Source: an optimization exercise on an open RTL-to-GDS flow (aim: small area, a short achievable clock period and few clock cycles). Production flows keep margins and buffers that such runs may drop. At most, simulation tests tie the RTL to the original design; equivalence was not proved. Not every run is shown, and edits may drop behaviour that the tests do not exercise. The RTL of runs 4, 15, 16 and 19 was laid out without a check of its function.

[flow/config.mk]
export PLATFORM = sky130hd
export DESIGN_NAME = core
export DESIGN_NICKNAME = core
export VERILOG_FILES = /design/flow/design.v
export SDC_FILE = /design/flow/constraint.sdc
export NUM_CORES = 8
export LEC_CHECK = 0
export CAP_MARGIN = 20
export CORE_MARGIN = 2
export CORE_UTILIZATION = 40
export SLEW_MARGIN = 20
[flow/constraint.sdc]
create_clock -name core_clock -period 13.0 [get_ports {CLK}]
set_input_delay 2.6000 -clock core_clock [delete_from_list [all_inputs] [get_ports {CLK}]]
set_output_delay 2.6000 -clock core_clock [all_outputs]
set_load 0.01 [all_outputs]
[flow/design.v]
module ctrl(
	input RST,
	input stallreq_from_if,
	input stallreq_from_id,
	input stallreq_from_ex,
	input stallreq_from_mem,
	output reg[5:0] stall
);
	always @ (*) begin
		if(RST == 1) begin
			stall <= 6'b000000;
		end else if (stallreq_from_mem == 1) begin
			stall <= 6'b011111;  
		end else if (stallreq_from_ex == 1) begin
			stall <= 6'b001111;
		end else if (stallreq_from_id == 1) begin
			stall <= 6'b000111;
		end else if (stallreq_from_if == 1) begin
			stall <= 6'b000011;
		end else begin
			stall <= 6'b000000;
		end
	end
endmodule
`timescale 1ns / 1ps
module pc_reg(
	input CLK,
	input RST,
	input wire[5:0] stall,
	input wire          branch_flag,
	input wire[31:0] branch_target_address,
	output reg[31:0] PC
);
	always @ (posedge CLK or posedge RST) begin
		if (RST) begin
			PC <= 32'h00000000;
		end else begin
			if(!stall[0]) begin
				if(branch_flag == 1) begin
					PC  <= branch_target_address;
				end else begin
					PC <= PC + 4;
				end
			end
		end
	end
endmodule
`timescale 1ns / 1ps
module IF_ID(
    input CLK,
    input RST,
    input [5:0] stall,
    input jmp_flag,
    input [31:0] if_pc,
    input [31:0] if_inst,
    output reg[31:0] id_pc,
    output reg[31:0] id_inst
);
    always @ (posedge CLK or posedge RST) begin
        if (RST) begin
            id_pc <= 32'h00000000;
            id_inst <= 32'h00000000;
        end else if((stall[1] == 1 && stall[2] == 0)) begin
            id_pc <= 32'h00000000;
            id_inst <= 32'h00000000;    
        end else if (stall[1] == 0 && jmp_flag) begin
            id_pc <= 32'h00000000;
            id_inst <= 32'h00000000;    
        end else if (stall[1] == 0) begin
            id_pc <= if_pc;
            id_inst <= if_inst;
        end
    end
endmodule
`timescale 1ns / 1ps
module ID
(
    input RST,
    input [31:0] addr, 
    input [31:0] inst_i,
    input [31:0] reg1_data, 
    input [31:0] reg2_data,
    input [4:0] ex_aluop,
    input               ex_reg_op,
	input [31:0] ex_data,
	input [4:0]  ex_rd,
    input               mem_reg_op,
	input [31:0] mem_data,
	input [4:0]  mem_rd,
    input is_in_delayslot_i,
    output reg [1:0]        reg1_op,                
    output reg [1:0]        reg2_op,
    output reg [4:0] reg1_addr,
    output reg [4:0] reg2_addr,
    output reg [4:0] ALU_op,
    output reg [31:0]   src_1,
    output reg [31:0]   src_2,
    output reg [4:0]    rd,
    output reg                 write_op,
    output wire[31:0]   inst_o,
    output reg [31:0]   mem_wdata,
    output reg                 next_inst_in_delayslot,
	output reg                 branch_flag,
	output reg [31:0]   branch_target_address,       
	output reg [31:0]   link_addr,
	output reg                 is_in_delayslot_o,
	output wire                stallreq
);
    reg instvalid;
    wire[31:0] pc_plus_8;
    wire[31:0] pc_plus_4;
    wire[31:0] imm_JAL;
    wire[31:0] imm_BRANCH;
    reg [31:0] imm;
    wire [6:0] funct7 = inst_i[31:25];
    wire [2:0] funct3 = inst_i[14:12];
    wire [6:0] opcode = inst_i[6:0];
    wire [4:0] rs1 = inst_i[19:15];
    wire [4:0] rs2 = inst_i[24:20];
    wire [4:0] rd_ = inst_i[11:7];
    reg stallreq_for_reg1_loadrelate;
    reg stallreq_for_reg2_loadrelate;
    wire pre_inst_is_load;
    assign pc_plus_8 = addr + 8;
    assign pc_plus_4 = addr + 4;
    assign imm_JAL = {{11{inst_i[31]}}, inst_i[31], inst_i[19:12], inst_i[20], inst_i[30:21], 1'b0};
    assign imm_BRANCH = {{19{inst_i[31]}}, inst_i[31], inst_i[7], inst_i[30:25], inst_i[11:8], 1'b0};
    assign stallreq = stallreq_for_reg1_loadrelate | stallreq_for_reg2_loadrelate;
    assign pre_inst_is_load = (ex_aluop == 5 || ex_aluop == 6 || ex_aluop == 7 || ex_aluop == 8 || ex_aluop == 9) ? 1 : 0;
    assign inst_o = inst_i;
    always @(*) begin
        ALU_op                 <= 0;
        rd                     <= 5'b00000;
        write_op               <= 1'b0;
        instvalid              <= 1'b0;
        reg1_op                <= 2'b00;
        reg2_op                <= 2'b00;
        reg1_addr              <= 5'b00000;
        reg2_addr              <= 5'b00000;
        imm                    <= 32'h0;
        link_addr              <= 32'h00000000;
        branch_target_address  <= 32'h00000000;
        branch_flag            <= 1'b0;
        next_inst_in_delayslot <= 1'b0;
        mem_wdata              <= 32'h00000000;
        if (RST) begin
            ALU_op                 <= 0;
			rd                     <= 5'b00000;
			write_op               <= 1'b0;
			instvalid              <= 1;
			reg1_op                <= 2'b00;
			reg2_op                <= 2'b00;
			reg1_addr              <= 5'b00000;
			reg2_addr              <= 5'b00000;
			imm                    <= 32'h0;	
			link_addr              <= 32'h00000000;
			branch_target_address  <= 32'h00000000;
			branch_flag            <= 1'b0;
			next_inst_in_delayslot <= 1'b0;	
            mem_wdata              <= 32'h00000000;
        end else begin
            case (opcode)
                7'b0110111: begin
                    ALU_op                 <= 1;
			        rd                     <= rd_;
			        write_op               <= 1'b1;
			        instvalid              <= 1;
			        reg1_op                <= 2'b10;
			        reg2_op                <= 2'b00;
			        reg1_addr              <= 5'b00000;
			        reg2_addr              <= 5'b00000;
			        imm                    <= {inst_i[31:12], 12'd0};	
			        link_addr              <= 32'h00000000;
			        branch_target_address  <= 32'h00000000;
			        branch_flag            <= 1'b0;
			        next_inst_in_delayslot <= 1'b0;
                    mem_wdata              <= 32'h00000000;
                end
                7'b0010111: begin
                    ALU_op                 <= 2;
			        rd                     <= rd_;
			        write_op               <= 1'b1;
			        instvalid              <= 1;
			        reg1_op                <= 2'b10;
			        reg2_op                <= 2'b11;
			        reg1_addr              <= 5'b00000;
			        reg2_addr              <= 5'b00000;
			        imm                    <= {inst_i[31:12], 12'd0};	
			        link_addr              <= 32'h00000000;
			        branch_target_address  <= 32'h00000000;
			        branch_flag            <= 1'b0;
			        next_inst_in_delayslot <= 1'b0;
                    mem_wdata              <= 32'h00000000;
                end
                7'b1101111: begin
                    ALU_op                 <= 3;
			        rd                     <= rd_;
			        write_op               <= 1'b1;
			        instvalid              <= 1;
			        reg1_op                <= 2'b00;
			        reg2_op                <= 2'b00;
			        reg1_addr              <= 5'b00000;
			        reg2_addr              <= 5'b00000;
			        imm                    <= 32'h00000000;	
			        link_addr              <= pc_plus_4;
			        branch_target_address  <= addr + imm_JAL;
			        branch_flag            <= 1'b1;
			        next_inst_in_delayslot <= 1'b0;
                    mem_wdata              <= 32'h00000000;
                end
                7'b1100111: begin
                    ALU_op                 <= 3;
			        rd                     <= rd_;
			        write_op               <= 1'b1;
			        instvalid              <= 1;
			        reg1_op                <= 2'b01;
			        reg2_op                <= 2'b00;
			        reg1_addr              <= rs1;
			        reg2_addr              <= 5'b00000;
			        imm                    <= 32'h00000000;	
			        link_addr              <= pc_plus_4;
			        branch_target_address  <= (src_1 + {{20{inst_i[31]}}, inst_i[31:20]}) & 32'hfffffffe;
			        branch_flag            <= 1'b1;
			        next_inst_in_delayslot <= 1'b0;
                    mem_wdata              <= 32'h00000000;
                end
                7'b1100011: begin
                    ALU_op                 <= 4;
			        rd                     <= rd_;
			        write_op               <= 1'b0;
			        instvalid              <= 1;
			        reg1_op                <= 2'b01;
			        reg2_op                <= 2'b01;
			        reg1_addr              <= rs1;
			        reg2_addr              <= rs2;
			        imm                    <= 32'h00000000;	
			        link_addr              <= 32'h00000000;
                    branch_target_address  <= addr + imm_BRANCH;
			        next_inst_in_delayslot <= 1'b0;
                    mem_wdata              <= 32'h00000000;
                    case (funct3)
                        3'b000: begin
                            branch_flag <= (src_1 == src_2) ? 1'b1 : 1'b0;
                        end
                        3'b001: begin
                            branch_flag <= (src_1 != src_2) ? 1'b1 : 1'b0;
                        end
                        3'b100: begin
                            branch_flag <= ($signed(src_1) < $signed(src_2)) ? 1'b1 : 1'b0;
                        end
                        3'b110: begin
                            branch_flag <= (src_1 < src_2) ? 1'b1 : 1'b0;
                        end
                        3'b101: begin
                            branch_flag <= ($signed(src_1) >= $signed(src_2)) ? 1'b1 : 1'b0;
                        end
                        3'b111: begin
                            branch_flag <= (src_1 >= src_2) ? 1'b1 : 1'b0;
                        end
                    endcase
                end
                7'b0000011: begin
			        write_op               <= 1'b1;
                    rd                     <= rd_;
			        instvalid              <= 1;
			        reg1_op                <= 2'b01;
			        reg2_op                <= 2'b00;
			        reg1_addr              <= rs1;
			        reg2_addr              <= 5'b00000;
			        imm                    <= 32'h00000000;
			        link_addr              <= 32'h00000000;
			        branch_target_address  <= 32'h00000000;
			        branch_flag            <= 1'b0;
			        next_inst_in_delayslot <= 1'b0;
                    mem_wdata              <= 32'h00000000;
                    case(funct3)
                        3'b000: begin
                            ALU_op  <= 5;
                        end
                        3'b001: begin
                            ALU_op  <= 6;
                        end
                        3'b010: begin
                            ALU_op  <= 7;
                        end
                        3'b100: begin
                            ALU_op  <= 8;
                        end
                        3'b101: begin
                            ALU_op  <= 9;
                        end
                    endcase
                end
                7'b0100011: begin
			        write_op               <= 1'b0;
                    rd                     <= rd_;
			        instvalid              <= 1;
			        reg1_op                <= 2'b01;
			        reg2_op                <= 2'b01;
			        reg1_addr              <= rs1;
			        reg2_addr              <= rs2;
			        imm                    <= 32'h00000000;
			        link_addr              <= 32'h00000000;
			        branch_target_address  <= 32'h00000000;
			        branch_flag            <= 1'b0;
			        next_inst_in_delayslot <= 1'b0;
                    mem_wdata              <= 32'h00000000;
                    case(funct3)
                        3'b000: begin
                            ALU_op  <= 10;
                        end
                        3'b001: begin
                            ALU_op  <= 11;
                        end
                        3'b010: begin
                            ALU_op  <= 12;
                        end
                    endcase
                end
                7'b0010011: begin
                    rd                     <= rd_;
			        write_op               <= 1'b1;
			        instvalid              <= 1;
			        reg1_op                <= 2'b01;
			        reg2_op                <= 2'b10;
			        reg1_addr              <= rs1;
			        reg2_addr              <= 5'b00000;
			        link_addr              <= 32'h00000000;
			        branch_target_address  <= 32'h00000000;
			        branch_flag            <= 1'b0;
			        next_inst_in_delayslot <= 1'b0;
                    mem_wdata              <= 32'h00000000;
                    case (funct3)
                        3'b000: begin
                            ALU_op                 <= 15;
                            imm                    <= {{20{inst_i[31]}}, inst_i[31:20]};	
                        end
                        3'b010: begin
                            ALU_op                 <= 22;
                            imm                    <= {{20{inst_i[31]}}, inst_i[31:20]};	
                        end
                        3'b011: begin
                            ALU_op                 <= 23;
                            imm                    <= {{20{inst_i[31]}}, inst_i[31:20]};	
                        end
                        3'b100: begin
                            ALU_op                 <= 16;
                            imm                    <= {{20{inst_i[31]}}, inst_i[31:20]};	
                        end
                        3'b110: begin
                            ALU_op                 <= 14;
                            imm                    <= {{20{inst_i[31]}}, inst_i[31:20]};	
                        end
                        3'b111: begin
                            ALU_op                 <= 13;
                            imm                    <= {{20{inst_i[31]}}, inst_i[31:20]};	
                        end
                        3'b001: begin
                            ALU_op                 <= 17;
                            imm                    <= {{20{inst_i[31]}}, inst_i[24:20]};	
                        end
                        3'b101: begin
                            case (funct7)
                                7'b0000000 :     ALU_op <= 18;
                                7'b0100000 :     ALU_op <= 19;
                            endcase
                            imm                    <= {27'd0, inst_i[24:20]};
                        end
                    endcase
                end
                7'b0110011: begin
                    rd                     <= rd_;
			        write_op               <= 1'b1;
			        instvalid              <= 1;
			        reg1_op                <= 2'b01;
			        reg2_op                <= 2'b01;
			        reg1_addr              <= rs1;
			        reg2_addr              <= rs2;
                    imm                    <= 32'h00000000;
			        link_addr              <= 32'h00000000;
			        branch_target_address  <= 32'h00000000;
			        branch_flag            <= 1'b0;
			        next_inst_in_delayslot <= 1'b0;
                    mem_wdata              <= 32'h00000000;
                    case (funct3)
                        3'b000: begin
                            case (funct7)
                                7'b0000000 :     ALU_op <= 15;
                                7'b0100000 :     ALU_op <= 20;
                            endcase
                        end
                        3'b001: begin
                            ALU_op                 <= 17;
                        end
                        3'b010: begin
                            ALU_op                 <= 22;
                        end
                        3'b011: begin
                            ALU_op                 <= 23;
                        end
                        3'b100: begin
                            ALU_op                 <= 16;
                        end
                        3'b110: begin
                            ALU_op                 <= 14;
                        end
                        3'b111: begin
                            ALU_op                 <= 13;
                        end
                        3'b101: begin
                            case (funct7)
                                7'b0000000 :     ALU_op <= 18;
                                7'b0100000 :     ALU_op <= 19;
                            endcase
                        end
                    endcase
                end
                default: begin
                    ALU_op                 <= 0;
                    rd                     <= 5'b00000;
                    write_op               <= 1'b0;
                    instvalid              <= 1'b0;
                    reg1_op                <= 2'b00;
                    reg2_op                <= 2'b00;
                    reg1_addr              <= 5'b00000;
                    reg2_addr              <= 5'b00000;
                    imm                    <= 32'h0;    
                    link_addr              <= 32'h00000000;
                    branch_target_address  <= 32'h00000000;
                    branch_flag            <= 1'b0;
                    next_inst_in_delayslot <= 1'b0;    
                end    
            endcase
        end
    end
    always @(*) begin
        stallreq_for_reg1_loadrelate <= 1'b0;
        src_1 <= reg1_data;
        if (RST) begin
            src_1 <= 5'b00000;
        end else begin
            case (reg1_op)
                2'b00: begin
                    src_1 <= 32'h00000000;
                end
                2'b01: begin
                    if (pre_inst_is_load && ex_reg_op && ex_rd == reg1_addr) begin
                        stallreq_for_reg1_loadrelate <= 1'b1;
                    end else if (ex_reg_op && (ex_rd == reg1_addr)&& (reg1_addr != 5'b00000)) begin
                        src_1 <= ex_data;
                    end else if (mem_reg_op && (mem_rd == reg1_addr)&& (reg1_addr != 5'b00000)) begin
                        src_1 <= mem_data;
                    end else begin
                        src_1 <= reg1_data;
                    end
                end
                2'b10: begin
                    src_1 <= imm;
                end
                2'b11: begin
                    src_1 <= addr;
                end
            endcase
		end
    end
    always @(*) begin
        stallreq_for_reg2_loadrelate <= 1'b0;
        src_2 <= reg2_data;
        if (RST) begin
            src_2 <= 5'b00000;
        end else begin
            case (reg2_op)
                2'b00: begin
                    src_2 <= 32'h00000000;
                end
                2'b01: begin
                    if (pre_inst_is_load && ex_reg_op && ex_rd == reg2_addr) begin
                        stallreq_for_reg2_loadrelate <= 1'b1;
                    end else if (ex_reg_op && (ex_rd == reg2_addr) && (reg2_addr != 5'b00000)) begin
                        src_2 <= ex_data;
                    end else if (mem_reg_op && (mem_rd == reg2_addr)&& (reg2_addr != 5'b00000)) begin
                        src_2 <= mem_data;
                    end else begin
                        src_2 <= reg2_data;
                    end
                end
                2'b10: begin
                    src_2 <= imm;
                end
                2'b11: begin
                    src_2 <= addr;
                end
            endcase
		end
    end
    always @(*) begin
		if(RST) begin
			is_in_delayslot_o <= 1'b0;
		end else begin
		    is_in_delayslot_o <= is_in_delayslot_i;		
	  end
	end
endmodule
`timescale 1ns / 1ps
module regist
(
    input CLK,
    input RST,
    input [1:0] read_op1, 
    input [1:0] read_op2,
    input [4:0] read_addr1, 
    input [4:0] read_addr2,
    input write_op,
    input [4:0] write_addr,
    input [31:0] write_data,
    output reg [31:0] read_data1, 
    output reg [31:0] read_data2
);
    reg [31:0] reg_val[31:0];
    integer i;
    always @(posedge CLK or posedge RST) begin
        if (RST) begin
            for (i = 0; i < 32; i = i + 1) begin
                reg_val[i] <= 32'h00000000;
            end
        end else begin
            if (write_op && write_addr != 5'b00000) begin
                reg_val[write_addr] <= write_data;
            end
        end
    end
    always @(*) begin
        if (RST) begin
            read_data1 <= 32'h00000000;
        end else begin
            if (read_op1 != 2'b00) begin
                if (write_op && write_addr == read_addr1 && write_addr != 5'b00000) begin
                    read_data1 <= write_data;
                end else begin
                    read_data1 <= reg_val[read_addr1];
                end
            end else begin
                read_data1 <= 32'h00000000;
            end
        end
    end
    always @(*) begin
        if (RST) begin
            read_data2 <= 32'h00000000;
        end else begin
            if (read_op2 != 2'b00) begin
                if (write_op && write_addr == read_addr2 && write_addr != 5'b00000) begin
                    read_data2 <= write_data;
                end else begin
                    read_data2 <= reg_val[read_addr2];
                end
            end else begin
                read_data2 <= 32'h00000000;
            end
        end
    end
endmodule
module ID_EX(
	input CLK,
	input RST,
	input [5:0] stall,
	input [4:0]          id_AluOp,
	input [31:0]            id_reg1,
	input [31:0]            id_reg2,
	input [4:0]             id_rd,
	input                          id_rd_op,
	input [31:0]            id_link_address,
	input                          id_delayslot,
	input                          next_delayslot,		
	input [31:0]            id_inst,
	input [31:0]            id_mem_wdata,
	output reg [4:0]     ex_AluOp,
	output reg [31:0]       ex_reg1,
	output reg [31:0]       ex_reg2,
	output reg [4:0]        ex_rd,
	output reg                     ex_rd_op,
	output reg [31:0]       ex_link_address,
    output reg                     ex_is_in_delayslot,
	output reg                     is_in_delayslot,
	output reg [31:0]       ex_inst,
	output reg [31:0]       ex_mem_wdata
);
	always @ (posedge CLK) begin
		if (RST) begin
			ex_AluOp           <= 0;
			ex_reg1            <= 32'h00000000;
			ex_reg2            <= 32'h00000000;
			ex_rd              <= 5'd0;
			ex_rd_op           <= 0;
			ex_link_address    <= 32'h00000000;
			ex_is_in_delayslot <= 0;
	        is_in_delayslot    <= 0;
	        ex_inst            <= 32'h00000000;
			ex_mem_wdata           <= 32'h00000000;
		end else if(stall[2] && !stall[3]) begin
			ex_AluOp           <= 0;
			ex_reg1            <= 32'h00000000;
			ex_reg2            <= 32'h00000000;
			ex_rd              <= 5'd0;
			ex_rd_op           <= 0;
			ex_link_address    <= 32'h00000000;
			ex_is_in_delayslot <= 0;
	        ex_inst            <= 32'h00000000;
			ex_mem_wdata           <= 32'h00000000;
		end else if(!stall[2]) begin
            ex_AluOp           <= id_AluOp;
			ex_reg1            <= id_reg1;
			ex_reg2            <= id_reg2;
			ex_rd              <= id_rd;
			ex_rd_op           <= id_rd_op;
			ex_link_address    <= id_link_address;
			ex_is_in_delayslot <= id_delayslot;
            is_in_delayslot    <= next_delayslot;
	        ex_inst            <= id_inst;
			ex_mem_wdata           <= id_mem_wdata;		
		end
	end
endmodule
`timescale 1ns / 1ps
module EX(
    input RST,
    input [4:0] AluOP,
    input [31:0]   src1,
    input [31:0]   src2,
    input [4:0]    rd,
    input                 rd_op,
    input [31:0]   inst_i,
    input [31:0]   mem_wdata_i,
    input [31:0]   link_address_i,
    input                 is_in_delayslot_i,    
    output reg[4:0]     rd_o,
    output reg                 rd_op_o,
    output reg[31:0]    rd_data,
    output wire[31:0]   mem_wdata_o,
    output wire[4:0] AluOP_o,
    output reg[31:0]    mem_addr_o,
    output reg                 stallreq  
    );
    assign AluOP_o = AluOP;
    assign mem_wdata_o = src2;
    wire [31:0] load_addr;
    wire [31:0] store_addr;
    assign load_addr = {{20{inst_i[31]}}, inst_i[31:20]};
    assign store_addr = {{20{inst_i[31]}}, inst_i[31:25], inst_i[11:7]};
    always @(*) begin
        rd_data    <= 32'h00000000;
        mem_addr_o <= 32'h00000000;
        stallreq   <= 1'b0;
        if(RST) begin
            rd_o       <= 5'b00000;
            rd_op_o    <= 1'b0;
            rd_data    <= 32'h00000000;
            mem_addr_o <= 32'h00000000;
        end else begin
            rd_o     <= rd;
            rd_op_o  <= rd_op;
            stallreq <= 1'b0;
            case(AluOP)
                1  :   rd_data <= src1;
                2:   rd_data <= src1 + src2;
                15  :   rd_data <= src1 + src2;
                20  :   rd_data <= src1 - src2;
                13  :   rd_data <= src1 & src2;
                14   :   rd_data <= src1 | src2;
                16  :   rd_data <= src1 ^ src2;
                17  :   rd_data <= src1 << src2[4:0];
                18  :   rd_data <= src1 >> src2[4:0];
                19  :   rd_data <= $signed(src1) >>> src2[4:0];
                21  :   rd_data <= src1 == src2 ? 32'b1 : 32'b0;
                22  :   rd_data <= $signed(src1) < $signed(src2) ? 32'b1 : 32'b0;
                23 :   rd_data <= src1 < src2 ? 32'b1 : 32'b0;
                5   :   mem_addr_o <= src1 + load_addr;
                6   :   mem_addr_o <= src1 + load_addr;
                7   :   mem_addr_o <= src1 + load_addr;
                8  :   mem_addr_o <= src1 + load_addr;
                9  :   mem_addr_o <= src1 + load_addr;
                10   :   mem_addr_o <= src1 + store_addr;
                11   :   mem_addr_o <= src1 + store_addr;
                12   :   mem_addr_o <= src1 + store_addr;
                default   :   rd_data <= link_address_i;
            endcase
        end
    end
endmodule
`timescale 1ns / 1ps
module EX_MEM(
	input CLK,
	input RST,
	input [5:0]	stall,	
	input [4:0]    ex_rd,
	input                 ex_rd_op,
	input [31:0]	  ex_rd_data, 	
    input [4:0] ex_aluop,
	input [31:0]   ex_mem_addr,
	input [31:0]   ex_mem_wdata,
	output reg[4:0]    mem_rd,
	output reg                mem_rd_op,
	output reg[31:0]   mem_rd_data,
    output reg[4:0] mem_aluop,
	output reg[31:0]   mem_mem_addr,
	output reg[31:0]   mem_mem_wdata
);
	always @ (posedge CLK or posedge RST) begin
		if(RST) begin
            mem_rd        <= 5'b00000;
			mem_rd_op     <= 1'b0;
		    mem_rd_data   <= 32'h00000000;	
  		    mem_aluop     <= 0;
			mem_mem_addr  <= 32'h00000000;
			mem_mem_wdata <= 32'h00000000;
		end else if(stall[3] && !stall[4]) begin
			mem_rd        <= 5'b00000;
			mem_rd_op     <= 1'b0;
		    mem_rd_data   <= 32'h00000000;
  		    mem_aluop     <= 0;
			mem_mem_addr  <= 32'h00000000;
			mem_mem_wdata <= 32'h00000000;
		end else if(!stall[3]) begin
			mem_rd        <= ex_rd;
			mem_rd_op     <= ex_rd_op;
			mem_rd_data   <= ex_rd_data;	
  		    mem_aluop     <= ex_aluop;
			mem_mem_addr  <= ex_mem_addr;
			mem_mem_wdata <= ex_mem_wdata;
	    end
	end
endmodule
module mem(
    input RST,
    input [4:0]      rd,
    input                   rd_op,
    input [31:0]     rd_data,
    input [4:0]   AluOP,
    input [31:0]     mem_addr,
    input [31:0]     mem_wdata_i,
    input [31:0]     mem_data,
    input busy,
    output reg[4:0]  rd_o,
    output reg              rd_op_o,
    output reg[31:0] rd_data_o,
    output reg[31:0] mem_addr_o,
    output reg              mem_write,
    output reg              mem_read,
    output reg[3:0]         mem_mask,
    output reg[31:0] mem_wdata,
    output reg              stallreq
);
    always @(*) begin
        rd_data_o <= 32'h00000000;
        if (RST) begin
            rd_o       <= 5'b00000;
            rd_op_o    <= 1'b0;
            rd_data_o  <= 32'h00000000;
            mem_addr_o <= 32'h00000000;
            mem_write  <= 1'b0;
            mem_read   <= 1'b0;
            mem_mask   <= 4'b0000;
            mem_wdata  <= 32'h00000000;
            stallreq   <= 1'b0;
        end
        else begin
            stallreq <= busy;
            rd_o     <= rd;
            rd_op_o  <= rd_op;
            case (AluOP)
                5: begin
                    mem_addr_o <= {mem_addr[31:2], 2'b00};
                    mem_write  <= 1'b0;
                    mem_read   <= 1'b1;
                    mem_mask   <= 4'b0000;
                    mem_wdata  <= 32'h00000000;
                    case (mem_addr[1:0])
                        2'b00: rd_data_o  <= {{24{mem_data[7]}}, mem_data[7:0]};
                        2'b01: rd_data_o  <= {{24{mem_data[15]}}, mem_data[15:8]};
                        2'b10: rd_data_o  <= {{24{mem_data[23]}}, mem_data[23:16]};
                        2'b11: rd_data_o  <= {{24{mem_data[31]}}, mem_data[31:24]};
                    endcase
                end
                8: begin
                    mem_addr_o <= {mem_addr[31:2], 2'b00};
                    mem_write  <= 1'b0;
                    mem_read   <= 1'b1;
                    mem_mask   <= 4'b0000;
                    mem_wdata  <= 32'h00000000;
                    case (mem_addr[1:0])
                        2'b00: rd_data_o  <= {24'b0, mem_data[7:0]};
                        2'b01: rd_data_o  <= {24'b0, mem_data[15:8]};
                        2'b10: rd_data_o  <= {24'b0, mem_data[23:16]};
                        2'b11: rd_data_o  <= {24'b0, mem_data[31:24]};
                    endcase
                end
                6: begin
                    mem_addr_o <= {mem_addr[31:2], 2'b00};
                    mem_write  <= 1'b0;
                    mem_read   <= 1'b1;
                    mem_mask   <= 4'b0000;
                    mem_wdata  <= 32'h00000000;
                    case (mem_addr[1:0])
                        2'b00: rd_data_o  <= {{16{mem_data[15]}}, mem_data[15:0]};
                        2'b10: rd_data_o  <= {{16{mem_data[31]}}, mem_data[31:16]};
                    endcase
                end
                9: begin
                    mem_addr_o <= {mem_addr[31:2], 2'b00};
                    mem_write  <= 1'b0;
                    mem_read   <= 1'b1;
                    mem_mask   <= 4'b0000;
                    mem_wdata  <= 32'h00000000;
                    case (mem_addr[1:0])
                        2'b00: rd_data_o  <= {16'b0, mem_data[15:0]};
                        2'b10: rd_data_o  <= {16'b0, mem_data[31:16]};
                    endcase
                end
                7: begin
                    mem_addr_o <= {mem_addr[31:2], 2'b00};
                    mem_write  <= 1'b0;
                    mem_read   <= 1'b1;
                    mem_mask   <= 4'b0000;
                    mem_wdata  <= 32'h00000000;
                    rd_data_o  <= mem_data;
                end
                10: begin
                    mem_addr_o <= {mem_addr[31:2], 2'b00};
                    mem_write  <= 1'b1;
                    mem_read   <= 1'b0;
                    mem_mask   <= 1'b1 << mem_addr[1:0];
                    mem_wdata  <= mem_wdata_i << (8 * mem_addr[1:0]);
                    rd_data_o  <= 32'h00000000;
                end
                11: begin
                    mem_addr_o <= {mem_addr[31:2], 2'b00};
                    mem_write  <= 1'b1;
                    mem_read   <= 1'b0;
                    mem_mask   <= 2'b11 << mem_addr[1:0];
                    mem_wdata  <= mem_wdata_i << (8 * mem_addr[1:0]);
                    rd_data_o  <= 32'h00000000;
                end
                12: begin
                    mem_addr_o <= {mem_addr[31:2], 2'b00};
                    mem_write  <= 1'b1;
                    mem_read   <= 1'b0;
                    mem_mask   <= 4'b1111;
                    mem_wdata  <= mem_wdata_i;
                    rd_data_o  <= 32'h00000000;
                end
                default: begin
                    rd_data_o  <= rd_data;
                    mem_addr_o <= 32'h00000000;
                    mem_write  <= 1'b0;
                    mem_read   <= 1'b0;
                    mem_mask   <= 4'b0000;
                    mem_wdata  <= 32'h00000000;
                end
            endcase
        end
    end
endmodule
module mem_wb(
	input CLK,
	input RST,
	input [5:0]             stall,	
	input [4:0]      mem_rd,
	input                   mem_rd_op,
	input [31:0]	    mem_rd_data,
	output reg[4:0]  wb_rd,
	output reg              wb_rd_op,
	output reg[31:0]	wb_rd_data
);
	always @ (posedge CLK) begin
		if(RST) begin
			wb_rd      <= 5'b00000;
			wb_rd_op   <= 1'b0;
		  	wb_rd_data <= 32'h00000000;
		end else if(stall[4] && !stall[5]) begin
			wb_rd      <= 5'b00000;
			wb_rd_op   <= 1'b0;
		  	wb_rd_data <= 32'h00000000;
		end else if(!stall[4]) begin
			wb_rd      <= mem_rd;
			wb_rd_op   <= mem_rd_op;
		  	wb_rd_data <= mem_rd_data;		
		end
	end
endmodule
`timescale 1ns / 1ps
module core(
	input CLK,
	input RST,
	output wire [31:0]   imem_addr,
	input       [31:0]   imem_data,
	output wire                 dmem_read,
	output wire                 dmem_write,
	output wire [31:0]   dmem_addr,
	output wire [31:0]   dmem_wdata,
	output wire [3:0]           dmem_mask,
	input       [31:0]   dmem_rdata
);
	wire[31:0] pc;
	wire[31:0] id_pc_i;
	wire[31:0] id_inst_i;
	wire[4:0] id_aluop_o;
	wire[31:0] id_reg1_o;
	wire[31:0] id_reg2_o;
	wire id_reg_op_o;
	wire[4:0] id_rd_o;
	wire id_is_in_delayslot_o;
	wire[31:0] id_link_address_o;
	wire[31:0] id_inst_o;
	wire[31:0] id_mem_wdata_o;
	wire[4:0] ex_aluop_i;
	wire[31:0] ex_reg1_i;
	wire[31:0] ex_reg2_i;
	wire ex_reg_op_i;
	wire[4:0] ex_rd_i;
	wire ex_is_in_delayslot_i;
	wire[31:0] ex_link_address_i;
	wire[31:0] ex_inst_i;
	wire[31:0] ex_mem_wdata_i;
	wire ex_reg_op_o;
	wire[4:0] ex_rd_o;
	wire[31:0] ex_data_o;
	wire[31:0] ex_mem_wdata_o;
	wire[4:0] ex_aluop_o;
	wire[31:0] ex_mem_addr_o;
	wire mem_reg_op_i;
	wire[4:0] mem_rd_i;
	wire[31:0] mem_data_i;
	wire[31:0] mem_mem_wdata_i;
	wire[4:0] mem_aluop_i;
	wire[31:0] mem_mem_addr_i;
	wire mem_reg_op_o;
	wire[4:0] mem_rd_o;
	wire[31:0] mem_data_o;
	wire wb_reg_op_i;
	wire[4:0] wb_rd_i;
	wire[31:0] wb_data_i;
	wire[1:0] reg1_read;
	wire[1:0] reg2_read;
	wire[31:0] reg1_data;
	wire[31:0] reg2_data;
	wire[4:0] reg1_addr;
	wire[4:0] reg2_addr;
	wire is_in_delayslot_i;
	wire next_inst_in_delayslot_o;
	wire id_branch_flag_o;
	wire[31:0] branch_target_address;
	wire [5:0] stall;
	wire stallreq_from_id;
	wire stallreq_from_ex;
	wire stallreq_from_mem;
	pc_reg pc_reg0(
		.CLK(CLK),
		.RST(RST),
		.stall(stall),
		.branch_flag(id_branch_flag_o),
		.branch_target_address(branch_target_address),
		.PC(pc)
	);
	assign imem_addr = pc;
	IF_ID if_id0(
		.CLK(CLK),
		.RST(RST),
		.stall(stall),
		.jmp_flag(id_branch_flag_o),
		.if_pc(pc),
		.if_inst(imem_data),
		.id_pc(id_pc_i),
		.id_inst(id_inst_i)
	);
	ID id0(
		.RST(RST),
		.addr(id_pc_i),
		.inst_i(id_inst_i),
		.reg1_data(reg1_data),
		.reg2_data(reg2_data),
		.ex_aluop(ex_aluop_o),
		.ex_reg_op(ex_reg_op_o),
		.ex_data(ex_data_o),
		.ex_rd(ex_rd_o),
		.mem_reg_op(mem_reg_op_o),
		.mem_data(mem_data_o),
		.mem_rd(mem_rd_o),
		.is_in_delayslot_i(is_in_delayslot_i),
		.reg1_op(reg1_read),
		.reg2_op(reg2_read),
		.reg1_addr(reg1_addr),
		.reg2_addr(reg2_addr),
		.ALU_op(id_aluop_o),
		.src_1(id_reg1_o),
		.src_2(id_reg2_o),
		.rd(id_rd_o),
		.write_op(id_reg_op_o),
		.inst_o(id_inst_o),
		.mem_wdata(id_mem_wdata_o),
		.next_inst_in_delayslot(next_inst_in_delayslot_o),
		.branch_flag(id_branch_flag_o),
		.branch_target_address(branch_target_address),
		.link_addr(id_link_address_o),
		.is_in_delayslot_o(id_is_in_delayslot_o),
		.stallreq(stallreq_from_id)
	);
	regist regfile(
		.CLK (CLK),
		.RST (RST),
		.write_op   (wb_reg_op_i),
		.write_addr (wb_rd_i),
		.write_data (wb_data_i),
		.read_op1   (reg1_read),
		.read_addr1 (reg1_addr),
		.read_data1 (reg1_data),
		.read_op2   (reg2_read),
		.read_addr2 (reg2_addr),
		.read_data2 (reg2_data)
	);
	ID_EX id_ex0(
		.CLK(CLK),
		.RST(RST),
		.stall(stall),
		.id_AluOp(id_aluop_o),
		.id_reg1(id_reg1_o),
		.id_reg2(id_reg2_o),
		.id_rd(id_rd_o),
		.id_rd_op(id_reg_op_o),
		.id_link_address(id_link_address_o),
		.id_delayslot(id_is_in_delayslot_o),
		.next_delayslot(next_inst_in_delayslot_o),
		.id_inst(id_inst_o),
		.id_mem_wdata(id_mem_wdata_o),
		.ex_AluOp(ex_aluop_i),
		.ex_reg1(ex_reg1_i),
		.ex_reg2(ex_reg2_i),
		.ex_rd(ex_rd_i),
		.ex_rd_op(ex_reg_op_i),
		.ex_link_address(ex_link_address_i),
		.ex_is_in_delayslot(ex_is_in_delayslot_i),
		.is_in_delayslot(is_in_delayslot_i),
		.ex_inst(ex_inst_i),
		.ex_mem_wdata(ex_mem_wdata_i)
	);
	EX ex0(
		.RST(RST),
		.AluOP(ex_aluop_i),
		.src1(ex_reg1_i),
		.src2(ex_reg2_i),
		.rd(ex_rd_i),
		.rd_op(ex_reg_op_i),
		.inst_i(ex_inst_i),
		.mem_wdata_i(ex_mem_wdata_i),
		.link_address_i(ex_link_address_i),
		.is_in_delayslot_i(ex_is_in_delayslot_i),
		.rd_o(ex_rd_o),
		.rd_op_o(ex_reg_op_o),
		.rd_data(ex_data_o),
		.mem_wdata_o(ex_mem_wdata_o),
		.AluOP_o(ex_aluop_o),
		.mem_addr_o(ex_mem_addr_o),
		.stallreq(stallreq_from_ex)
	);
	EX_MEM ex_mem0(
		.CLK(CLK),
		.RST(RST),
		.stall(stall),
		.ex_rd(ex_rd_o),
		.ex_rd_op(ex_reg_op_o),
		.ex_rd_data(ex_data_o),
		.ex_aluop(ex_aluop_o),
		.ex_mem_addr(ex_mem_addr_o),
		.ex_mem_wdata(ex_mem_wdata_o),
		.mem_rd(mem_rd_i),
		.mem_rd_op(mem_reg_op_i),
		.mem_rd_data(mem_data_i),
		.mem_aluop(mem_aluop_i),
		.mem_mem_addr(mem_mem_addr_i),
		.mem_mem_wdata(mem_mem_wdata_i)
	);
	mem mem0(
		.RST(RST),
		.rd(mem_rd_i),
		.rd_op(mem_reg_op_i),
		.rd_data(mem_data_i),
		.AluOP(mem_aluop_i),
		.mem_addr(mem_mem_addr_i),
		.mem_wdata_i(mem_mem_wdata_i),
		.mem_data(dmem_rdata),
		.busy(1'b0),
		.rd_o(mem_rd_o),
		.rd_op_o(mem_reg_op_o),
		.rd_data_o(mem_data_o),
		.mem_addr_o(dmem_addr),
		.mem_write(dmem_write),
		.mem_read(dmem_read),
		.mem_mask(dmem_mask),
		.mem_wdata(dmem_wdata),
		.stallreq(stallreq_from_mem)
	);
	mem_wb mem_wb0(
		.CLK(CLK),
		.RST(RST),
		.stall(stall),
		.mem_rd(mem_rd_o),
		.mem_rd_op(mem_reg_op_o),
		.mem_rd_data(mem_data_o),
		.wb_rd(wb_rd_i),
		.wb_rd_op(wb_reg_op_i),
		.wb_rd_data(wb_data_i)
	);
	ctrl ctrl0(
		.RST(RST),
		.stallreq_from_if(1'b0),
		.stallreq_from_id(stallreq_from_id),
		.stallreq_from_ex(stallreq_from_ex),
		.stallreq_from_mem(stallreq_from_mem),
		.stall(stall)
	);
endmodule
[flow/run.sh]
#!/bin/bash
# synth_recipe.tcl (not shown) runs the flow's synth.tcl, then flattens the netlist and writes it again
# the make line also repeats each setting of config.mk as NAME=value (left out here)
make -C /OpenROAD-flow-scripts/flow DESIGN_CONFIG=/design/flow/config.mk WORK_HOME=/design/flow/orfs CLKGATE_MAP_FILE= SYNTH_SCRIPT=/design/flow/synth_recipe.tcl finish
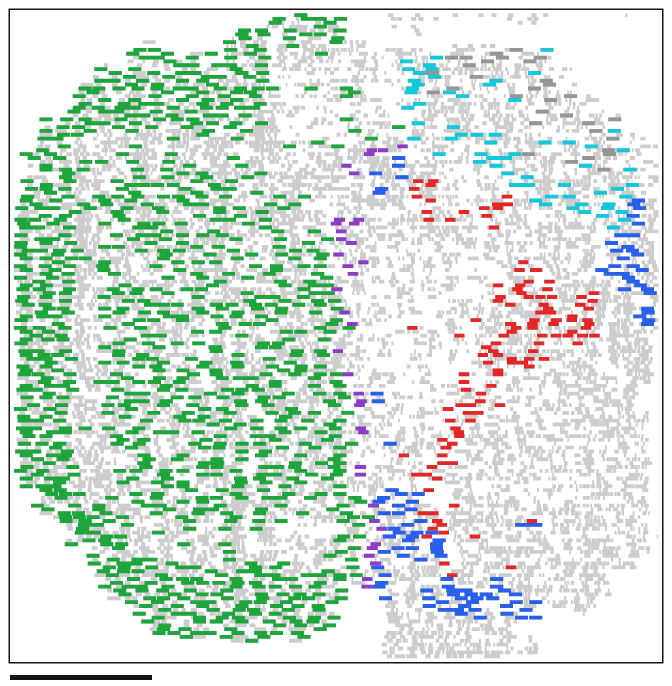
Figure 1: run 1, flops by top-level scope.
The bar under the picture is 100 um long.
- purple: mem_wb0 (flops 38)
- cyan: if_id0 (flops 64; where upper right)
- blue: ex_mem0 (flops 107)
- green: regfile (flops 1024)
- red: id_ex0 (flops 124; where middle right)

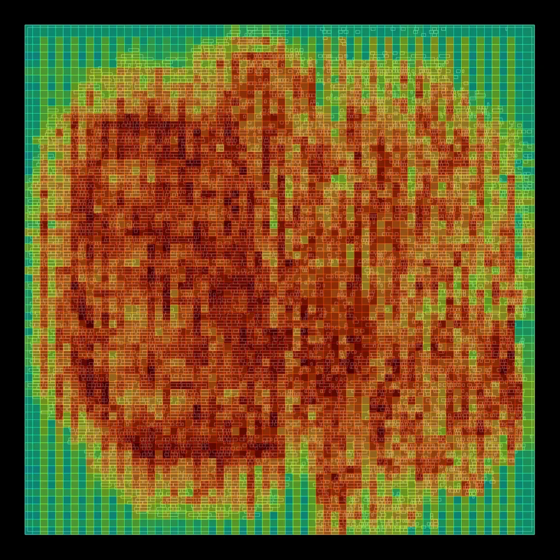
Figure 2: run 1, routing congestion map.
met1 usage: 48.20%
GR peak layer: met2
DR WL/cell: 38.94 um
M3 GR Usage: 13.50%
Tot GR Track Use: 40.27%

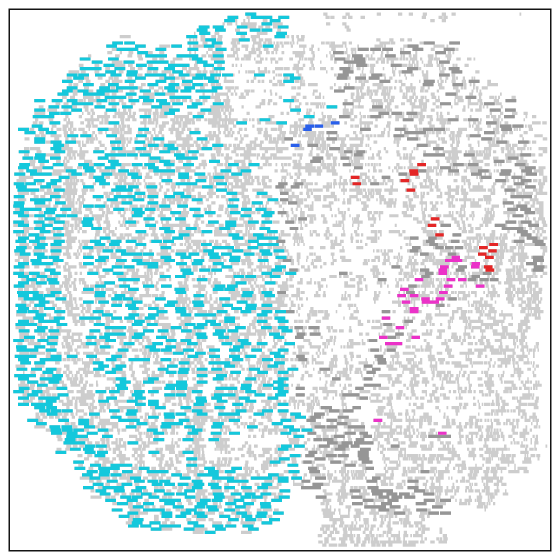
Figure 3: run 1, where the registers sit.
- cyan: regfile.reg_val (flops 1024)
- blue: mem_wb0.wb_rd (flops 5; where top center)
- magenta: id_ex0.ex_link_address (flops 32; where middle right)
- red: id_ex0.ex_inst (flops 17; where middle right)

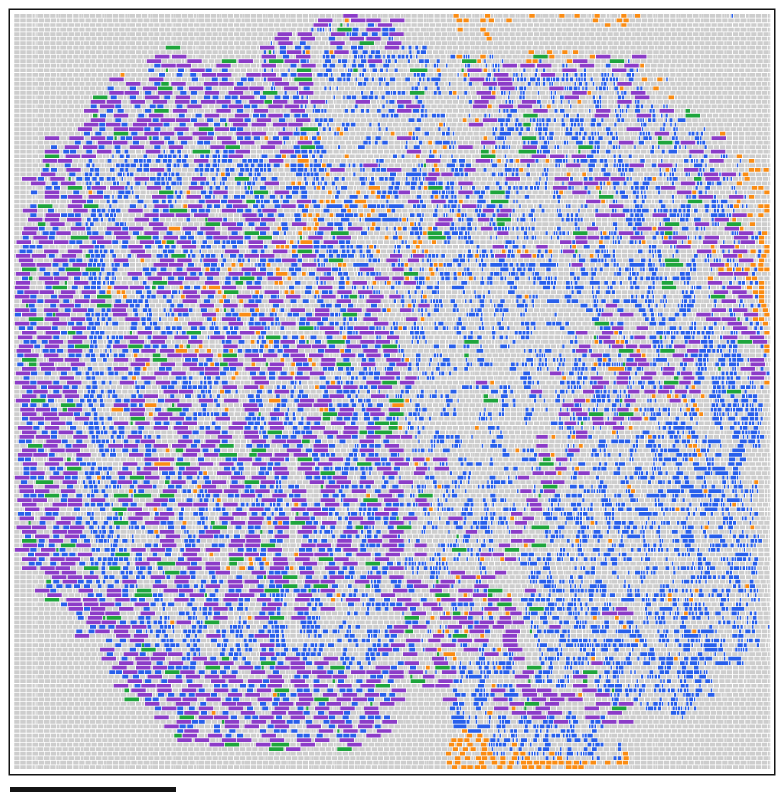
Figure 4: run 1, cell classes on the final placement.
The bar under the picture is 100 um long. Fill, decap, tap and diode cells in gray.
- orange: other buffers and delay cells (cells 532)
- purple: flops (cells 1389)
- green: clock drivers and dummy loads (cells 293)
- blue: all other logic (cells 6334)

==> run 1: state kept, by name (all words and copies together) (netlist names), 17 cells and up <==
signal	count
id_ex0.ex_inst	17
ex_mem0.mem_mem_wdata	32
if_id0.id_pc	32
if_id0.id_inst	32
id_ex0.ex_reg1	32
ex_mem0.mem_rd_data	32
mem_wb0.wb_rd_data	32
id_ex0.ex_reg2	32
regfile.reg_val	1024
id_ex0.ex_link_address	32
ex_mem0.mem_mem_addr	32
pc_reg0.PC	32
==> run 1: cell type report <==
class | instances | area (um2) | area share, %
sequential | 1389 | 33970 | 36.04
inverter | 183 | 694.4 | 0.7368
timing repair buffer | 532 | 4623 | 4.905
tap | 2704 | 3383 | 3.590
antenna | 12 | 30.03 | 0.03186
clock buffer | 215 | 4491 | 4.765
clock inverter | 78 | 1015 | 1.077
multi-input combinational | 6151 | 46040 | 48.85
==> run 1: kinds of logic (layout without fill, tap and decap cells) <==
| logic type | Yosys count | in the layout | share of synthesized area [%] |
|---|---|---|---|
| compound gates | 2426 | 2426 | 21.42 |
| mux | 1119 | 1119 | 15.58 |
| fa+ha+maj | 224 | 224 | 3.415 |
| other cells | 1 | 14 | 0.004525 |
| buf+inv | 955 | 1008 | 4.421 |
| flops | 1389 | 1389 | 40.96 |
| xor+xnor | 117 | 117 | 1.236 |
| simple gates | 2263 | 2263 | 12.96 |
==> run 1: Yosys cell counts (54+ instances only) <==
library cell,instances
a211oi_1,65
a21o_1,80
a21oi_1,342
a221oi_1,242
a222oi_1,131
a22o_1,131
a22oi_1,453
and2_1,107
and3_1,54
buf_1,89
clkbuf_1,638
dfrtp_1,1227
dfxtp_1,162
ha_1,219
inv_1,179
mux2_2,1007
mux2i_1,76
nand2_1,667
nand3_1,229
nand4_1,152
nor2_1,605
nor2b_1,67
nor3_1,144
o211ai_1,95
o21ai_0,367
o22ai_1,54
xnor2_1,67
==> run 1: worst reg2reg max path, delay by kind of cell (launching register included) <==
kind | cells | cell delay (ps)
compound gates | 16 | 5680
fa+ha+maj | 3 | 1330
flops | 1 | 500
simple gates | 14 | 3120
==> run 1: routing by layer <==
layer / GRT usage, % / vias to the layer above
met3: 13.50 / 2242
met1: 48.20 / 40360
met2: 60.28 / 6638
met4: 29.25 / 30
li1: - / 31960
met5: 0.9185 / -
==> results.sh, run 1 <==
export IMPL_grt_pass1_wl_um=607300
export IMPL_synthArstFlopShare_pct=88.34
export IMPL_worstHoldStart="id_ex0.ex_reg2[20]$_SDFFE_PP0N_"
export IMPL_drc=0
export IMPL_ys_types=115
export IMPL_cts_tree="yes"
export IMPL_rsz0062_at_grt="false"
export IMPL_cts_hold_buffers_added=0
export IMPL_gp_congestion=1.019
export IMPL_end_kind="flop"
export IMPL_fin_cells=11260
export IMPL_crit_arrival_ps=11720
export IMPL_worst_setup_path_type="input port to flop"
export IMPL_firstDrtPassIters=17
export IMPL_synth_top_area_share_pct=37.05
export IMPL_vias=81230
export IMPL_fin_crit_sh_pct=84.45
export IMPL_final_common_cell="dfrtp_1"
export IMPL_clkTransAtPathRegs_ps=60
export IMPL_dp_cells=10960
export IMPL_highest_layer="met5"
export IMPL_die_w_um=459.2
export IMPL_fillers=19550
export IMPL_crit_family="compound AO/OA/AOI/OAI gates"
export IMPL_hold_slack_ps=371.0
export IMPL_grt_antenna_before_repair=25
export IMPL_clockBufferDepth=3
export IMPL_insertion_delay_ps=860
export IMPL_grt_pass1_vias=77590
export IMPL_setup_violations=0
export IMPL_final_util_pct=45.65
export IMPL_required_ps=13740
export IMPL_status="no timing/DRC/antenna violations"
export IMPL_worst_slew_pin_slew_ps=1319
export IMPL_cts_setup_buffers=0
export IMPL_critical_path_cell_count=31
export IMPL_fmax_ghz=0.09109
export IMPL_vias_per_cell=7.211
export IMPL_root_buffer="clkbuf_16"
export IMPL_r2r_end="pc_reg0.PC[27]$_DFFE_PP0N_"
export IMPL_wl_met3_um=53090
export IMPL_synth_avg_cell_area_um2=9.757
export IMPL_globalRouteOverflowTotal=0
export IMPL_wl_met2_um=186600
export IMPL_clkSinkCount=1389
export IMPL_reg2regPathDepth=33
export IMPL_ys_ff_latch=1389
export IMPL_drtIter0Drc=15170
export IMPL_r2r_slack_ps=2310
export IMPL_holdPathEnd="ex_mem0.mem_mem_wdata[20]$_DFF_PP0_"
export IMPL_nets=8703
export IMPL_r2r_start="id_ex0.ex_reg2[0]$_SDFFE_PP0N_"
export IMPL_setup_tns_ps=0
export IMPL_place_ws_ps=1761
export IMPL_critical_path_max_stage_delay_ps=1020
export IMPL_area_growth_pct=13.72
export IMPL_ant_nets=0
export IMPL_syn_inst=8494
export IMPL_synth_warnings=11
export IMPL_synth_edff_count=0
export IMPL_slew_headroom_pct=12.05
export IMPL_cp_common_cell="a21o_1"
export IMPL_min_period_ps=10980
export IMPL_rows=167
export IMPL_cpMaxStageDelayCell="nor3_1"
export IMPL_htree_levels=4
export IMPL_yosys_area_top_type="dfrtp_1"
export IMPL_drv_slew=0
export IMPL_drive_gt1_share_pct=22.03
export IMPL_numCtsBuffers=157
export IMPL_mostFrequentLayoutCells="dfrtp_1, mux2_2, nand2_1"
export IMPL_startpoint_type="input port"
export IMPL_core_um2=206400
export IMPL_cp_endpoint="pc_reg0.PC[27]$_DFFE_PP0N_"
export IMPL_io_pin_count=168
export IMPL_wl_met1_um=157600
export IMPL_cts_resized=0
export IMPL_place_hpwl_um=292400
export IMPL_dieArea_um2=210800
export IMPL_layout_setup_ws_ps=2022
export IMPL_drv_cap=0
export IMPL_synth_seq_area_share_pct=40.96
export IMPL_grt_max_degree=196
export IMPL_hold_viol_final=0
export IMPL_synthFlopType="dfrtp_1"
export IMPL_worstPathMaxFanout=50
export IMPL_port_buffers=165
export IMPL_routed_wirelength_um=438600
export IMPL_skew_ps=77.91
export IMPL_start_util_pct=40.14
export IMPL_syn_area_um2=82870
export IMPL_hold_depth=0
export IMPL_ys_top_cells_by_area="dfrtp_1, mux2_2, a22oi_1"
export IMPL_worstHoldPathType="flop to flop"
export IMPL_fp_dieH_um=459.2
export IMPL_finish_instance_area_um2=94250
export IMPL_critPathLaunch="RST"
export IMPL_postPlaceCellArea_um2=88610
export IMPL_critPathBufInv=3
Figure 5. Nets reached from selected ports (run 1).
The bar under the picture is 100 um long.
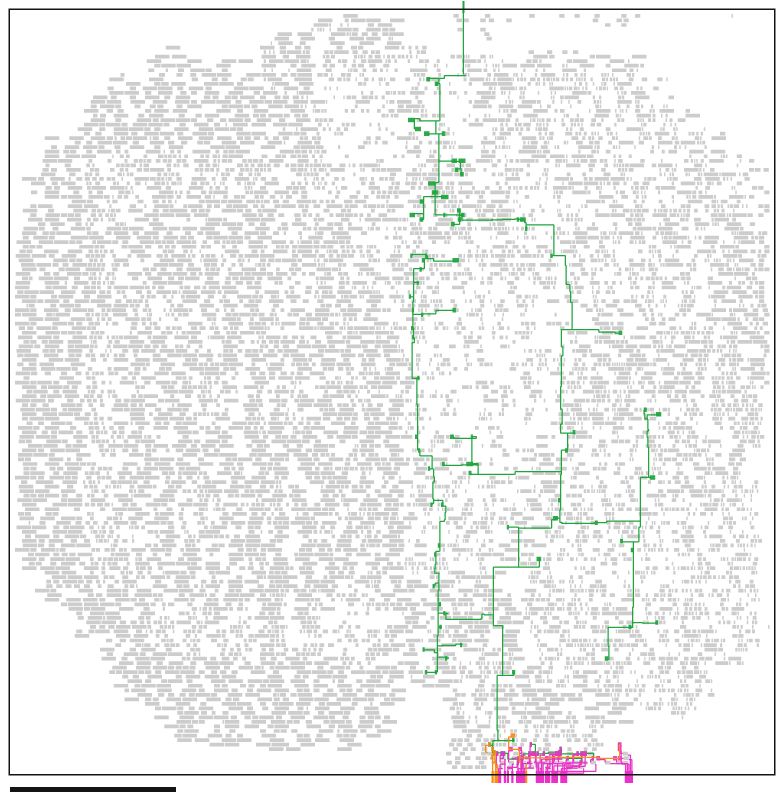

## Run 2: files that changed since run 1, shown whole
==> flow/design.v <==
`timescale 1ns / 1ps
module core(
	input CLK,
	input RST,
	output wire [31:0]  imem_addr,
	input       [31:0]  imem_data,
	output wire         dmem_read,
	output wire         dmem_write,
	output wire [31:0]  dmem_addr,
	output wire [31:0]  dmem_wdata,
	output wire [3:0]   dmem_mask,
	input       [31:0]  dmem_rdata
);
	reg  [31:2] pc_f;              
	reg  [31:0] ir;                
	reg  [31:2] pc_d;              
	reg         v_d;               
	reg         x_v;               
	reg  [31:0] x_a, x_b, x_c;     
	reg         x_fa, x_fb, x_fc;  
	reg  [4:0]  x_rd;
	reg         x_we, x_ld, x_st, x_br, x_jalr, x_link, x_pred;
	reg  [2:0]  x_f3;              
	reg  [2:0]  x_rsel;            
	reg         x_sub, x_sra;
	reg  [31:0] m_res;             
	reg  [31:0] m_wd;              
	reg  [3:0]  m_mask;
	reg  [4:0]  m_rd;
	reg         m_we, m_ld, m_st;
	reg  [2:0]  m_f3;
	reg  [31:0] rf [1:31];
	assign imem_addr = {pc_f, 2'b00};
	assign dmem_read  = m_ld;
	assign dmem_write = m_st;
	assign dmem_addr  = {m_res[31:2], 2'b00};
	assign dmem_wdata = m_wd;
	assign dmem_mask  = m_mask;
	wire [7:0]  ld_b = m_res[1] ? (m_res[0] ? dmem_rdata[31:24] : dmem_rdata[23:16])
	                            : (m_res[0] ? dmem_rdata[15:8]  : dmem_rdata[7:0]);
	wire [15:0] ld_h = m_res[1] ? dmem_rdata[31:16] : dmem_rdata[15:0];
	wire [31:0] ld_v = m_f3[1] ? dmem_rdata :
	                   m_f3[0] ? {{16{~m_f3[2] & ld_h[15]}}, ld_h} :
	                             {{24{~m_f3[2] & ld_b[7]}}, ld_b};
	wire [31:0] wb = m_ld ? ld_v : m_res;
	always @(posedge CLK) begin
		if (m_we) rf[m_rd] <= wb;
	end
	wire [4:0] rs1 = ir[19:15];
	wire [4:0] rs2 = ir[24:20];
	wire [4:0] rd  = ir[11:7];
	wire [2:0] f3  = ir[14:12];
	wire d_jal  = ir[6] & ir[3];
	wire d_jalr = ir[6] & ir[2] & ~ir[3];
	wire d_br   = ir[6] & ~ir[2];
	wire d_u    = ~ir[6] & ir[2];
	wire d_lui  = d_u & ir[5];
	wire d_alu  = ~ir[6] & ~ir[2] & ir[4];
	wire d_op   = d_alu & ir[5];
	wire d_mem  = ~ir[6] & ~ir[2] & ~ir[4];
	wire d_st   = d_mem & ir[5];
	wire d_ld   = d_mem & ~ir[5];
	wire use1 = ~d_u & ~d_jal;
	wire use2 = d_br | d_st | d_op;
	wire d_we = ~d_br & ~d_st & (rd != 5'd0);
	reg [31:0] rf1, rf2;
	integer k;
	always @(*) begin
		rf1 = 32'd0;
		rf2 = 32'd0;
		for (k = 1; k < 32; k = k + 1) begin
			if (rs1 == k) rf1 = rf1 | rf[k];
			if (rs2 == k) rf2 = rf2 | rf[k];
		end
	end
	wire [31:0] r1 = (m_we && m_rd == rs1) ? wb : rf1;
	wire [31:0] r2 = (m_we && m_rd == rs2) ? wb : rf2;
	wire [31:0] imm_b = d_u  ? {ir[31:12], 12'd0} :
	                    d_st ? {{20{ir[31]}}, ir[31:25], ir[11:7]} :
	                           {{20{ir[31]}}, ir[31:20]};
	wire [31:2] imm_t = d_jal ? {{12{ir[31]}}, ir[19:12], ir[20], ir[30:22]}
	                          : {{20{ir[31]}}, ir[7], ir[30:25], ir[11:9]};
	wire [31:2] tgt_d = pc_d + imm_t;
	wire d_pred = d_br & ir[31];
	wire ld_use = x_v & x_ld & x_we & ((use1 & rs1 == x_rd) | (use2 & rs2 == x_rd));
	wire stall  = v_d & ld_use;
	wire [31:0] xa = x_fa ? m_res : x_a;
	wire [31:0] xb = x_fb ? m_res : x_b;
	wire [31:0] xc = x_fc ? m_res : x_c;
	wire [31:0] bb  = x_sub ? ~xb : xb;
	wire [32:0] sum = {1'b0, xa} + {1'b0, bb} + {32'd0, x_sub};
	wire ltu = ~sum[32];
	wire lt  = (xa[31] ^ xb[31]) ? xa[31] : sum[31];
	wire eq  = (xa == xb);
	wire left = ~x_rsel[2];
	reg [31:0] a_rev, s_rev;
	integer j;
	always @(*) for (j = 0; j < 32; j = j + 1) a_rev[j] = xa[31 - j];
	wire [31:0] s_in = left ? a_rev : xa;
	wire [32:0] s_ext = {x_sra & xa[31], s_in};
	wire [32:0] s_out = $signed(s_ext) >>> xb[4:0];
	always @(*) for (j = 0; j < 32; j = j + 1) s_rev[j] = s_out[31 - j];
	wire [31:0] shv = left ? s_rev : s_out[31:0];
	reg [31:0] res;
	always @(*) begin
		case (x_rsel)
			3'b000: res = sum[31:0];
			3'b001: res = shv;
			3'b010: res = {31'd0, lt};
			3'b011: res = {31'd0, ltu};
			3'b100: res = xa ^ xb;
			3'b101: res = shv;
			3'b110: res = xa | xb;
			default: res = xa & xb;
		endcase
		if (x_link) res = x_c;
	end
	wire cond  = x_f3[2] ? (x_f3[1] ? ltu : lt) : eq;
	wire taken = cond ^ x_f3[0];
	wire redirect_x = x_v & ((x_br & (taken ^ x_pred)) | x_jalr);
	wire [31:2] tgt_x = x_jalr ? sum[31:2] : x_c[31:2];
	wire redirect_d = v_d & (d_jal | d_pred) & ~stall & ~redirect_x;
	wire [1:0] lo = sum[1:0];
	wire [3:0] mask = x_f3[1] ? 4'b1111 :
	                  x_f3[0] ? (lo[1] ? 4'b1100 : 4'b0011) :
	                  (4'b0001 << lo);
	wire [31:0] wd = x_f3[1] ? xc : x_f3[0] ? {2{xc[15:0]}} : {4{xc[7:0]}};
	always @(posedge CLK or posedge RST) begin
		if (RST) begin
			pc_f <= 30'd0;
			v_d  <= 1'b0;
			x_v  <= 1'b0;
			m_we <= 1'b0;
			m_ld <= 1'b0;
			m_st <= 1'b0;
		end else begin
			if (redirect_x)      pc_f <= tgt_x;
			else if (stall)      pc_f <= pc_d;
			else if (redirect_d) pc_f <= tgt_d;
			else                 pc_f <= pc_f + 30'd1;
			v_d  <= ~(redirect_x | stall | redirect_d);
			x_v  <= v_d & ~stall & ~redirect_x;
			m_we <= x_v & x_we;
			m_ld <= x_v & x_ld;
			m_st <= x_v & x_st;
		end
	end
	always @(posedge CLK) begin
		ir   <= imem_data;
		pc_d <= pc_f;
		x_a    <= d_u ? (d_lui ? 32'd0 : {pc_d, 2'b00}) : r1;
		x_b    <= (d_op | d_br) ? r2 : imm_b;
		x_c    <= d_st ? r2 : ((d_br & ~ir[31]) ? {tgt_d, 2'b00} : {pc_f, 2'b00});
		x_fa   <= use1 & x_v & x_we & (rs1 == x_rd);
		x_fb   <= (d_op | d_br) & x_v & x_we & (rs2 == x_rd);
		x_fc   <= d_st & x_v & x_we & (rs2 == x_rd);
		x_rd   <= rd;
		x_we   <= d_we;
		x_ld   <= d_ld;
		x_st   <= d_st;
		x_br   <= d_br;
		x_jalr <= d_jalr;
		x_link <= d_jal | d_jalr;
		x_pred <= d_pred;
		x_f3   <= f3;
		x_rsel <= d_alu ? f3 : 3'b000;
		x_sub  <= d_br | (d_alu & f3[2:1] == 2'b01) | (d_op & f3 == 3'b000 & ir[30]);
		x_sra  <= ir[30];
		m_res  <= res;
		m_wd   <= wd;
		m_mask <= mask;
		m_rd   <= x_rd;
		m_f3   <= x_f3;
	end
endmodule
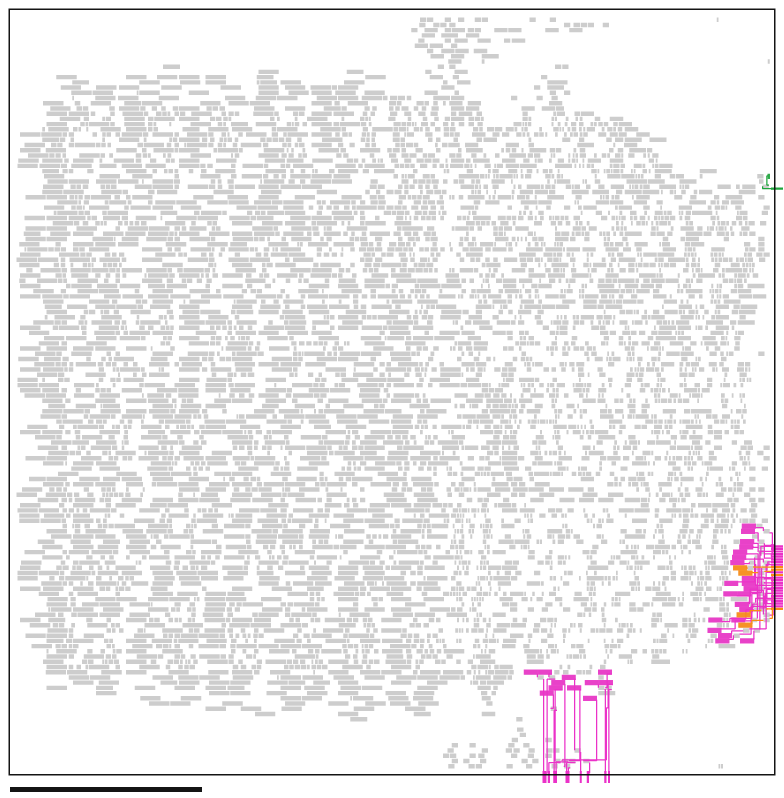
Figure 6: run 2, nets reached from selected ports.
The bar under the picture is 100 um long.
- magenta: dmem_wdata (direction output; edge 21 right, 11 bottom; end cells 32; buffers 32; wire 1130 um)
- green: RST (direction input; edge right; end cells 1; buffers 1; wire 13.3 um)
- orange: dmem_mask (direction output; edge right; end cells 4; buffers 4; wire 64.4 um)
IO Port Bufs: 161
I/O pins: 168

==> run 2 against run 1 <==
  * First-iteration DRC count is 24% lower
  * Critical path depth is 18 lower
  * Largest cell class is now registers
  * Clock skew is 8.6 ps lower
  * Routed wire length is 28% lower
  * Global-route usage is 1.6 points lower
  * Die area is 25% lower
  * Design area is 24% lower
  * Final cell count is 34% lower
  * Area after synthesis is 25% lower
  * Synthesized cell count is 39% lower
  * Highest routed layer unchanged
  * Register-to-register slack better by 4400 ps
==> results.sh, run 2 <==
export IMPL_status="no timing/DRC/antenna violations"
export IMPL_htree_levels=4
export IMPL_syn_inst=5197
export IMPL_worst_slew_pin_slew_ps=1294
export IMPL_startpoint_type="flop"
export IMPL_synth_xor_area_share_pct=1.903
export IMPL_critPathBufInv=2
export IMPL_dieArea_um2=158500
export IMPL_gp_congestion=1.016
export IMPL_place_hpwl_um=185500
export IMPL_cpMaxStageDelayCell="mux2i_1"
export IMPL_synth_top_family_by_area="compound AO/OA/AOI/OAI gates"
export IMPL_crit_arrival_ps=6910
export IMPL_drc=0
export IMPL_worst_setup_path_type="flop to flop"
export IMPL_cts_tree="yes"
export IMPL_firstDrtPassIters=11
export IMPL_setup_violations=0
export IMPL_cts_resized=0
export IMPL_insertion_delay_ps=830
export IMPL_drtIter0Drc=11470
export IMPL_syn_area_um2=62130
export IMPL_synth_warnings=1
export IMPL_synth_commonest_cells="edfxtp_1, a22oi_1, nor2_1, clkbuf_1, nand2_1"
export IMPL_grt_pass1_vias=50630
export IMPL_fin_crit_sh_pct=48.07
export IMPL_fin_cells=7434
export IMPL_drv_cap=0
export IMPL_synth_edff_count=992
export IMPL_end_kind="flop"
export IMPL_worstPathCellList="buf_4 -> mux2i_1 -> inv_1 -> ha_1 -> nand2_1 -> o41ai_4 -> a31oi_2 -> o2111a_1 -> o31ai_1 -> a2111oi_0 -> a41oi_1 -> a31oi_1 -> mux2_1"
export IMPL_grt_usage_pct=38.71
export IMPL_dp_cells=7175
export IMPL_ys_top_cells_by_area="edfxtp_1, dfxtp_1, a22oi_1"
export IMPL_cts_hold_buffers_added=0
export IMPL_clkTransAtPathRegs_ps=60
export IMPL_area_growth_pct=15.13
export IMPL_regMostFlops="rf"
export IMPL_die_w_um=398.1
export IMPL_hold_depth=0
export IMPL_clockBufferDepth=3
export IMPL_vias=54550
export IMPL_grt_antenna_before_repair=15
export IMPL_rows=144
export IMPL_clkSinkCount=1282
export IMPL_grt_pass1_wl_um=421200
export IMPL_synth_compound_area_share_pct=20.40
export IMPL_synth_seq_area_share_pct=57.58
export IMPL_grt_max_degree=76
export IMPL_critical_path_cell_count=13
export IMPL_drive_gt1_share_pct=12.13
export IMPL_synth_top_area_share_pct=47.95
export IMPL_ys_types=87
export IMPL_yosys_area_top_type="edfxtp_1"
export IMPL_rsz0062_at_grt="false"
export IMPL_hold_viol_final=0
export IMPL_drv_slew=0
export IMPL_setup_tns_ps=0
export IMPL_ant_nets=0
export IMPL_slew_headroom_pct=13.04
export IMPL_required_ps=13660
export IMPL_routed_wirelength_um=316600
export IMPL_synthArstFlopShare_pct=2.730
export IMPL_synth_avg_cell_area_um2=11.95
export IMPL_crit_family="compound AO/OA/AOI/OAI gates"
export IMPL_numCtsBuffers=142
export IMPL_synth_most_common_cell="edfxtp_1"
export IMPL_worstPathMaxFanout=28
export IMPL_start_util_pct=40.28
export IMPL_min_period_ps=6249
export IMPL_fp_dieH_um=398.1
export IMPL_ys_ff_latch=1282
export IMPL_critical_path_max_stage_delay_ps=810
export IMPL_synthFlopType="edfxtp_1"
export IMPL_synthAdderAreaFrac_pct=2.582
export IMPL_cts_setup_buffers=0
export IMPL_mostFrequentLayoutCells="edfxtp_1, a22oi_1, nor2_1"
export IMPL_synthMuxAreaShare_pct=5.285
export IMPL_nets=5469
export IMPL_vias_per_cell=7.338
export IMPL_largest_reg_flops=992
export IMPL_worstHoldPathType="flop to flop"
export IMPL_skew_ps=69.30
export IMPL_synth_simple_area_share_pct=8.606
export IMPL_globalRouteOverflowTotal=0
export IMPL_root_buffer="clkbuf_16"
export IMPL_final_common_cell="edfxtp_1"
export IMPL_fmax_ghz=0.1600
export IMPL_reg2regPathDepth=13
export IMPL_wl_per_cell_um=42.59
Testbench counts for the RTL of run 2, summed over its fixed seeds: cycles 19,814.
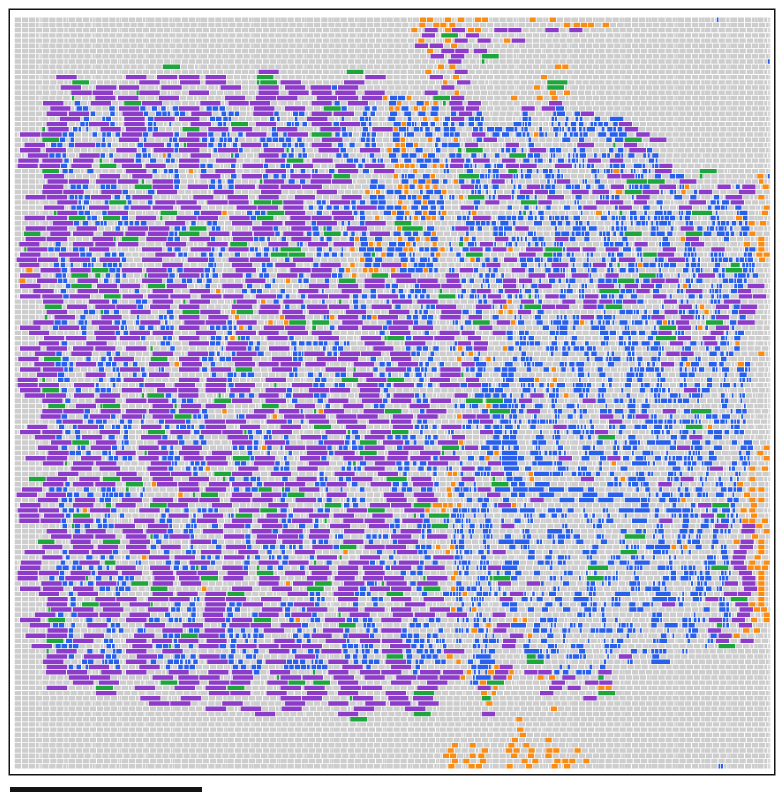
Figure 7: run 2, cell classes on the final placement.
The bar under the picture is 100 um long. Fill, decap, tap and diode cells in gray.
Seq area share: 50.03%
final core occ: 46.38%
Core Footprint: 154200 um2
Final Cell Area: 71530 um2

-- run 2: stage by stage --
step / instance area (um2) / hold WS [ps] / utilization, % / setup WS, ps
after global placement: 66830 / 379.0 / 43.33 / 6921
after detailed placement: 66840 / 384.9 / 43.34 / 6934
after global routing: 71510 / 402.5 / 46.37 / 6654
final: 71530 / 397.3 / 46.38 / 6751
after CTS: 71480 / 397.0 / 46.35 / 6895
after floorplan: 62140 / 329.0 / - / 8226
-- run 2: worst paths after layout --
kind | from | to | slack [ps]
min in group asynchronous | RST | pc_f[25]$_DFF_PP0_ | 2250
max in group asynchronous | RST | pc_f[10]$_DFF_PP0_ | 10330
hold reg to reg | x_rd[2]$_DFF_P_ | m_rd[2]$_DFF_P_ | 400
setup / recovery | x_fa$_DFF_P_ | pc_f[29]$_DFF_PP0_ | 6750
setup reg to reg | x_fa$_DFF_P_ | pc_f[29]$_DFF_PP0_ | 6750
hold / removal | x_rd[2]$_DFF_P_ | m_rd[2]$_DFF_P_ | 400
-- run 2: cell type report --
type                    instances  area, um2
inverters                     118      442.9
diodes                          6      15.01
clock buffers                 176       3762
repair buffers                353       3058
clock inverters                76      874.6
fillers                     14020      82700
flip-flops and latches       1282      35780
well taps                    2044       2557
multi-input cells            3379      25030
-- run 2: cell families after synthesis --
logic type,Yosys count
simple gates,1135
flops,1282
xor+xnor,135
mux,269
fa+ha+maj,127
buf+inv,539
compound gates,1709
other cells,1
-- run 2: layer usage --
layer  GRT usage (%)  routed length [um]  vias up
met2           55.91              131200     5633
met1           45.51              104400    26440
met4           26.81               28000       16
met3           18.01               52940     1519
met5          0.2421                 149        -
li1                -                   -    20940
-- run 2: worst reg2reg max path: stages (launching register included) --
cell       delay [ps]
dfxtp_2           740
buf_4             570
mux2i_1           840
inv_1             240
ha_1              340
nand2_1            90
o41ai_4           580
a31oi_2           380
o2111a_1          360
o31ai_1           570
a2111oi_0         220
a41oi_1           550
a31oi_1           290
mux2_1            360
Figure 8. Where the registers sit (run 2).
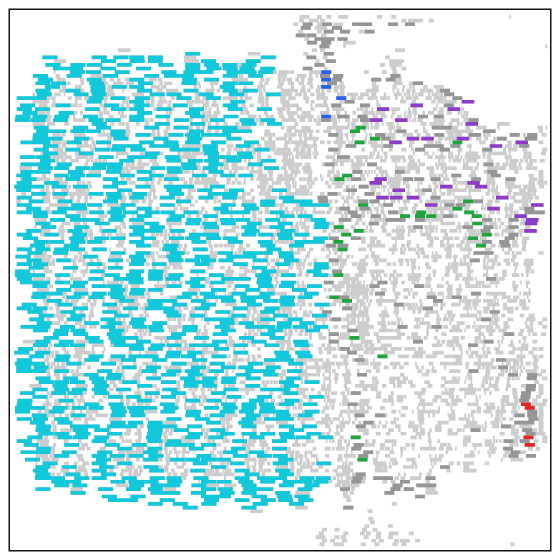

--- run 3 (diff from run 2) ---
==> flow/flow/run.sh (new file) <==
#!/bin/bash
# Standard ORFS layout; timing repair aims well below the clock period.
bash standard.sh SETUP_SLACK_MARGIN=9.3 finish > standard.log 2>&1
==> flow/standard.sh (new file) <==
#!/bin/bash
# synth_recipe.tcl (not shown) runs the flow's synth.tcl, then flattens the netlist and writes it again
# the make line also repeats each setting of config.mk as NAME=value (left out here)
make -C /OpenROAD-flow-scripts/flow DESIGN_CONFIG=/design/flow/config.mk WORK_HOME=/design/flow/orfs CLKGATE_MAP_FILE= SYNTH_SCRIPT=/design/flow/synth_recipe.tcl "${@:-finish}"
--- a/flow/config.mk
+++ b/flow/config.mk
@@ -7,5 +7,5 @@
 export LEC_CHECK = 0
 export CAP_MARGIN = 20
 export CORE_MARGIN = 2
-export CORE_UTILIZATION = 40
+export CORE_UTILIZATION = 60
 export SLEW_MARGIN = 20
removed: flow/run.sh
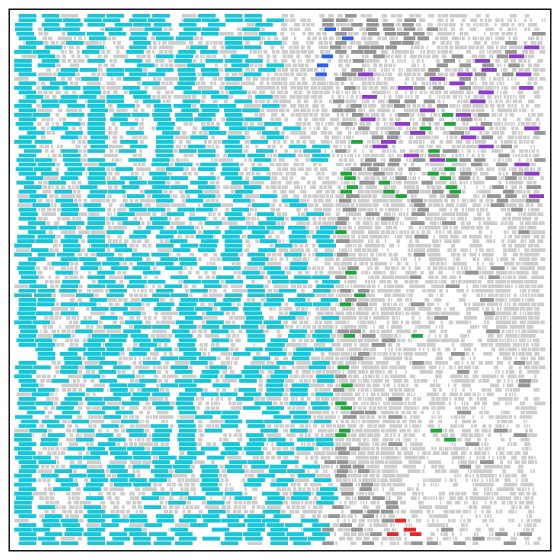
Figure 9: run 3, where the registers sit.
- purple: pc_f (flops 30; where upper right)
- red: m_mask (flops 4; where lower right)
- green: x_b (flops 32)
- cyan: rf (flops 992)
- blue: m_rd (flops 5; where top center)
- not colored: 219

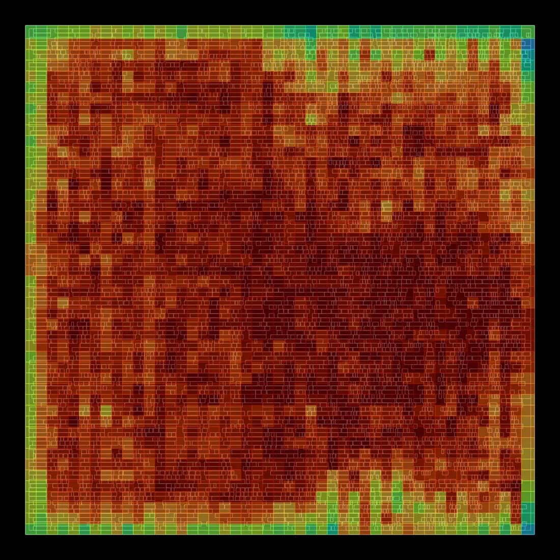
Figure 10: run 3, routing congestion map.
M3 GR Usage: 43.43%
final core occ: 75.79%
GRT met2 Usage: 79.69%
DR WL/cell: 48.27 um
Tot GR Track Use: 62.94%

==> run 3 against run 2 <==
  * Die area fell by 33%
  * First-iteration DRC count rose by 51%
  * Final cell count fell by 4.1%
  * The layout now fails its checks (capacitance limit, slew limit)
  * Sequential share of layout area fell by 4.0 points
  * Maximum frequency rose by 44%
  * Area after synthesis did not move
  * Register-to-register slack improved by 1900 ps
  * Utilization rose by 29 points
==> results.sh, run 3 <==
export IMPL_status="finished with violations"
export IMPL_violatedChecks="capacitance limit, slew limit"
export IMPL_postPlaceCellArea_um2=66080
export IMPL_wl_met2_um=126400
export IMPL_synth_commonest_cells="edfxtp_1, a22oi_1, nor2_1, clkbuf_1, nand2_1"
export IMPL_ys_types=87
export IMPL_crit_arrival_ps=5000
export IMPL_globalRouteOverflowTotal=0
export IMPL_end_kind="flop"
export IMPL_vias=61490
export IMPL_drtIter0Drc=17270
export IMPL_finish_instance_area_um2=78100
export IMPL_cpMaxStageDelayCell="mux2i_1"
export IMPL_fmax_ghz=0.2311
export IMPL_clkSinkCount=1282
export IMPL_drv_cap=2
export IMPL_drive_gt1_share_pct=26.54
export IMPL_grt_pass1_wl_um=454200
export IMPL_worstHoldPathType="flop to flop"
export IMPL_slew_headroom_pct=-6.552
export IMPL_root_buffer="clkbuf_16"
export IMPL_cts_hold_buffers_added=0
export IMPL_min_period_ps=4328
export IMPL_r2r_start="x_fb$_DFF_P_"
export IMPL_synth_seq_area_share_pct=57.58
export IMPL_core_um2=103100
export IMPL_cts_setup_buffers=227
export IMPL_ys_top_cells_by_area="edfxtp_1, dfxtp_1, a22oi_1"
export IMPL_synthArstFlopShare_pct=2.730
export IMPL_drv_slew=8
export IMPL_dp_cells=6480
export IMPL_port_buffers=161
export IMPL_gp_congestion=1.104
export IMPL_synth_warnings=1
export IMPL_clkTransAtPathRegs_ps=70
export IMPL_vias_per_cell=8.626
export IMPL_ant_nets=0
export IMPL_final_common_cell="edfxtp_1"
export IMPL_syn_area_um2=62130
export IMPL_required_ps=13670
export IMPL_fillers=6775
export IMPL_worst_setup_path_type="flop to flop"
export IMPL_hold_viol_final=0
export IMPL_setup_violations=0
export IMPL_dieArea_um2=106100
export IMPL_mostFrequentLayoutCells="edfxtp_1, a22oi_1, buf_4"
export IMPL_rows=118
export IMPL_wl_met1_um=97800
export IMPL_cts_tree="yes"
export IMPL_nets=5805
export IMPL_r2r_end="pc_f[28]$_DFF_PP0_"
export IMPL_ys_ff_latch=1282
export IMPL_io_pin_count=168
export IMPL_largest_reg_flops=992
export IMPL_synth_most_common_cell="edfxtp_1"
export IMPL_fin_cells=7129
export IMPL_regMostFlops="rf"
export IMPL_skew_ps=35.02
export IMPL_worstHoldStart="x_rd[1]$_DFF_P_"
export IMPL_rsz0062_at_grt="true"
export IMPL_drc=0
export IMPL_synth_top_area_share_pct=47.95
export IMPL_insertion_delay_ps=820
export IMPL_routed_wirelength_um=344100
export IMPL_clockBufferDepth=3
export IMPL_fin_crit_sh_pct=33.29
export IMPL_yosys_area_top_type="edfxtp_1"
export IMPL_area_growth_pct=25.72
export IMPL_wl_met3_um=70110
export IMPL_reg2regPathDepth=17
export IMPL_htree_levels=4
export IMPL_worstPathCellList="buf_12 -> mux2i_4 -> buf_12 -> nor3_4 -> or3_4 -> fa_2 -> nor2b_4 -> o31a_1 -> o221ai_4 -> o211ai_1 -> buf_4 -> a21oi_4 -> buf_4 -> buf_4 -> xnor2_1 -> mux2i_1 -> mux2i_1"
export IMPL_synth_avg_cell_area_um2=11.95
export IMPL_grt_pass1_vias=55080
export IMPL_worstPathMaxFanout=6
## run 3: cell counts after synthesis
Identical to the previous run, type by type.
## run 3: worst max path at each step
stage | from | slack [ps] | to | cells after the start
finish | x_fb$_DFF_P_ | 8670 | pc_f[28]$_DFF_PP0_ | 17
global route | x_fb$_DFF_P_ | 8680 | pc_f[26]$_DFF_PP0_ | 17
CTS | x_fa$_DFF_P_ | 8930 | pc_f[29]$_DFF_PP0_ | 16
detailed placement | dmem_rdata[31] | 6870 | x_c[30]$_DFF_P_ | 9
global placement | x_fb$_DFF_P_ | 6980 | pc_f[29]$_DFF_PP0_ | 15
floorplan | dmem_rdata[23] | 8620 | x_b[17]$_DFF_P_ | 7
## run 3: cell type report
type	instances	area share (%)
diodes	30	0.09612
repair buffers	667	9.050
well taps	1380	2.211
repair inverters	1	0.006408
clock inverters	70	1.069
multi-input cells	3407	36.25
flip-flops and latches	1282	46.07
inverters	118	0.6007
clock buffers	174	4.646
## run 3: kinds of logic after synthesis
logic type | Yosys count | synth area share (%)
compound gates | 1709 | 20.40
xor+xnor | 135 | 1.903
fa+ha+maj | 127 | 2.582
buf+inv | 539 | 3.639
flops | 1282 | 57.58
mux | 269 | 5.285
other cells | 1 | 0.006036
simple gates | 1135 | 8.606
## run 3: metrics by stage
| step | hold WS, ps | util [%] | worst slack [ps] |
|---|---|---|---|
| finish | 398.9 | 75.79 | 8672 |
| global route | 407.5 | 75.76 | 8676 |
| CTS | 399.1 | 73.11 | 8925 |
| detailed placement | 389.0 | 64.12 | 6866 |
| global placement | 387.8 | 64.11 | 6982 |
| floorplan | 329.0 | - | 8624 |
## run 3: per-layer routing
metal,vias to the layer above,GRT usage [%]
met5,-,23.96
met4,74,57.49
met3,3082,43.43
met2,7970,79.69
met1,28620,67.11
li1,21740,-
## run 3: critical path, delay by kind of cell, from the launching register on
kind,cells,cell delay (ps)
AOI/OAI and AO/OA,4,720
adders and majority gates,1,380
DFF,1,390
and+or+nand+nor,3,660
buffers and inverters,5,790
xor gates and xnor gates,1,140
muxes,3,1090
--- run 4 (diff from run 3) ---
--- a/flow/design.v
+++ b/flow/design.v
@@ -22,6 +22,8 @@
 	reg         x_we, x_ld, x_st, x_br, x_jalr, x_link, x_pred;
 	reg  [2:0]  x_f3;              
 	reg  [2:0]  x_rsel;            
+	reg  [5:0]  x_rdc;             
+	reg         x_rj;
 	reg         x_sub, x_sra;
 	reg  [31:0] m_res;             
 	reg  [31:0] m_wd;              
@@ -115,9 +117,8 @@
 		endcase
 		if (x_link) res = x_c;
 	end
-	wire cond  = x_f3[2] ? (x_f3[1] ? ltu : lt) : eq;
-	wire taken = cond ^ x_f3[0];
-	wire redirect_x = x_v & ((x_br & (taken ^ x_pred)) | x_jalr);
+	wire redirect_x = x_rj | (x_rdc[0] & eq) | (x_rdc[1] & ~eq) | (x_rdc[2] & lt) |
+	                  (x_rdc[3] & ~lt) | (x_rdc[4] & ltu) | (x_rdc[5] & ~ltu);
 	wire [31:2] tgt_x = x_jalr ? sum[31:2] : x_c[31:2];
 	wire redirect_d = v_d & (d_jal | d_pred) & ~stall & ~redirect_x;
 	wire [1:0] lo = sum[1:0];
@@ -130,6 +131,8 @@
 			pc_f <= 30'd0;
 			v_d  <= 1'b0;
 			x_v  <= 1'b0;
+			x_rj <= 1'b0;
+			x_rdc <= 6'b000000;
 			m_we <= 1'b0;
 			m_ld <= 1'b0;
 			m_st <= 1'b0;
@@ -140,6 +143,10 @@
 			else                 pc_f <= pc_f + 30'd1;
 			v_d  <= ~(redirect_x | stall | redirect_d);
 			x_v  <= v_d & ~stall & ~redirect_x;
+			x_rj <= v_d & ~stall & ~redirect_x & d_jalr;
+			x_rdc <= (v_d & ~stall & ~redirect_x & d_br) ?
+			         ({f3[2] & f3[1], f3[2] & f3[1], f3[2] & ~f3[1], f3[2] & ~f3[1], ~f3[2], ~f3[2]} &
+			          ((f3[0] ^ ir[31]) ? 6'b101010 : 6'b010101)) : 6'b000000;
 			m_we <= x_v & x_we;
 			m_ld <= x_v & x_ld;
 			m_st <= x_v & x_st;
==> flow/flow/run.sh (replaced) <==
#!/bin/bash
# Standard ORFS layout; timing repair aims well below the clock period.
bash standard.sh SETUP_SLACK_MARGIN=9.0 SKIP_GATE_CLONING=1 finish > standard.log 2>&1
--- a/flow/config.mk
+++ b/flow/config.mk
@@ -7,5 +7,7 @@
 export LEC_CHECK = 0
 export CAP_MARGIN = 20
 export CORE_MARGIN = 2
-export CORE_UTILIZATION = 60
+export CORE_UTILIZATION = 50
+export CTS_CLUSTER_DIAMETER = 100
+export CTS_CLUSTER_SIZE = 30
 export SLEW_MARGIN = 20
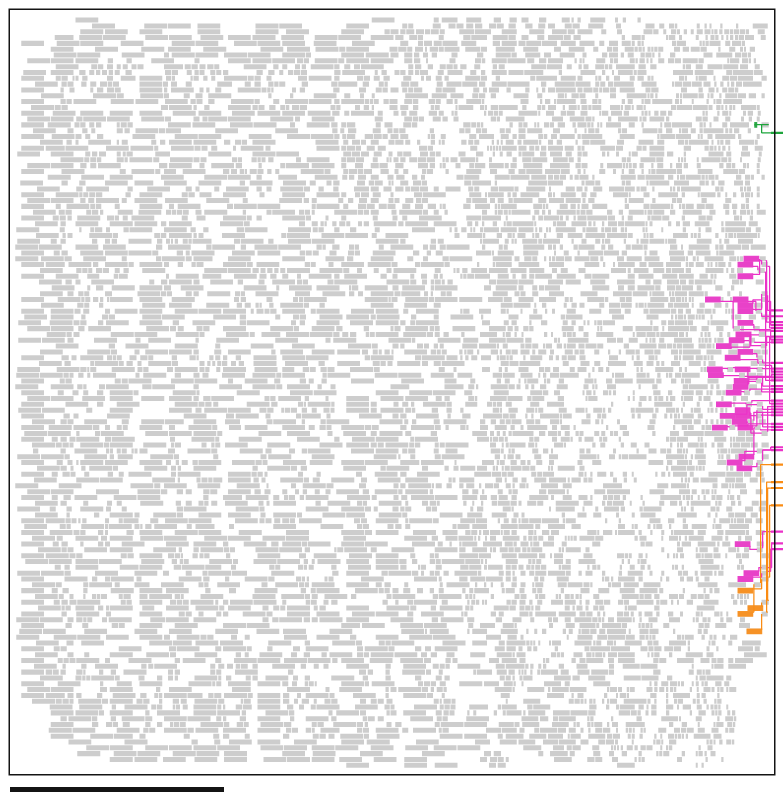
Figure 11: run 4, nets reached from selected ports.
The bar under the picture is 100 um long.

==> run 4 against run 3 <==
  * Now clean on timing, DRC and antenna
  * Die area increased by 20%
  * Hold slack got worse by 46 ps
  * First-iteration DRC count shrank 26%
  * Clock skew is 13 ps higher
  * Setup slack lost 260 ps
  * Final cell count is 1.2% higher
  * Flip-flop and latch count is 5 higher
  * Critical path depth up 2
==> results.sh, run 4 <==
export IMPL_r2r_end="pc_f[25]$_DFF_PP0_"
export IMPL_finish_instance_area_um2=73710
export IMPL_syn_area_um2=62290
export IMPL_slew_headroom_pct=20.95
export IMPL_port_buffers=161
export IMPL_status="no timing/DRC/antenna violations"
export IMPL_core_um2=123600
export IMPL_clkTransAtPathRegs_ps=120
export IMPL_synth_simple_area_share_pct=9.371
export IMPL_area_growth_pct=18.34
export IMPL_synth_xor_area_share_pct=1.912
export IMPL_grt_usage_pct=51.22
export IMPL_gp_congestion=1.044
export IMPL_synth_top_family_by_area="compound AO/OA/AOI/OAI gates"
export IMPL_vias=57710
export IMPL_final_common_cell="edfxtp_1"
export IMPL_worst_setup_path_type="flop to flop"
export IMPL_globalRouteOverflowTotal=0
export IMPL_r2r_slack_ps=8410
export IMPL_numCtsBuffers=55
export IMPL_startpoint_type="flop"
export IMPL_fp_dieH_um=357.0
export IMPL_worstPathMaxFanout=7
export IMPL_worstHoldPathType="flop to flop"
export IMPL_firstDrtPassIters=12
export IMPL_grt_busiest_layer="met2"
export IMPL_grt_pass1_vias=52220
export IMPL_critical_path_max_stage_delay_ps=520
export IMPL_cp_endpoint="pc_f[25]$_DFF_PP0_"
export IMPL_layout_setup_ws_ps=8411
export IMPL_place_ws_ps=6751
export IMPL_drive_gt1_share_pct=21.13
export IMPL_synth_warnings=1
export IMPL_cts_hold_buffers_added=0
export IMPL_setup_tns_ps=0
export IMPL_end_kind="flop"
export IMPL_cpMaxStageDelayCell="a2111o_2"
export IMPL_synthFlopType="edfxtp_1"
export IMPL_synth_compound_area_share_pct=20.43
export IMPL_insertion_delay_ps=790
export IMPL_crit_arrival_ps=5230
export IMPL_synth_top_area_share_pct=47.82
export IMPL_htree_levels=2
export IMPL_grt_max_degree=79
export IMPL_synthMuxAreaShare_pct=4.602
export IMPL_wl_met2_um=134400
export IMPL_hold_viol_final=0
export IMPL_postPlaceCellArea_um2=66890
export IMPL_met2_usage_pct=71.74
export IMPL_wl_met1_um=107100
export IMPL_critPathBufInv=7
export IMPL_io_pin_count=168
export IMPL_ant_nets=0
export IMPL_fmax_ghz=0.2179
export IMPL_fin_cells=7213
export IMPL_fin_crit_sh_pct=35.30
export IMPL_root_buffer="clkbuf_16"
export IMPL_highest_layer="met5"
export IMPL_synth_commonest_cells="edfxtp_1, a22oi_1, nor2_1, clkbuf_1, nand2_1"
export IMPL_vias_per_cell=8.000
export IMPL_routed_wirelength_um=337900
export IMPL_worstPathCellList="clkbuf_16 -> buf_16 -> buf_12 -> mux2i_4 -> buf_6 -> clkinvlp_4 -> ha_4 -> nand4_1 -> nor4_2 -> a32oi_1 -> nand4b_1 -> or3_4 -> o2111ai_4 -> mux2i_4 -> a2111o_2 -> buf_12 -> buf_8 -> or3_1 -> o211a_1"
export IMPL_wl_met3_um=57840
export IMPL_critical_path_cell_count=19
export IMPL_multiInputGateArea_um2=27430
export IMPL_fillers=10200
export IMPL_use_met3_pct=22.61
export IMPL_die_w_um=357.0
export IMPL_synthArstFlopShare_pct=3.263
export IMPL_clkSinkCount=1287
export IMPL_r2r_start="x_fa$_DFF_P_"
export IMPL_synthAdderAreaFrac_pct=2.575
export IMPL_grt_antenna_before_repair=12
export IMPL_synth_edff_count=992
export IMPL_nets=5735
export IMPL_place_hpwl_um=200000
export IMPL_ys_top_cells_by_area="edfxtp_1, dfxtp_1, a22oi_1"
export IMPL_syn_inst=5268
export IMPL_rows=129
export IMPL_clockBufferDepth=3
export IMPL_ff_latch_area_um2=36070
export IMPL_yosys_area_top_type="edfxtp_1"
export IMPL_hold_slack_ps=352.7
export IMPL_start_util_pct=50.38
export IMPL_dieArea_um2=127400
export IMPL_drc=0
export IMPL_rsz0062_at_grt="true"
export IMPL_wl_per_cell_um=46.85
export IMPL_drv_cap=0
export IMPL_drtIter0Drc=12800
export IMPL_ys_types=80
export IMPL_reg2regPathDepth=19
export IMPL_regMostFlops="rf"
export IMPL_cts_tree="yes"
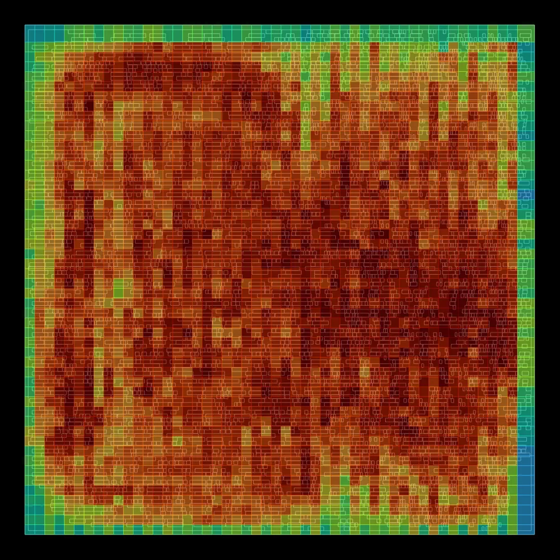
Figure 12: run 4, routing congestion map.
met1 usage: 60.09%
final core occ: 59.62%

==> run 4: cell types whose count changed in the layout (fill, tap and decap cells not counted), sizes merged, moves of 19 or more <==
cell,delta
mux2i,-37
clkbuf,-112
clkdlybuf4s15,+21
clkinv,-34
diode,-19
dlygate4sd2,+33
nand2,+43
nor3,+25
o21ai,+43
buf,-77
a21oi,-63
==> run 4: how the worst min path moves through the flow <==
stage	slack (ps)	depth (start not counted)	endpoint	startpoint
2_1_floorplan	310	0	m_f3[2]$_DFF_P_	x_f3[2]$_DFF_P_
3_3_place_gp	320	0	m_f3[2]$_DFF_P_	x_f3[2]$_DFF_P_
3_5_place_dp	310	0	m_f3[2]$_DFF_P_	x_f3[2]$_DFF_P_
4_1_cts	350	0	m_f3[2]$_DFF_P_	x_f3[2]$_DFF_P_
5_1_grt	350	0	m_f3[2]$_DFF_P_	x_f3[2]$_DFF_P_
6_report	350	0	m_f3[2]$_DFF_P_	x_f3[2]$_DFF_P_
==> run 4: cells by family (layout without fill, tap and decap cells) <==
| logic type | count (synthesis) | in the layout |
|---|---|---|
| buffers and inverters | 535 | 829 |
| other | 1 | 15 |
| adder cells (fa/ha/maj) | 127 | 127 |
| flip-flops | 1287 | 1287 |
| AO/OA/AOI/OAI | 1717 | 1717 |
| XOR/XNOR | 136 | 136 |
| AND/OR/NAND/NOR | 1235 | 1235 |
| multiplexers | 230 | 230 |
==> run 4: layout make-up <==
cell class,count,area share (%)
clock buffer,64,1.942
antenna,11,0.03734
sequential,1287,48.94
inverter,116,0.6162
timing repair buffer,633,8.075
multi-input combinational,3449,37.21
tap,1637,2.779
clock inverter,16,0.4040
==> run 4: worst register-to-register path, cell delays in order, from the launching register on <==
cell,delay [ps]
dfxtp_2,360
clkbuf_16,170
buf_16,170
buf_12,170
mux2i_4,250
buf_6,170
clkinvlp_4,280
ha_4,410
nand4_1,170
nor4_2,200
a32oi_1,110
nand4b_1,190
or3_4,160
o2111ai_4,180
mux2i_4,250
a2111o_2,530
buf_12,170
buf_8,130
or3_1,310
o211a_1,110
==> run 4: stage by stage <==
step | utilization (%)
after floorplan | -
after global placement | 54.09
after detailed placement | 54.10
after CTS | 58.21
after global routing | 59.60
final | 59.62
==> run 4: repair_timing <==
action	in CTS	in global routing
buffers inserted	193	80
pin swaps	62	53
resized for setup	643	232
setup endpoints to repair	943	211
--- run 5 (diff from run 4) ---
--- a/flow/design.v
+++ b/flow/design.v
@@ -17,7 +17,6 @@
 	reg         v_d;               
 	reg         x_v;               
 	reg  [31:0] x_a, x_b, x_c;     
-	reg         x_fa, x_fb, x_fc;  
 	reg  [4:0]  x_rd;
 	reg         x_we, x_ld, x_st, x_br, x_jalr, x_link, x_pred;
 	reg  [2:0]  x_f3;              
@@ -75,8 +74,12 @@
 			if (rs2 == k) rf2 = rf2 | rf[k];
 		end
 	end
-	wire [31:0] r1 = (m_we && m_rd == rs1) ? wb : rf1;
-	wire [31:0] r2 = (m_we && m_rd == rs2) ? wb : rf2;
+	wire [31:0] r1 = (m_we && !m_ld && m_rd == rs1) ? m_res : rf1;
+	wire [31:0] r2 = (m_we && !m_ld && m_rd == rs2) ? m_res : rf2;
+	wire x1 = x_v & x_we & (rs1 == x_rd);
+	wire x2 = x_v & x_we & (rs2 == x_rd);
+	wire l1 = m_ld & m_we & (rs1 == m_rd);
+	wire l2 = m_ld & m_we & (rs2 == m_rd);
 	wire [31:0] imm_b = d_u  ? {ir[31:12], 12'd0} :
 	                    d_st ? {{20{ir[31]}}, ir[31:25], ir[11:7]} :
 	                           {{20{ir[31]}}, ir[31:20]};
@@ -86,9 +89,9 @@
 	wire d_pred = d_br & ir[31];
 	wire ld_use = x_v & x_ld & x_we & ((use1 & rs1 == x_rd) | (use2 & rs2 == x_rd));
 	wire stall  = v_d & ld_use;
-	wire [31:0] xa = x_fa ? m_res : x_a;
-	wire [31:0] xb = x_fb ? m_res : x_b;
-	wire [31:0] xc = x_fc ? m_res : x_c;
+	wire [31:0] xa = x_a;
+	wire [31:0] xb = x_b;
+	wire [31:0] xc = x_c;
 	wire [31:0] bb  = x_sub ? ~xb : xb;
 	wire [32:0] sum = {1'b0, xa} + {1'b0, bb} + {32'd0, x_sub};
 	wire ltu = ~sum[32];
@@ -155,12 +158,12 @@
 	always @(posedge CLK) begin
 		ir   <= imem_data;
 		pc_d <= pc_f;
-		x_a    <= d_u ? (d_lui ? 32'd0 : {pc_d, 2'b00}) : r1;
-		x_b    <= (d_op | d_br) ? r2 : imm_b;
-		x_c    <= d_st ? r2 : ((d_br & ~ir[31]) ? {tgt_d, 2'b00} : {pc_f, 2'b00});
-		x_fa   <= use1 & x_v & x_we & (rs1 == x_rd);
-		x_fb   <= (d_op | d_br) & x_v & x_we & (rs2 == x_rd);
-		x_fc   <= d_st & x_v & x_we & (rs2 == x_rd);
+		x_a    <= (use1 & x1) ? res : (use1 & l1) ? ld_v :
+		          d_u ? (d_lui ? 32'd0 : {pc_d, 2'b00}) : r1;
+		x_b    <= ((d_op | d_br) & x2) ? res : ((d_op | d_br) & l2) ? ld_v :
+		          (d_op | d_br) ? r2 : imm_b;
+		x_c    <= (d_st & x2) ? res : (d_st & l2) ? ld_v :
+		          d_st ? r2 : ((d_br & ~ir[31]) ? {tgt_d, 2'b00} : {pc_f, 2'b00});
 		x_rd   <= rd;
 		x_we   <= d_we;
 		x_ld   <= d_ld;
==> flow/flow/run.sh (replaced) <==
#!/bin/bash
# Standard ORFS layout; timing repair aims well below the clock period.
bash standard.sh SETUP_SLACK_MARGIN=9.0  finish > standard.log 2>&1
--- a/flow/config.mk
+++ b/flow/config.mk
@@ -8,6 +8,6 @@
 export CAP_MARGIN = 20
 export CORE_MARGIN = 2
 export CORE_UTILIZATION = 50
-export CTS_CLUSTER_DIAMETER = 100
-export CTS_CLUSTER_SIZE = 30
+export CTS_CLUSTER_DIAMETER = 70
+export CTS_CLUSTER_SIZE = 24
 export SLEW_MARGIN = 20
==> run 5 against run 4 <==
  * Sequential share of layout area fell by 0.32 points
  * Via count rose by 2.0%
  * First-iteration DRC count rose by 7.6%
  * Highest routed layer unchanged
  * Setup slack improved by 290 ps
  * Design area rose by 0.56%
  * Hold slack got worse by 5.3 ps
  * Utilization fell by 0.74 points
  * Still clean
  * Critical endpoint is now x_b[10]$_DFF_P_
  * Final cell count rose by 3.8%
  * Area after synthesis rose by 2.2%
==> results.sh, run 5 <==
export IMPL_status="no timing/DRC/antenna violations"
export IMPL_worst_slew_pin_slew_ps=1229
export IMPL_drc=0
export IMPL_synth_edff_count=992
export IMPL_critical_path_max_stage_delay_ps=700
export IMPL_worstPathMaxFanout=6
export IMPL_area_growth_pct=16.48
export IMPL_rows=130
export IMPL_end_kind="flop"
export IMPL_vias=58870
export IMPL_synth_seq_area_share_pct=56.33
export IMPL_clkSinkCount=1284
export IMPL_hold_slack_ps=347.4
export IMPL_synth_avg_cell_area_um2=11.35
export IMPL_r2r_end="x_b[10]$_DFF_P_"
export IMPL_routed_wirelength_um=339200
export IMPL_die_w_um=360.7
export IMPL_numCtsBuffers=88
export IMPL_grt_usage_pct=50.18
export IMPL_startpoint_type="flop"
export IMPL_clockBufferDepth=3
export IMPL_setup_tns_ps=0
export IMPL_gp_congestion=1.081
export IMPL_port_buffers=161
export IMPL_root_buffer="clkbuf_16"
export IMPL_worstPathCellList="xor2_1 -> ha_1 -> and3_1 -> a31oi_1 -> a21boi_0 -> o31ai_1 -> a21oi_1 -> o31ai_4 -> a22o_2 -> mux2_2 -> a21o_1"
export IMPL_cts_hold_buffers_added=0
export IMPL_start_util_pct=50.54
export IMPL_fillers=10470
export IMPL_core_um2=125900
export IMPL_synthArstFlopShare_pct=3.271
export IMPL_multiInputGateArea_um2=28160
export IMPL_synthMuxAreaShare_pct=4.049
export IMPL_cpMaxStageDelayCell="dfxtp_1"
export IMPL_reg2regPathDepth=11
export IMPL_r2r_start="x_b[9]$_DFF_P_"
export IMPL_ys_ff_latch=1284
export IMPL_slew_headroom_pct=17.50
export IMPL_insertion_delay_ps=820
export IMPL_synth_compound_area_share_pct=21.31
export IMPL_syn_area_um2=63630
export IMPL_ys_top_cells_by_area="edfxtp_1, a22oi_1, dfxtp_1"
export IMPL_setup_violations=0
export IMPL_worstHoldStart="x_f3[2]$_DFF_P_"
export IMPL_synth_most_common_cell="edfxtp_1"
export IMPL_vias_per_cell=7.861
export IMPL_worst_setup_path_type="flop to flop"
export IMPL_regMostFlops="rf"
export IMPL_holdPathEnd="m_f3[2]$_DFF_P_"
export IMPL_rsz0062_at_grt="true"
export IMPL_synthAdderAreaFrac_pct=2.521
export IMPL_r2r_slack_ps=8700
export IMPL_fmax_ghz=0.2327
export IMPL_largest_reg_flops=992
export IMPL_synth_xor_area_share_pct=1.831
export IMPL_synth_commonest_cells="edfxtp_1, a22oi_1, nand2_1, nor2_1, clkbuf_1"
export IMPL_cts_tree="yes"
export IMPL_fin_crit_sh_pct=33.06
export IMPL_dp_cells=7154
export IMPL_hold_depth=0
export IMPL_nets=5948
export IMPL_htree_levels=3
export IMPL_crit_arrival_ps=5050
export IMPL_grt_pass1_vias=53560
export IMPL_drv_slew=0
export IMPL_worstHoldPathType="flop to flop"
export IMPL_wl_per_cell_um=45.30
export IMPL_final_common_cell="edfxtp_1"
export IMPL_ff_latch_area_um2=36030
export IMPL_fp_dieH_um=360.7
export IMPL_synth_warnings=1
Testbench counts for the RTL of run 5, summed over its fixed seeds: cycles 19,814.
run 5: cell types whose count changed after synthesis, moves of 29 or more:
cell	previous run	this run
nand2_1	310	477
a22oi_1	451	908
nor4_1	17	50
nand3b_1	41	12
o211ai_1	24	57
a21oi_1	214	253
nand4_1	148	93
mux2i_1	157	68
a221oi_1	250	26
xnor2_1	90	56
a22o_1	226	10
a211oi_1	30	59
mux2_2	30	69
xor2_1	46	77
run 5: worst max-delay path by stage:
stage | start | to | slack [ps] | cells after the start
global route | x_b[7]$_DFF_P_ | x_c[10]$_DFF_P_ | 8750 | 12
floorplan | dmem_rdata[15] | rf[10][22]$_DFFE_PP_ | 8800 | 6
finish | x_b[9]$_DFF_P_ | x_b[10]$_DFF_P_ | 8700 | 11
global placement | dmem_rdata[23] | x_c[28]$_DFF_P_ | 7260 | 10
detailed placement | dmem_rdata[23] | x_c[28]$_DFF_P_ | 7240 | 10
CTS | x_sub$_DFF_P_ | pc_f[19]$_DFF_PP0_ | 8970 | 15
run 5: routing by layer:
layer  GRT usage (%)  wire, um  vias up
met3           23.43     59810     1800
met2           69.16    134400     6439
met4           40.36     35670       24
met1           59.51    108900    28280
met5           3.256       530        -
li1                -         -    22330
run 5: stage by stage:
step	setup slack (ps)	cell area, um2	utilization (%)
final	8702	74120	58.88
after global routing	8753	74090	58.85
after CTS	8966	72800	57.82
after detailed placement	7241	67830	53.88
after global placement	7264	67820	53.87
after floorplan	8802	64060	-
run 5: critical path, delay by kind of cell (launching register included):
kind                       cells  cell delay, ps
and+or+nand+nor                1             290
xor gates and xnor gates       1             170
adders and majority gates      1             410
AOI/OAI and AO/OA              7            2390
DFF                            1             700
muxes                          1             290
run 5: repair_timing:
| item | CTS | global route |
|---|---|---|
| endpoints found under the setup margin | 1247 | 526 |
| gates cloned | 7 | 9 |
| buffers inserted | 97 | 48 |
| gates resized for setup | 531 | 188 |
| pin swaps | 36 | 51 |
run 5: final cells by class:
type                       count  area share [%]
timing repair buffer         485           5.650
tap                         1650           2.785
inverter                     116          0.5891
antenna                       15         0.05064
multi-input combinational   3780           37.99
sequential                  1284           48.62
clock inverter                64           1.224
clock buffer                  95           3.093
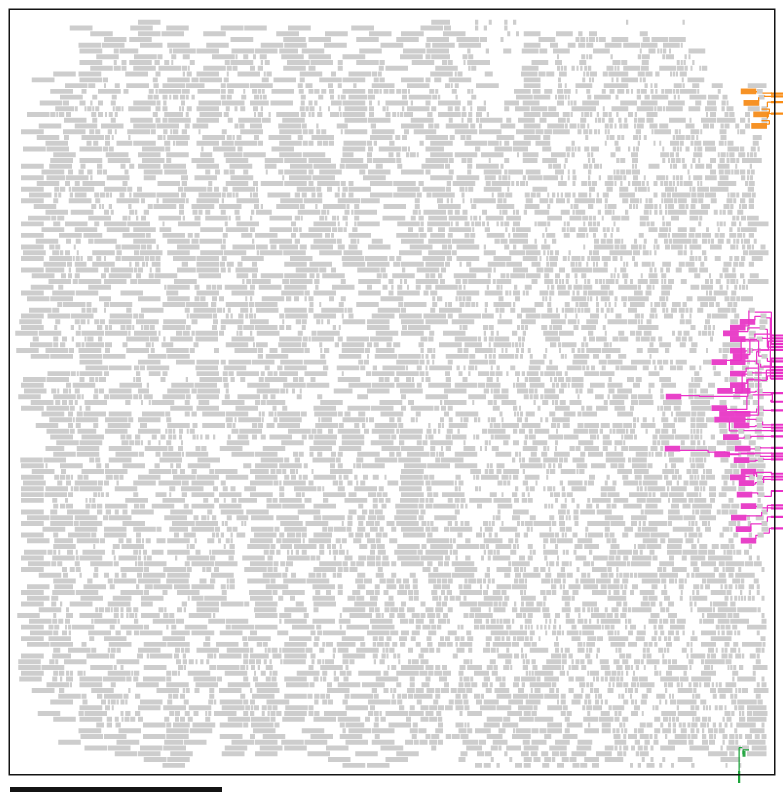
Figure 13: run 5, nets reached from selected ports.
The bar under the picture is 100 um long.
- orange: dmem_mask (direction output; edge right; end cells 4; buffers 4; wire 33.7 um)
- green: RST (direction input; edge bottom; end cells 1; buffers 1; wire 18.2 um)
- magenta: dmem_wdata (direction output; edge right; end cells 32; buffers 32; wire 616 um)

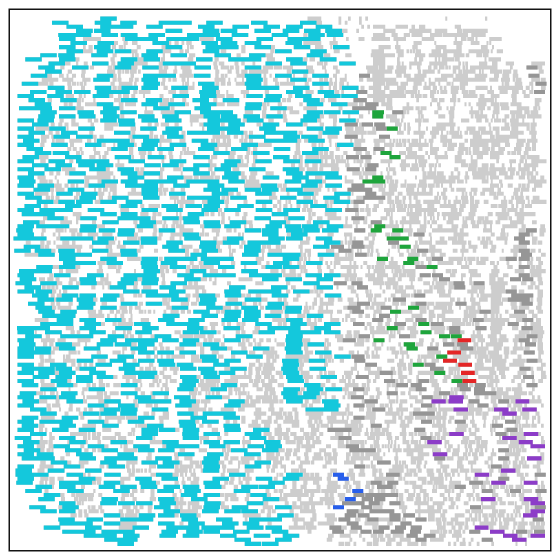
Figure 14: run 5, where the registers sit.
- red: x_rdc (flops 6)
- green: x_b (flops 32; where middle right)
- cyan: rf (flops 992)
- purple: pc_f (flops 30; where lower right)
- blue: m_rd (flops 5)
- not colored: 219

--- run 6 (diff from run 5) ---
--- a/flow/config.mk
+++ b/flow/config.mk
@@ -7,7 +7,5 @@
 export LEC_CHECK = 0
 export CAP_MARGIN = 20
 export CORE_MARGIN = 2
-export CORE_UTILIZATION = 50
-export CTS_CLUSTER_DIAMETER = 70
-export CTS_CLUSTER_SIZE = 24
+export CORE_UTILIZATION = 40
 export SLEW_MARGIN = 20
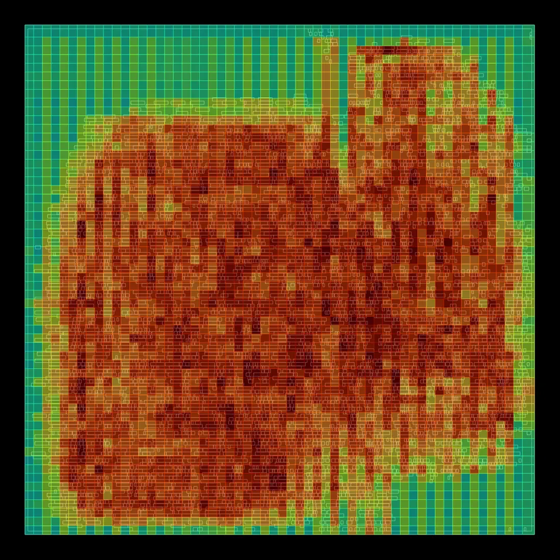
Figure 15: run 6, routing congestion map.
DR WL/cell: 44.68 um
Tot GR Track Use: 42.54%
M3 GR Usage: 20.72%

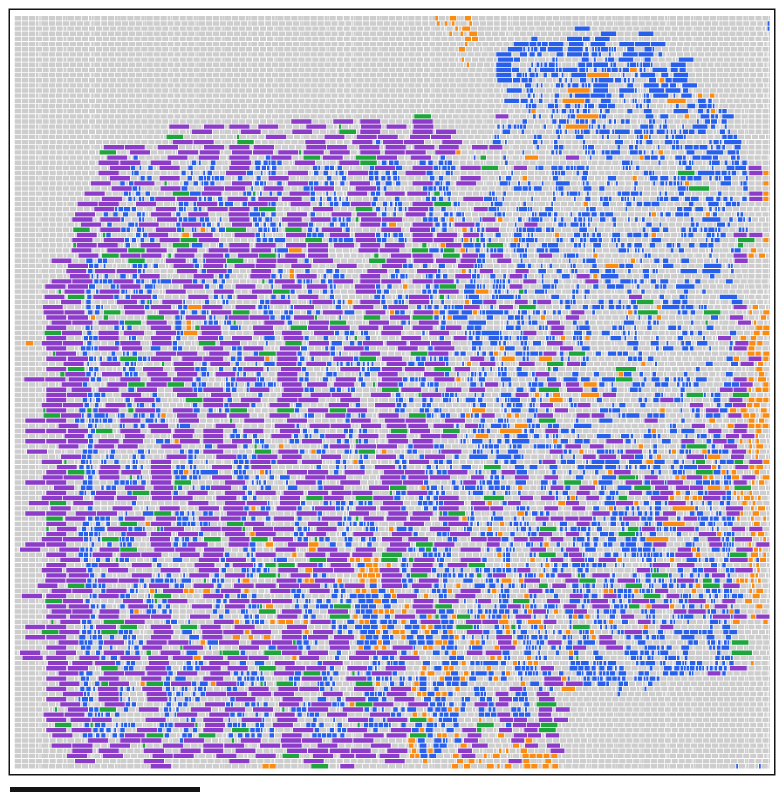
Figure 16: run 6, cell classes on the final placement.
The bar under the picture is 100 um long. Fill, decap, tap and diode cells in gray.
- blue: all other logic (cells 3900)
- purple: flops (cells 1284)
- green: clock drivers and dummy loads (cells 247)
- orange: other buffers and delay cells (cells 489)
Core Footprint: 158200 um2
Final Cell Area: 75970 um2
Seq area share: 47.46%
final core occ: 48.02%
# rows: 146

==> run 6 against run 5 <==
  * Die area is 25% higher
  * Synthesized cell count stayed put
  * Critical path type unchanged
  * Largest cell class unchanged
==> results.sh, run 6 <==
export IMPL_firstDrtPassIters=13
export IMPL_min_period_ps=4227
export IMPL_drv_slew=0
export IMPL_cpMaxStageDelayCell="dfxtp_2"
export IMPL_mostFrequentLayoutCells="edfxtp_1, a22oi_1, nand2_1"
export IMPL_slew_headroom_pct=8.133
export IMPL_globalRouteOverflowTotal=0
export IMPL_place_hpwl_um=210900
export IMPL_holdPathEnd="m_f3[2]$_DFF_P_"
export IMPL_start_util_pct=40.22
export IMPL_synth_seq_area_share_pct=56.33
export IMPL_hold_viol_final=0
export IMPL_rsz0062_at_grt="true"
export IMPL_area_growth_pct=19.38
export IMPL_final_common_cell="edfxtp_1"
export IMPL_regMostFlops="rf"
export IMPL_synth_edff_count=992
export IMPL_ys_types=108
export IMPL_syn_inst=5607
export IMPL_drv_cap=0
export IMPL_root_buffer="clkbuf_16"
export IMPL_hold_depth=0
export IMPL_fp_dieH_um=402.9
export IMPL_port_buffers=161
export IMPL_critical_path_cell_count=10
export IMPL_worstHoldStart="x_f3[2]$_DFF_P_"
export IMPL_largest_reg_flops=992
export IMPL_fin_crit_sh_pct=32.51
export IMPL_worst_setup_path_type="flop to flop"
export IMPL_ys_top_cells_by_area="edfxtp_1, a22oi_1, dfxtp_1"
export IMPL_htree_levels=4
export IMPL_ys_ff_latch=1284
export IMPL_worstPathMaxFanout=25
export IMPL_r2r_end="x_a[4]$_DFF_P_"
export IMPL_grt_pass1_wl_um=471700
export IMPL_grt_pass1_vias=54830
export IMPL_routed_wirelength_um=357700
export IMPL_synth_commonest_cells="edfxtp_1, a22oi_1, nand2_1, nor2_1, clkbuf_1"
export IMPL_clockBufferDepth=3
export IMPL_critPathBufInv=1
export IMPL_end_kind="flop"
export IMPL_synth_most_common_cell="edfxtp_1"
export IMPL_worst_slew_pin_slew_ps=1364
export IMPL_reg2regPathDepth=10
export IMPL_dieArea_um2=162300
export IMPL_nets=6005
export IMPL_syn_area_um2=63630
export IMPL_die_w_um=402.9
export IMPL_setup_violations=0
export IMPL_drc=0
export IMPL_worstHoldPathType="flop to flop"
export IMPL_vias=60060
export IMPL_grt_max_degree=61
export IMPL_setup_tns_ps=0
export IMPL_crit_arrival_ps=4900
export IMPL_place_ws_ps=7124
export IMPL_fmax_ghz=0.2366
export IMPL_clkTransAtPathRegs_ps=70
export IMPL_ant_nets=0
export IMPL_crit_family="simple AND/OR/NAND/NOR gates"
export IMPL_synth_warnings=1
export IMPL_drtIter0Drc=14310
export IMPL_clkSinkCount=1284
export IMPL_worstPathCellList="or3b_2 -> nor2_4 -> buf_6 -> a22oi_1 -> nand2_1 -> nor3_1 -> a311oi_4 -> a31oi_1 -> o21ai_0 -> mux2_2"
export IMPL_required_ps=13670
export IMPL_grt_antenna_before_repair=23
export IMPL_numCtsBuffers=137
export IMPL_fin_cells=8006
export IMPL_io_pin_count=168
export IMPL_startpoint_type="flop"
export IMPL_skew_ps=38.67
export IMPL_dp_cells=7572
export IMPL_critical_path_max_stage_delay_ps=650
export IMPL_synthArstFlopShare_pct=3.271
export IMPL_yosys_area_top_type="edfxtp_1"
export IMPL_synth_avg_cell_area_um2=11.35
export IMPL_cts_tree="yes"
export IMPL_hold_slack_ps=330.3
export IMPL_insertion_delay_ps=810
export IMPL_vias_per_cell=7.501
export IMPL_postPlaceCellArea_um2=68330
export IMPL_cts_hold_buffers_added=0
export IMPL_gp_congestion=1.041
export IMPL_synthFlopType="edfxtp_1"
export IMPL_synth_top_area_share_pct=46.81
export IMPL_r2r_start="ir[17]$_DFF_P_"
export IMPL_r2r_slack_ps=8770
export IMPL_drive_gt1_share_pct=19.76
export IMPL_layout_setup_ws_ps=8773
export IMPL_status="no timing/DRC/antenna violations"
run 6: cell count changes in the layout (fill, tap and decap cells not counted), moves of 9 or more:
cell,previous run,this run
buf_2,41,54
buf_4,282,269
buf_6,21,37
ha_1,112,121
dfxtp_1,195,183
inv_12,9,0
clkbuf_2,14,2
clkbuf_16,92,143
dfxtp_2,21,31
clkinv_1,4,26
clkbuf_1,4,22
clkinvlp_4,2,14
clkinv_2,3,14
inv_6,11,1
run 6: timing repair:
item / in CTS / in global routing
buffers inserted: 119 / 28
cloned: 20 / 3
pin swaps: 42 / 43
endpoints found under the hold margin: 0 / 0
setup endpoints to repair: 1252 / 747
resized for setup: 594 / 162
run 6: worst max-delay path by stage:
stage                    from              endpoint  slack (ps)
3_5_place_dp   dmem_rdata[15]       x_c[31]$_DFF_P_        7120
3_3_place_gp   dmem_rdata[15]       x_c[31]$_DFF_P_        7160
6_report       ir[17]$_DFF_P_        x_a[4]$_DFF_P_        8770
4_1_cts        dmem_rdata[15]       x_c[31]$_DFF_P_        8800
2_1_floorplan  dmem_rdata[15]  rf[10][22]$_DFFE_PP_        8800
5_1_grt         ir[6]$_DFF_P_       x_c[20]$_DFF_P_        8900
run 6: metal layers:
layer | GRT usage [%] | share of wire (%)
met2 | 58.83 | 39
met1 | 50.69 | 33
met4 | 31.99 | 10
met3 | 20.72 | 18
met5 | 0.2081 | 0.097
run 6: cells by family after synthesis:
kind of cell               Yosys count  share of synthesized area, %
buffers and inverters              556                         3.642
and+or+nand+nor                   1429                         10.31
muxes                              187                         4.049
adders and majority gates          127                         2.521
other                                1                      0.005893
AOI/OAI and AO/OA                 1890                         21.31
DFF                               1284                         56.33
xor gates and xnor gates           133                         1.831
run 6: area by class of cell:
cell class | count | area (um2)
Multi-Input combinational cell | 3784 | 27890
Inverter | 116 | 442.9
Sequential cell | 1284 | 36060
Fill cell | 14130 | 82230
Clock inverter | 77 | 823.3
Antenna cell | 14 | 35.03
Timing Repair Buffer | 489 | 4393
Tap cell | 2072 | 2592
Clock buffer | 170 | 3730
--- run 7 (diff from run 6) ---
--- a/flow/design.v
+++ b/flow/design.v
@@ -15,6 +15,7 @@
 	reg  [31:0] ir;                
 	reg  [31:2] pc_d;              
 	reg         v_d;               
+	reg  [31:1] s1, s2;            
 	reg         x_v;               
 	reg  [31:0] x_a, x_b, x_c;     
 	reg  [4:0]  x_rd;
@@ -65,13 +66,13 @@
 	wire use2 = d_br | d_st | d_op;
 	wire d_we = ~d_br & ~d_st & (rd != 5'd0);
 	reg [31:0] rf1, rf2;
-	integer k;
+	integer k, q;
 	always @(*) begin
 		rf1 = 32'd0;
 		rf2 = 32'd0;
 		for (k = 1; k < 32; k = k + 1) begin
-			if (rs1 == k) rf1 = rf1 | rf[k];
-			if (rs2 == k) rf2 = rf2 | rf[k];
+			if (s1[k]) rf1 = rf1 | rf[k];
+			if (s2[k]) rf2 = rf2 | rf[k];
 		end
 	end
 	wire [31:0] r1 = (m_we && !m_ld && m_rd == rs1) ? m_res : rf1;
@@ -99,12 +100,12 @@
 	wire eq  = (xa == xb);
 	wire left = ~x_rsel[2];
 	reg [31:0] a_rev, s_rev;
-	integer j;
+	integer j, j2;
 	always @(*) for (j = 0; j < 32; j = j + 1) a_rev[j] = xa[31 - j];
 	wire [31:0] s_in = left ? a_rev : xa;
 	wire [32:0] s_ext = {x_sra & xa[31], s_in};
 	wire [32:0] s_out = $signed(s_ext) >>> xb[4:0];
-	always @(*) for (j = 0; j < 32; j = j + 1) s_rev[j] = s_out[31 - j];
+	always @(*) for (j2 = 0; j2 < 32; j2 = j2 + 1) s_rev[j2] = s_out[31 - j2];
 	wire [31:0] shv = left ? s_rev : s_out[31:0];
 	reg [31:0] res;
 	always @(*) begin
@@ -157,6 +158,10 @@
 	end
 	always @(posedge CLK) begin
 		ir   <= imem_data;
+		for (q = 1; q < 32; q = q + 1) begin
+			s1[q] <= (imem_data[19:15] == q);
+			s2[q] <= (imem_data[24:20] == q);
+		end
 		pc_d <= pc_f;
 		x_a    <= (use1 & x1) ? res : (use1 & l1) ? ld_v :
 		          d_u ? (d_lui ? 32'd0 : {pc_d, 2'b00}) : r1;
==> flow/flow/run.sh (replaced) <==
#!/bin/bash
# Standard ORFS layout; timing repair aims well below the clock period.
bash standard.sh SETUP_SLACK_MARGIN=8.6  finish > standard.log 2>&1
--- a/flow/config.mk
+++ b/flow/config.mk
@@ -7,5 +7,7 @@
 export LEC_CHECK = 0
 export CAP_MARGIN = 20
 export CORE_MARGIN = 2
-export CORE_UTILIZATION = 40
+export CORE_UTILIZATION = 50
+export CTS_CLUSTER_DIAMETER = 70
+export CTS_CLUSTER_SIZE = 24
 export SLEW_MARGIN = 20
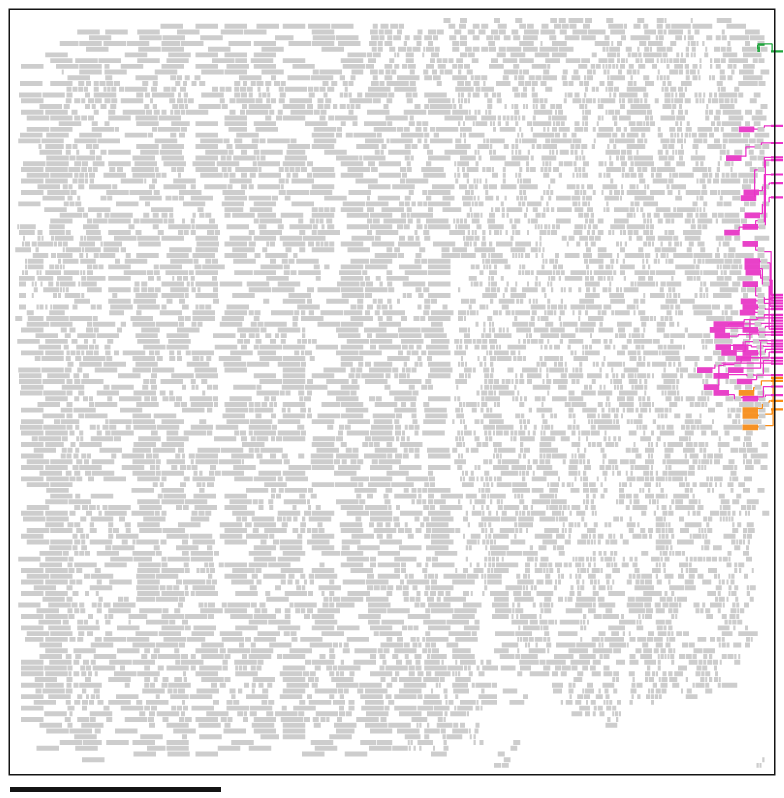
Figure 17: run 7, nets reached from selected ports.
The bar under the picture is 100 um long.
- orange: dmem_mask (direction output; edge right; end cells 4; buffers 4; wire 51.4 um)
- green: RST (direction input; edge right; end cells 1; buffers 1; wire 15.6 um)
- magenta: dmem_wdata (direction output; edge right; end cells 32; buffers 32; wire 566 um)

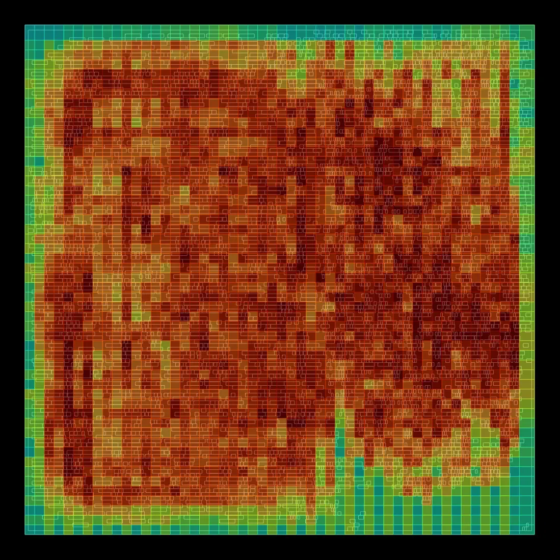
Figure 18: run 7, routing congestion map.
Tot GR Track Use: 48.49%
DR WL/cell: 45.30 um
M3 GR Usage: 21.54%

==> run 7 against run 6 <==
  * Setup slack worse by 320 ps
  * Routed wire length down 8.0%
==> results.sh, run 7 <==
export IMPL_reg2regPathDepth=13
export IMPL_worstPathCellList="clkdlybuf4s50_1 -> mux2i_4 -> a2111oi_4 -> buf_4 -> a21oi_1 -> a21oi_4"
export IMPL_syn_inst=5481
export IMPL_crit_arrival_ps=4990
export IMPL_drtIter0Drc=12560
export IMPL_final_common_cell="edfxtp_1"
export IMPL_setup_violations=0
export IMPL_critical_path_max_stage_delay_ps=800
export IMPL_hold_viol_final=0
export IMPL_r2r_slack_ps=8550
export IMPL_rsz0062_at_grt="true"
export IMPL_fmax_ghz=0.2199
export IMPL_largest_reg_flops=992
export IMPL_r2r_end="pc_f[27]$_DFF_PP0_"
export IMPL_worstHoldStart="x_f3[2]$_DFF_P_"
export IMPL_mostFrequentLayoutCells="edfxtp_1, a22oi_1, nor2_1"
export IMPL_insertion_delay_ps=810
export IMPL_synth_edff_count=992
export IMPL_postPlaceCellArea_um2=67890
export IMPL_finish_instance_area_um2=72370
export IMPL_root_buffer="clkbuf_16"
export IMPL_synth_warnings=1
export IMPL_place_hpwl_um=194100
export IMPL_vias_per_cell=7.987
export IMPL_dieArea_um2=131500
export IMPL_rows=131
export IMPL_ys_ff_latch=1346
export IMPL_drc=0
export IMPL_fin_crit_sh_pct=34.98
export IMPL_setup_tns_ps=0
export IMPL_area_growth_pct=12.51
export IMPL_yosys_area_top_type="edfxtp_1"
export IMPL_numCtsBuffers=92
export IMPL_ff_latch_area_um2=37300
export IMPL_multiInputGateArea_um2=25870
export IMPL_r2r_start="x_a[6]$_DFF_P_"
export IMPL_grt_pass1_vias=52710
export IMPL_synthArstFlopShare_pct=3.120
export IMPL_ys_types=95
export IMPL_gp_congestion=1.123
export IMPL_worst_setup_path_type="input port to flop"
export IMPL_hold_depth=0
export IMPL_drv_cap=0
export IMPL_synth_top_area_share_pct=46.31
export IMPL_die_w_um=362.7
export IMPL_synth_avg_cell_area_um2=11.74
export IMPL_ys_top_cells_by_area="edfxtp_1, dfxtp_1, a22oi_1"
export IMPL_regMostFlops="rf"
export IMPL_io_pin_count=168
export IMPL_synth_most_common_cell="edfxtp_1"
export IMPL_holdPathEnd="m_f3[2]$_DFF_P_"
export IMPL_critPathBufInv=2
export IMPL_cts_hold_buffers_added=0
export IMPL_grt_antenna_before_repair=22
export IMPL_ant_nets=0
export IMPL_status="no timing/DRC/antenna violations"
export IMPL_cpMaxStageDelayCell="a21oi_4"
export IMPL_core_um2=127700
export IMPL_worstHoldPathType="flop to flop"
export IMPL_globalRouteOverflowTotal=0
export IMPL_htree_levels=3
export IMPL_worstPathMaxFanout=31
export IMPL_syn_area_um2=64320
export IMPL_layout_setup_ws_ps=8452
export IMPL_place_ws_ps=6915
export IMPL_clkSinkCount=1346
export IMPL_synth_commonest_cells="edfxtp_1, a22oi_1, nor2_1, nand2_1, clkbuf_1"
export IMPL_fp_dieH_um=362.7
export IMPL_cts_tree="yes"
export IMPL_firstDrtPassIters=13
export IMPL_start_util_pct=50.38
export IMPL_clkTransAtPathRegs_ps=90
export IMPL_synthFlopType="edfxtp_1"
export IMPL_nets=5705
export IMPL_fillers=10560
export IMPL_synth_seq_area_share_pct=57.66
export IMPL_vias=58000
export IMPL_worst_slew_pin_slew_ps=1371
export IMPL_final_util_pct=56.68
export IMPL_skew_ps=72.83
export IMPL_drv_slew=0
export IMPL_grt_max_degree=66
export IMPL_clockBufferDepth=3
export IMPL_min_period_ps=4548
export IMPL_required_ps=13440
export IMPL_port_buffers=161
export IMPL_crit_family="compound AO/OA/AOI/OAI gates"
export IMPL_drive_gt1_share_pct=13.70
export IMPL_startpoint_type="input port"
export IMPL_grt_pass1_wl_um=436700
export IMPL_end_kind="flop"
export IMPL_routed_wirelength_um=328900
export IMPL_slew_headroom_pct=7.864
Testbench counts for the RTL of run 7, summed over its fixed seeds: cycles 19,814.
[run 7: logic make-up after synthesis]
group / count (synthesis) / synth area share, %
adders and majority gates: 127 / 2.494
and+or+nand+nor: 1243 / 8.967
other: 1 / 0.005830
DFF: 1346 / 57.66
AOI/OAI and AO/OA: 1902 / 21.62
muxes: 174 / 3.783
xor gates and xnor gates: 135 / 1.838
buffers and inverters: 553 / 3.639
[run 7: worst max-delay path by stage]
stage	from	endpoint	slack, ps	cells after the start
floorplan	dmem_rdata[31]	rf[10][18]$_DFFE_PP_	8600	6
global placement	dmem_rdata[31]	rf[18][26]$_DFFE_PP_	6970	6
detailed placement	dmem_rdata[31]	rf[15][26]$_DFFE_PP_	6910	6
CTS	x_b[22]$_DFF_P_	pc_f[28]$_DFF_PP0_	8480	13
global route	dmem_rdata[23]	rf[29][24]$_DFFE_PP_	8490	6
finish	dmem_rdata[23]	rf[29][24]$_DFFE_PP_	8450	6
[run 7: area by class of cell]
type                       count  area share [%]
sequential                  1346           51.54
inverter                     119          0.6276
multi-input combinational   3588           35.74
antenna                       14         0.04841
tap                         1662           2.873
timing repair inverter         1        0.006915
clock inverter                67           1.290
clock buffer                 100           3.311
timing repair buffer         364           4.566
[run 7: repair_timing]
action | 4_1_cts | 5_1_grt
resized for setup | 113 | 109
endpoints found under the setup margin | 910 | 503
setup buffers | 18 | 21
pin swaps | 3 | 9
cloned | 2 | 3
[run 7: routing by layer]
layer / part of all wire (%) / vias up / GRT usage, %
met3: 17 / 1960 / 21.54
met5: 0.039 / - / 0.2590
met4: 11 / 12 / 39.26
met2: 40 / 6493 / 68.11
li1: - / 21900 / -
met1: 32 / 27630 / 57.29
[run 7: stage by stage]
step | std cells | hold WS, ps
finish | 7261 | 334.7
global route | 7249 | 343.6
CTS | 7222 | 336.1
detailed placement | 7035 | 321.4
global placement | 7035 | 311.9
floorplan | 5484 | 309.6
--- run 8 (diff from run 7) ---
==> flow/flow/run.sh (replaced) <==
#!/bin/bash
# Standard ORFS layout; timing repair aims well below the clock period.
bash standard.sh SETUP_SLACK_MARGIN=8.8  finish > standard.log 2>&1
==> run 8 against run 7 <==
  * Still clean on timing, DRC and antenna
  * Sequential share of layout area decreased by 0.60 points
  * First-iteration DRC count increased by 1.1%
  * Global-route usage increased by 1.1 points
  * Critical endpoint is now rf[2][1]$_DFFE_PP_
==> results.sh, run 8 <==
export IMPL_r2r_start="x_sub$_DFF_P_"
export IMPL_die_w_um=362.7
export IMPL_drv_slew=0
export IMPL_setup_violations=0
export IMPL_synthArstFlopShare_pct=3.120
export IMPL_reg2regPathDepth=14
export IMPL_cts_tree="yes"
export IMPL_syn_inst=5481
export IMPL_ff_latch_area_um2=37300
export IMPL_worstHoldStart="x_f3[2]$_DFF_P_"
export IMPL_drc=0
export IMPL_cp_common_cell="mux2_2"
export IMPL_dieArea_um2=131500
export IMPL_synth_top_area_share_pct=46.31
export IMPL_nets=5767
export IMPL_synth_commonest_cells="edfxtp_1, a22oi_1, nor2_1, nand2_1, clkbuf_1"
export IMPL_setup_tns_ps=0
export IMPL_synthFlopType="edfxtp_1"
export IMPL_mostFrequentLayoutCells="edfxtp_1, a22oi_1, nor2_1"
export IMPL_r2r_end="x_c[22]$_DFF_P_"
export IMPL_ys_ff_latch=1346
export IMPL_start_util_pct=50.38
export IMPL_min_period_ps=4347
export IMPL_yosys_area_top_type="edfxtp_1"
export IMPL_fillers=10700
export IMPL_clockBufferDepth=3
export IMPL_clkTransAtPathRegs_ps=100
export IMPL_place_hpwl_um=202700
export IMPL_htree_levels=3
export IMPL_final_common_cell="edfxtp_1"
export IMPL_slew_headroom_pct=10.86
export IMPL_crit_arrival_ps=4810
export IMPL_firstDrtPassIters=12
export IMPL_startpoint_type="input port"
export IMPL_ys_types=95
export IMPL_synth_seq_area_share_pct=57.66
export IMPL_critical_path_max_stage_delay_ps=750
export IMPL_area_growth_pct=13.85
export IMPL_rsz0062_at_grt="true"
export IMPL_skew_ps=37.51
export IMPL_gp_congestion=1.080
export IMPL_synth_edff_count=992
export IMPL_holdPathEnd="m_f3[2]$_DFF_P_"
export IMPL_syn_area_um2=64320
export IMPL_status="no timing/DRC/antenna violations"
export IMPL_cpMaxStageDelayCell="clkdlybuf4s50_1"
export IMPL_grt_max_degree=65
export IMPL_drive_gt1_share_pct=15.47
export IMPL_port_buffers=161
export IMPL_insertion_delay_ps=770
export IMPL_synth_most_common_cell="edfxtp_1"
export IMPL_r2r_slack_ps=8760
export IMPL_multiInputGateArea_um2=26430
export IMPL_worstPathCellList="clkdlybuf4s50_1 -> mux2_2 -> a22oi_1 -> o21ai_0 -> mux2_2"
export IMPL_largest_reg_flops=992
export IMPL_grt_antenna_before_repair=25
export IMPL_grt_pass1_wl_um=444900
export IMPL_fin_crit_sh_pct=33.44
export IMPL_clkSinkCount=1346
export IMPL_ant_nets=0
export IMPL_required_ps=13470
export IMPL_critPathBufInv=1
export IMPL_numCtsBuffers=92
export IMPL_io_pin_count=168
export IMPL_drv_cap=0
export IMPL_worstHoldPathType="flop to flop"
export IMPL_vias=58330
export IMPL_synth_avg_cell_area_um2=11.74
export IMPL_hold_depth=0
export IMPL_fp_dieH_um=362.7
export IMPL_finish_instance_area_um2=73230
export IMPL_wl_per_cell_um=45.89
export IMPL_fmax_ghz=0.2300
export IMPL_root_buffer="clkbuf_16"
export IMPL_globalRouteOverflowTotal=0
export IMPL_grt_pass1_vias=52770
export IMPL_worst_setup_path_type="input port to flop"
export IMPL_worst_slew_pin_slew_ps=1327
export IMPL_drtIter0Drc=12700
export IMPL_routed_wirelength_um=336200
export IMPL_hold_viol_final=0
export IMPL_crit_family="multiplexers"
export IMPL_postPlaceCellArea_um2=68020
export IMPL_regMostFlops="rf"
export IMPL_worstPathMaxFanout=31
export IMPL_critPathLaunch="dmem_rdata[25]"
export IMPL_ys_top_cells_by_area="edfxtp_1, dfxtp_1, a22oi_1"
export IMPL_synth_warnings=1
export IMPL_vias_per_cell=7.962
export IMPL_end_kind="flop"
## run 8: metrics by stage
stage	instances	hold slack (ps)	setup WS [ps]
floorplan	5484	309.6	8809
global placement	7053	315.3	7001
detailed placement	7053	313.5	7007
CTS	7273	352.0	8765
global route	7313	358.5	8714
finish	7326	355.5	8653
## run 8: layer usage
metal  GRT usage, %  part of all wire, %  up-vias  wire length [um]
li1               -                    -    22080                 -
met1          60.24                   33    28230            109800
met2          70.19                   41     6244            136700
met3          18.54                   16     1749             53560
met4          41.01                   11       26             35610
met5              0                 0.14        -               483
## run 8: worst register-to-register path, stage by stage (launching register included)
cell and delay (ps):
dfxtp_4 370, buf_12 170, buf_4 190, xor2_2 250, ha_1 380, nor3_1 270
o21bai_1 150, a211oi_2 350, nand3_1 190, a21oi_1 260, xnor2_2 240, a211oi_4 460
nor2_1 140, a21oi_2 400, o21ai_0 270
## run 8: repair_timing
| action | 4_1_cts | 5_1_grt |
|---|---|---|
| cloned | 9 | 5 |
| resized for setup | 274 | 117 |
| pin swaps | 16 | 31 |
| hold buffers | 0 | 0 |
| buffers inserted | 41 | 31 |
| setup endpoints to repair | 997 | 437 |
| hold endpoints to repair | 0 | 0 |
## run 8: layout make-up
cell class	instances	share of cell area, %
Antenna cell	14	0.04784
Timing Repair inverter	1	0.006834
Tap cell	1662	2.840
Clock inverter	66	1.203
Inverter	119	0.6202
Sequential cell	1346	50.93
Clock buffer	104	3.351
Multi-Input combinational cell	3596	36.09
Timing Repair Buffer	418	4.907
## run 8: worst max path at each step
stage                                end  slack, ps  cells past startpoint
CTS                   pc_f[28]$_DFF_PP0_       8770                     14
global route             x_c[27]$_DFF_P_       8710                     11
finish                rf[2][1]$_DFFE_PP_       8650                      5
detailed placement  rf[26][26]$_DFFE_PP_       7010                      5
floorplan           rf[10][18]$_DFFE_PP_       8810                      5
global placement    rf[18][26]$_DFFE_PP_       7000                      5
## run 8: cell families after synthesis
kind of cell,share of synthesized area (%)
AO/OA/AOI/OAI,21.62
flip-flops,57.66
AND/OR/NAND/NOR,8.967
buffers and inverters,3.639
multiplexers,3.783
XOR/XNOR,1.838
adder cells (fa/ha/maj),2.494
other,0.005830
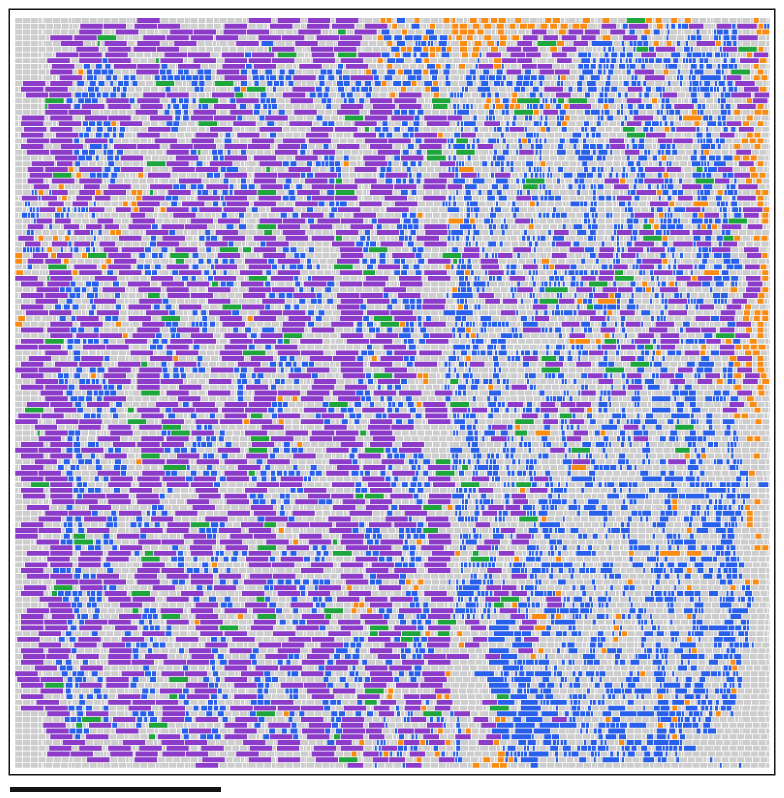
Figure 19: run 8, cell classes on the final placement.
The bar under the picture is 100 um long. Fill, decap, tap and diode cells in gray.
- orange: other buffers and delay cells (cells 418)
- blue: all other logic (cells 3716)
- purple: flops (cells 1346)
- green: clock drivers and dummy loads (cells 170)
# rows: 131
Core Footprint: 127700 um2

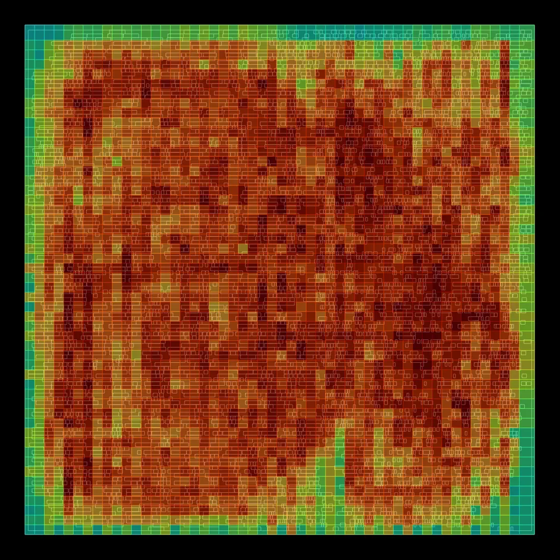
Figure 20: run 8, routing congestion map.
final core occ: 57.35%
Tot GR Track Use: 49.63%

--- run 9 (diff from run 8) ---
==> flow/flow/run.sh (replaced) <==
#!/bin/bash
# Standard ORFS layout; timing repair aims well below the clock period.
bash standard.sh SETUP_SLACK_MARGIN=9.1  finish > standard.log 2>&1
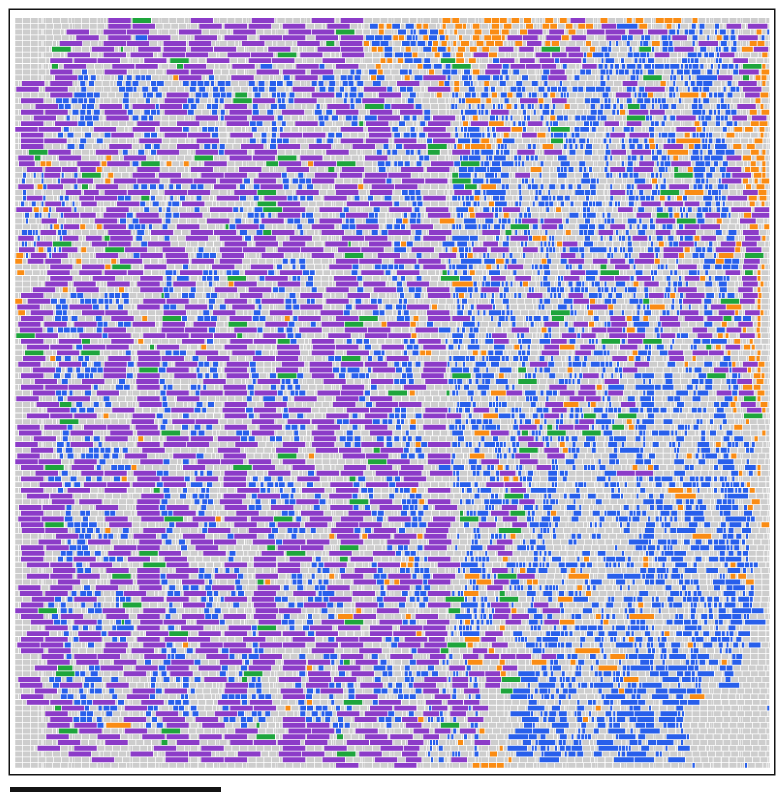
Figure 21: run 9, cell classes on the final placement.
The bar under the picture is 100 um long. Fill, decap, tap and diode cells in gray.
- blue: all other logic (cells 3729)
- purple: flops (cells 1346)
- orange: other buffers and delay cells (cells 460)
- green: clock drivers and dummy loads (cells 162)

==> run 9 against run 8 <==
  * Maximum frequency grew 1.6%
  * Via count grew 1.8%
  * Global-route usage grew 1.3 points
  * Flip-flop and latch count is the same
  * Hold slack lost 20 ps
  * Routed wire length grew 2.4%
  * Critical path depth grew 4
  * Setup slack gained 68 ps
  * Die area is the same
==> results.sh, run 9 <==
export IMPL_required_ps=13620
export IMPL_r2r_slack_ps=8720
export IMPL_reg2regPathDepth=9
export IMPL_worstPathMaxFanout=17
export IMPL_use_met3_pct=23.90
export IMPL_drive_gt1_share_pct=19.91
export IMPL_met2_usage_pct=70.48
export IMPL_synthFlopType="edfxtp_1"
export IMPL_clkSinkCount=1346
export IMPL_ys_top_cells_by_area="edfxtp_1, dfxtp_1, a22oi_1"
export IMPL_worstHoldPathType="flop to flop"
export IMPL_final_common_cell="edfxtp_1"
export IMPL_grt_antenna_before_repair=22
export IMPL_hold_viol_final=0
export IMPL_drv_slew=0
export IMPL_grt_pass1_vias=53780
export IMPL_wl_met3_um=58810
export IMPL_wl_met2_um=136300
export IMPL_regMostFlops="rf"
export IMPL_rsz0062_at_grt="true"
export IMPL_fin_cells=7380
export IMPL_cts_tree="yes"
export IMPL_syn_area_um2=64320
export IMPL_startpoint_type="flop"
export IMPL_fp_dieH_um=362.7
export IMPL_highest_layer="met5"
export IMPL_largest_reg_flops=992
export IMPL_r2r_end="x_b[13]$_DFF_P_"
export IMPL_drc=0
export IMPL_slew_headroom_pct=9.256
export IMPL_hold_slack_ps=335.9
export IMPL_wl_met1_um=111200
export IMPL_r2r_start="s2[27]$_DFF_P_"
export IMPL_setup_violations=0
export IMPL_ys_ff_latch=1346
export IMPL_gp_congestion=1.113
export IMPL_dp_cells=7030
export IMPL_fillers=10680
export IMPL_io_pin_count=168
export IMPL_grt_pass1_wl_um=456400
export IMPL_synth_edff_count=992
export IMPL_synth_commonest_cells="edfxtp_1, a22oi_1, nor2_1, nand2_1, clkbuf_1"
export IMPL_rows=131
export IMPL_place_ws_ps=7339
export IMPL_layout_setup_ws_ps=8721
export IMPL_port_buffers=161
export IMPL_ys_types=95
export IMPL_status="no timing/DRC/antenna violations"
export IMPL_yosys_area_top_type="edfxtp_1"
export IMPL_setup_tns_ps=0
export IMPL_synth_seq_area_share_pct=57.66
export IMPL_synthArstFlopShare_pct=3.120
export IMPL_vias=59380
export IMPL_skew_ps=66.20
export IMPL_cpMaxStageDelayCell="nor3_1"
export IMPL_clkTransAtPathRegs_ps=90
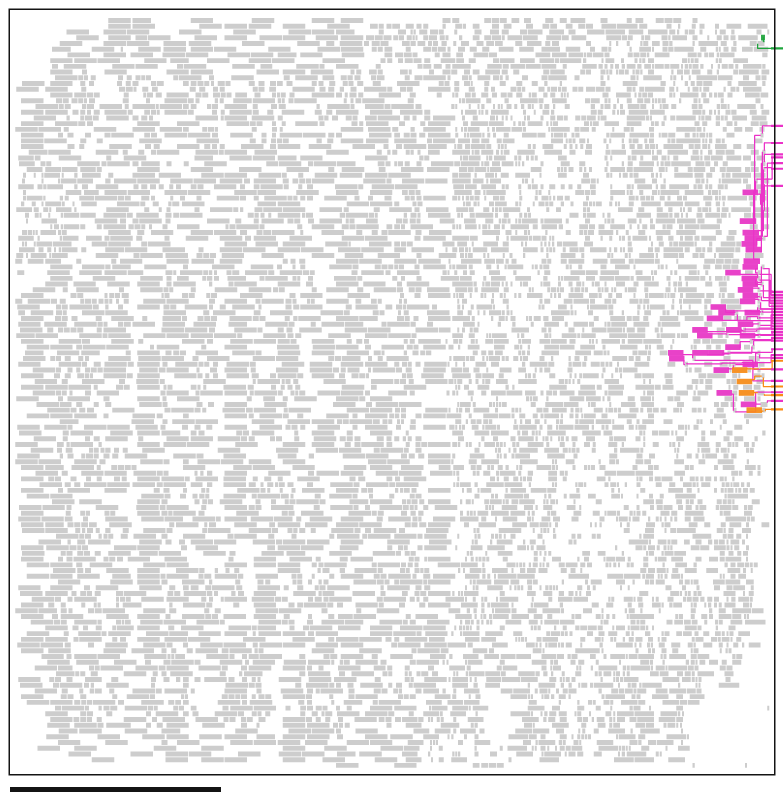
Figure 22: run 9, nets reached from selected ports.
The bar under the picture is 100 um long.
- orange: dmem_mask (direction output; edge right; end cells 4; buffers 4; wire 42.6 um)
- green: RST (direction input; edge right; end cells 1; buffers 1; wire 11.8 um)
- magenta: dmem_wdata (direction output; edge right; end cells 32; buffers 32; wire 880 um)

## run 9: cell count changes in the layout (fill, tap and decap cells not counted), sizes merged, moves of 4 or more
cell / before / now
dlygate4sd2: 99 / 4
inv: 159 / 145
clkdlybuf4s50: 60 / 50
diode: 14 / 21
clkbuf: 109 / 116
mux2: 65 / 71
bufbuf: 0 / 4
mux2i: 65 / 69
a21oi: 318 / 322
clkinv: 20 / 30
buf: 254 / 379
clkinvlp: 4 / 8
## run 9: per-stage QoR
step / utilization, % / cell area (um2)
floorplan: - / 64730
global placement: 53.30 / 68050
detailed placement: 53.30 / 68050
CTS: 57.53 / 73460
global route: 58.39 / 74550
finish: 58.43 / 74600
## run 9: worst max-delay path by stage
| stage | from | to | slack, ps | cells after the start |
|---|---|---|---|---|
| after floorplan | dmem_rdata[15] | rf[10][20]$_DFFE_PP_ | 8850 | 6 |
| after global placement | dmem_rdata[15] | rf[13][23]$_DFFE_PP_ | 7380 | 7 |
| after detailed placement | dmem_rdata[15] | rf[13][23]$_DFFE_PP_ | 7340 | 7 |
| after CTS | m_res[3]$_DFF_P_ | dmem_addr[3] | 9010 | 1 |
| after global routing | x_sub$_DFF_P_ | pc_f[28]$_DFF_PP0_ | 8940 | 18 |
| final | s2[27]$_DFF_P_ | x_b[13]$_DFF_P_ | 8720 | 9 |
## run 9: layout make-up
cell class,count,area [um2],area share [%]
Timing Repair inverter,1,5.005,0.006709
Multi-Input combinational cell,3609,27200,36.47
Clock inverter,64,745.7,0.9996
Inverter,119,475.5,0.6373
Sequential cell,1346,37420,50.16
Antenna cell,21,52.55,0.07044
Timing Repair Buffer,460,4250,5.697
Clock buffer,98,2371,3.178
Tap cell,1662,2079,2.788
## run 9: what timing repair did
item,4_1_cts,5_1_grt
cloned,29,6
endpoints found under the setup margin,1253,431
setup buffers,101,29
resized for setup,730,195
pin swaps,31,34
## run 9: kinds of logic after synthesis
group / synth area share [%]
compound gates: 21.62
flops: 57.66
simple gates: 8.967
buf+inv: 3.639
mux: 3.783
xor+xnor: 1.838
fa+ha+maj: 2.494
other cells: 0.005830
--- run 10 (diff from run 9) ---
==> flow/flow/run.sh (replaced) <==
#!/bin/bash
# Standard ORFS layout; timing repair aims well below the clock period.
bash standard.sh SETUP_SLACK_MARGIN=9.0  finish > standard.log 2>&1
--- a/flow/config.mk
+++ b/flow/config.mk
@@ -7,7 +7,7 @@
 export LEC_CHECK = 0
 export CAP_MARGIN = 20
 export CORE_MARGIN = 2
-export CORE_UTILIZATION = 50
+export CORE_UTILIZATION = 56
 export CTS_CLUSTER_DIAMETER = 70
 export CTS_CLUSTER_SIZE = 24
 export SLEW_MARGIN = 20
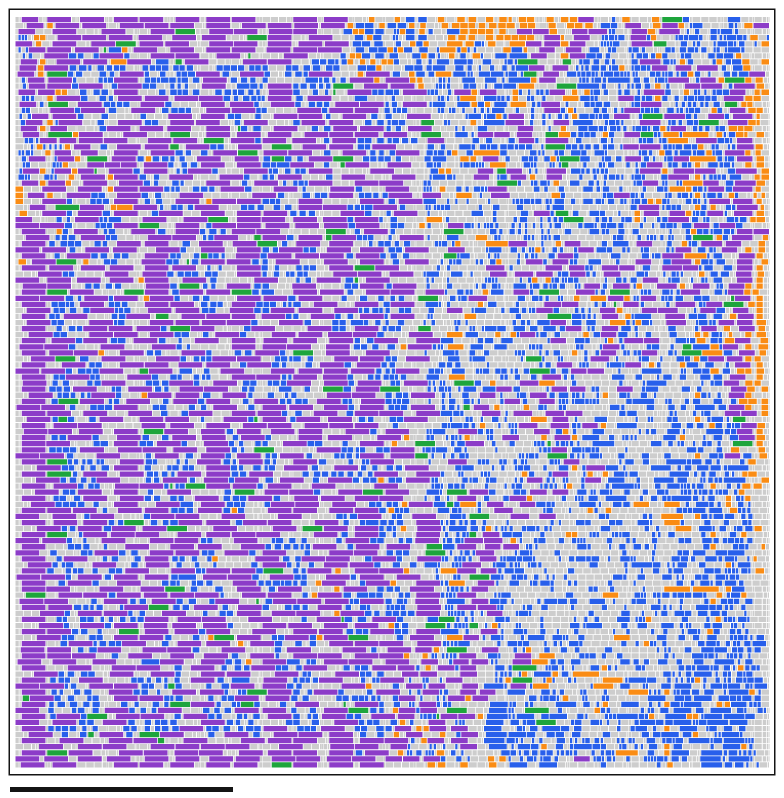
Figure 23: run 10, cell classes on the final placement.
The bar under the picture is 100 um long. Fill, decap, tap and diode cells in gray.
- orange: other buffers and delay cells (cells 493)
- blue: all other logic (cells 3725)
- purple: flops (cells 1346)
- green: clock drivers and dummy loads (cells 143)
Seq area share: 50.10%
# rows: 124
final core occ: 65.37%
Core Footprint: 114200 um2

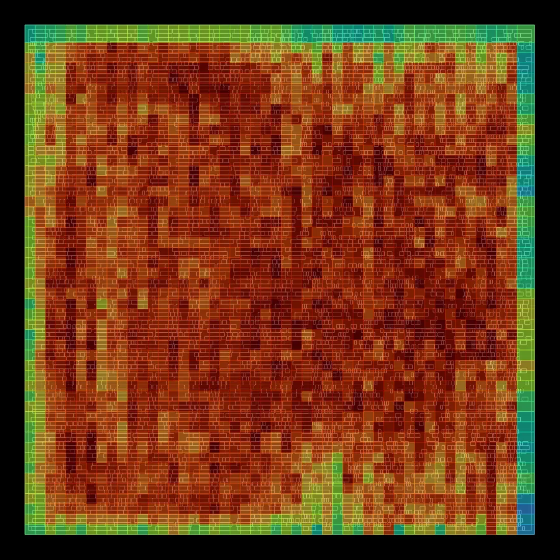
Figure 24: run 10, routing congestion map.
GRT met2 Usage: 75.61%
DR WL/cell: 45.90 um

==> run 10 against run 9 <==
  * Setup slack gained 170 ps
  * Via count is essentially flat
  * Critical endpoint is now x_b[18]$_DFF_P_
  * Maximum frequency grew 4.1%
  * Largest cell class unchanged
  * Still clean on timing, DRC and antenna
  * Global-route usage grew 3.6 points
  * Highest routed layer unchanged
  * Clock skew grew 2.7 ps
==> results.sh, run 10 <==
export IMPL_status="no timing/DRC/antenna violations"
export IMPL_insertion_delay_ps=740
export IMPL_nets=5842
export IMPL_worst_setup_path_type="flop to flop"
export IMPL_fin_cells=7236
export IMPL_vias_per_cell=8.213
export IMPL_clkTransAtPathRegs_ps=90
export IMPL_dieArea_um2=117600
export IMPL_ant_nets=0
export IMPL_synth_commonest_cells="edfxtp_1, a22oi_1, nor2_1, nand2_1, clkbuf_1"
export IMPL_required_ps=13650
export IMPL_reg2regPathDepth=13
export IMPL_synthFlopType="edfxtp_1"
export IMPL_cp_endpoint="x_b[18]$_DFF_P_"
export IMPL_grt_usage_pct=54.57
export IMPL_fp_dieH_um=342.9
export IMPL_synth_warnings=1
export IMPL_fmax_ghz=0.2433
export IMPL_rsz0062_at_grt="true"
export IMPL_grt_antenna_before_repair=19
export IMPL_crit_arrival_ps=4760
export IMPL_slew_headroom_pct=6.001
export IMPL_dp_cells=6892
export IMPL_die_w_um=342.9
export IMPL_end_kind="flop"
export IMPL_routed_wirelength_um=332200
export IMPL_worstHoldPathType="flop to flop"
export IMPL_htree_levels=3
export IMPL_firstDrtPassIters=14
export IMPL_setup_tns_ps=0
export IMPL_start_util_pct=56.33
export IMPL_clkSinkCount=1346
export IMPL_grt_pass1_wl_um=439700
export IMPL_synth_top_area_share_pct=46.31
export IMPL_vias=59430
export IMPL_root_buffer="clkbuf_16"
export IMPL_cts_hold_buffers_added=0
export IMPL_startpoint_type="flop"
export IMPL_regMostFlops="rf"
export IMPL_syn_area_um2=64320
export IMPL_drc=0
export IMPL_skew_ps=68.91
export IMPL_drive_gt1_share_pct=18.28
export IMPL_place_hpwl_um=193500
export IMPL_syn_inst=5481
export IMPL_hold_viol_final=0
export IMPL_area_growth_pct=16.05
export IMPL_numCtsBuffers=83
export IMPL_cts_tree="yes"
export IMPL_drtIter0Drc=13740
export IMPL_final_common_cell="edfxtp_1"
export IMPL_grt_pass1_vias=54320
export IMPL_fin_crit_sh_pct=31.62
export IMPL_synth_avg_cell_area_um2=11.74
export IMPL_largest_reg_flops=992
export IMPL_yosys_area_top_type="edfxtp_1"
export IMPL_critPathLaunch="x_sub$_DFF_P_"
export IMPL_synthArstFlopShare_pct=3.120
export IMPL_r2r_end="x_b[18]$_DFF_P_"
export IMPL_mostFrequentLayoutCells="edfxtp_1, a22oi_1, nor2_1"
export IMPL_r2r_start="x_sub$_DFF_P_"
export IMPL_hold_depth=0
export IMPL_synth_edff_count=992
export IMPL_hold_slack_ps=335.7
export IMPL_synth_seq_area_share_pct=57.66
export IMPL_min_period_ps=4111
export IMPL_worstHoldStart="x_f3[2]$_DFF_P_"
export IMPL_synth_most_common_cell="edfxtp_1"
export IMPL_setup_violations=0
export IMPL_gp_congestion=1.080
export IMPL_ys_ff_latch=1346
export IMPL_worst_slew_pin_slew_ps=1399
export IMPL_worstPathMaxFanout=8
export IMPL_fillers=8824
export IMPL_drv_cap=0
export IMPL_ys_top_cells_by_area="edfxtp_1, dfxtp_1, a22oi_1"
export IMPL_clockBufferDepth=3
export IMPL_holdPathEnd="m_f3[2]$_DFF_P_"
export IMPL_grt_max_degree=65
export IMPL_r2r_slack_ps=8890
export IMPL_globalRouteOverflowTotal=0
export IMPL_port_buffers=161
export IMPL_io_pin_count=168
export IMPL_drv_slew=0
export IMPL_ys_types=95
==> run 10: cell counts after synthesis <==
Identical to the previous run, type by type.
==> run 10: repair_timing <==
action | 4_1_cts | 5_1_grt
setup endpoints to repair | 1207 | 466
buffers inserted | 79 | 69
gates cloned | 27 | 9
gates resized for setup | 479 | 185
pin swaps | 36 | 58
==> run 10: cells by family after synthesis <==
| group | after synthesis | synth area share [%] |
|---|---|---|
| AO/OA/AOI/OAI | 1902 | 21.62 |
| flip-flops | 1346 | 57.66 |
| AND/OR/NAND/NOR | 1243 | 8.967 |
| buffers and inverters | 553 | 3.639 |
| multiplexers | 174 | 3.783 |
| XOR/XNOR | 135 | 1.838 |
| adder cells (fa/ha/maj) | 127 | 2.494 |
| other | 1 | 0.005830 |
==> run 10: critical path, stage by stage (launching register included) <==
cell and delay [ps]:
dfxtp_4 410, bufbuf_16 300, xor2_1 160, ha_1 440, nand4_1 190, nor3_2 310
o211ai_1 220, a41oi_2 280, buf_4 170, xor2_1 490, a22oi_1 150, o211ai_1 640
nor2_1 110, nor2_1 170
==> run 10: area by class of cell <==
class,instances,area (um2),share of cell area (%)
flip-flops and latches,1346,37400,50.10
inverters,119,474.2,0.6353
well taps,1512,1892,2.534
clock buffers,94,2140,2.866
diodes,17,42.54,0.05699
multi-input cells,3605,27190,36.42
repair buffers,493,4826,6.465
repair inverters,1,5.005,0.006705
clock inverters,49,683.2,0.9152
==> run 10: metrics by stage <==
step | cell area [um2] | setup WS (ps)
after detailed placement | 67990 | 7532
after floorplan | 64760 | 8795
after global routing | 74620 | 8783
after global placement | 67990 | 7541
final | 74650 | 8889
after CTS | 73000 | 8856
==> run 10: metal layers <==
metal  up-vias  global-route usage, %  share of wire [%]
met5         -                  1.603               0.17
met4        30                  45.54                 11
li1      22220                      -                  -
met1     28020                  63.82                 31
met3      2275                  25.90                 18
met2      6887                  75.61                 40
--- run 11 (diff from run 10) ---
--- a/flow/config.mk
+++ b/flow/config.mk
@@ -7,7 +7,8 @@
 export LEC_CHECK = 0
 export CAP_MARGIN = 20
 export CORE_MARGIN = 2
-export CORE_UTILIZATION = 56
+export CORE_UTILIZATION = 50
 export CTS_CLUSTER_DIAMETER = 70
 export CTS_CLUSTER_SIZE = 24
 export SLEW_MARGIN = 20
+export TNS_END_PERCENT = 40
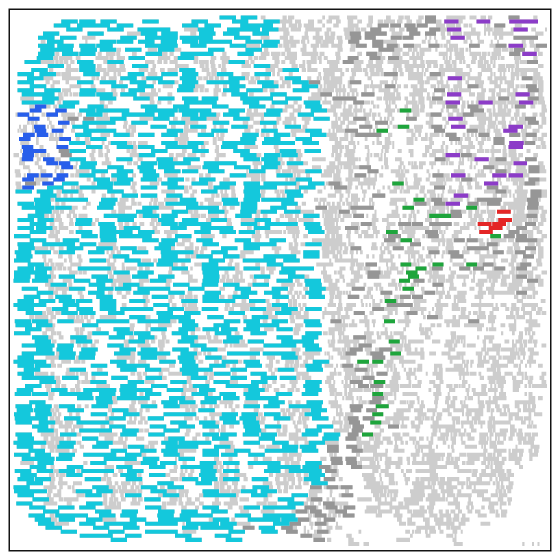
Figure 25: run 11, where the registers sit.
Seq area share: 50.28%
final core occ: 58.19%

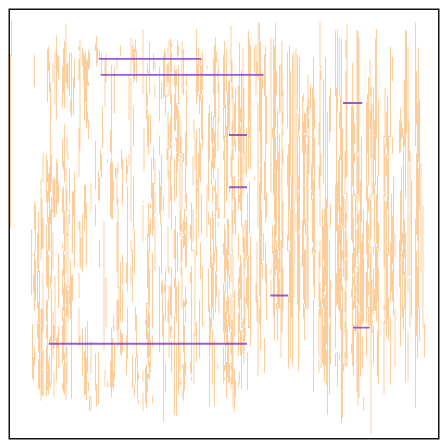
Figure 26: run 11, signal wires by layer.
Two of the layers only.
- orange: met4 (wire length 37.3 mm)
- purple: met5 (wire length 457 um)
Tot GR Track Use: 49.63%
Vias: 58900

==> run 11 against run 10 <==
  * First-iteration DRC count down 8.8%
  * Maximum frequency down 4.6%
  * Design area down 0.47%
  * Hold slack better by 21 ps
  * Global-route usage down 4.9 points
  * Via count down 0.89%
  * Die area up 12%
  * Final cell count up 1.8%
  * Register-to-register slack worse by 70 ps
  * Utilization down 7.2 points
  * Critical endpoint is now x_b[3]$_DFF_P_
  * Clock skew down 17 ps
  * Sequential share of layout area up 0.18 points
==> results.sh, run 11 <==
export IMPL_synth_seq_area_share_pct=57.66
export IMPL_worst_setup_path_type="input port to flop"
export IMPL_grt_pass1_vias=53400
export IMPL_worstPathCellList="clkdlybuf4s50_1 -> mux2_2 -> a22oi_1 -> o21ai_0 -> a21oi_1 -> a2bb2oi_2 -> o2bb2ai_1"
export IMPL_clkTransAtPathRegs_ps=90
export IMPL_slew_headroom_pct=12.06
export IMPL_clkSinkCount=1346
export IMPL_synthArstFlopShare_pct=3.120
export IMPL_r2r_end="x_c[15]$_DFF_P_"
export IMPL_ys_top_cells_by_area="edfxtp_1, dfxtp_1, a22oi_1"
export IMPL_root_buffer="clkbuf_16"
export IMPL_largest_reg_flops=992
export IMPL_routed_wirelength_um=338100
export IMPL_numCtsBuffers=90
export IMPL_r2r_slack_ps=8820
export IMPL_nets=5804
export IMPL_mostFrequentLayoutCells="edfxtp_1, a22oi_1, nor2_1"
export IMPL_grt_antenna_before_repair=25
export IMPL_firstDrtPassIters=13
export IMPL_drv_cap=0
export IMPL_skew_ps=51.97
export IMPL_startpoint_type="input port"
export IMPL_clockBufferDepth=3
export IMPL_rows=131
export IMPL_worstHoldPathType="flop to flop"
export IMPL_start_util_pct=50.38
export IMPL_critical_path_max_stage_delay_ps=660
export IMPL_grt_max_degree=65
export IMPL_cpMaxStageDelayCell="clkdlybuf4s50_1"
export IMPL_cp_endpoint="x_b[3]$_DFF_P_"
export IMPL_grt_pass1_wl_um=446300
export IMPL_syn_inst=5481
export IMPL_dp_cells=7047
export IMPL_wl_per_cell_um=45.90
export IMPL_drive_gt1_share_pct=16.96
export IMPL_worstHoldStart="x_f3[2]$_DFF_P_"
export IMPL_hold_viol_final=0
export IMPL_setup_tns_ps=0
export IMPL_drtIter0Drc=12530
export IMPL_synth_warnings=1
export IMPL_synth_avg_cell_area_um2=11.74
export IMPL_port_buffers=161
export IMPL_fmax_ghz=0.2322
export IMPL_synth_commonest_cells="edfxtp_1, a22oi_1, nor2_1, nand2_1, clkbuf_1"
export IMPL_globalRouteOverflowTotal=0
export IMPL_crit_arrival_ps=4920
export IMPL_core_um2=127700
export IMPL_syn_area_um2=64320
export IMPL_fin_crit_sh_pct=33.14
export IMPL_fp_dieH_um=362.7
export IMPL_ys_ff_latch=1346
export IMPL_insertion_delay_ps=760
export IMPL_drc=0
export IMPL_end_kind="flop"
export IMPL_vias_per_cell=7.998
export IMPL_status="no timing/DRC/antenna violations"
export IMPL_worstPathMaxFanout=3
export IMPL_required_ps=13610
## run 11: worst min path at each step
stage	endpoint	slack [ps]	cells after the start
floorplan	m_f3[2]$_DFF_P_	310	0
global placement	m_f3[2]$_DFF_P_	310	0
detailed placement	m_f3[2]$_DFF_P_	320	0
CTS	m_f3[2]$_DFF_P_	350	0
global route	m_f3[2]$_DFF_P_	360	0
finish	m_f3[2]$_DFF_P_	360	0
## run 11: kinds of logic (layout without fill, tap and decap cells)
group | after synthesis | count (layout) | share of synthesized area, %
compound gates | 1902 | 1915 | 21.62
flops | 1346 | 1346 | 57.66
simple gates | 1243 | 1243 | 8.967
buf+inv | 553 | 739 | 3.639
mux | 174 | 175 | 3.783
xor+xnor | 135 | 135 | 1.838
fa+ha+maj | 127 | 127 | 2.494
other cells | 1 | 23 | 0.005830
## run 11: area by class of cell
cell class,instances,area (um2)
fill,10570,53380
multi-input combinational,3599,26780
timing repair buffer,455,4337
inverter,119,456.7
clock inverter,63,857.1
clock buffer,102,2381
antenna,19,47.55
tap,1662,2079
sequential,1346,37360
## run 11: routing by layer
metal	part of all wire [%]	global-route usage, %	up-vias
met5	0.14	1.036	-
met4	11	41.27	16
met3	17	21.28	1985
met2	40	70.08	6327
met1	32	58.32	28430
li1	-	-	22150
## run 11: through the flow
step                instance area (um2)  setup WS, ps
finish                            74300          8692
detailed placement                68100          7160
global route                      74270          8753
floorplan                         64640          8692
CTS                               73170          8732
global placement                  68100          7193
## run 11: worst max-delay path, delay by kind of cell
| family | cells | cell delay (ps) |
|---|---|---|
| mux | 1 | 230 |
| compound gates | 5 | 1420 |
| buf+inv | 1 | 660 |
## run 11: repair_timing
item,CTS,global route
endpoints found under the setup margin,1155,937
setup buffers,69,37
gates resized for setup,364,116
endpoints found under the hold margin,0,0
pin swaps,41,44
hold buffers,0,0
cloned,14,10
Figure 27. Routing congestion map (run 11).
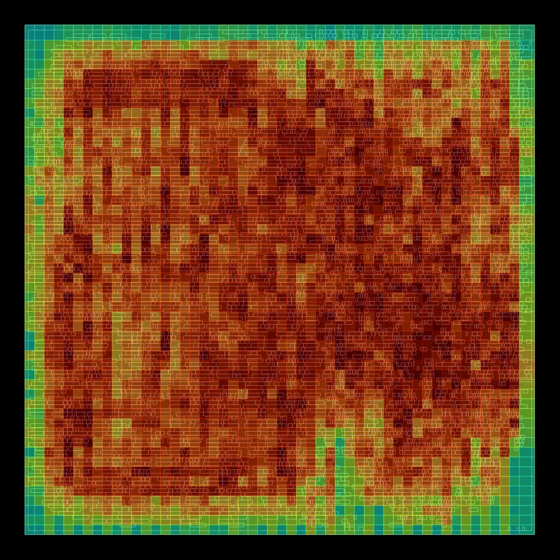

--- run 12 (diff from run 11) ---
--- a/flow/config.mk
+++ b/flow/config.mk
@@ -11,4 +11,4 @@
 export CTS_CLUSTER_DIAMETER = 70
 export CTS_CLUSTER_SIZE = 24
 export SLEW_MARGIN = 20
-export TNS_END_PERCENT = 40
+export TNS_END_PERCENT = 10
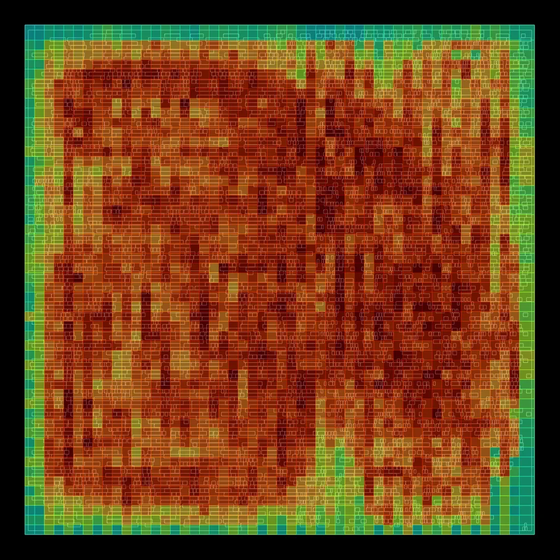
Figure 28: run 12, routing congestion map.
DR WL/cell: 46.32 um
GRT met2 Usage: 69.82%

==> run 12 against run 11 <==
  * Still clean
  * Sequential share of layout area grew 0.85 points
  * Clock skew increased by 24 ps
  * Global-route usage up 0.33 points
  * Routed wire length is 0.14% lower
  * Register-to-register slack worse by 100 ps
  * Final cell count down 1.0%
  * Largest cell class unchanged
==> results.sh, run 12 <==
export IMPL_status="no timing/DRC/antenna violations"
export IMPL_ant_nets=0
export IMPL_setup_tns_ps=0
export IMPL_synth_avg_cell_area_um2=11.74
export IMPL_crit_arrival_ps=4890
export IMPL_synth_warnings=1
export IMPL_grt_antenna_before_repair=22
export IMPL_synth_most_common_cell="edfxtp_1"
export IMPL_clockBufferCount=99
export IMPL_globalRouteOverflowTotal=0
export IMPL_vias_per_cell=7.995
export IMPL_fp_dieH_um=362.7
export IMPL_drc=0
export IMPL_seq_cell_share_pct=51.13
export IMPL_drive_gt1_share_pct=15.07
export IMPL_insertion_delay_ps=810
export IMPL_end_kind="flop"
export IMPL_worst_setup_path_type="input port to flop"
export IMPL_syn_inst=5481
export IMPL_io_pin_count=168
export IMPL_cts_tree="yes"
export IMPL_grt_pass1_wl_um=447700
export IMPL_place_hpwl_um=197800
export IMPL_grt_max_degree=65
export IMPL_clkSinkCount=1346
export IMPL_synth_edff_count=992
export IMPL_clkTransAtPathRegs_ps=100
export IMPL_final_util_pct=57.14
export IMPL_dieArea_um2=131500
export IMPL_buffers=385
export IMPL_synthFlopType="edfxtp_1"
export IMPL_multi_input_area_share_pct=36.07
export IMPL_final_common_cell="edfxtp_1"
export IMPL_mostFrequentLayoutCells="edfxtp_1, a22oi_1, nor2_1"
export IMPL_die_w_um=362.7
export IMPL_fillers=10680
export IMPL_min_period_ps=4305
export IMPL_fmax_ghz=0.2323
export IMPL_ys_top_cells_by_area="edfxtp_1, dfxtp_1, a22oi_1"
export IMPL_start_util_pct=50.38
export IMPL_area_growth_pct=13.43
export IMPL_design_seq_count=1346
export IMPL_synth_commonest_cells="edfxtp_1, a22oi_1, nor2_1, nand2_1, clkbuf_1"
export IMPL_diodes=13
export IMPL_rsz0062_at_grt="true"
export IMPL_hold_viol_final=0
export IMPL_regMostFlops="rf"
export IMPL_root_buffer="clkbuf_16"
export IMPL_slew_headroom_pct=10.29
export IMPL_largestClassByArea="registers"
export IMPL_yosys_area_top_type="edfxtp_1"
export IMPL_drv_slew=0
export IMPL_num_nonclk_inverters=120
export IMPL_nets=5734
export IMPL_ys_types=95
export IMPL_htree_levels=3
export IMPL_synth_top_area_share_pct=46.31
export IMPL_final_nonclk_buf_share_pct=4.855
export IMPL_fin_crit_sh_pct=33.12
export IMPL_rows=131
export IMPL_synth_seq_area_share_pct=57.66
export IMPL_required_ps=13580
export IMPL_clockNetworkAreaShare_pct=4.406
export IMPL_startpoint_type="input port"
export IMPL_numCtsBuffers=92
export IMPL_worstPathMaxFanout=3
export IMPL_firstDrtPassIters=12
export IMPL_clockBufferDepth=3
export IMPL_setup_violations=0
export IMPL_worst_slew_pin_slew_ps=1335
export IMPL_ys_ff_latch=1346
export IMPL_finish_instance_area_um2=72960
export IMPL_grt_pass1_vias=52760
export IMPL_core_um2=127700
export IMPL_largest_reg_flops=992
export IMPL_drtIter0Drc=12830
export IMPL_multiInputGateArea_um2=26320
export IMPL_synthArstFlopShare_pct=3.120
export IMPL_worstHoldPathType="flop to flop"
export IMPL_tapCellCount=1662
export IMPL_nMultiInputCombCells=3596
export IMPL_ff_latch_area_um2=37300
export IMPL_skew_ps=75.75
export IMPL_cts_hold_buffers_added=0
export IMPL_port_buffers=161
export IMPL_drv_cap=0
export IMPL_syn_area_um2=64320
export IMPL_gp_congestion=1.072
export IMPL_postPlaceCellArea_um2=67960
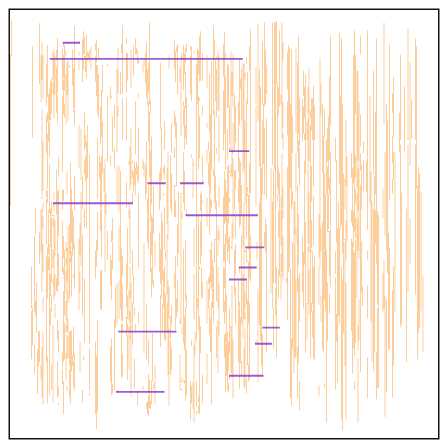
Figure 29: run 12, signal wires by layer.
Two of the layers only.
final WL: 337600 um
Tot GR Track Use: 49.96%
Vias: 58280

==> run 12: through the flow <==
stage                     hold slack, ps  cells  worst slack, ps
after floorplan                    309.6   5484             8692
after global placement             315.7   7040             7066
after detailed placement           316.1   7040             7362
after CTS                          331.8   7269             8736
after global routing               330.4   7276             8732
final                              329.7   7289             8695
==> run 12: kinds of logic (layout without fill, tap and decap cells) <==
logic type      Yosys count  count (layout)  synth area share (%)
flops                  1346            1346                 57.66
mux                     174             176                 3.783
simple gates           1243            1243                 8.967
compound gates         1902            1911                 21.62
other cells               1              17              0.005830
xor+xnor                135             135                 1.838
fa+ha+maj               127             127                 2.494
buf+inv                 553             672                 3.639
==> run 12: worst max-delay path, stage by stage <==
cell	delay, ps
clkdlybuf4s50_1	680
mux2_2	250
a22oi_1	90
o21ai_1	370
a21oi_1	150
a2bb2oi_2	370
o2bb2ai_1	380
==> run 12: repair_timing <==
action,CTS,global route
buffers inserted,44,5
pin swaps,29,14
hold endpoints to repair,0,0
gates resized for setup,304,69
gates cloned,18,0
endpoints found under the setup margin,1153,949
==> run 12: layer usage <==
layer / global-route usage [%] / up-vias / wire length, um
met3: 21.81 / 1963 / 57340
met2: 69.82 / 6394 / 134600
met1: 59.92 / 27910 / 109100
li1: - / 21980 / -
met5: 1.665 / - / 531
met4: 39.27 / 30 / 36090
==> run 12: path summary, 6_finish.rpt <==
check	start	to	slack, ps	depth (start not counted)
max in group asynchronous	RST	m_ld$_DFF_PP0_	10100	2
setup / recovery	dmem_rdata[27]	x_b[3]$_DFF_P_	8690	7
min in group asynchronous	RST	m_we$_DFF_PP0_	2300	2
hold reg to reg	x_f3[2]$_DFF_P_	m_f3[2]$_DFF_P_	330	0
setup reg to reg	x_sub$_DFF_P_	x_c[23]$_DFF_P_	8720	13
hold / removal	x_f3[2]$_DFF_P_	m_f3[2]$_DFF_P_	330	0
--- run 13 (diff from run 12) ---
--- a/flow/config.mk
+++ b/flow/config.mk
@@ -11,4 +11,3 @@
 export CTS_CLUSTER_DIAMETER = 70
 export CTS_CLUSTER_SIZE = 24
 export SLEW_MARGIN = 20
-export TNS_END_PERCENT = 10
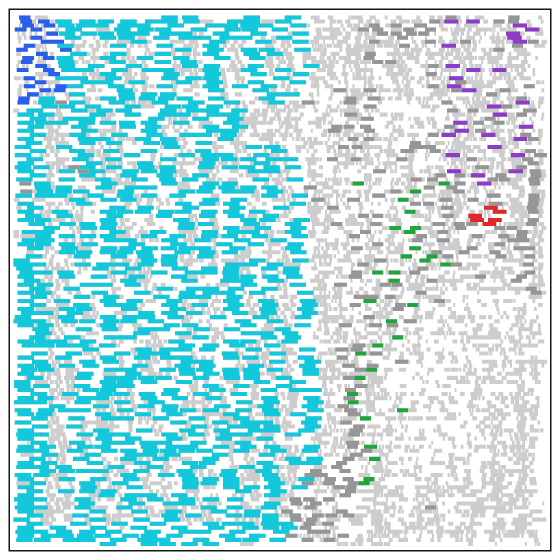
Figure 30: run 13, where the registers sit.
- blue: s2 (flops 31; where upper left)
- purple: pc_f (flops 30; where upper right)
- red: x_rdc (flops 6; where middle right)
- cyan: rf (flops 992)
- green: x_b (flops 32)

==> run 13 against run 12 <==
  * Maximum frequency up 6.2%
  * Area after synthesis unchanged
  * Critical path depth up 4
  * Clock skew down 4.2 ps
  * Design area up 2.2%
  * Die area unchanged
  * Count of clock-buffer cells in the layout up 1
  * Utilization up 1.3 points
  * Sequential share of layout area down 0.99 points
  * Highest routed layer unchanged
==> results.sh, run 13 <==
export IMPL_rsz0062_at_grt="true"
export IMPL_layout_setup_ws_ps=8945
export IMPL_largestClassByArea="registers"
export IMPL_synth_avg_cell_area_um2=11.74
export IMPL_area_growth_pct=15.93
export IMPL_place_ws_ps=7496
export IMPL_crit_arrival_ps=4630
export IMPL_gp_congestion=1.055
export IMPL_cpMaxStageDelayCell="a22oi_1"
export IMPL_num_nonclk_inverters=120
export IMPL_ant_nets=0
export IMPL_holdPathEnd="m_f3[2]$_DFF_P_"
export IMPL_syn_inst=5481
export IMPL_ys_ff_latch=1346
export IMPL_fmax_ghz=0.2466
export IMPL_place_hpwl_um=205900
export IMPL_clockNetworkAreaShare_pct=4.401
export IMPL_cts_hold_buffers_added=0
export IMPL_htree_levels=3
export IMPL_dieArea_um2=131500
export IMPL_yosys_area_top_type="edfxtp_1"
export IMPL_clkTransAtPathRegs_ps=100
export IMPL_cts_tree="yes"
export IMPL_ys_top_cells_by_area="edfxtp_1, dfxtp_1, a22oi_1"
export IMPL_regMostFlops="rf"
export IMPL_firstDrtPassIters=12
export IMPL_final_nonclk_buf_share_pct=5.648
export IMPL_nets=5817
export IMPL_r2r_slack_ps=8950
export IMPL_hold_viol_final=0
export IMPL_io_pin_count=168
export IMPL_grt_max_degree=65
export IMPL_clockBufferCount=100
export IMPL_synthFlopType="edfxtp_1"
export IMPL_vias=58710
export IMPL_drc=0
export IMPL_r2r_end="x_a[2]$_DFF_P_"
export IMPL_wl_per_cell_um=46.80
export IMPL_largest_reg_flops=992
export IMPL_die_w_um=362.7
export IMPL_postPlaceCellArea_um2=68100
export IMPL_slew_headroom_pct=9.228
export IMPL_drtIter0Drc=12330
export IMPL_status="no timing/DRC/antenna violations"
export IMPL_end_kind="flop"
export IMPL_diodes=19
export IMPL_fin_crit_sh_pct=31.19
export IMPL_critical_path_max_stage_delay_ps=880
export IMPL_drive_gt1_share_pct=18.61
export IMPL_synth_top_area_share_pct=46.31
export IMPL_insertion_delay_ps=800
export IMPL_drv_slew=0
export IMPL_core_um2=127700
export IMPL_buffers=462
export IMPL_mostFrequentLayoutCells="edfxtp_1, a22oi_1, nor2_1"
export IMPL_clkSinkCount=1346
export IMPL_worstHoldPathType="flop to flop"
export IMPL_grt_pass1_wl_um=455400
export IMPL_synth_edff_count=992
export IMPL_grt_pass1_vias=53460
export IMPL_reg2regPathDepth=11
export IMPL_synth_most_common_cell="edfxtp_1"
export IMPL_multiInputGateArea_um2=27080
export IMPL_vias_per_cell=7.959
export IMPL_start_util_pct=50.38
export IMPL_tapCellCount=1662
export IMPL_grt_antenna_before_repair=24
export IMPL_multi_input_area_share_pct=36.31
export IMPL_skew_ps=71.60
export IMPL_startpoint_type="flop"
export IMPL_routed_wirelength_um=345200
export IMPL_worstPathMaxFanout=16
export IMPL_r2r_start="x_b[0]$_DFF_P_"
export IMPL_synth_warnings=1
export IMPL_design_seq_count=1346
export IMPL_ys_types=95
export IMPL_final_common_cell="edfxtp_1"
export IMPL_worstHoldStart="x_f3[2]$_DFF_P_"
export IMPL_numCtsBuffers=89
export IMPL_synth_seq_area_share_pct=57.66
export IMPL_required_ps=13580
export IMPL_grt_usage_pct=50.96
export IMPL_nMultiInputCombCells=3605
export IMPL_setup_tns_ps=0
export IMPL_drv_cap=0
export IMPL_min_period_ps=4055
export IMPL_globalRouteOverflowTotal=0
export IMPL_synth_commonest_cells="edfxtp_1, a22oi_1, nor2_1, nand2_1, clkbuf_1"
export IMPL_worst_setup_path_type="flop to flop"
export IMPL_clockBufferDepth=3
export IMPL_worstPathCellList="buf_12 -> buf_4 -> mux4_1 -> mux4_2 -> mux2i_1 -> a221o_1 -> o211ai_1 -> a22oi_1 -> inv_1 -> nand2_1 -> o21ai_0"
export IMPL_syn_area_um2=64320
export IMPL_fillers=10590
export IMPL_setup_violations=0
export IMPL_port_buffers=161
export IMPL_root_buffer="clkbuf_16"
export IMPL_ff_latch_area_um2=37390
export IMPL_fp_dieH_um=362.7
export IMPL_worst_slew_pin_slew_ps=1351
export IMPL_hold_depth=0
export IMPL_synthArstFlopShare_pct=3.120
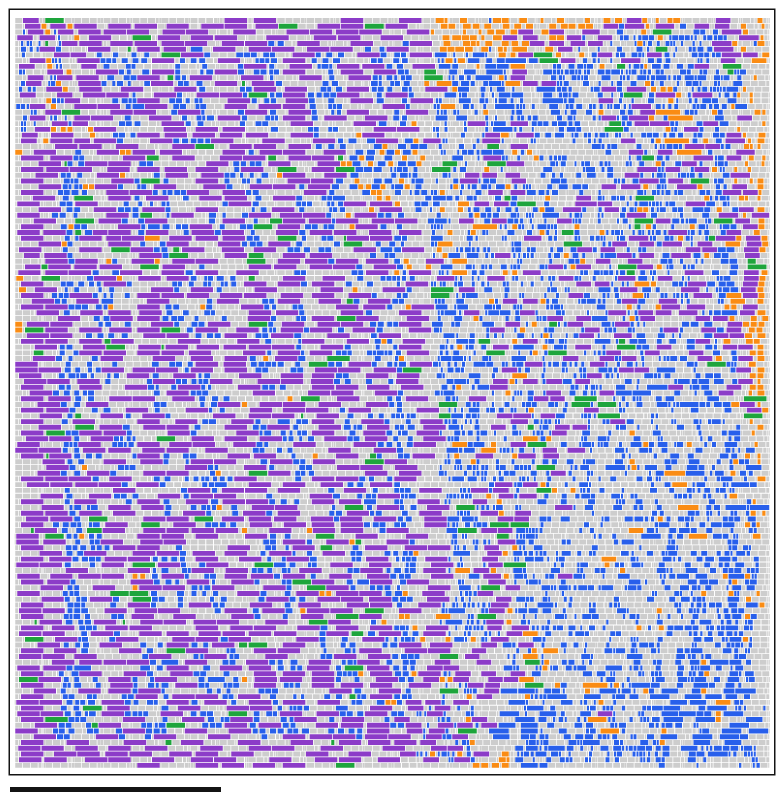
Figure 31: run 13, cell classes on the final placement.
The bar under the picture is 100 um long. Fill, decap, tap and diode cells in gray.
final core occ: 58.40%
# rows: 131
Seq area share: 50.14%
Final Cell Area: 74570 um2

[run 13: logic make-up after synthesis]
| logic type | Yosys count | synth area share [%] |
|---|---|---|
| simple gates | 1243 | 8.967 |
| fa+ha+maj | 127 | 2.494 |
| other cells | 1 | 0.005830 |
| flops | 1346 | 57.66 |
| buf+inv | 553 | 3.639 |
| xor+xnor | 135 | 1.838 |
| compound gates | 1902 | 21.62 |
| mux | 174 | 3.783 |
[run 13: repair_timing]
action,in CTS,in global routing
endpoints found under the setup margin,1203,633
gates cloned,25,6
buffers inserted,83,47
pin swaps,34,41
resized for setup,512,194
[run 13: how the worst max path moves through the flow]
stage / cells past startpoint / start / slack (ps) / to
2_1_floorplan: 6 / dmem_rdata[15] / 8800 / rf[10][20]$_DFFE_PP_
3_3_place_gp: 6 / dmem_rdata[23] / 7520 / rf[18][23]$_DFFE_PP_
3_5_place_dp: 6 / dmem_rdata[23] / 7500 / rf[18][23]$_DFFE_PP_
4_1_cts: 12 / dmem_rdata[15] / 8710 / x_c[30]$_DFF_P_
5_1_grt: 14 / x_sub$_DFF_P_ / 8900 / pc_f[26]$_DFF_PP0_
6_report: 11 / x_b[0]$_DFF_P_ / 8950 / x_a[2]$_DFF_P_
[run 13: through the flow]
step	instances	hold WS, ps	utilization [%]
final	7376	338.0	58.40
after global placement	7032	314.6	53.33
after detailed placement	7033	320.0	53.34
after floorplan	5484	309.6	-
after global routing	7357	342.8	58.37
after CTS	7303	334.7	57.38
[run 13: critical path: cells and delay by family (launching register included)]
| family | cells | cell delay, ps |
|---|---|---|
| and+or+nand+nor | 1 | 90 |
| AOI/OAI and AO/OA | 4 | 1520 |
| DFF | 1 | 420 |
| buffers and inverters | 3 | 450 |
| muxes | 3 | 1340 |
[run 13: routing by layer]
layer	wire (um)	vias up	track usage, %	share of wire [%]
li1	-	22170	-	-
met1	111700	28280	60.29	32
met2	140100	6341	72.12	41
met3	55850	1881	21.77	16
met4	37010	30	41.36	11
met5	575	-	0.1110	0.17
--- run 14 (diff from run 13) ---
--- a/flow/config.mk
+++ b/flow/config.mk
@@ -10,4 +10,5 @@
 export CORE_UTILIZATION = 50
 export CTS_CLUSTER_DIAMETER = 70
 export CTS_CLUSTER_SIZE = 24
+export PLACE_DENSITY = 0.72
 export SLEW_MARGIN = 20
==> run 14 against run 13 <==
  * The layout now fails its checks (capacitance limit)
  * Maximum frequency down 3.3%
  * Area after synthesis unchanged
  * Sequential share of layout area is 0.49 points higher
  * Global-route usage is 2.6 points lower
  * Critical path type is now input port to flop
==> results.sh, run 14 <==
export IMPL_hold_slack_ps=336.8
export IMPL_grt_pass1_wl_um=438700
export IMPL_highest_layer="met5"
export IMPL_place_ws_ps=7488
export IMPL_largest_reg_flops=992
export IMPL_synth_simple_area_share_pct=8.967
export IMPL_grt_usage_pct=48.37
export IMPL_insertion_delay_ps=820
export IMPL_firstDrtPassIters=17
export IMPL_hold_viol_final=0
export IMPL_nets=5801
export IMPL_slew_headroom_pct=-1.013
export IMPL_synth_top_area_share_pct=46.31
export IMPL_wl_met3_um=68150
export IMPL_synthAdderAreaFrac_pct=2.494
export IMPL_synth_xor_area_share_pct=1.838
export IMPL_yosys_area_top_type="edfxtp_1"
export IMPL_grt_pass1_vias=54980
export IMPL_synth_avg_cell_area_um2=11.74
export IMPL_wl_met2_um=122000
export IMPL_ant_nets=0
export IMPL_required_ps=13570
export IMPL_clkSinkCount=1346
export IMPL_synth_commonest_cells="edfxtp_1, a22oi_1, nor2_1, nand2_1, clkbuf_1"
export IMPL_grt_max_degree=65
export IMPL_hold_depth=0
export IMPL_synthFlopType="edfxtp_1"
export IMPL_cpMaxStageDelayCell="clkdlybuf4s50_1"
export IMPL_dp_cells=7025
export IMPL_worstPathCellList="clkdlybuf4s50_1 -> mux2_2 -> a22oi_1 -> o21ai_0 -> mux2_4"
export IMPL_worst_setup_path_type="input port to flop"
export IMPL_worst_slew_pin_slew_ps=1504
export IMPL_syn_inst=5481
export IMPL_area_growth_pct=14.73
export IMPL_skew_ps=64.81
export IMPL_drive_gt1_share_pct=17.34
export IMPL_worstPathMaxFanout=31
export IMPL_ys_types=95
export IMPL_drc=0
export IMPL_status="finished with violations"
export IMPL_start_util_pct=50.38
export IMPL_final_common_cell="edfxtp_1"
export IMPL_fp_dieH_um=362.7
export IMPL_drv_slew=2
export IMPL_numCtsBuffers=87
export IMPL_cts_tree="yes"
export IMPL_clockBufferDepth=3
export IMPL_place_hpwl_um=195300
export IMPL_setup_tns_ps=0
export IMPL_core_um2=127700
export IMPL_globalRouteOverflowTotal=0
export IMPL_vias_per_cell=8.259
export IMPL_io_pin_count=168
export IMPL_cts_hold_buffers_added=0
export IMPL_syn_area_um2=64320
export IMPL_drv_cap=1
export IMPL_synth_most_common_cell="edfxtp_1"
export IMPL_fin_crit_sh_pct=32.27
export IMPL_reg2regPathDepth=14
export IMPL_synth_compound_area_share_pct=21.62
export IMPL_routed_wirelength_um=330000
export IMPL_layout_setup_ws_ps=8805
export IMPL_ys_top_cells_by_area="edfxtp_1, dfxtp_1, a22oi_1"
export IMPL_fin_cells=7363
export IMPL_multiInputGateArea_um2=26700
export IMPL_fmax_ghz=0.2384
export IMPL_synth_seq_area_share_pct=57.66
export IMPL_wl_met1_um=100900
export IMPL_die_w_um=362.7
export IMPL_port_buffers=161
export IMPL_fillers=10240
export IMPL_clkTransAtPathRegs_ps=90
export IMPL_drtIter0Drc=16480
export IMPL_root_buffer="clkbuf_16"
export IMPL_ff_latch_area_um2=37360
export IMPL_grt_antenna_before_repair=24
export IMPL_synth_top_family_by_area="compound AO/OA/AOI/OAI gates"
export IMPL_dieArea_um2=131500
export IMPL_htree_levels=3
export IMPL_wl_per_cell_um=44.82
export IMPL_regMostFlops="rf"
export IMPL_setup_violations=0
export IMPL_violatedChecks="capacitance limit"
export IMPL_worstHoldPathType="flop to flop"
export IMPL_synthMuxAreaShare_pct=3.783
export IMPL_min_period_ps=4195
export IMPL_vias=60810
export IMPL_crit_arrival_ps=4760
export IMPL_rows=131
export IMPL_rsz0062_at_grt="true"
export IMPL_mostFrequentLayoutCells="edfxtp_1, a22oi_1, nor2_1"
export IMPL_synth_warnings=1
export IMPL_end_kind="flop"
export IMPL_ys_ff_latch=1346
export IMPL_startpoint_type="input port"
export IMPL_synth_edff_count=992
export IMPL_gp_congestion=1.174
export IMPL_critical_path_max_stage_delay_ps=780
export IMPL_synthArstFlopShare_pct=3.120
[run 14: cell count changes in the layout (fill, tap and decap cells not counted), moves of 7 or more]
cell / delta
clkbuf_16: -7
a21oi_4: -9
dfxtp_2: -11
diode_2: +7
a21oi_1: +12
buf_6: +20
o21ai_2: -7
buf_2: -11
dfxtp_1: +15
clkinv_4: -11
[run 14: routing by layer]
metal | global-route usage (%) | vias up
li1 | - | 22120
met1 | 56.54 | 28460
met2 | 62.20 | 7668
met3 | 28.91 | 2516
met4 | 40.40 | 40
met5 | 2.072 | -
[run 14: kinds of logic after synthesis]
logic type      after synthesis
simple gates               1243
xor+xnor                    135
compound gates             1902
flops                      1346
buf+inv                     553
other cells                   1
mux                         174
fa+ha+maj                   127
[run 14: path summary, 6_finish.rpt]
| kind | start | to | slack [ps] |
|---|---|---|---|
| setup / recovery | dmem_rdata[12] | rf[30][4]$_DFFE_PP_ | 8810 |
| hold / removal | x_f3[2]$_DFF_P_ | m_f3[2]$_DFF_P_ | 340 |
| setup reg to reg | x_sub$_DFF_P_ | x_b[7]$_DFF_P_ | 8910 |
| hold reg to reg | x_f3[2]$_DFF_P_ | m_f3[2]$_DFF_P_ | 340 |
| max in group asynchronous | RST | m_ld$_DFF_PP0_ | 10120 |
| min in group asynchronous | RST | x_rdc[2]$_DFF_PP0_ | 2320 |
[run 14: final cells by class]
cell class,instances,area share (%)
Multi-Input combinational cell,3602,36.18
Inverter,119,0.6426
Clock inverter,54,1.016
Sequential cell,1346,50.63
Timing Repair Buffer,451,5.493
Clock buffer,102,3.127
Timing Repair inverter,1,0.006782
Tap cell,1662,2.818
Antenna cell,26,0.08817
[run 14: worst max-delay path: cells and delay by family]
family / cells / cell delay [ps]
AO/OA/AOI/OAI: 2 / 550
multiplexers: 2 / 790
buffers and inverters: 1 / 780
[run 14: metrics by stage]
step | instance area [um2]
after floorplan | 64760
after global placement | 68050
after detailed placement | 68050
after CTS | 72860
after global routing | 73740
final | 73790
[run 14: what timing repair did]
action,CTS,global route
gates resized for setup,523,140
setup buffers,80,48
gates cloned,24,3
pin swaps,30,29
setup endpoints to repair,1233,561
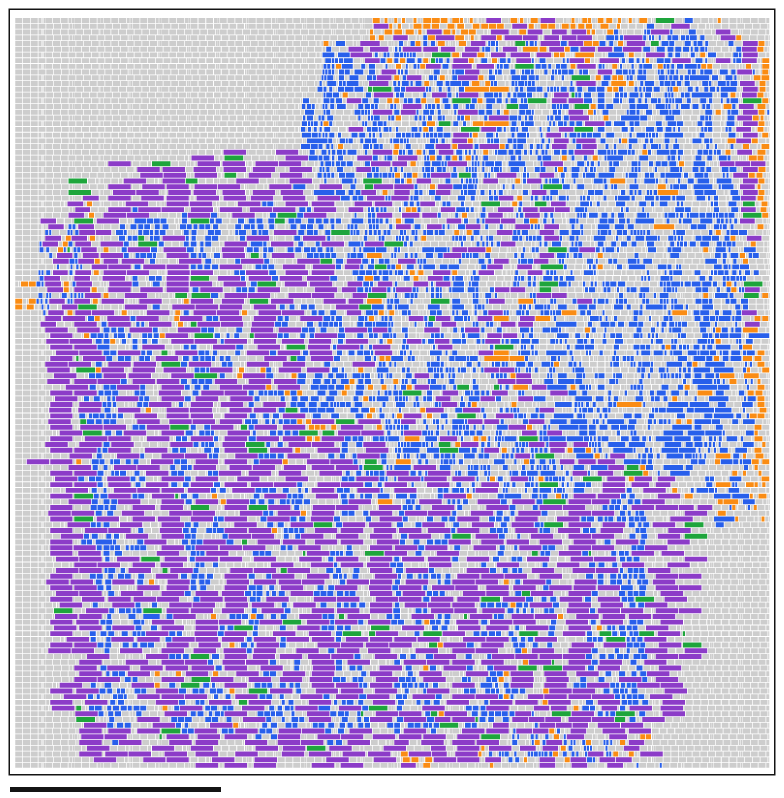
Figure 32: run 14, cell classes on the final placement.
The bar under the picture is 100 um long. Fill, decap, tap and diode cells in gray.
- blue: all other logic (cells 3722)
- purple: flops (cells 1346)
- orange: other buffers and delay cells (cells 451)
- green: clock drivers and dummy loads (cells 156)
final core occ: 57.79%
Seq area share: 50.63%

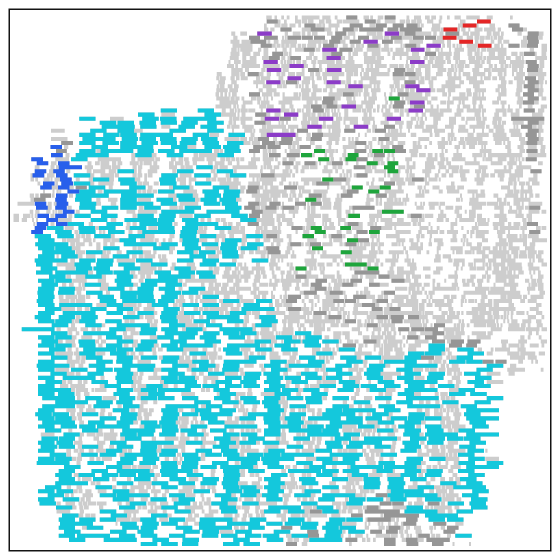
Figure 33: run 14, where the registers sit.
- green: x_b (flops 32)
- purple: pc_f (flops 30; where top center)
- red: x_rdc (flops 6; where upper right)
- blue: s2 (flops 31)
- cyan: rf (flops 992)
- not colored: 255

--- run 15 (diff from run 14) ---
--- a/flow/design.v
+++ b/flow/design.v
@@ -18,6 +18,7 @@
 	reg  [31:1] s1, s2;            
 	reg         x_v;               
 	reg  [31:0] x_a, x_b, x_c;     
+	reg         x_fc;              
 	reg  [4:0]  x_rd;
 	reg         x_we, x_ld, x_st, x_br, x_jalr, x_link, x_pred;
 	reg  [2:0]  x_f3;              
@@ -92,7 +93,7 @@
 	wire stall  = v_d & ld_use;
 	wire [31:0] xa = x_a;
 	wire [31:0] xb = x_b;
-	wire [31:0] xc = x_c;
+	wire [31:0] xc = x_fc ? m_res : x_c;
 	wire [31:0] bb  = x_sub ? ~xb : xb;
 	wire [32:0] sum = {1'b0, xa} + {1'b0, bb} + {32'd0, x_sub};
 	wire ltu = ~sum[32];
@@ -167,7 +168,8 @@
 		          d_u ? (d_lui ? 32'd0 : {pc_d, 2'b00}) : r1;
 		x_b    <= ((d_op | d_br) & x2) ? res : ((d_op | d_br) & l2) ? ld_v :
 		          (d_op | d_br) ? r2 : imm_b;
-		x_c    <= (d_st & x2) ? res : (d_st & l2) ? ld_v :
+		x_fc   <= d_st & x2;
+		x_c    <= (d_st & l2) ? ld_v :
 		          d_st ? r2 : ((d_br & ~ir[31]) ? {tgt_d, 2'b00} : {pc_f, 2'b00});
 		x_rd   <= rd;
 		x_we   <= d_we;
--- a/flow/config.mk
+++ b/flow/config.mk
@@ -10,5 +10,4 @@
 export CORE_UTILIZATION = 50
 export CTS_CLUSTER_DIAMETER = 70
 export CTS_CLUSTER_SIZE = 24
-export PLACE_DENSITY = 0.72
 export SLEW_MARGIN = 20
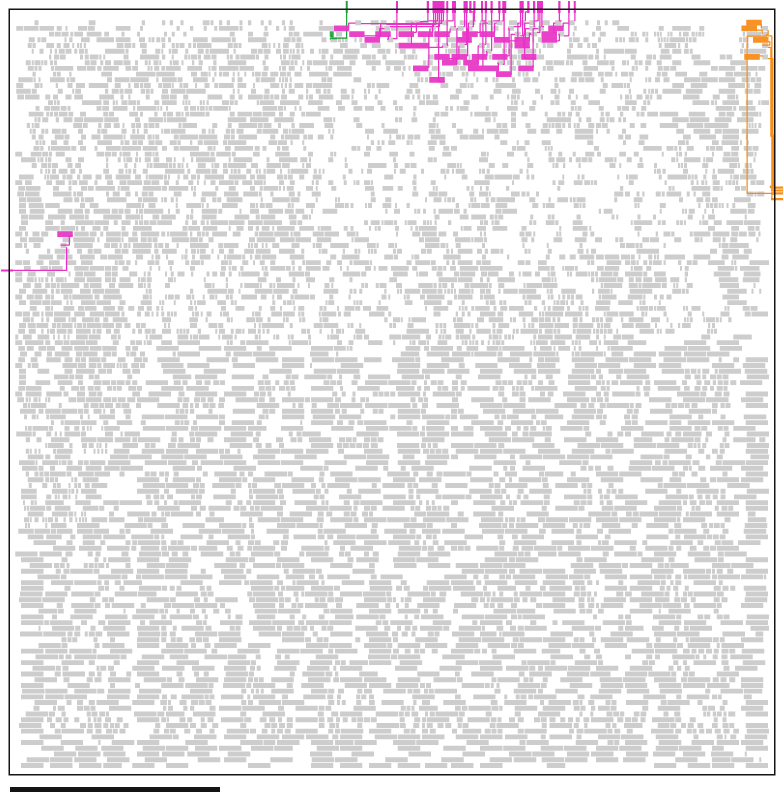
Figure 34: run 15, nets reached from selected ports.
The bar under the picture is 100 um long.
- orange: dmem_mask (direction output; edge right; end cells 4; buffers 4; wire 331 um)
- magenta: dmem_wdata (direction output; edge 31 top, 1 left; end cells 32; buffers 32; wire 794 um)
- green: RST (direction input; edge top; end cells 1; buffers 1; wire 25.9 um)

==> run 15 against run 14 <==
  * Now clean on timing, DRC and antenna
  * Routed wire length rose by 5.9%
  * Via count fell by 1.6%
  * Hold slack got worse by 8.3 ps
  * Critical path type is now flop to flop
==> results.sh, run 15 <==
export IMPL_status="no timing/DRC/antenna violations"
export IMPL_ys_top_cells_by_area="edfxtp_1, dfxtp_1, a22oi_1"
export IMPL_rsz0062_at_grt="true"
export IMPL_critPathBufInv=2
export IMPL_drv_slew=0
export IMPL_worst_slew_pin_slew_ps=1315
export IMPL_r2r_slack_ps=8760
export IMPL_nets=5811
export IMPL_grt_pass1_vias=54150
export IMPL_area_growth_pct=15.70
export IMPL_drv_cap=0
export IMPL_setup_violations=0
export IMPL_rows=131
export IMPL_drive_gt1_share_pct=18.45
export IMPL_clkTransAtPathRegs_ps=90
export IMPL_synth_commonest_cells="edfxtp_1, a22oi_1, nor2_1, clkbuf_1, dfxtp_1"
export IMPL_globalRouteOverflowTotal=0
export IMPL_end_kind="flop"
export IMPL_fillers=10640
export IMPL_clockBufferDepth=3
export IMPL_mostFrequentLayoutCells="edfxtp_1, a22oi_1, nor2_1"
export IMPL_grt_antenna_before_repair=15
export IMPL_cts_tree="yes"
export IMPL_numCtsBuffers=94
export IMPL_min_period_ps=4238
export IMPL_worstPathCellList="buf_4 -> buf_4 -> a22o_1 -> a221oi_1 -> nand4_1 -> nor3_1 -> a21oi_1 -> a211oi_1 -> a31oi_1"
export IMPL_fmax_ghz=0.2360
export IMPL_largest_reg_flops=992
export IMPL_multiInputGateArea_um2=27370
export IMPL_synth_warnings=1
export IMPL_synth_edff_count=992
export IMPL_syn_area_um2=64700
export IMPL_startpoint_type="flop"
export IMPL_dp_cells=7115
export IMPL_synth_most_common_cell="edfxtp_1"
export IMPL_drtIter0Drc=13560
export IMPL_synthArstFlopShare_pct=3.118
export IMPL_yosys_area_top_type="edfxtp_1"
export IMPL_grt_usage_pct=51.24
export IMPL_worst_setup_path_type="flop to flop"
export IMPL_drc=0
export IMPL_setup_tns_ps=0
export IMPL_required_ps=13580
export IMPL_fp_dieH_um=363.7
export IMPL_ys_types=94
export IMPL_port_buffers=161
export IMPL_clkSinkCount=1347
export IMPL_cp_common_cell="buf_4"
export IMPL_critical_path_max_stage_delay_ps=990
export IMPL_skew_ps=57.76
export IMPL_cpMaxStageDelayCell="nor3_1"
export IMPL_synth_avg_cell_area_um2=11.83
export IMPL_fin_crit_sh_pct=32.60
export IMPL_root_buffer="clkbuf_16"
export IMPL_gp_congestion=1.058
export IMPL_start_util_pct=50.54
export IMPL_vias=59850
export IMPL_ys_ff_latch=1347
export IMPL_io_pin_count=168
export IMPL_die_w_um=363.7
export IMPL_synth_top_area_share_pct=46.04
export IMPL_final_common_cell="edfxtp_1"
export IMPL_regMostFlops="rf"
export IMPL_wl_per_cell_um=46.99
export IMPL_dieArea_um2=132300
export IMPL_grt_max_degree=65
export IMPL_insertion_delay_ps=780
export IMPL_postPlaceCellArea_um2=68890
export IMPL_synthFlopType="edfxtp_1"
export IMPL_crit_family="compound AO/OA/AOI/OAI gates"
export IMPL_firstDrtPassIters=10
export IMPL_cts_hold_buffers_added=0
export IMPL_worstPathMaxFanout=17
export IMPL_routed_wirelength_um=349500
export IMPL_htree_levels=3
export IMPL_hold_viol_final=0
export IMPL_ant_nets=0
export IMPL_place_hpwl_um=210700
export IMPL_synth_seq_area_share_pct=57.35
export IMPL_slew_headroom_pct=11.67
export IMPL_ff_latch_area_um2=37350
export IMPL_place_ws_ps=7301
export IMPL_worstHoldPathType="flop to flop"
export IMPL_vias_per_cell=8.047
export IMPL_fin_cells=7437
export IMPL_grt_pass1_wl_um=458900
export IMPL_layout_setup_ws_ps=8762
export IMPL_syn_inst=5467
export IMPL_crit_arrival_ps=4810
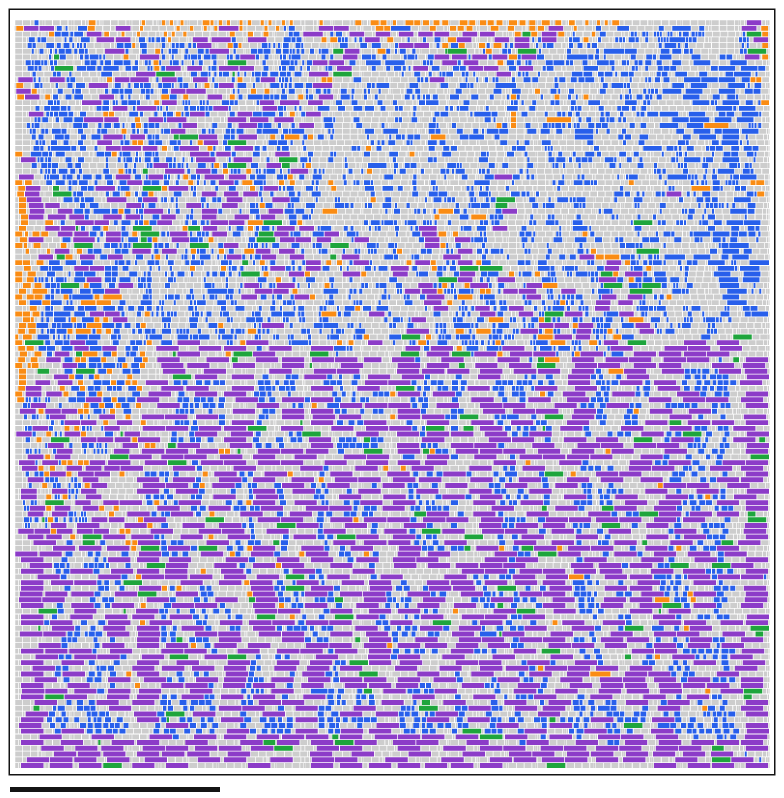
Figure 35: run 15, cell classes on the final placement.
The bar under the picture is 100 um long. Fill, decap, tap and diode cells in gray.
- purple: flops (cells 1347)
- blue: all other logic (cells 3700)
- orange: other buffers and delay cells (cells 475)
- green: clock drivers and dummy loads (cells 174)
Core Footprint: 128000 um2
final core occ: 58.48%
Final Cell Area: 74860 um2

[run 15: area by class of cell]
cell class | instances | share of cell area [%]
inverters | 119 | 0.6017
clock buffers | 115 | 3.445
repair buffers | 475 | 5.611
flip-flops and latches | 1347 | 49.89
clock inverters | 59 | 0.9611
multi-input cells | 3581 | 36.56
well taps | 1729 | 2.890
diodes | 12 | 0.04012
[run 15: worst reg2reg max path: cells and delay by family, from the launching register on]
family	cells	cell delay (ps)
compound gates	5	1860
simple gates	2	1190
buf+inv	2	680
flops	1	320
[run 15: per-layer routing]
layer	GRT usage (%)	vias to the layer above	routed length (um)
met2	65.87	6774	129800
met3	25.84	1609	67290
met1	68.11	29260	123200
met5	0.2542	-	277
met4	30.79	20	28920
li1	-	22180	-
[run 15: cell families after synthesis]
| kind of cell | after synthesis | synth area share [%] |
|---|---|---|
| buf+inv | 559 | 3.524 |
| simple gates | 1223 | 8.919 |
| mux | 233 | 4.893 |
| flops | 1347 | 57.35 |
| xor+xnor | 130 | 1.760 |
| other cells | 1 | 0.005796 |
| compound gates | 1847 | 21.07 |
| fa+ha+maj | 127 | 2.479 |
[run 15: worst paths after layout]
kind	startpoint	endpoint	cells past startpoint
worst min-delay path	x_f3[2]$_DFF_P_	m_f3[2]$_DFF_P_	0
worst max register to register	s2[30]$_DFF_P_	x_c[27]$_DFF_P_	9
worst min register to register	x_f3[2]$_DFF_P_	m_f3[2]$_DFF_P_	0
min in group asynchronous	RST	pc_f[28]$_DFF_PP0_	2
max in group asynchronous	RST	m_ld$_DFF_PP0_	2
worst max-delay path	s2[30]$_DFF_P_	x_c[27]$_DFF_P_	9
[run 15: through the flow]
| stage | hold WS, ps | util, % |
|---|---|---|
| after floorplan | 309.6 | - |
| after global placement | 313.9 | 53.81 |
| after detailed placement | 313.6 | 53.81 |
| after CTS | 331.6 | 57.93 |
| after global routing | 342.6 | 58.45 |
| final | 328.6 | 58.48 |
[run 15: what timing repair did]
| item | CTS | global route |
|---|---|---|
| setup endpoints to repair | 1205 | 489 |
| resized for setup | 526 | 101 |
| gates cloned | 19 | 3 |
| buffers inserted | 95 | 19 |
| pin swaps | 34 | 26 |
--- run 16 (diff from run 15) ---
--- a/flow/config.mk
+++ b/flow/config.mk
@@ -7,7 +7,7 @@
 export LEC_CHECK = 0
 export CAP_MARGIN = 20
 export CORE_MARGIN = 2
-export CORE_UTILIZATION = 50
+export CORE_UTILIZATION = 45
 export CTS_CLUSTER_DIAMETER = 70
 export CTS_CLUSTER_SIZE = 24
 export SLEW_MARGIN = 20
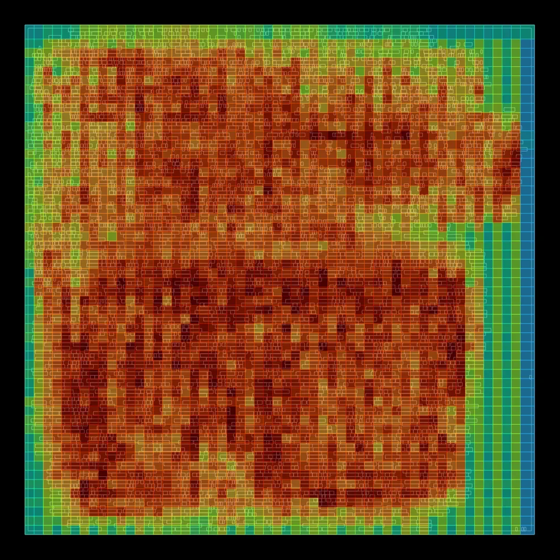
Figure 36: run 16, routing congestion map.
met1 usage: 60.39%
final core occ: 52.10%
Tot GR Track Use: 46.52%

==> run 16 against run 15 <==
  * Non-clock buffer count is 12 lower
  * Sequential share of layout area is 0.22 points higher
  * Area after synthesis stayed put
  * Final cell count is 2.0% higher
  * Count of clock-buffer cells in the layout is 12 lower
  * Flip-flop and latch count stayed put
  * Design area is 0.38% lower
  * Routed wire length is 1.1% higher
==> results.sh, run 16 <==
export IMPL_routed_wirelength_um=353200
export IMPL_final_common_cell="edfxtp_1"
export IMPL_root_buffer="clkbuf_16"
export IMPL_htree_levels=3
export IMPL_synth_simple_area_share_pct=8.919
export IMPL_hold_slack_ps=341.1
export IMPL_area_growth_pct=15.26
export IMPL_drv_cap=0
export IMPL_ys_top_cells_by_area="edfxtp_1, dfxtp_1, a22oi_1"
export IMPL_globalRouteOverflowTotal=0
export IMPL_drive_gt1_share_pct=18.10
export IMPL_required_ps=13700
export IMPL_synth_edff_count=992
export IMPL_gp_congestion=1.055
export IMPL_crit_arrival_ps=4820
export IMPL_worstHoldPathType="flop to flop"
export IMPL_drtIter0Drc=14320
export IMPL_place_ws_ps=7417
export IMPL_end_kind="flop"
export IMPL_synth_avg_cell_area_um2=11.83
export IMPL_firstDrtPassIters=11
export IMPL_synth_xor_area_share_pct=1.760
export IMPL_cpMaxStageDelayCell="a21oi_1"
export IMPL_syn_area_um2=64700
export IMPL_wl_per_cell_um=46.56
export IMPL_ys_ff_latch=1347
export IMPL_port_buffers=161
export IMPL_synthArstFlopShare_pct=3.118
export IMPL_postPlaceCellArea_um2=69000
export IMPL_dp_cells=7275
export IMPL_vias_per_cell=7.853
export IMPL_fin_crit_sh_pct=31.69
export IMPL_rsz0062_at_grt="true"
export IMPL_grt_max_degree=65
export IMPL_critical_path_max_stage_delay_ps=890
export IMPL_synth_top_area_share_pct=46.04
export IMPL_nets=5796
export IMPL_clkSinkCount=1347
export IMPL_start_util_pct=45.20
export IMPL_critPathBufInv=2
export IMPL_fp_dieH_um=383.2
export IMPL_synth_most_common_cell="edfxtp_1"
export IMPL_dieArea_um2=146800
export IMPL_synthFlopType="edfxtp_1"
export IMPL_synth_commonest_cells="edfxtp_1, a22oi_1, nor2_1, clkbuf_1, dfxtp_1"
export IMPL_synth_seq_area_share_pct=57.35
export IMPL_fin_cells=7586
export IMPL_crit_family="compound AO/OA/AOI/OAI gates"
export IMPL_synth_compound_area_share_pct=21.07
export IMPL_mostFrequentLayoutCells="edfxtp_1, a22oi_1, nor2_1"
export IMPL_insertion_delay_ps=770
export IMPL_core_um2=143100
export IMPL_worstPathMaxFanout=27
export IMPL_syn_inst=5467
export IMPL_grt_pass1_vias=54280
export IMPL_drc=0
export IMPL_ys_types=94
export IMPL_vias=59570
export IMPL_cts_hold_buffers_added=0
export IMPL_worst_setup_path_type="flop to flop"
export IMPL_die_w_um=383.2
export IMPL_yosys_area_top_type="edfxtp_1"
export IMPL_clkTransAtPathRegs_ps=90
export IMPL_min_period_ps=4120
export IMPL_io_pin_count=168
export IMPL_grt_pass1_wl_um=464500
export IMPL_cp_common_cell="a21oi_1"
export IMPL_startpoint_type="flop"
export IMPL_synth_top_family_by_area="compound AO/OA/AOI/OAI gates"
export IMPL_fmax_ghz=0.2427
export IMPL_worstPathCellList="buf_8 -> inv_2 -> mux2i_1 -> mux2_2 -> a21oi_1 -> nor2_1 -> a21oi_1 -> o21ai_0 -> a21oi_1 -> o21a_1"
export IMPL_slew_headroom_pct=10.42
export IMPL_rows=139
export IMPL_hold_viol_final=0
export IMPL_synthAdderAreaFrac_pct=2.479
export IMPL_finish_instance_area_um2=74570
export IMPL_ant_nets=0
export IMPL_layout_setup_ws_ps=8880
export IMPL_setup_tns_ps=0
export IMPL_regMostFlops="rf"
export IMPL_place_hpwl_um=210000
export IMPL_status="no timing/DRC/antenna violations"
export IMPL_clockBufferDepth=3
export IMPL_numCtsBuffers=88
export IMPL_fillers=12580
export IMPL_drv_slew=0
export IMPL_synth_warnings=1
export IMPL_synthMuxAreaShare_pct=4.893
export IMPL_largest_reg_flops=992
export IMPL_worst_slew_pin_slew_ps=1333
export IMPL_cts_tree="yes"
export IMPL_grt_antenna_before_repair=26
export IMPL_skew_ps=57.40
export IMPL_setup_violations=0
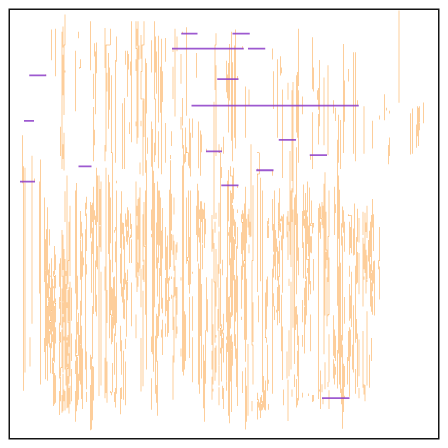
Figure 37: run 16, signal wires by layer.
Two of the layers only.
- orange: met4 (wire length 29.4 mm)
- purple: met5 (wire length 403 um)

[run 16: cell type report]
| class | instances | area, um2 | area share, % |
|---|---|---|---|
| repair inverters | 1 | 5.005 | 0.006711 |
| flip-flops and latches | 1347 | 37370 | 50.11 |
| inverters | 119 | 459.2 | 0.6158 |
| clock inverters | 58 | 719.4 | 0.9647 |
| clock buffers | 103 | 2365 | 3.171 |
| multi-input cells | 3583 | 27170 | 36.43 |
| diodes | 9 | 22.52 | 0.03020 |
| well taps | 1903 | 2381 | 3.193 |
| repair buffers | 463 | 4084 | 5.476 |
[run 16: worst paths after layout]
path,start,end,slack [ps],depth (start not counted)
max reg2reg,x_rsel[2]$_SDFF_PN0_,x_b[2]$_DFF_P_,8880,10
min reg2reg,x_f3[2]$_DFF_P_,m_f3[2]$_DFF_P_,340,0
max,x_rsel[2]$_SDFF_PN0_,x_b[2]$_DFF_P_,8880,10
max in group asynchronous,RST,m_ld$_DFF_PP0_,10010,2
min in group asynchronous,RST,x_rj$_DFF_PP0_,2320,2
min,x_f3[2]$_DFF_P_,m_f3[2]$_DFF_P_,340,0
[run 16: logic make-up (layout without fill, tap and decap cells)]
family | Yosys count | count (layout)
AOI/OAI and AO/OA | 1847 | 1863
DFF | 1347 | 1347
and+or+nand+nor | 1223 | 1223
buffers and inverters | 559 | 744
muxes | 233 | 236
xor gates and xnor gates | 130 | 130
adders and majority gates | 127 | 127
other | 1 | 13
[run 16: timing repair]
action	CTS	global route
gates cloned	20	7
endpoints found under the setup margin	1147	466
resized for setup	519	110
setup buffers	102	11
pin swaps	28	10
[run 16: layer usage]
metal	global-route usage (%)	part of all wire, %	vias to the layer above
li1	-	-	22160
met4	29.89	8.3	32
met3	22.19	19	1690
met2	61.24	38	6491
met5	0.9259	0.11	-
met1	60.39	35	29200
--- run 17 (diff from run 16) ---
--- a/flow/design.v
+++ b/flow/design.v
@@ -18,7 +18,6 @@
 	reg  [31:1] s1, s2;            
 	reg         x_v;               
 	reg  [31:0] x_a, x_b, x_c;     
-	reg         x_fc;              
 	reg  [4:0]  x_rd;
 	reg         x_we, x_ld, x_st, x_br, x_jalr, x_link, x_pred;
 	reg  [2:0]  x_f3;              
@@ -93,7 +92,7 @@
 	wire stall  = v_d & ld_use;
 	wire [31:0] xa = x_a;
 	wire [31:0] xb = x_b;
-	wire [31:0] xc = x_fc ? m_res : x_c;
+	wire [31:0] xc = x_c;
 	wire [31:0] bb  = x_sub ? ~xb : xb;
 	wire [32:0] sum = {1'b0, xa} + {1'b0, bb} + {32'd0, x_sub};
 	wire ltu = ~sum[32];
@@ -168,8 +167,7 @@
 		          d_u ? (d_lui ? 32'd0 : {pc_d, 2'b00}) : r1;
 		x_b    <= ((d_op | d_br) & x2) ? res : ((d_op | d_br) & l2) ? ld_v :
 		          (d_op | d_br) ? r2 : imm_b;
-		x_fc   <= d_st & x2;
-		x_c    <= (d_st & l2) ? ld_v :
+		x_c    <= (d_st & x2) ? res : (d_st & l2) ? ld_v :
 		          d_st ? r2 : ((d_br & ~ir[31]) ? {tgt_d, 2'b00} : {pc_f, 2'b00});
 		x_rd   <= rd;
 		x_we   <= d_we;
==> flow/flow/run.sh (replaced) <==
#!/bin/bash
# Standard ORFS layout; timing repair aims well below the clock period.
bash standard.sh SETUP_SLACK_MARGIN=9.0 "BUFFER_PORTS_ARGS=-buffer_cell sky130_fd_sc_hd__buf_4" finish > standard.log 2>&1
==> flow/config.mk (replaced) <==
export PLATFORM = sky130hd
export DESIGN_NAME = core
export DESIGN_NICKNAME = core
export VERILOG_FILES = /design/flow/design.v
export SDC_FILE = /design/flow/constraint.sdc
export NUM_CORES = 8
export LEC_CHECK = 0
export CAP_MARGIN = 30
export CORE_MARGIN = 2
export CORE_UTILIZATION = 50
export CTS_CLUSTER_DIAMETER = 70
export CTS_CLUSTER_SIZE = 24
export SLEW_MARGIN = 30
==> run 17 against run 16 <==
  * Still clean
  * Critical path depth shrank 3
  * First-iteration DRC count shrank 13%
  * Setup slack lost 53 ps
  * Largest cell class unchanged
==> results.sh, run 17 <==
export IMPL_status="no timing/DRC/antenna violations"
export IMPL_globalRouteOverflowTotal=0
export IMPL_cts_hold_buffers_added=0
export IMPL_startpoint_type="input port"
export IMPL_grt_pass1_wl_um=450800
export IMPL_vias_per_cell=7.936
export IMPL_clockBufferDepth=3
export IMPL_largest_reg_flops=992
export IMPL_gp_congestion=1.033
export IMPL_worstHoldStart="x_f3[2]$_DFF_P_"
export IMPL_clkTransAtPathRegs_ps=90
export IMPL_ant_nets=0
export IMPL_slew_headroom_pct=19.82
export IMPL_vias=58240
export IMPL_worst_slew_pin_slew_ps=1194
export IMPL_synth_avg_cell_area_um2=11.74
export IMPL_start_util_pct=50.38
export IMPL_place_hpwl_um=207100
export IMPL_rsz0062_at_grt="true"
export IMPL_fin_crit_sh_pct=32.10
export IMPL_synth_most_common_cell="edfxtp_1"
export IMPL_hold_depth=0
export IMPL_syn_inst=5481
export IMPL_skew_ps=90.73
export IMPL_drv_slew=0
export IMPL_synthMuxAreaShare_pct=3.783
export IMPL_grt_antenna_before_repair=18
export IMPL_synth_xor_area_share_pct=1.838
export IMPL_synthArstFlopShare_pct=3.120
export IMPL_clkSinkCount=1346
export IMPL_synth_top_area_share_pct=46.31
export IMPL_required_ps=13530
export IMPL_synth_top_family_by_area="compound AO/OA/AOI/OAI gates"
export IMPL_htree_levels=3
export IMPL_drtIter0Drc=12450
export IMPL_yosys_area_top_type="edfxtp_1"
export IMPL_min_period_ps=4173
export IMPL_setup_tns_ps=0
export IMPL_worstPathMaxFanout=3
export IMPL_ys_types=95
export IMPL_r2r_end="x_b[1]$_DFF_P_"
export IMPL_synth_seq_area_share_pct=57.66
export IMPL_drc=0
export IMPL_mostFrequentLayoutCells="edfxtp_1, a22oi_1, buf_4"
export IMPL_root_buffer="clkbuf_16"
export IMPL_synth_simple_area_share_pct=8.967
export IMPL_fillers=10650
export IMPL_final_common_cell="edfxtp_1"
export IMPL_fmax_ghz=0.2396
export IMPL_setup_violations=0
export IMPL_die_w_um=362.7
export IMPL_regMostFlops="rf"
export IMPL_grt_max_degree=65
export IMPL_cts_tree="yes"
export IMPL_ys_top_cells_by_area="edfxtp_1, dfxtp_1, a22oi_1"
export IMPL_syn_area_um2=64320
export IMPL_port_buffers=161
export IMPL_fp_dieH_um=362.7
export IMPL_drive_gt1_share_pct=19.24
export IMPL_ys_ff_latch=1346
export IMPL_grt_pass1_vias=53430
export IMPL_synthFlopType="edfxtp_1"
export IMPL_synth_compound_area_share_pct=21.62
export IMPL_rows=131
export IMPL_routed_wirelength_um=342600
export IMPL_drv_cap=0
export IMPL_worst_setup_path_type="input port to flop"
export IMPL_r2r_start="x_b[0]$_DFF_P_"
export IMPL_hold_viol_final=0
export IMPL_crit_arrival_ps=4710
export IMPL_synthAdderAreaFrac_pct=2.494
export IMPL_reg2regPathDepth=11
export IMPL_wl_per_cell_um=46.69
export IMPL_worstPathCellList="buf_4 -> mux2_2 -> a22oi_1 -> o21ai_0 -> a21oi_1 -> a2bb2oi_1 -> o2bb2ai_1"
export IMPL_synth_commonest_cells="edfxtp_1, a22oi_1, nor2_1, nand2_1, clkbuf_1"
export IMPL_nets=5779
export IMPL_critical_path_max_stage_delay_ps=560
export IMPL_grt_usage_pct=50.26
export IMPL_synth_edff_count=992
export IMPL_insertion_delay_ps=780
export IMPL_crit_family="compound AO/OA/AOI/OAI gates"
export IMPL_worstHoldPathType="flop to flop"
export IMPL_cpMaxStageDelayCell="o21ai_0"
export IMPL_critPathBufInv=1
export IMPL_area_growth_pct=14.22
export IMPL_io_pin_count=168
export IMPL_holdPathEnd="m_f3[2]$_DFF_P_"
export IMPL_r2r_slack_ps=8840
export IMPL_firstDrtPassIters=11
export IMPL_end_kind="flop"
export IMPL_numCtsBuffers=92
export IMPL_synth_warnings=1
export IMPL_dieArea_um2=131500
Testbench counts for the RTL of run 17, summed over its fixed seeds: cycles 19,814.
[run 17: area by class of cell]
type	instances	area, um2	share of cell area, %
Tap cell	1662	2079	2.830
Multi-Input combinational cell	3593	26710	36.35
Inverter	119	462.9	0.6301
Clock inverter	60	837.1	1.139
Timing Repair Buffer	434	3649	4.966
Clock buffer	109	2399	3.265
Antenna cell	15	37.54	0.05109
Sequential cell	1346	37300	50.77
[run 17: metrics by stage]
step	instance area (um2)	cells	setup WS (ps)	hold WS (ps)
after floorplan	64760	5484	8795	309.6
after global placement	67780	7043	7639	311.8
after detailed placement	67840	7044	7622	319.6
after CTS	72330	7262	8977	334.6
after global routing	73430	7323	8854	355.0
final	73470	7338	8827	333.4
[run 17: logic make-up after synthesis]
kind of cell    Yosys count
simple gates           1243
flops                  1346
mux                     174
other cells               1
buf+inv                 553
xor+xnor                135
compound gates         1902
fa+ha+maj               127
[run 17: layer usage]
metal / routed length, um / vias up / global-route usage (%)
met5: 292 / - / 0.1480
li1: - / 22070 / -
met2: 142600 / 6124 / 72.94
met3: 52650 / 1839 / 18.90
met1: 111000 / 28170 / 59.74
met4: 36100 / 30 / 40.40
[run 17: worst max-delay path by stage]
stage	from	end	slack, ps	depth (start not counted)
CTS	x_sub$_DFF_P_	pc_f[27]$_DFF_PP0_	8980	14
global placement	x_a[26]$_DFF_P_	pc_f[26]$_DFF_PP0_	7640	13
finish	dmem_rdata[27]	x_b[3]$_DFF_P_	8830	7
floorplan	dmem_rdata[15]	rf[10][20]$_DFFE_PP_	8800	6
detailed placement	x_a[26]$_DFF_P_	pc_f[26]$_DFF_PP0_	7620	13
global route	x_b[12]$_DFF_P_	pc_f[31]$_DFF_PP0_	8850	15
[run 17: repair_timing]
action                                  4_1_cts  5_1_grt
resized for setup                           218      101
setup buffers                                42       49
cloned                                        7       10
pin swaps                                    22       50
endpoints found under the setup margin      310      471
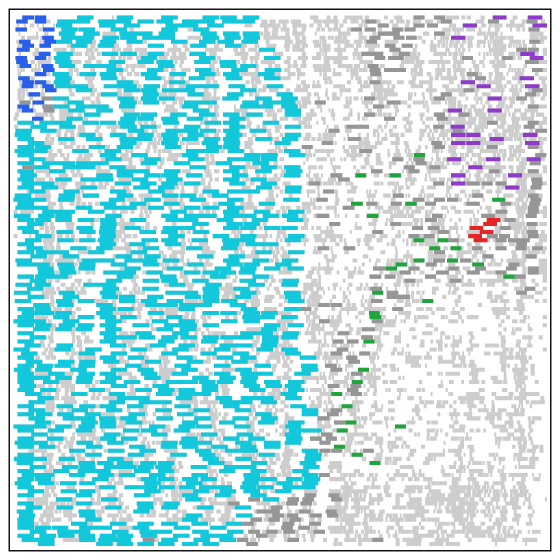
Figure 38: run 17, where the registers sit.
- red: x_rdc (flops 6; where middle right)
- purple: pc_f (flops 30; where upper right)
- blue: s2 (flops 31; where upper left)
- green: x_b (flops 32)
- cyan: rf (flops 992)
- not colored: 255
final core occ: 57.54%
Seq area share: 50.77%

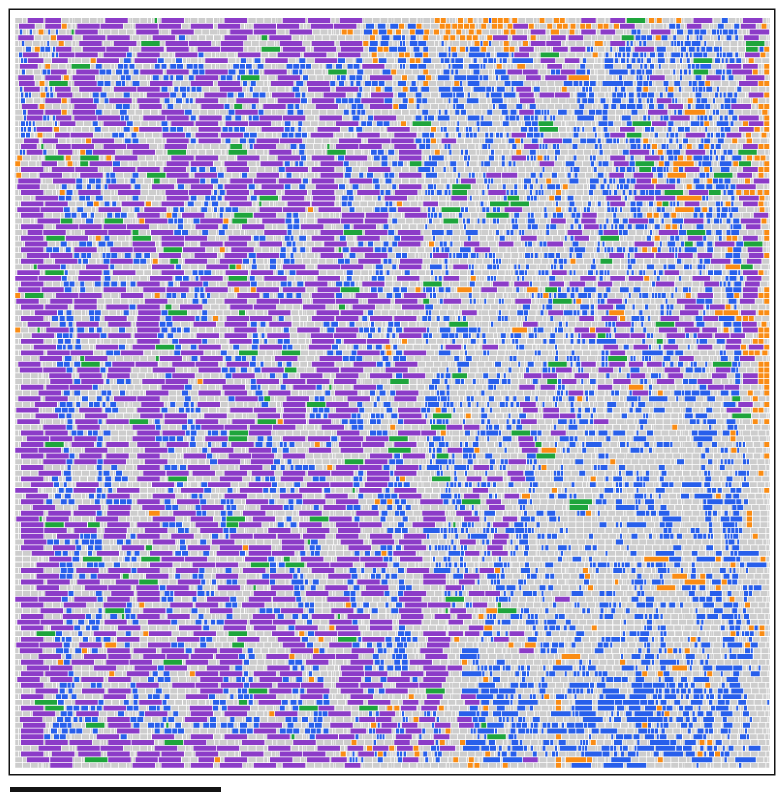
Figure 39: run 17, cell classes on the final placement.
The bar under the picture is 100 um long. Fill, decap, tap and diode cells in gray.
- green: clock drivers and dummy loads (cells 169)
- orange: other buffers and delay cells (cells 434)
- blue: all other logic (cells 3712)
- purple: flops (cells 1346)
Final Cell Area: 73470 um2
Core Footprint: 127700 um2

--- run 18 (diff from run 17) ---
==> flow/flow/run.sh (replaced) <==
#!/bin/bash
# Standard ORFS layout; timing repair aims well below the clock period.
bash standard.sh SETUP_SLACK_MARGIN=9.0 "BUFFER_PORTS_ARGS=-buffer_cell sky130_fd_sc_hd__buf_2" finish > standard.log 2>&1
==> run 18 against run 17 <==
  * Still clean
  * Via count is essentially flat
  * Global-route usage shrank 0.067 points
  * Clock skew grew 1.1 ps
  * Routed wire length grew 0.35%
  * First-iteration DRC count grew 4.8%
  * Utilization is essentially flat
  * Sequential share of layout area is essentially flat
==> results.sh, run 18 <==
export IMPL_status="no timing/DRC/antenna violations"
export IMPL_cp_endpoint="dmem_read"
export IMPL_reg2regPathDepth=14
export IMPL_rsz0062_at_grt="true"
export IMPL_final_common_cell="edfxtp_1"
export IMPL_drv_slew=0
export IMPL_worst_setup_path_type="flop to primary output"
export IMPL_critical_path_max_stage_delay_ps=520
export IMPL_cpMaxStageDelayCell="dfrtp_4"
export IMPL_regMostFlops="rf"
export IMPL_worstPathCellList="buf_12 -> buf_6"
export IMPL_worstPathMaxFanout=2
export IMPL_min_period_ps=4162
export IMPL_fin_crit_sh_pct=32.01
export IMPL_firstDrtPassIters=13
export IMPL_r2r_start="x_sub$_DFF_P_"
export IMPL_syn_area_um2=64320
export IMPL_dieArea_um2=131500
export IMPL_htree_levels=3
export IMPL_holdPathEnd="m_f3[2]$_DFF_P_"
export IMPL_clockBufferDepth=3
export IMPL_ys_ff_latch=1346
export IMPL_fp_dieH_um=362.7
export IMPL_ys_top_cells_by_area="edfxtp_1, dfxtp_1, a22oi_1"
export IMPL_grt_max_degree=65
export IMPL_synth_avg_cell_area_um2=11.74
export IMPL_synthArstFlopShare_pct=3.120
export IMPL_skew_ps=91.86
export IMPL_r2r_slack_ps=8990
export IMPL_crit_family="flip-flops"
export IMPL_syn_inst=5481
export IMPL_cts_hold_buffers_added=0
export IMPL_r2r_end="x_c[15]$_DFF_P_"
export IMPL_fmax_ghz=0.2403
export IMPL_grt_pass1_vias=53380
export IMPL_synthFlopType="edfxtp_1"
export IMPL_clkSinkCount=1346
export IMPL_ys_types=95
export IMPL_synth_edff_count=992
export IMPL_end_kind="primary output"
export IMPL_synth_commonest_cells="edfxtp_1, a22oi_1, nor2_1, nand2_1, clkbuf_1"
export IMPL_vias_per_cell=7.942
export IMPL_critPathBufInv=2
export IMPL_synth_most_common_cell="edfxtp_1"
export IMPL_largest_reg_flops=992
export IMPL_globalRouteOverflowTotal=0
export IMPL_hold_depth=0
export IMPL_ant_nets=0
export IMPL_crit_arrival_ps=1560
export IMPL_synth_warnings=1
export IMPL_io_pin_count=168
export IMPL_drc=0
export IMPL_synth_top_area_share_pct=46.31
export IMPL_critPathLaunch="m_ld$_DFF_PP0_"
export IMPL_layout_setup_ws_ps=8838
export IMPL_numCtsBuffers=90
export IMPL_setup_tns_ps=0
export IMPL_die_w_um=362.7
export IMPL_place_ws_ps=7616
export IMPL_root_buffer="clkbuf_16"
export IMPL_core_um2=127700
export IMPL_port_buffers=161
export IMPL_worstHoldPathType="flop to flop"
export IMPL_nets=5776
export IMPL_rows=131
export IMPL_drive_gt1_share_pct=19.81
export IMPL_area_growth_pct=14.30
export IMPL_hold_slack_ps=334.5
export IMPL_dp_cells=7034
export IMPL_synth_seq_area_share_pct=57.66
export IMPL_mostFrequentLayoutCells="edfxtp_1, a22oi_1, nor2_1"
export IMPL_worstHoldStart="x_f3[2]$_DFF_P_"
export IMPL_gp_congestion=1.022
export IMPL_required_ps=10400
export IMPL_hold_viol_final=0
export IMPL_grt_pass1_wl_um=449500
export IMPL_startpoint_type="flop"
export IMPL_insertion_delay_ps=800
export IMPL_drtIter0Drc=13050
export IMPL_yosys_area_top_type="edfxtp_1"
## run 18: kinds of logic after synthesis
kind of cell	Yosys count	share of synthesized area (%)
compound gates	1902	21.62
flops	1346	57.66
simple gates	1243	8.967
fa+ha+maj	127	2.494
xor+xnor	135	1.838
other cells	1	0.005830
mux	174	3.783
buf+inv	553	3.639
## run 18: stage by stage
| step | instance area, um2 |
|---|---|
| after floorplan | 64760 |
| after global placement | 67290 |
| after detailed placement | 67370 |
| after CTS | 72080 |
| after global routing | 73480 |
| final | 73520 |
## run 18: layout make-up
cell class / count / area, um2
repair inverters: 1 / 5.005
well taps: 1662 / 2079
inverters: 119 / 469.2
fillers: 10540 / 54170
clock inverters: 59 / 862.1
multi-input cells: 3594 / 26980
diodes: 15 / 37.54
clock buffers: 104 / 2377
repair buffers: 431 / 3405
flip-flops and latches: 1346 / 37310
## run 18: worst reg2reg max path: stages (launching register included)
cell and delay (ps):
dfxtp_4 420, buf_12 190, buf_4 160, xor2_2 170, ha_4 260, a21oi_4 170
nand2b_4 80, or4_4 540, a31o_2 280, a31oi_1 240, xnor2_1 300, a31oi_1 260
nand3_1 290, o21ai_4 350, o21ai_0 110
## run 18: timing repair
action | CTS | global route
resized for setup | 234 | 145
gates cloned | 9 | 14
hold endpoints to repair | 0 | 0
pin swaps | 26 | 52
endpoints found under the setup margin | 469 | 312
setup buffers | 51 | 40
## run 18: routing by layer
layer | vias to the layer above | GRT usage, % | share of wire, %
met1 | 28100 | 59.96 | 33
li1 | 22070 | - | -
met5 | - | 1.517 | 0.14
met4 | 30 | 41.15 | 10
met3 | 1817 | 19.85 | 16
met2 | 6202 | 71.27 | 41
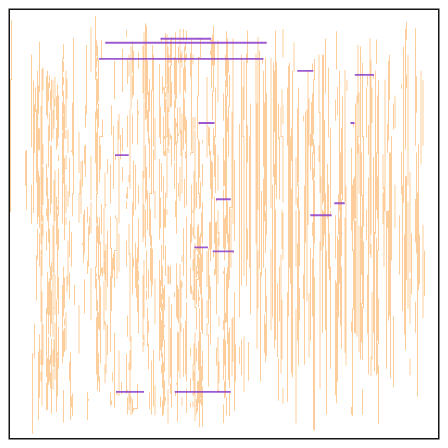
Figure 40: run 18, signal wires by layer.
Two of the layers only.
DR WL/cell: 46.90 um
final WL: 343800 um
Tot GR Track Use: 50.19%
Vias: 58220

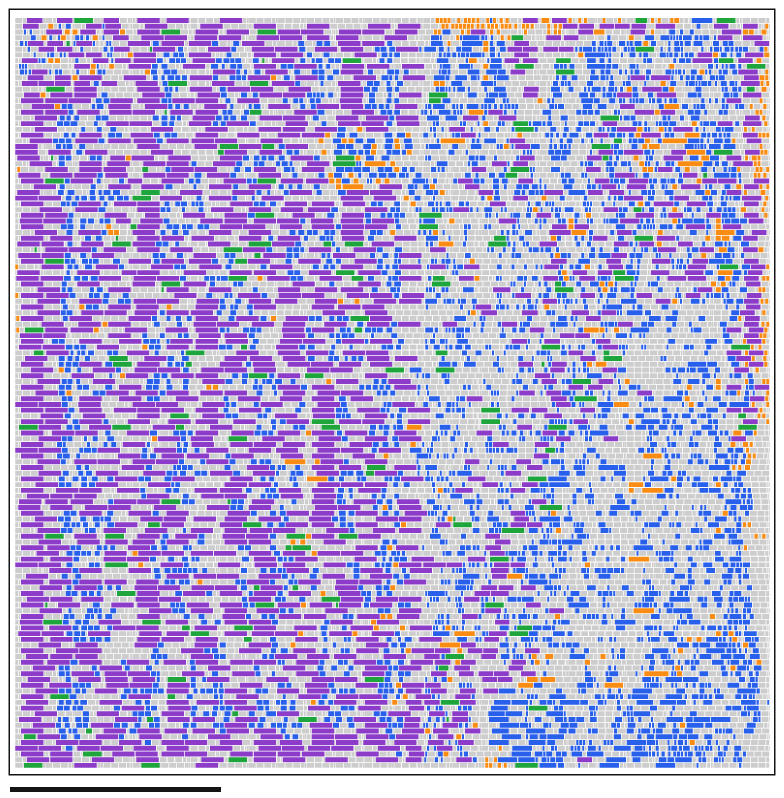
Figure 41: run 18, cell classes on the final placement.
The bar under the picture is 100 um long. Fill, decap, tap and diode cells in gray.
- orange: other buffers and delay cells (cells 431)
- green: clock drivers and dummy loads (cells 163)
- purple: flops (cells 1346)
- blue: all other logic (cells 3714)
final core occ: 57.58%
Seq area share: 50.74%
Final Cell Area: 73520 um2

--- run 19 (diff from run 18) ---
--- a/flow/design.v
+++ b/flow/design.v
@@ -30,6 +30,7 @@
 	reg  [3:0]  m_mask;
 	reg  [4:0]  m_rd;
 	reg         m_we, m_ld, m_st;
+	reg         m_ldi;             
 	reg  [2:0]  m_f3;
 	reg  [31:0] rf [1:31];
 	assign imem_addr = {pc_f, 2'b00};
@@ -44,7 +45,7 @@
 	wire [31:0] ld_v = m_f3[1] ? dmem_rdata :
 	                   m_f3[0] ? {{16{~m_f3[2] & ld_h[15]}}, ld_h} :
 	                             {{24{~m_f3[2] & ld_b[7]}}, ld_b};
-	wire [31:0] wb = m_ld ? ld_v : m_res;
+	wire [31:0] wb = m_ldi ? ld_v : m_res;
 	always @(posedge CLK) begin
 		if (m_we) rf[m_rd] <= wb;
 	end
@@ -75,12 +76,12 @@
 			if (s2[k]) rf2 = rf2 | rf[k];
 		end
 	end
-	wire [31:0] r1 = (m_we && !m_ld && m_rd == rs1) ? m_res : rf1;
-	wire [31:0] r2 = (m_we && !m_ld && m_rd == rs2) ? m_res : rf2;
+	wire [31:0] r1 = (m_we && !m_ldi && m_rd == rs1) ? m_res : rf1;
+	wire [31:0] r2 = (m_we && !m_ldi && m_rd == rs2) ? m_res : rf2;
 	wire x1 = x_v & x_we & (rs1 == x_rd);
 	wire x2 = x_v & x_we & (rs2 == x_rd);
-	wire l1 = m_ld & m_we & (rs1 == m_rd);
-	wire l2 = m_ld & m_we & (rs2 == m_rd);
+	wire l1 = m_ldi & m_we & (rs1 == m_rd);
+	wire l2 = m_ldi & m_we & (rs2 == m_rd);
 	wire [31:0] imm_b = d_u  ? {ir[31:12], 12'd0} :
 	                    d_st ? {{20{ir[31]}}, ir[31:25], ir[11:7]} :
 	                           {{20{ir[31]}}, ir[31:20]};
@@ -185,6 +186,7 @@
 		m_wd   <= wd;
 		m_mask <= mask;
 		m_rd   <= x_rd;
+		m_ldi  <= x_ld;
 		m_f3   <= x_f3;
 	end
 endmodule
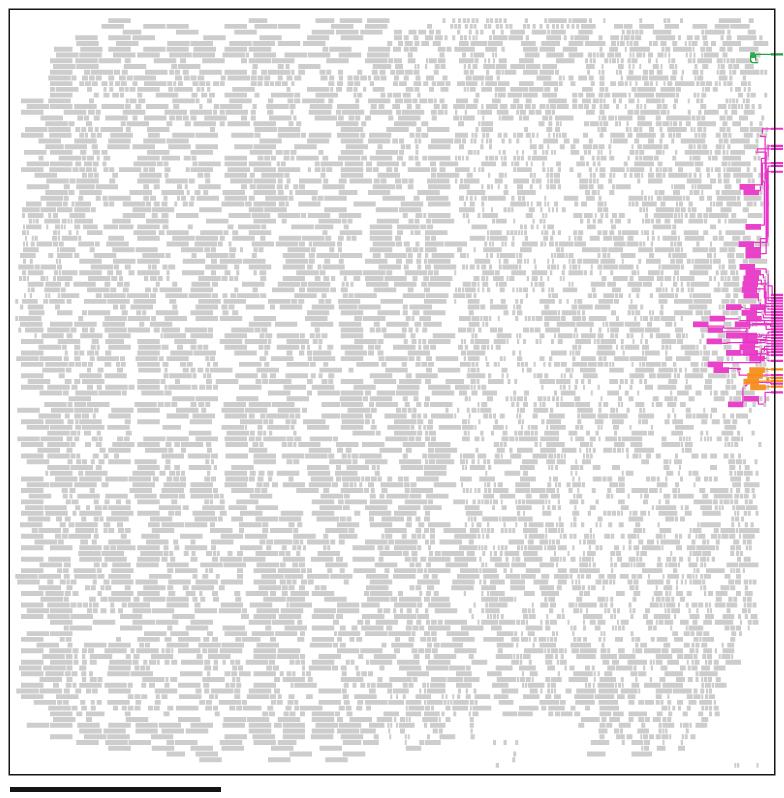
Figure 42: run 19, nets reached from selected ports.
The bar under the picture is 100 um long.
- magenta: dmem_wdata (direction output; edge right; end cells 32; buffers 32; wire 659 um)
- green: RST (direction input; edge right; end cells 1; buffers 1; wire 17.6 um)
- orange: dmem_mask (direction output; edge right; end cells 4; buffers 4; wire 21.0 um)

==> run 19 against run 18 <==
  * Still clean
  * Flip-flop and latch count increased by 1
  * Via count decreased by 0.12%
  * Routed wire length decreased by 2.4%
  * Critical path type is now flop to flop
  * Critical endpoint is now x_a[4]$_DFF_P_
  * Largest cell class unchanged
==> results.sh, run 19 <==
export IMPL_status="no timing/DRC/antenna violations"
export IMPL_ys_ff_latch=1347
export IMPL_hold_slack_ps=338.7
export IMPL_setup_violations=0
export IMPL_root_buffer="clkbuf_16"
export IMPL_final_common_cell="edfxtp_1"
export IMPL_end_kind="flop"
export IMPL_io_pin_count=168
export IMPL_rows=131
export IMPL_drv_cap=0
export IMPL_drv_slew=0
export IMPL_die_w_um=362.7
export IMPL_ff_latch_area_um2=37320
export IMPL_place_hpwl_um=196000
export IMPL_insertion_delay_ps=770
export IMPL_startpoint_type="flop"
export IMPL_dieArea_um2=131600
export IMPL_start_util_pct=50.39
export IMPL_synthFlopType="edfxtp_1"
export IMPL_worstPathCellList="buf_12 -> mux2i_2 -> fa_1 -> nand2b_1 -> nand2b_1 -> a21oi_1 -> xor2_1 -> o21ai_0 -> a211oi_1 -> o21bai_1 -> buf_4 -> nand2_1 -> o21ai_1"
export IMPL_yosys_area_top_type="edfxtp_1"
export IMPL_clkSinkCount=1347
export IMPL_synth_seq_area_share_pct=57.67
export IMPL_regMostFlops="rf"
export IMPL_synth_edff_count=992
export IMPL_syn_area_um2=64340
export IMPL_grt_pass1_wl_um=443300
export IMPL_grt_pass1_vias=53130
export IMPL_min_period_ps=4139
export IMPL_vias=58150
export IMPL_vias_per_cell=7.968
export IMPL_synth_warnings=1
export IMPL_firstDrtPassIters=13
export IMPL_nets=5738
export IMPL_worstHoldPathType="flop to flop"
export IMPL_drive_gt1_share_pct=19.09
export IMPL_worstPathMaxFanout=19
export IMPL_syn_inst=5482
export IMPL_routed_wirelength_um=335700
export IMPL_core_um2=127700
export IMPL_ys_top_cells_by_area="edfxtp_1, dfxtp_1, a22oi_1"
export IMPL_worst_slew_pin_slew_ps=1185
export IMPL_globalRouteOverflowTotal=0
export IMPL_fin_crit_sh_pct=31.84
export IMPL_fp_dieH_um=362.7
export IMPL_r2r_slack_ps=8860
export IMPL_area_growth_pct=13.46
export IMPL_largest_reg_flops=992
export IMPL_hold_viol_final=0
export IMPL_gp_congestion=1.092
export IMPL_place_ws_ps=7910
export IMPL_clkTransAtPathRegs_ps=90
export IMPL_synth_top_area_share_pct=46.30
export IMPL_skew_ps=71.57
export IMPL_rsz0062_at_grt="true"
export IMPL_ys_types=95
export IMPL_critical_path_max_stage_delay_ps=870
export IMPL_port_buffers=161
export IMPL_multiInputGateArea_um2=26940
export IMPL_synth_commonest_cells="edfxtp_1, a22oi_1, nor2_1, nand2_1, clkbuf_1"
export IMPL_clockBufferDepth=3
export IMPL_crit_arrival_ps=4600
export IMPL_drc=0
export IMPL_htree_levels=3
export IMPL_setup_tns_ps=0
export IMPL_fillers=10620
export IMPL_numCtsBuffers=95
export IMPL_synth_most_common_cell="edfxtp_1"
export IMPL_cts_tree="yes"
export IMPL_dp_cells=7026
export IMPL_cpMaxStageDelayCell="xor2_1"
export IMPL_drtIter0Drc=13510
export IMPL_synth_avg_cell_area_um2=11.74
export IMPL_synthArstFlopShare_pct=3.118
export IMPL_layout_setup_ws_ps=8861
export IMPL_fin_cells=7298
export IMPL_grt_usage_pct=49.33
export IMPL_fmax_ghz=0.2416
export IMPL_ant_nets=0
export IMPL_worst_setup_path_type="flop to flop"
export IMPL_slew_headroom_pct=20.40
export IMPL_grt_antenna_before_repair=19
export IMPL_mostFrequentLayoutCells="edfxtp_1, a22oi_1, nor2_1"
export IMPL_grt_max_degree=65
export IMPL_required_ps=13460
export IMPL_wl_per_cell_um=46.00
export IMPL_cp_common_cell="nand2b_1"
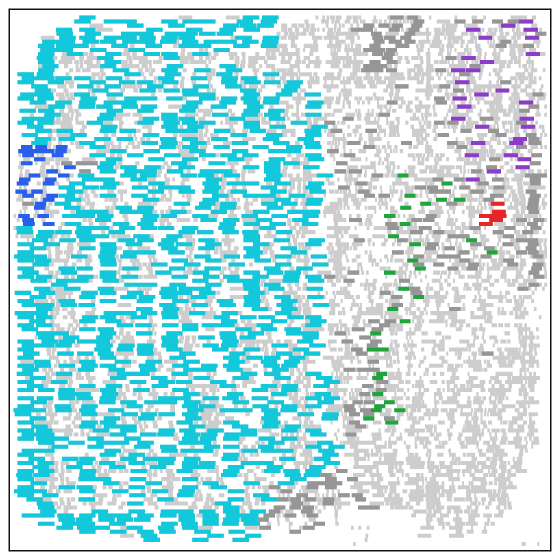
Figure 43: run 19, where the registers sit.
- blue: s2 (flops 31)
- cyan: rf (flops 992)
- red: x_rdc (flops 6)
- purple: pc_f (flops 30; where upper right)
- green: x_b (flops 32; where middle right)
final core occ: 57.17%
Seq area share: 51.12%

-- run 19: routing by layer --
layer	track usage, %	share of wire, %
met1	58.62	32
met2	69.51	40
met3	21.65	17
met4	38.79	11
met5	1.221	0.13
-- run 19: area by class of cell --
class / instances / area share [%]
Sequential cell: 1347 / 51.12
Multi-Input combinational cell: 3596 / 36.90
Timing Repair Buffer: 386 / 3.891
Clock buffer: 107 / 3.462
Tap cell: 1662 / 2.849
Clock inverter: 67 / 1.090
Inverter: 119 / 0.6341
Antenna cell: 14 / 0.04799
-- run 19: logic make-up after synthesis --
family / Yosys count / synth area share [%]
compound gates: 1902 / 21.61
buf+inv: 553 / 3.638
other cells: 1 / 0.005828
xor+xnor: 135 / 1.838
simple gates: 1243 / 8.965
flops: 1347 / 57.67
fa+ha+maj: 127 / 2.493
mux: 174 / 3.782
-- run 19: critical path, delay by kind of cell (launching register included) --
family	cells	cell delay, ps
flops	1	460
buf+inv	2	430
xor+xnor	1	870
simple gates	3	340
fa+ha+maj	1	250
compound gates	5	1120
mux	1	330
-- run 19: final timing paths --
| kind | from | endpoint | cells past startpoint |
|---|---|---|---|
| setup / recovery | x_b[0]$_DFF_P_ | x_a[4]$_DFF_P_ | 13 |
| hold / removal | x_f3[2]$_DFF_P_ | m_f3[2]$_DFF_P_ | 0 |
| setup reg to reg | x_b[0]$_DFF_P_ | x_a[4]$_DFF_P_ | 13 |
| hold reg to reg | x_f3[2]$_DFF_P_ | m_f3[2]$_DFF_P_ | 0 |
| max in group asynchronous | RST | pc_f[3]$_DFF_PP0_ | 2 |
| min in group asynchronous | RST | pc_f[24]$_DFF_PP0_ | 2 |
-- run 19: through the flow --
| step | util [%] | area, um2 |
|---|---|---|
| 2_1_floorplan | - | 64780 |
| 6_report | 57.17 | 73000 |
| 5_1_grt | 57.15 | 72970 |
| 3_5_place_dp | 52.71 | 67300 |
| 4_1_cts | 56.27 | 71850 |
| 3_3_place_gp | 52.67 | 67260 |
-- run 19: timing repair --
action                                  CTS  global route
resized for setup                       192           142
pin swaps                                26            35
endpoints found under the setup margin  498           414
cloned                                   12             6
setup buffers                            36            29
hold buffers                              0             0
--- run 20 (diff from run 19) ---
--- a/flow/design.v
+++ b/flow/design.v
@@ -24,6 +24,8 @@
 	reg  [2:0]  x_rsel;            
 	reg  [5:0]  x_rdc;             
 	reg         x_rj;
+	reg  [5:0]  x_sk;              
+	wire        squash;            
 	reg         x_sub, x_sra;
 	reg  [31:0] m_res;             
 	reg  [31:0] m_wd;              
@@ -88,9 +90,11 @@
 	wire [31:2] imm_t = d_jal ? {{12{ir[31]}}, ir[19:12], ir[20], ir[30:22]}
 	                          : {{20{ir[31]}}, ir[7], ir[30:25], ir[11:9]};
 	wire [31:2] tgt_d = pc_d + imm_t;
+	wire d_to4 = (imm_t == 30'd1);
+	wire d_to8 = (imm_t == 30'd2);
 	wire d_pred = d_br & ir[31];
 	wire ld_use = x_v & x_ld & x_we & ((use1 & rs1 == x_rd) | (use2 & rs2 == x_rd));
-	wire stall  = v_d & ld_use;
+	wire stall  = v_d & ld_use & ~squash;
 	wire [31:0] xa = x_a;
 	wire [31:0] xb = x_b;
 	wire [31:0] xc = x_c;
@@ -122,10 +126,12 @@
 		endcase
 		if (x_link) res = x_c;
 	end
+	assign squash = (x_sk[0] & eq) | (x_sk[1] & ~eq) | (x_sk[2] & lt) |
+	              (x_sk[3] & ~lt) | (x_sk[4] & ltu) | (x_sk[5] & ~ltu);
 	wire redirect_x = x_rj | (x_rdc[0] & eq) | (x_rdc[1] & ~eq) | (x_rdc[2] & lt) |
 	                  (x_rdc[3] & ~lt) | (x_rdc[4] & ltu) | (x_rdc[5] & ~ltu);
 	wire [31:2] tgt_x = x_jalr ? sum[31:2] : x_c[31:2];
-	wire redirect_d = v_d & (d_jal | d_pred) & ~stall & ~redirect_x;
+	wire redirect_d = v_d & ((d_jal & ~d_to4) | d_pred) & ~stall & ~redirect_x & ~squash;
 	wire [1:0] lo = sum[1:0];
 	wire [3:0] mask = x_f3[1] ? 4'b1111 :
 	                  x_f3[0] ? (lo[1] ? 4'b1100 : 4'b0011) :
@@ -138,6 +144,7 @@
 			x_v  <= 1'b0;
 			x_rj <= 1'b0;
 			x_rdc <= 6'b000000;
+			x_sk <= 6'b000000;
 			m_we <= 1'b0;
 			m_ld <= 1'b0;
 			m_st <= 1'b0;
@@ -147,11 +154,14 @@
 			else if (redirect_d) pc_f <= tgt_d;
 			else                 pc_f <= pc_f + 30'd1;
 			v_d  <= ~(redirect_x | stall | redirect_d);
-			x_v  <= v_d & ~stall & ~redirect_x;
-			x_rj <= v_d & ~stall & ~redirect_x & d_jalr;
-			x_rdc <= (v_d & ~stall & ~redirect_x & d_br) ?
+			x_v  <= v_d & ~stall & ~redirect_x & ~squash;
+			x_rj <= v_d & ~stall & ~redirect_x & ~squash & d_jalr;
+			x_rdc <= (v_d & ~stall & ~redirect_x & ~squash & d_br & ~d_to4 & ~d_to8) ?
 			         ({f3[2] & f3[1], f3[2] & f3[1], f3[2] & ~f3[1], f3[2] & ~f3[1], ~f3[2], ~f3[2]} &
 			          ((f3[0] ^ ir[31]) ? 6'b101010 : 6'b010101)) : 6'b000000;
+			x_sk <= (v_d & ~stall & ~redirect_x & ~squash & d_br & d_to8) ?
+			         ({f3[2] & f3[1], f3[2] & f3[1], f3[2] & ~f3[1], f3[2] & ~f3[1], ~f3[2], ~f3[2]} &
+			          (f3[0] ? 6'b101010 : 6'b010101)) : 6'b000000;
 			m_we <= x_v & x_we;
 			m_ld <= x_v & x_ld;
 			m_st <= x_v & x_st;
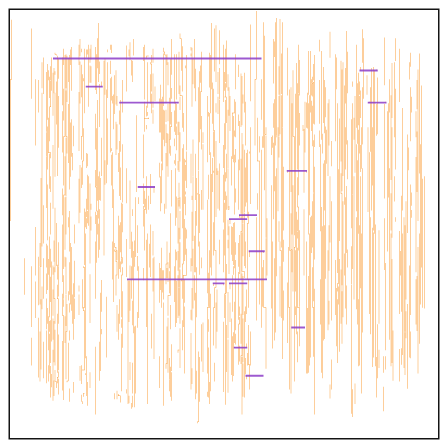
Figure 44: run 20, signal wires by layer.
Two of the layers only.
DR WL/cell: 46.18 um
final WL: 336900 um
Vias: 58200

==> run 20 against run 19 <==
  * Maximum frequency rose by 0.52%
  * First-iteration DRC count decreased by 6.9%
  * Final cell count about the same
  * Sequential share of layout area is 0.18 points lower
  * Utilization grew 0.49 points
  * Area after synthesis down 0.23%
  * Via count about the same
  * Critical endpoint is now pc_f[21]$_DFF_PP0_
  * Routed wire length is 0.35% higher
==> results.sh, run 20 <==
export IMPL_clockBufferDepth=3
export IMPL_cpMaxStageDelayCell="or4_4"
export IMPL_ff_latch_area_um2=37460
export IMPL_drc=0
export IMPL_start_util_pct=50.34
export IMPL_nets=5740
export IMPL_synthFlopType="edfxtp_1"
export IMPL_layout_setup_ws_ps=8882
export IMPL_cts_tree="yes"
export IMPL_grt_antenna_before_repair=24
export IMPL_root_buffer="clkbuf_16"
export IMPL_fin_crit_sh_pct=31.67
export IMPL_ys_ff_latch=1353
export IMPL_synth_top_area_share_pct=46.40
export IMPL_synth_edff_count=992
export IMPL_hold_slack_ps=340.4
export IMPL_largest_reg_flops=992
export IMPL_syn_inst=5414
export IMPL_place_ws_ps=7205
export IMPL_crit_arrival_ps=4750
export IMPL_drv_cap=0
export IMPL_synth_seq_area_share_pct=58.03
export IMPL_critPathBufInv=3
export IMPL_grt_max_degree=65
export IMPL_grt_pass1_wl_um=441600
export IMPL_dp_cells=6992
export IMPL_port_buffers=161
export IMPL_required_ps=13630
export IMPL_ys_top_cells_by_area="edfxtp_1, dfxtp_1, a22oi_1"
export IMPL_min_period_ps=4118
export IMPL_globalRouteOverflowTotal=0
export IMPL_gp_congestion=1.059
export IMPL_startpoint_type="flop"
export IMPL_critPathLaunch="x_sub$_DFF_P_"
export IMPL_firstDrtPassIters=10
export IMPL_grt_pass1_vias=52600
export IMPL_mostFrequentLayoutCells="edfxtp_1, a22oi_1, nor2_1"
export IMPL_rsz0062_at_grt="true"
export IMPL_final_common_cell="edfxtp_1"
export IMPL_worst_slew_pin_slew_ps=1193
export IMPL_fp_dieH_um=362.3
export IMPL_postPlaceCellArea_um2=67430
export IMPL_clkTransAtPathRegs_ps=90
export IMPL_critical_path_max_stage_delay_ps=530
export IMPL_drive_gt1_share_pct=20.50
export IMPL_fmax_ghz=0.2429
export IMPL_htree_levels=3
export IMPL_finish_instance_area_um2=73540
export IMPL_numCtsBuffers=90
export IMPL_drtIter0Drc=12570
export IMPL_hold_viol_final=0
export IMPL_vias_per_cell=7.978
export IMPL_rows=131
export IMPL_syn_area_um2=64200
export IMPL_synth_avg_cell_area_um2=11.86
export IMPL_synthArstFlopShare_pct=3.548
export IMPL_io_pin_count=168
export IMPL_yosys_area_top_type="edfxtp_1"
export IMPL_fillers=10660
export IMPL_status="no timing/DRC/antenna violations"
export IMPL_r2r_start="x_sub$_DFF_P_"
export IMPL_area_growth_pct=14.55
export IMPL_synth_most_common_cell="edfxtp_1"
export IMPL_worstHoldStart="x_f3[2]$_DFF_P_"
export IMPL_ant_nets=0
export IMPL_dieArea_um2=131300
export IMPL_fin_cells=7295
export IMPL_drv_slew=0
export IMPL_regMostFlops="rf"
export IMPL_worstPathMaxFanout=8
export IMPL_cp_common_cell="buf_12"
export IMPL_synth_commonest_cells="edfxtp_1, a22oi_1, nor2_1, dfxtp_1, clkbuf_1"
export IMPL_multiInputGateArea_um2=26850
export IMPL_slew_headroom_pct=19.87
export IMPL_setup_violations=0
export IMPL_end_kind="flop"
export IMPL_insertion_delay_ps=790
export IMPL_die_w_um=362.3
export IMPL_crit_family="simple AND/OR/NAND/NOR gates"
export IMPL_ys_types=83
export IMPL_setup_tns_ps=0
export IMPL_core_um2=127500
export IMPL_place_hpwl_um=199600
export IMPL_worst_setup_path_type="flop to flop"
export IMPL_synth_warnings=1
export IMPL_skew_ps=77.34
export IMPL_worstPathCellList="buf_12 -> xor2_1 -> ha_2 -> and2_1 -> nand2_1 -> or4_4 -> a31oi_4 -> nor3_4 -> a2111o_1 -> nor3b_4 -> buf_12 -> buf_4 -> nand3_4 -> or2_1 -> o221a_1"
export IMPL_cts_hold_buffers_added=0
export IMPL_clkSinkCount=1353
export IMPL_worstHoldPathType="flop to flop"
Testbench counts for the RTL of run 20, summed over its fixed seeds: cycles 19,536.
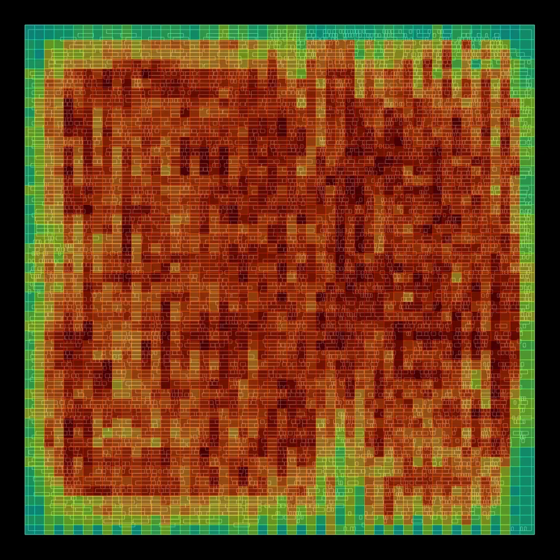
Figure 45: run 20, routing congestion map.
met1 usage: 58.15%
Tot GR Track Use: 49.27%
M3 GR Usage: 20.69%

[run 20: worst reg2reg max path, stage by stage (launching register included)]
cell and delay [ps]:
dfxtp_4 410, buf_12 170, xor2_1 190, ha_2 410, and2_1 180, nand2_1 70
or4_4 530, a31oi_4 260, nor3_4 90, a2111o_1 460, nor3b_4 250, buf_12 160
buf_4 160, nand3_4 200, or2_1 320, o221a_1 130
[run 20: area by class of cell]
cell class                 count  area share (%)
sequential                  1353           50.94
multi-input combinational   3538           36.51
timing repair buffer         440           4.652
clock buffer                  98           3.132
tap                         1662           2.828
clock inverter                66           1.242
inverter                     123          0.6415
antenna                       14         0.04764
timing repair inverter         1        0.006806
[run 20: cell families after synthesis]
family | share of synthesized area, %
buffers and inverters | 3.454
xor gates and xnor gates | 1.855
DFF | 58.03
muxes | 4.485
adders and majority gates | 2.499
and+or+nand+nor | 8.661
AOI/OAI and AO/OA | 21.01
other | 0.005841
[run 20: worst paths after layout]
check                                     endpoint  slack, ps  depth (start not counted)
min in group asynchronous       pc_f[31]$_DFF_PP0_       2030                          3
max in group asynchronous        pc_f[2]$_DFF_PP0_      10450                          3
worst min-delay path               m_f3[2]$_DFF_P_        340                          0
worst max-delay path            pc_f[21]$_DFF_PP0_       8880                         15
worst min register to register     m_f3[2]$_DFF_P_        340                          0
worst max register to register  pc_f[21]$_DFF_PP0_       8880                         15
[run 20: routing by layer]
| layer | vias to the layer above | wire length, um | GRT usage [%] |
|---|---|---|---|
| li1 | 21870 | - | - |
| met1 | 27950 | 106500 | 58.15 |
| met2 | 6339 | 136300 | 70.49 |
| met3 | 2001 | 56830 | 20.69 |
| met4 | 33 | 36790 | 39.30 |
| met5 | - | 505 | 0.2590 |
[run 20: stage by stage]
stage	util (%)
floorplan	-
global placement	52.84
detailed placement	52.88
CTS	56.54
global route	57.64
finish	57.67
[run 20: repair_timing]
action | CTS | global route
gates cloned | 12 | 14
pin swaps | 37 | 45
resized for setup | 215 | 149
setup endpoints to repair | 583 | 531
buffers inserted | 50 | 47

==> gallery <==
Routing congestion map.
(a)
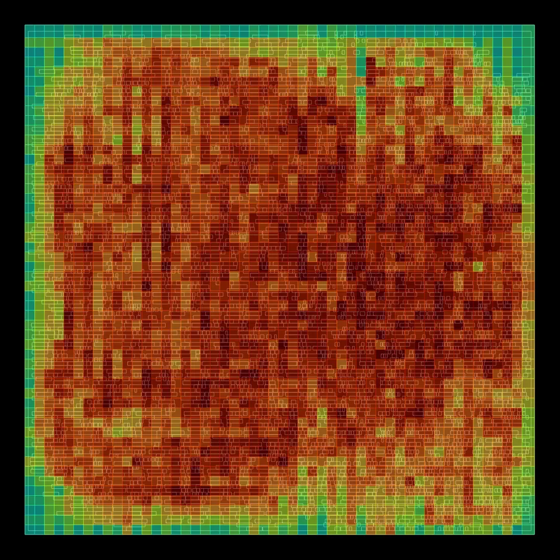
(b)
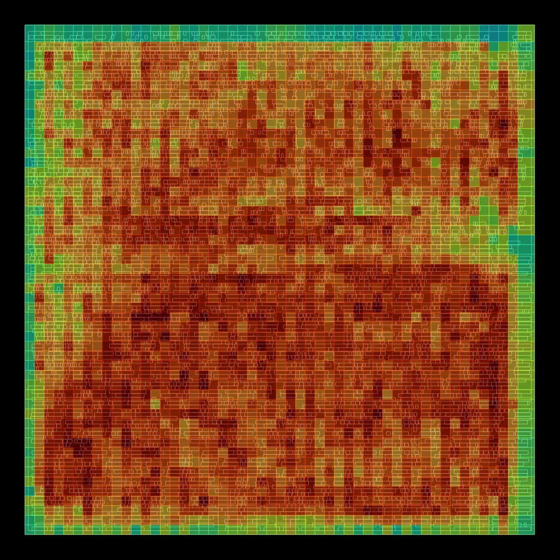
(c)
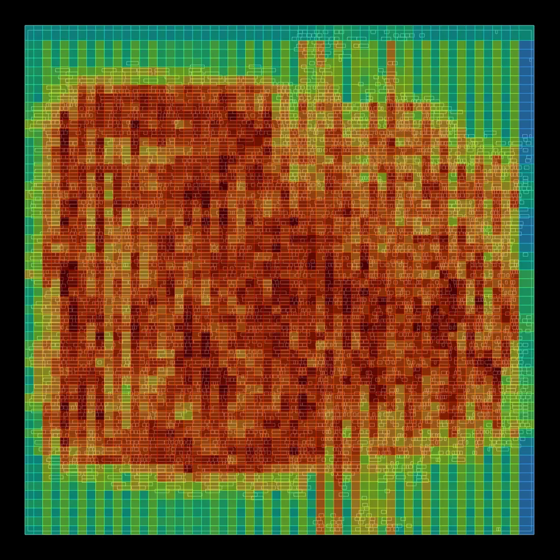
(d)
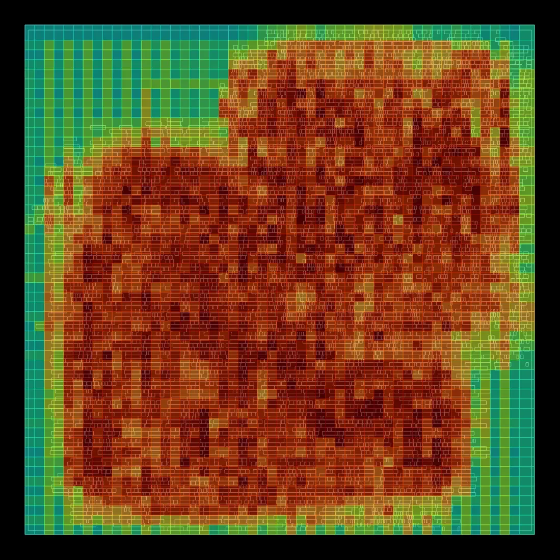
(e)
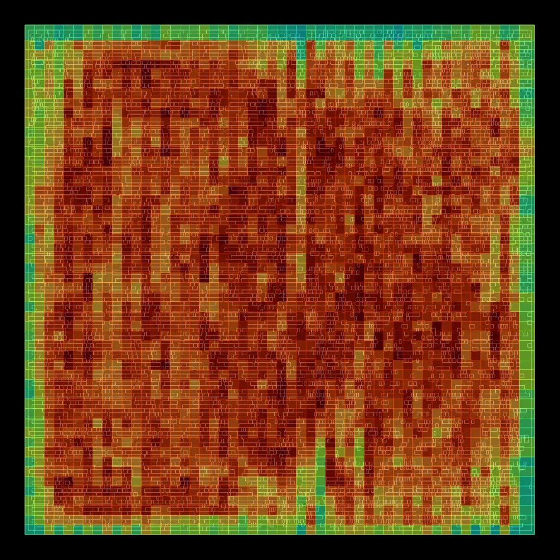
(f)
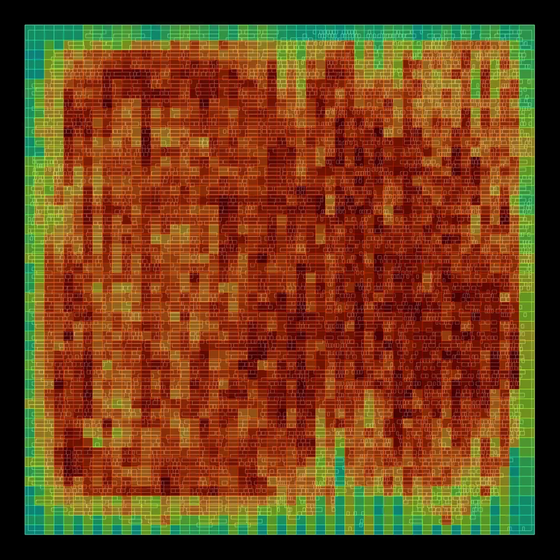
(d) is run 14.
(e) is run 17.
(c) is run 2.
(f) is run 19.
(a) is run 5.
(b) is run 15.
- lowest utilization: (c)


==> layout pictures side by side <==
Signal wires by layer.
Two of the layers only.
Plate I
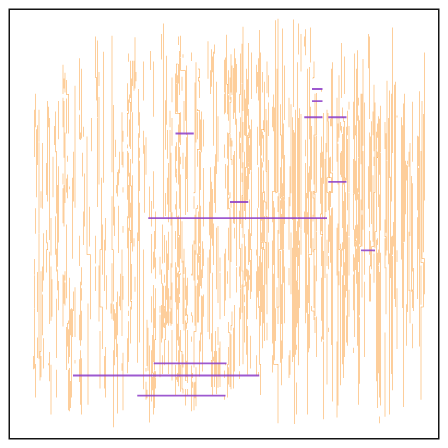
Plate II
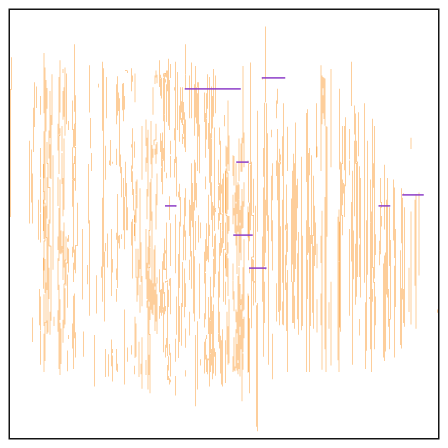
Plate III
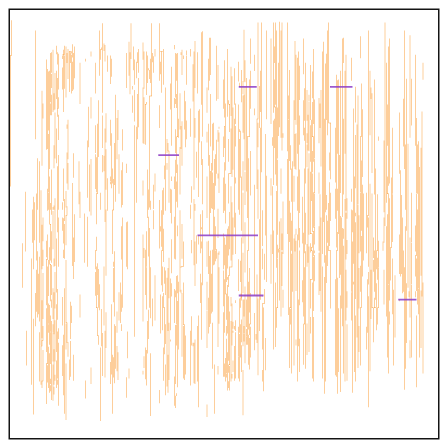
Plate IV
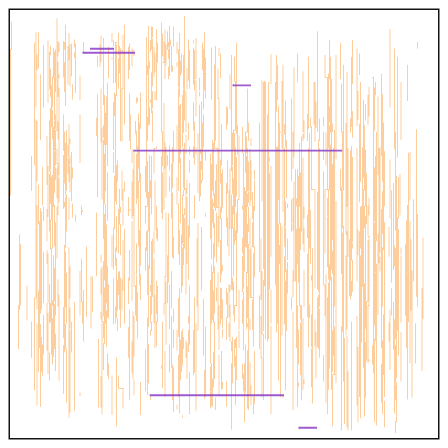
Plate V
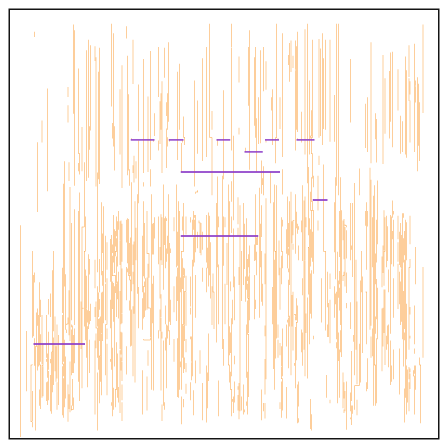
Plate VI
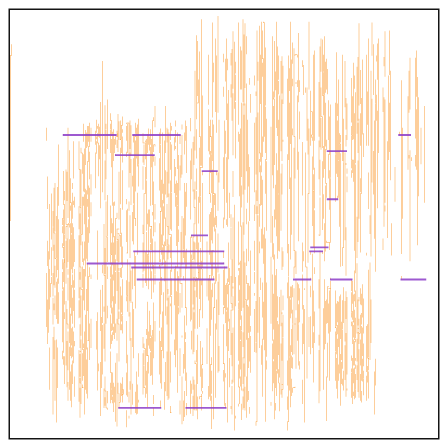
- Plate I = run 5
- Plate III = run 7
- Plate VI = run 14
- Plate IV = run 4
- Plate V = run 15
- Plate II = run 2

Key to Plate VI:
- orange: met4 (wire length 38.3 mm)
- purple: met5 (wire length 652 um)

[separate check: timing with driven ports]
In the flow no input, the clock included, has a driving cell. The finished layouts below were timed again as built, in two steps.
Step 1 assumes that a clkbuf_16 drives the clock port and a buf_2 every other input.
Step 2 times the ports against the registers' clock, not the clock port: input delays grow and output delays shrink by t, the midpoint of the rising clock arrivals with the driver on.
Three values: ideal ports, drivers, drivers and shift; two values: the first two.
run	t, ns	slack for setup (ns)	worst setup path at the end	worst slew at a driven data input, ns
run 1	0.913	2.022 / 2.068 / 1.155	input to register	0.05
run 2	0.868	6.751 / 6.751 / 6.751	register to register	0.06
run 3	0.885	8.672 / 8.672 / 8.165	input to register	0.06
run 4	0.839	8.411 / 8.411 / 8.127	input to register	0.06
run 5	0.863	8.702 / 8.702 / 8.034	input to register	0.05
run 6	0.869	8.773 / 8.773 / 8.071	input to register	0.04
run 7	0.849	8.452 / 8.498 / 7.649	input to register	0.05
run 8	0.829	8.653 / 8.699 / 7.870	input to register	0.04
run 9	0.842	8.721 / 8.721 / 8.203	input to register	0.05
run 10	0.787	8.889 / 8.889 / 8.166	input to register	0.06
run 11	0.819	8.692 / 8.695 / 7.920	input to register	0.06
run 12	0.849	8.695 / 8.677 / 7.899	input to register	0.05
run 13	0.848	8.945 / 8.903 / 8.176	input to register	0.06
run 14	0.862	8.805 / 8.858 / 7.996	input to register	0.07
run 15	0.843	8.762 / 8.762 / 8.057	input to register	0.04
run 16	0.835	8.880 / 8.880 / 8.166	input to register	0.11
run 17	0.820	8.827 / 8.837 / 8.054	input to register	0.07
run 18	0.831	8.838 / 8.757 / 8.103	input to register	0.06
run 19	0.822	8.861 / 8.861 / 8.166	input to register	0.03
run 20	0.825	8.882 / 8.882 / 8.132	input to register	0.04
The setup slack of run 1, which loses most, moves by +0.046 ns with the drivers and by -0.867 ns with both steps.
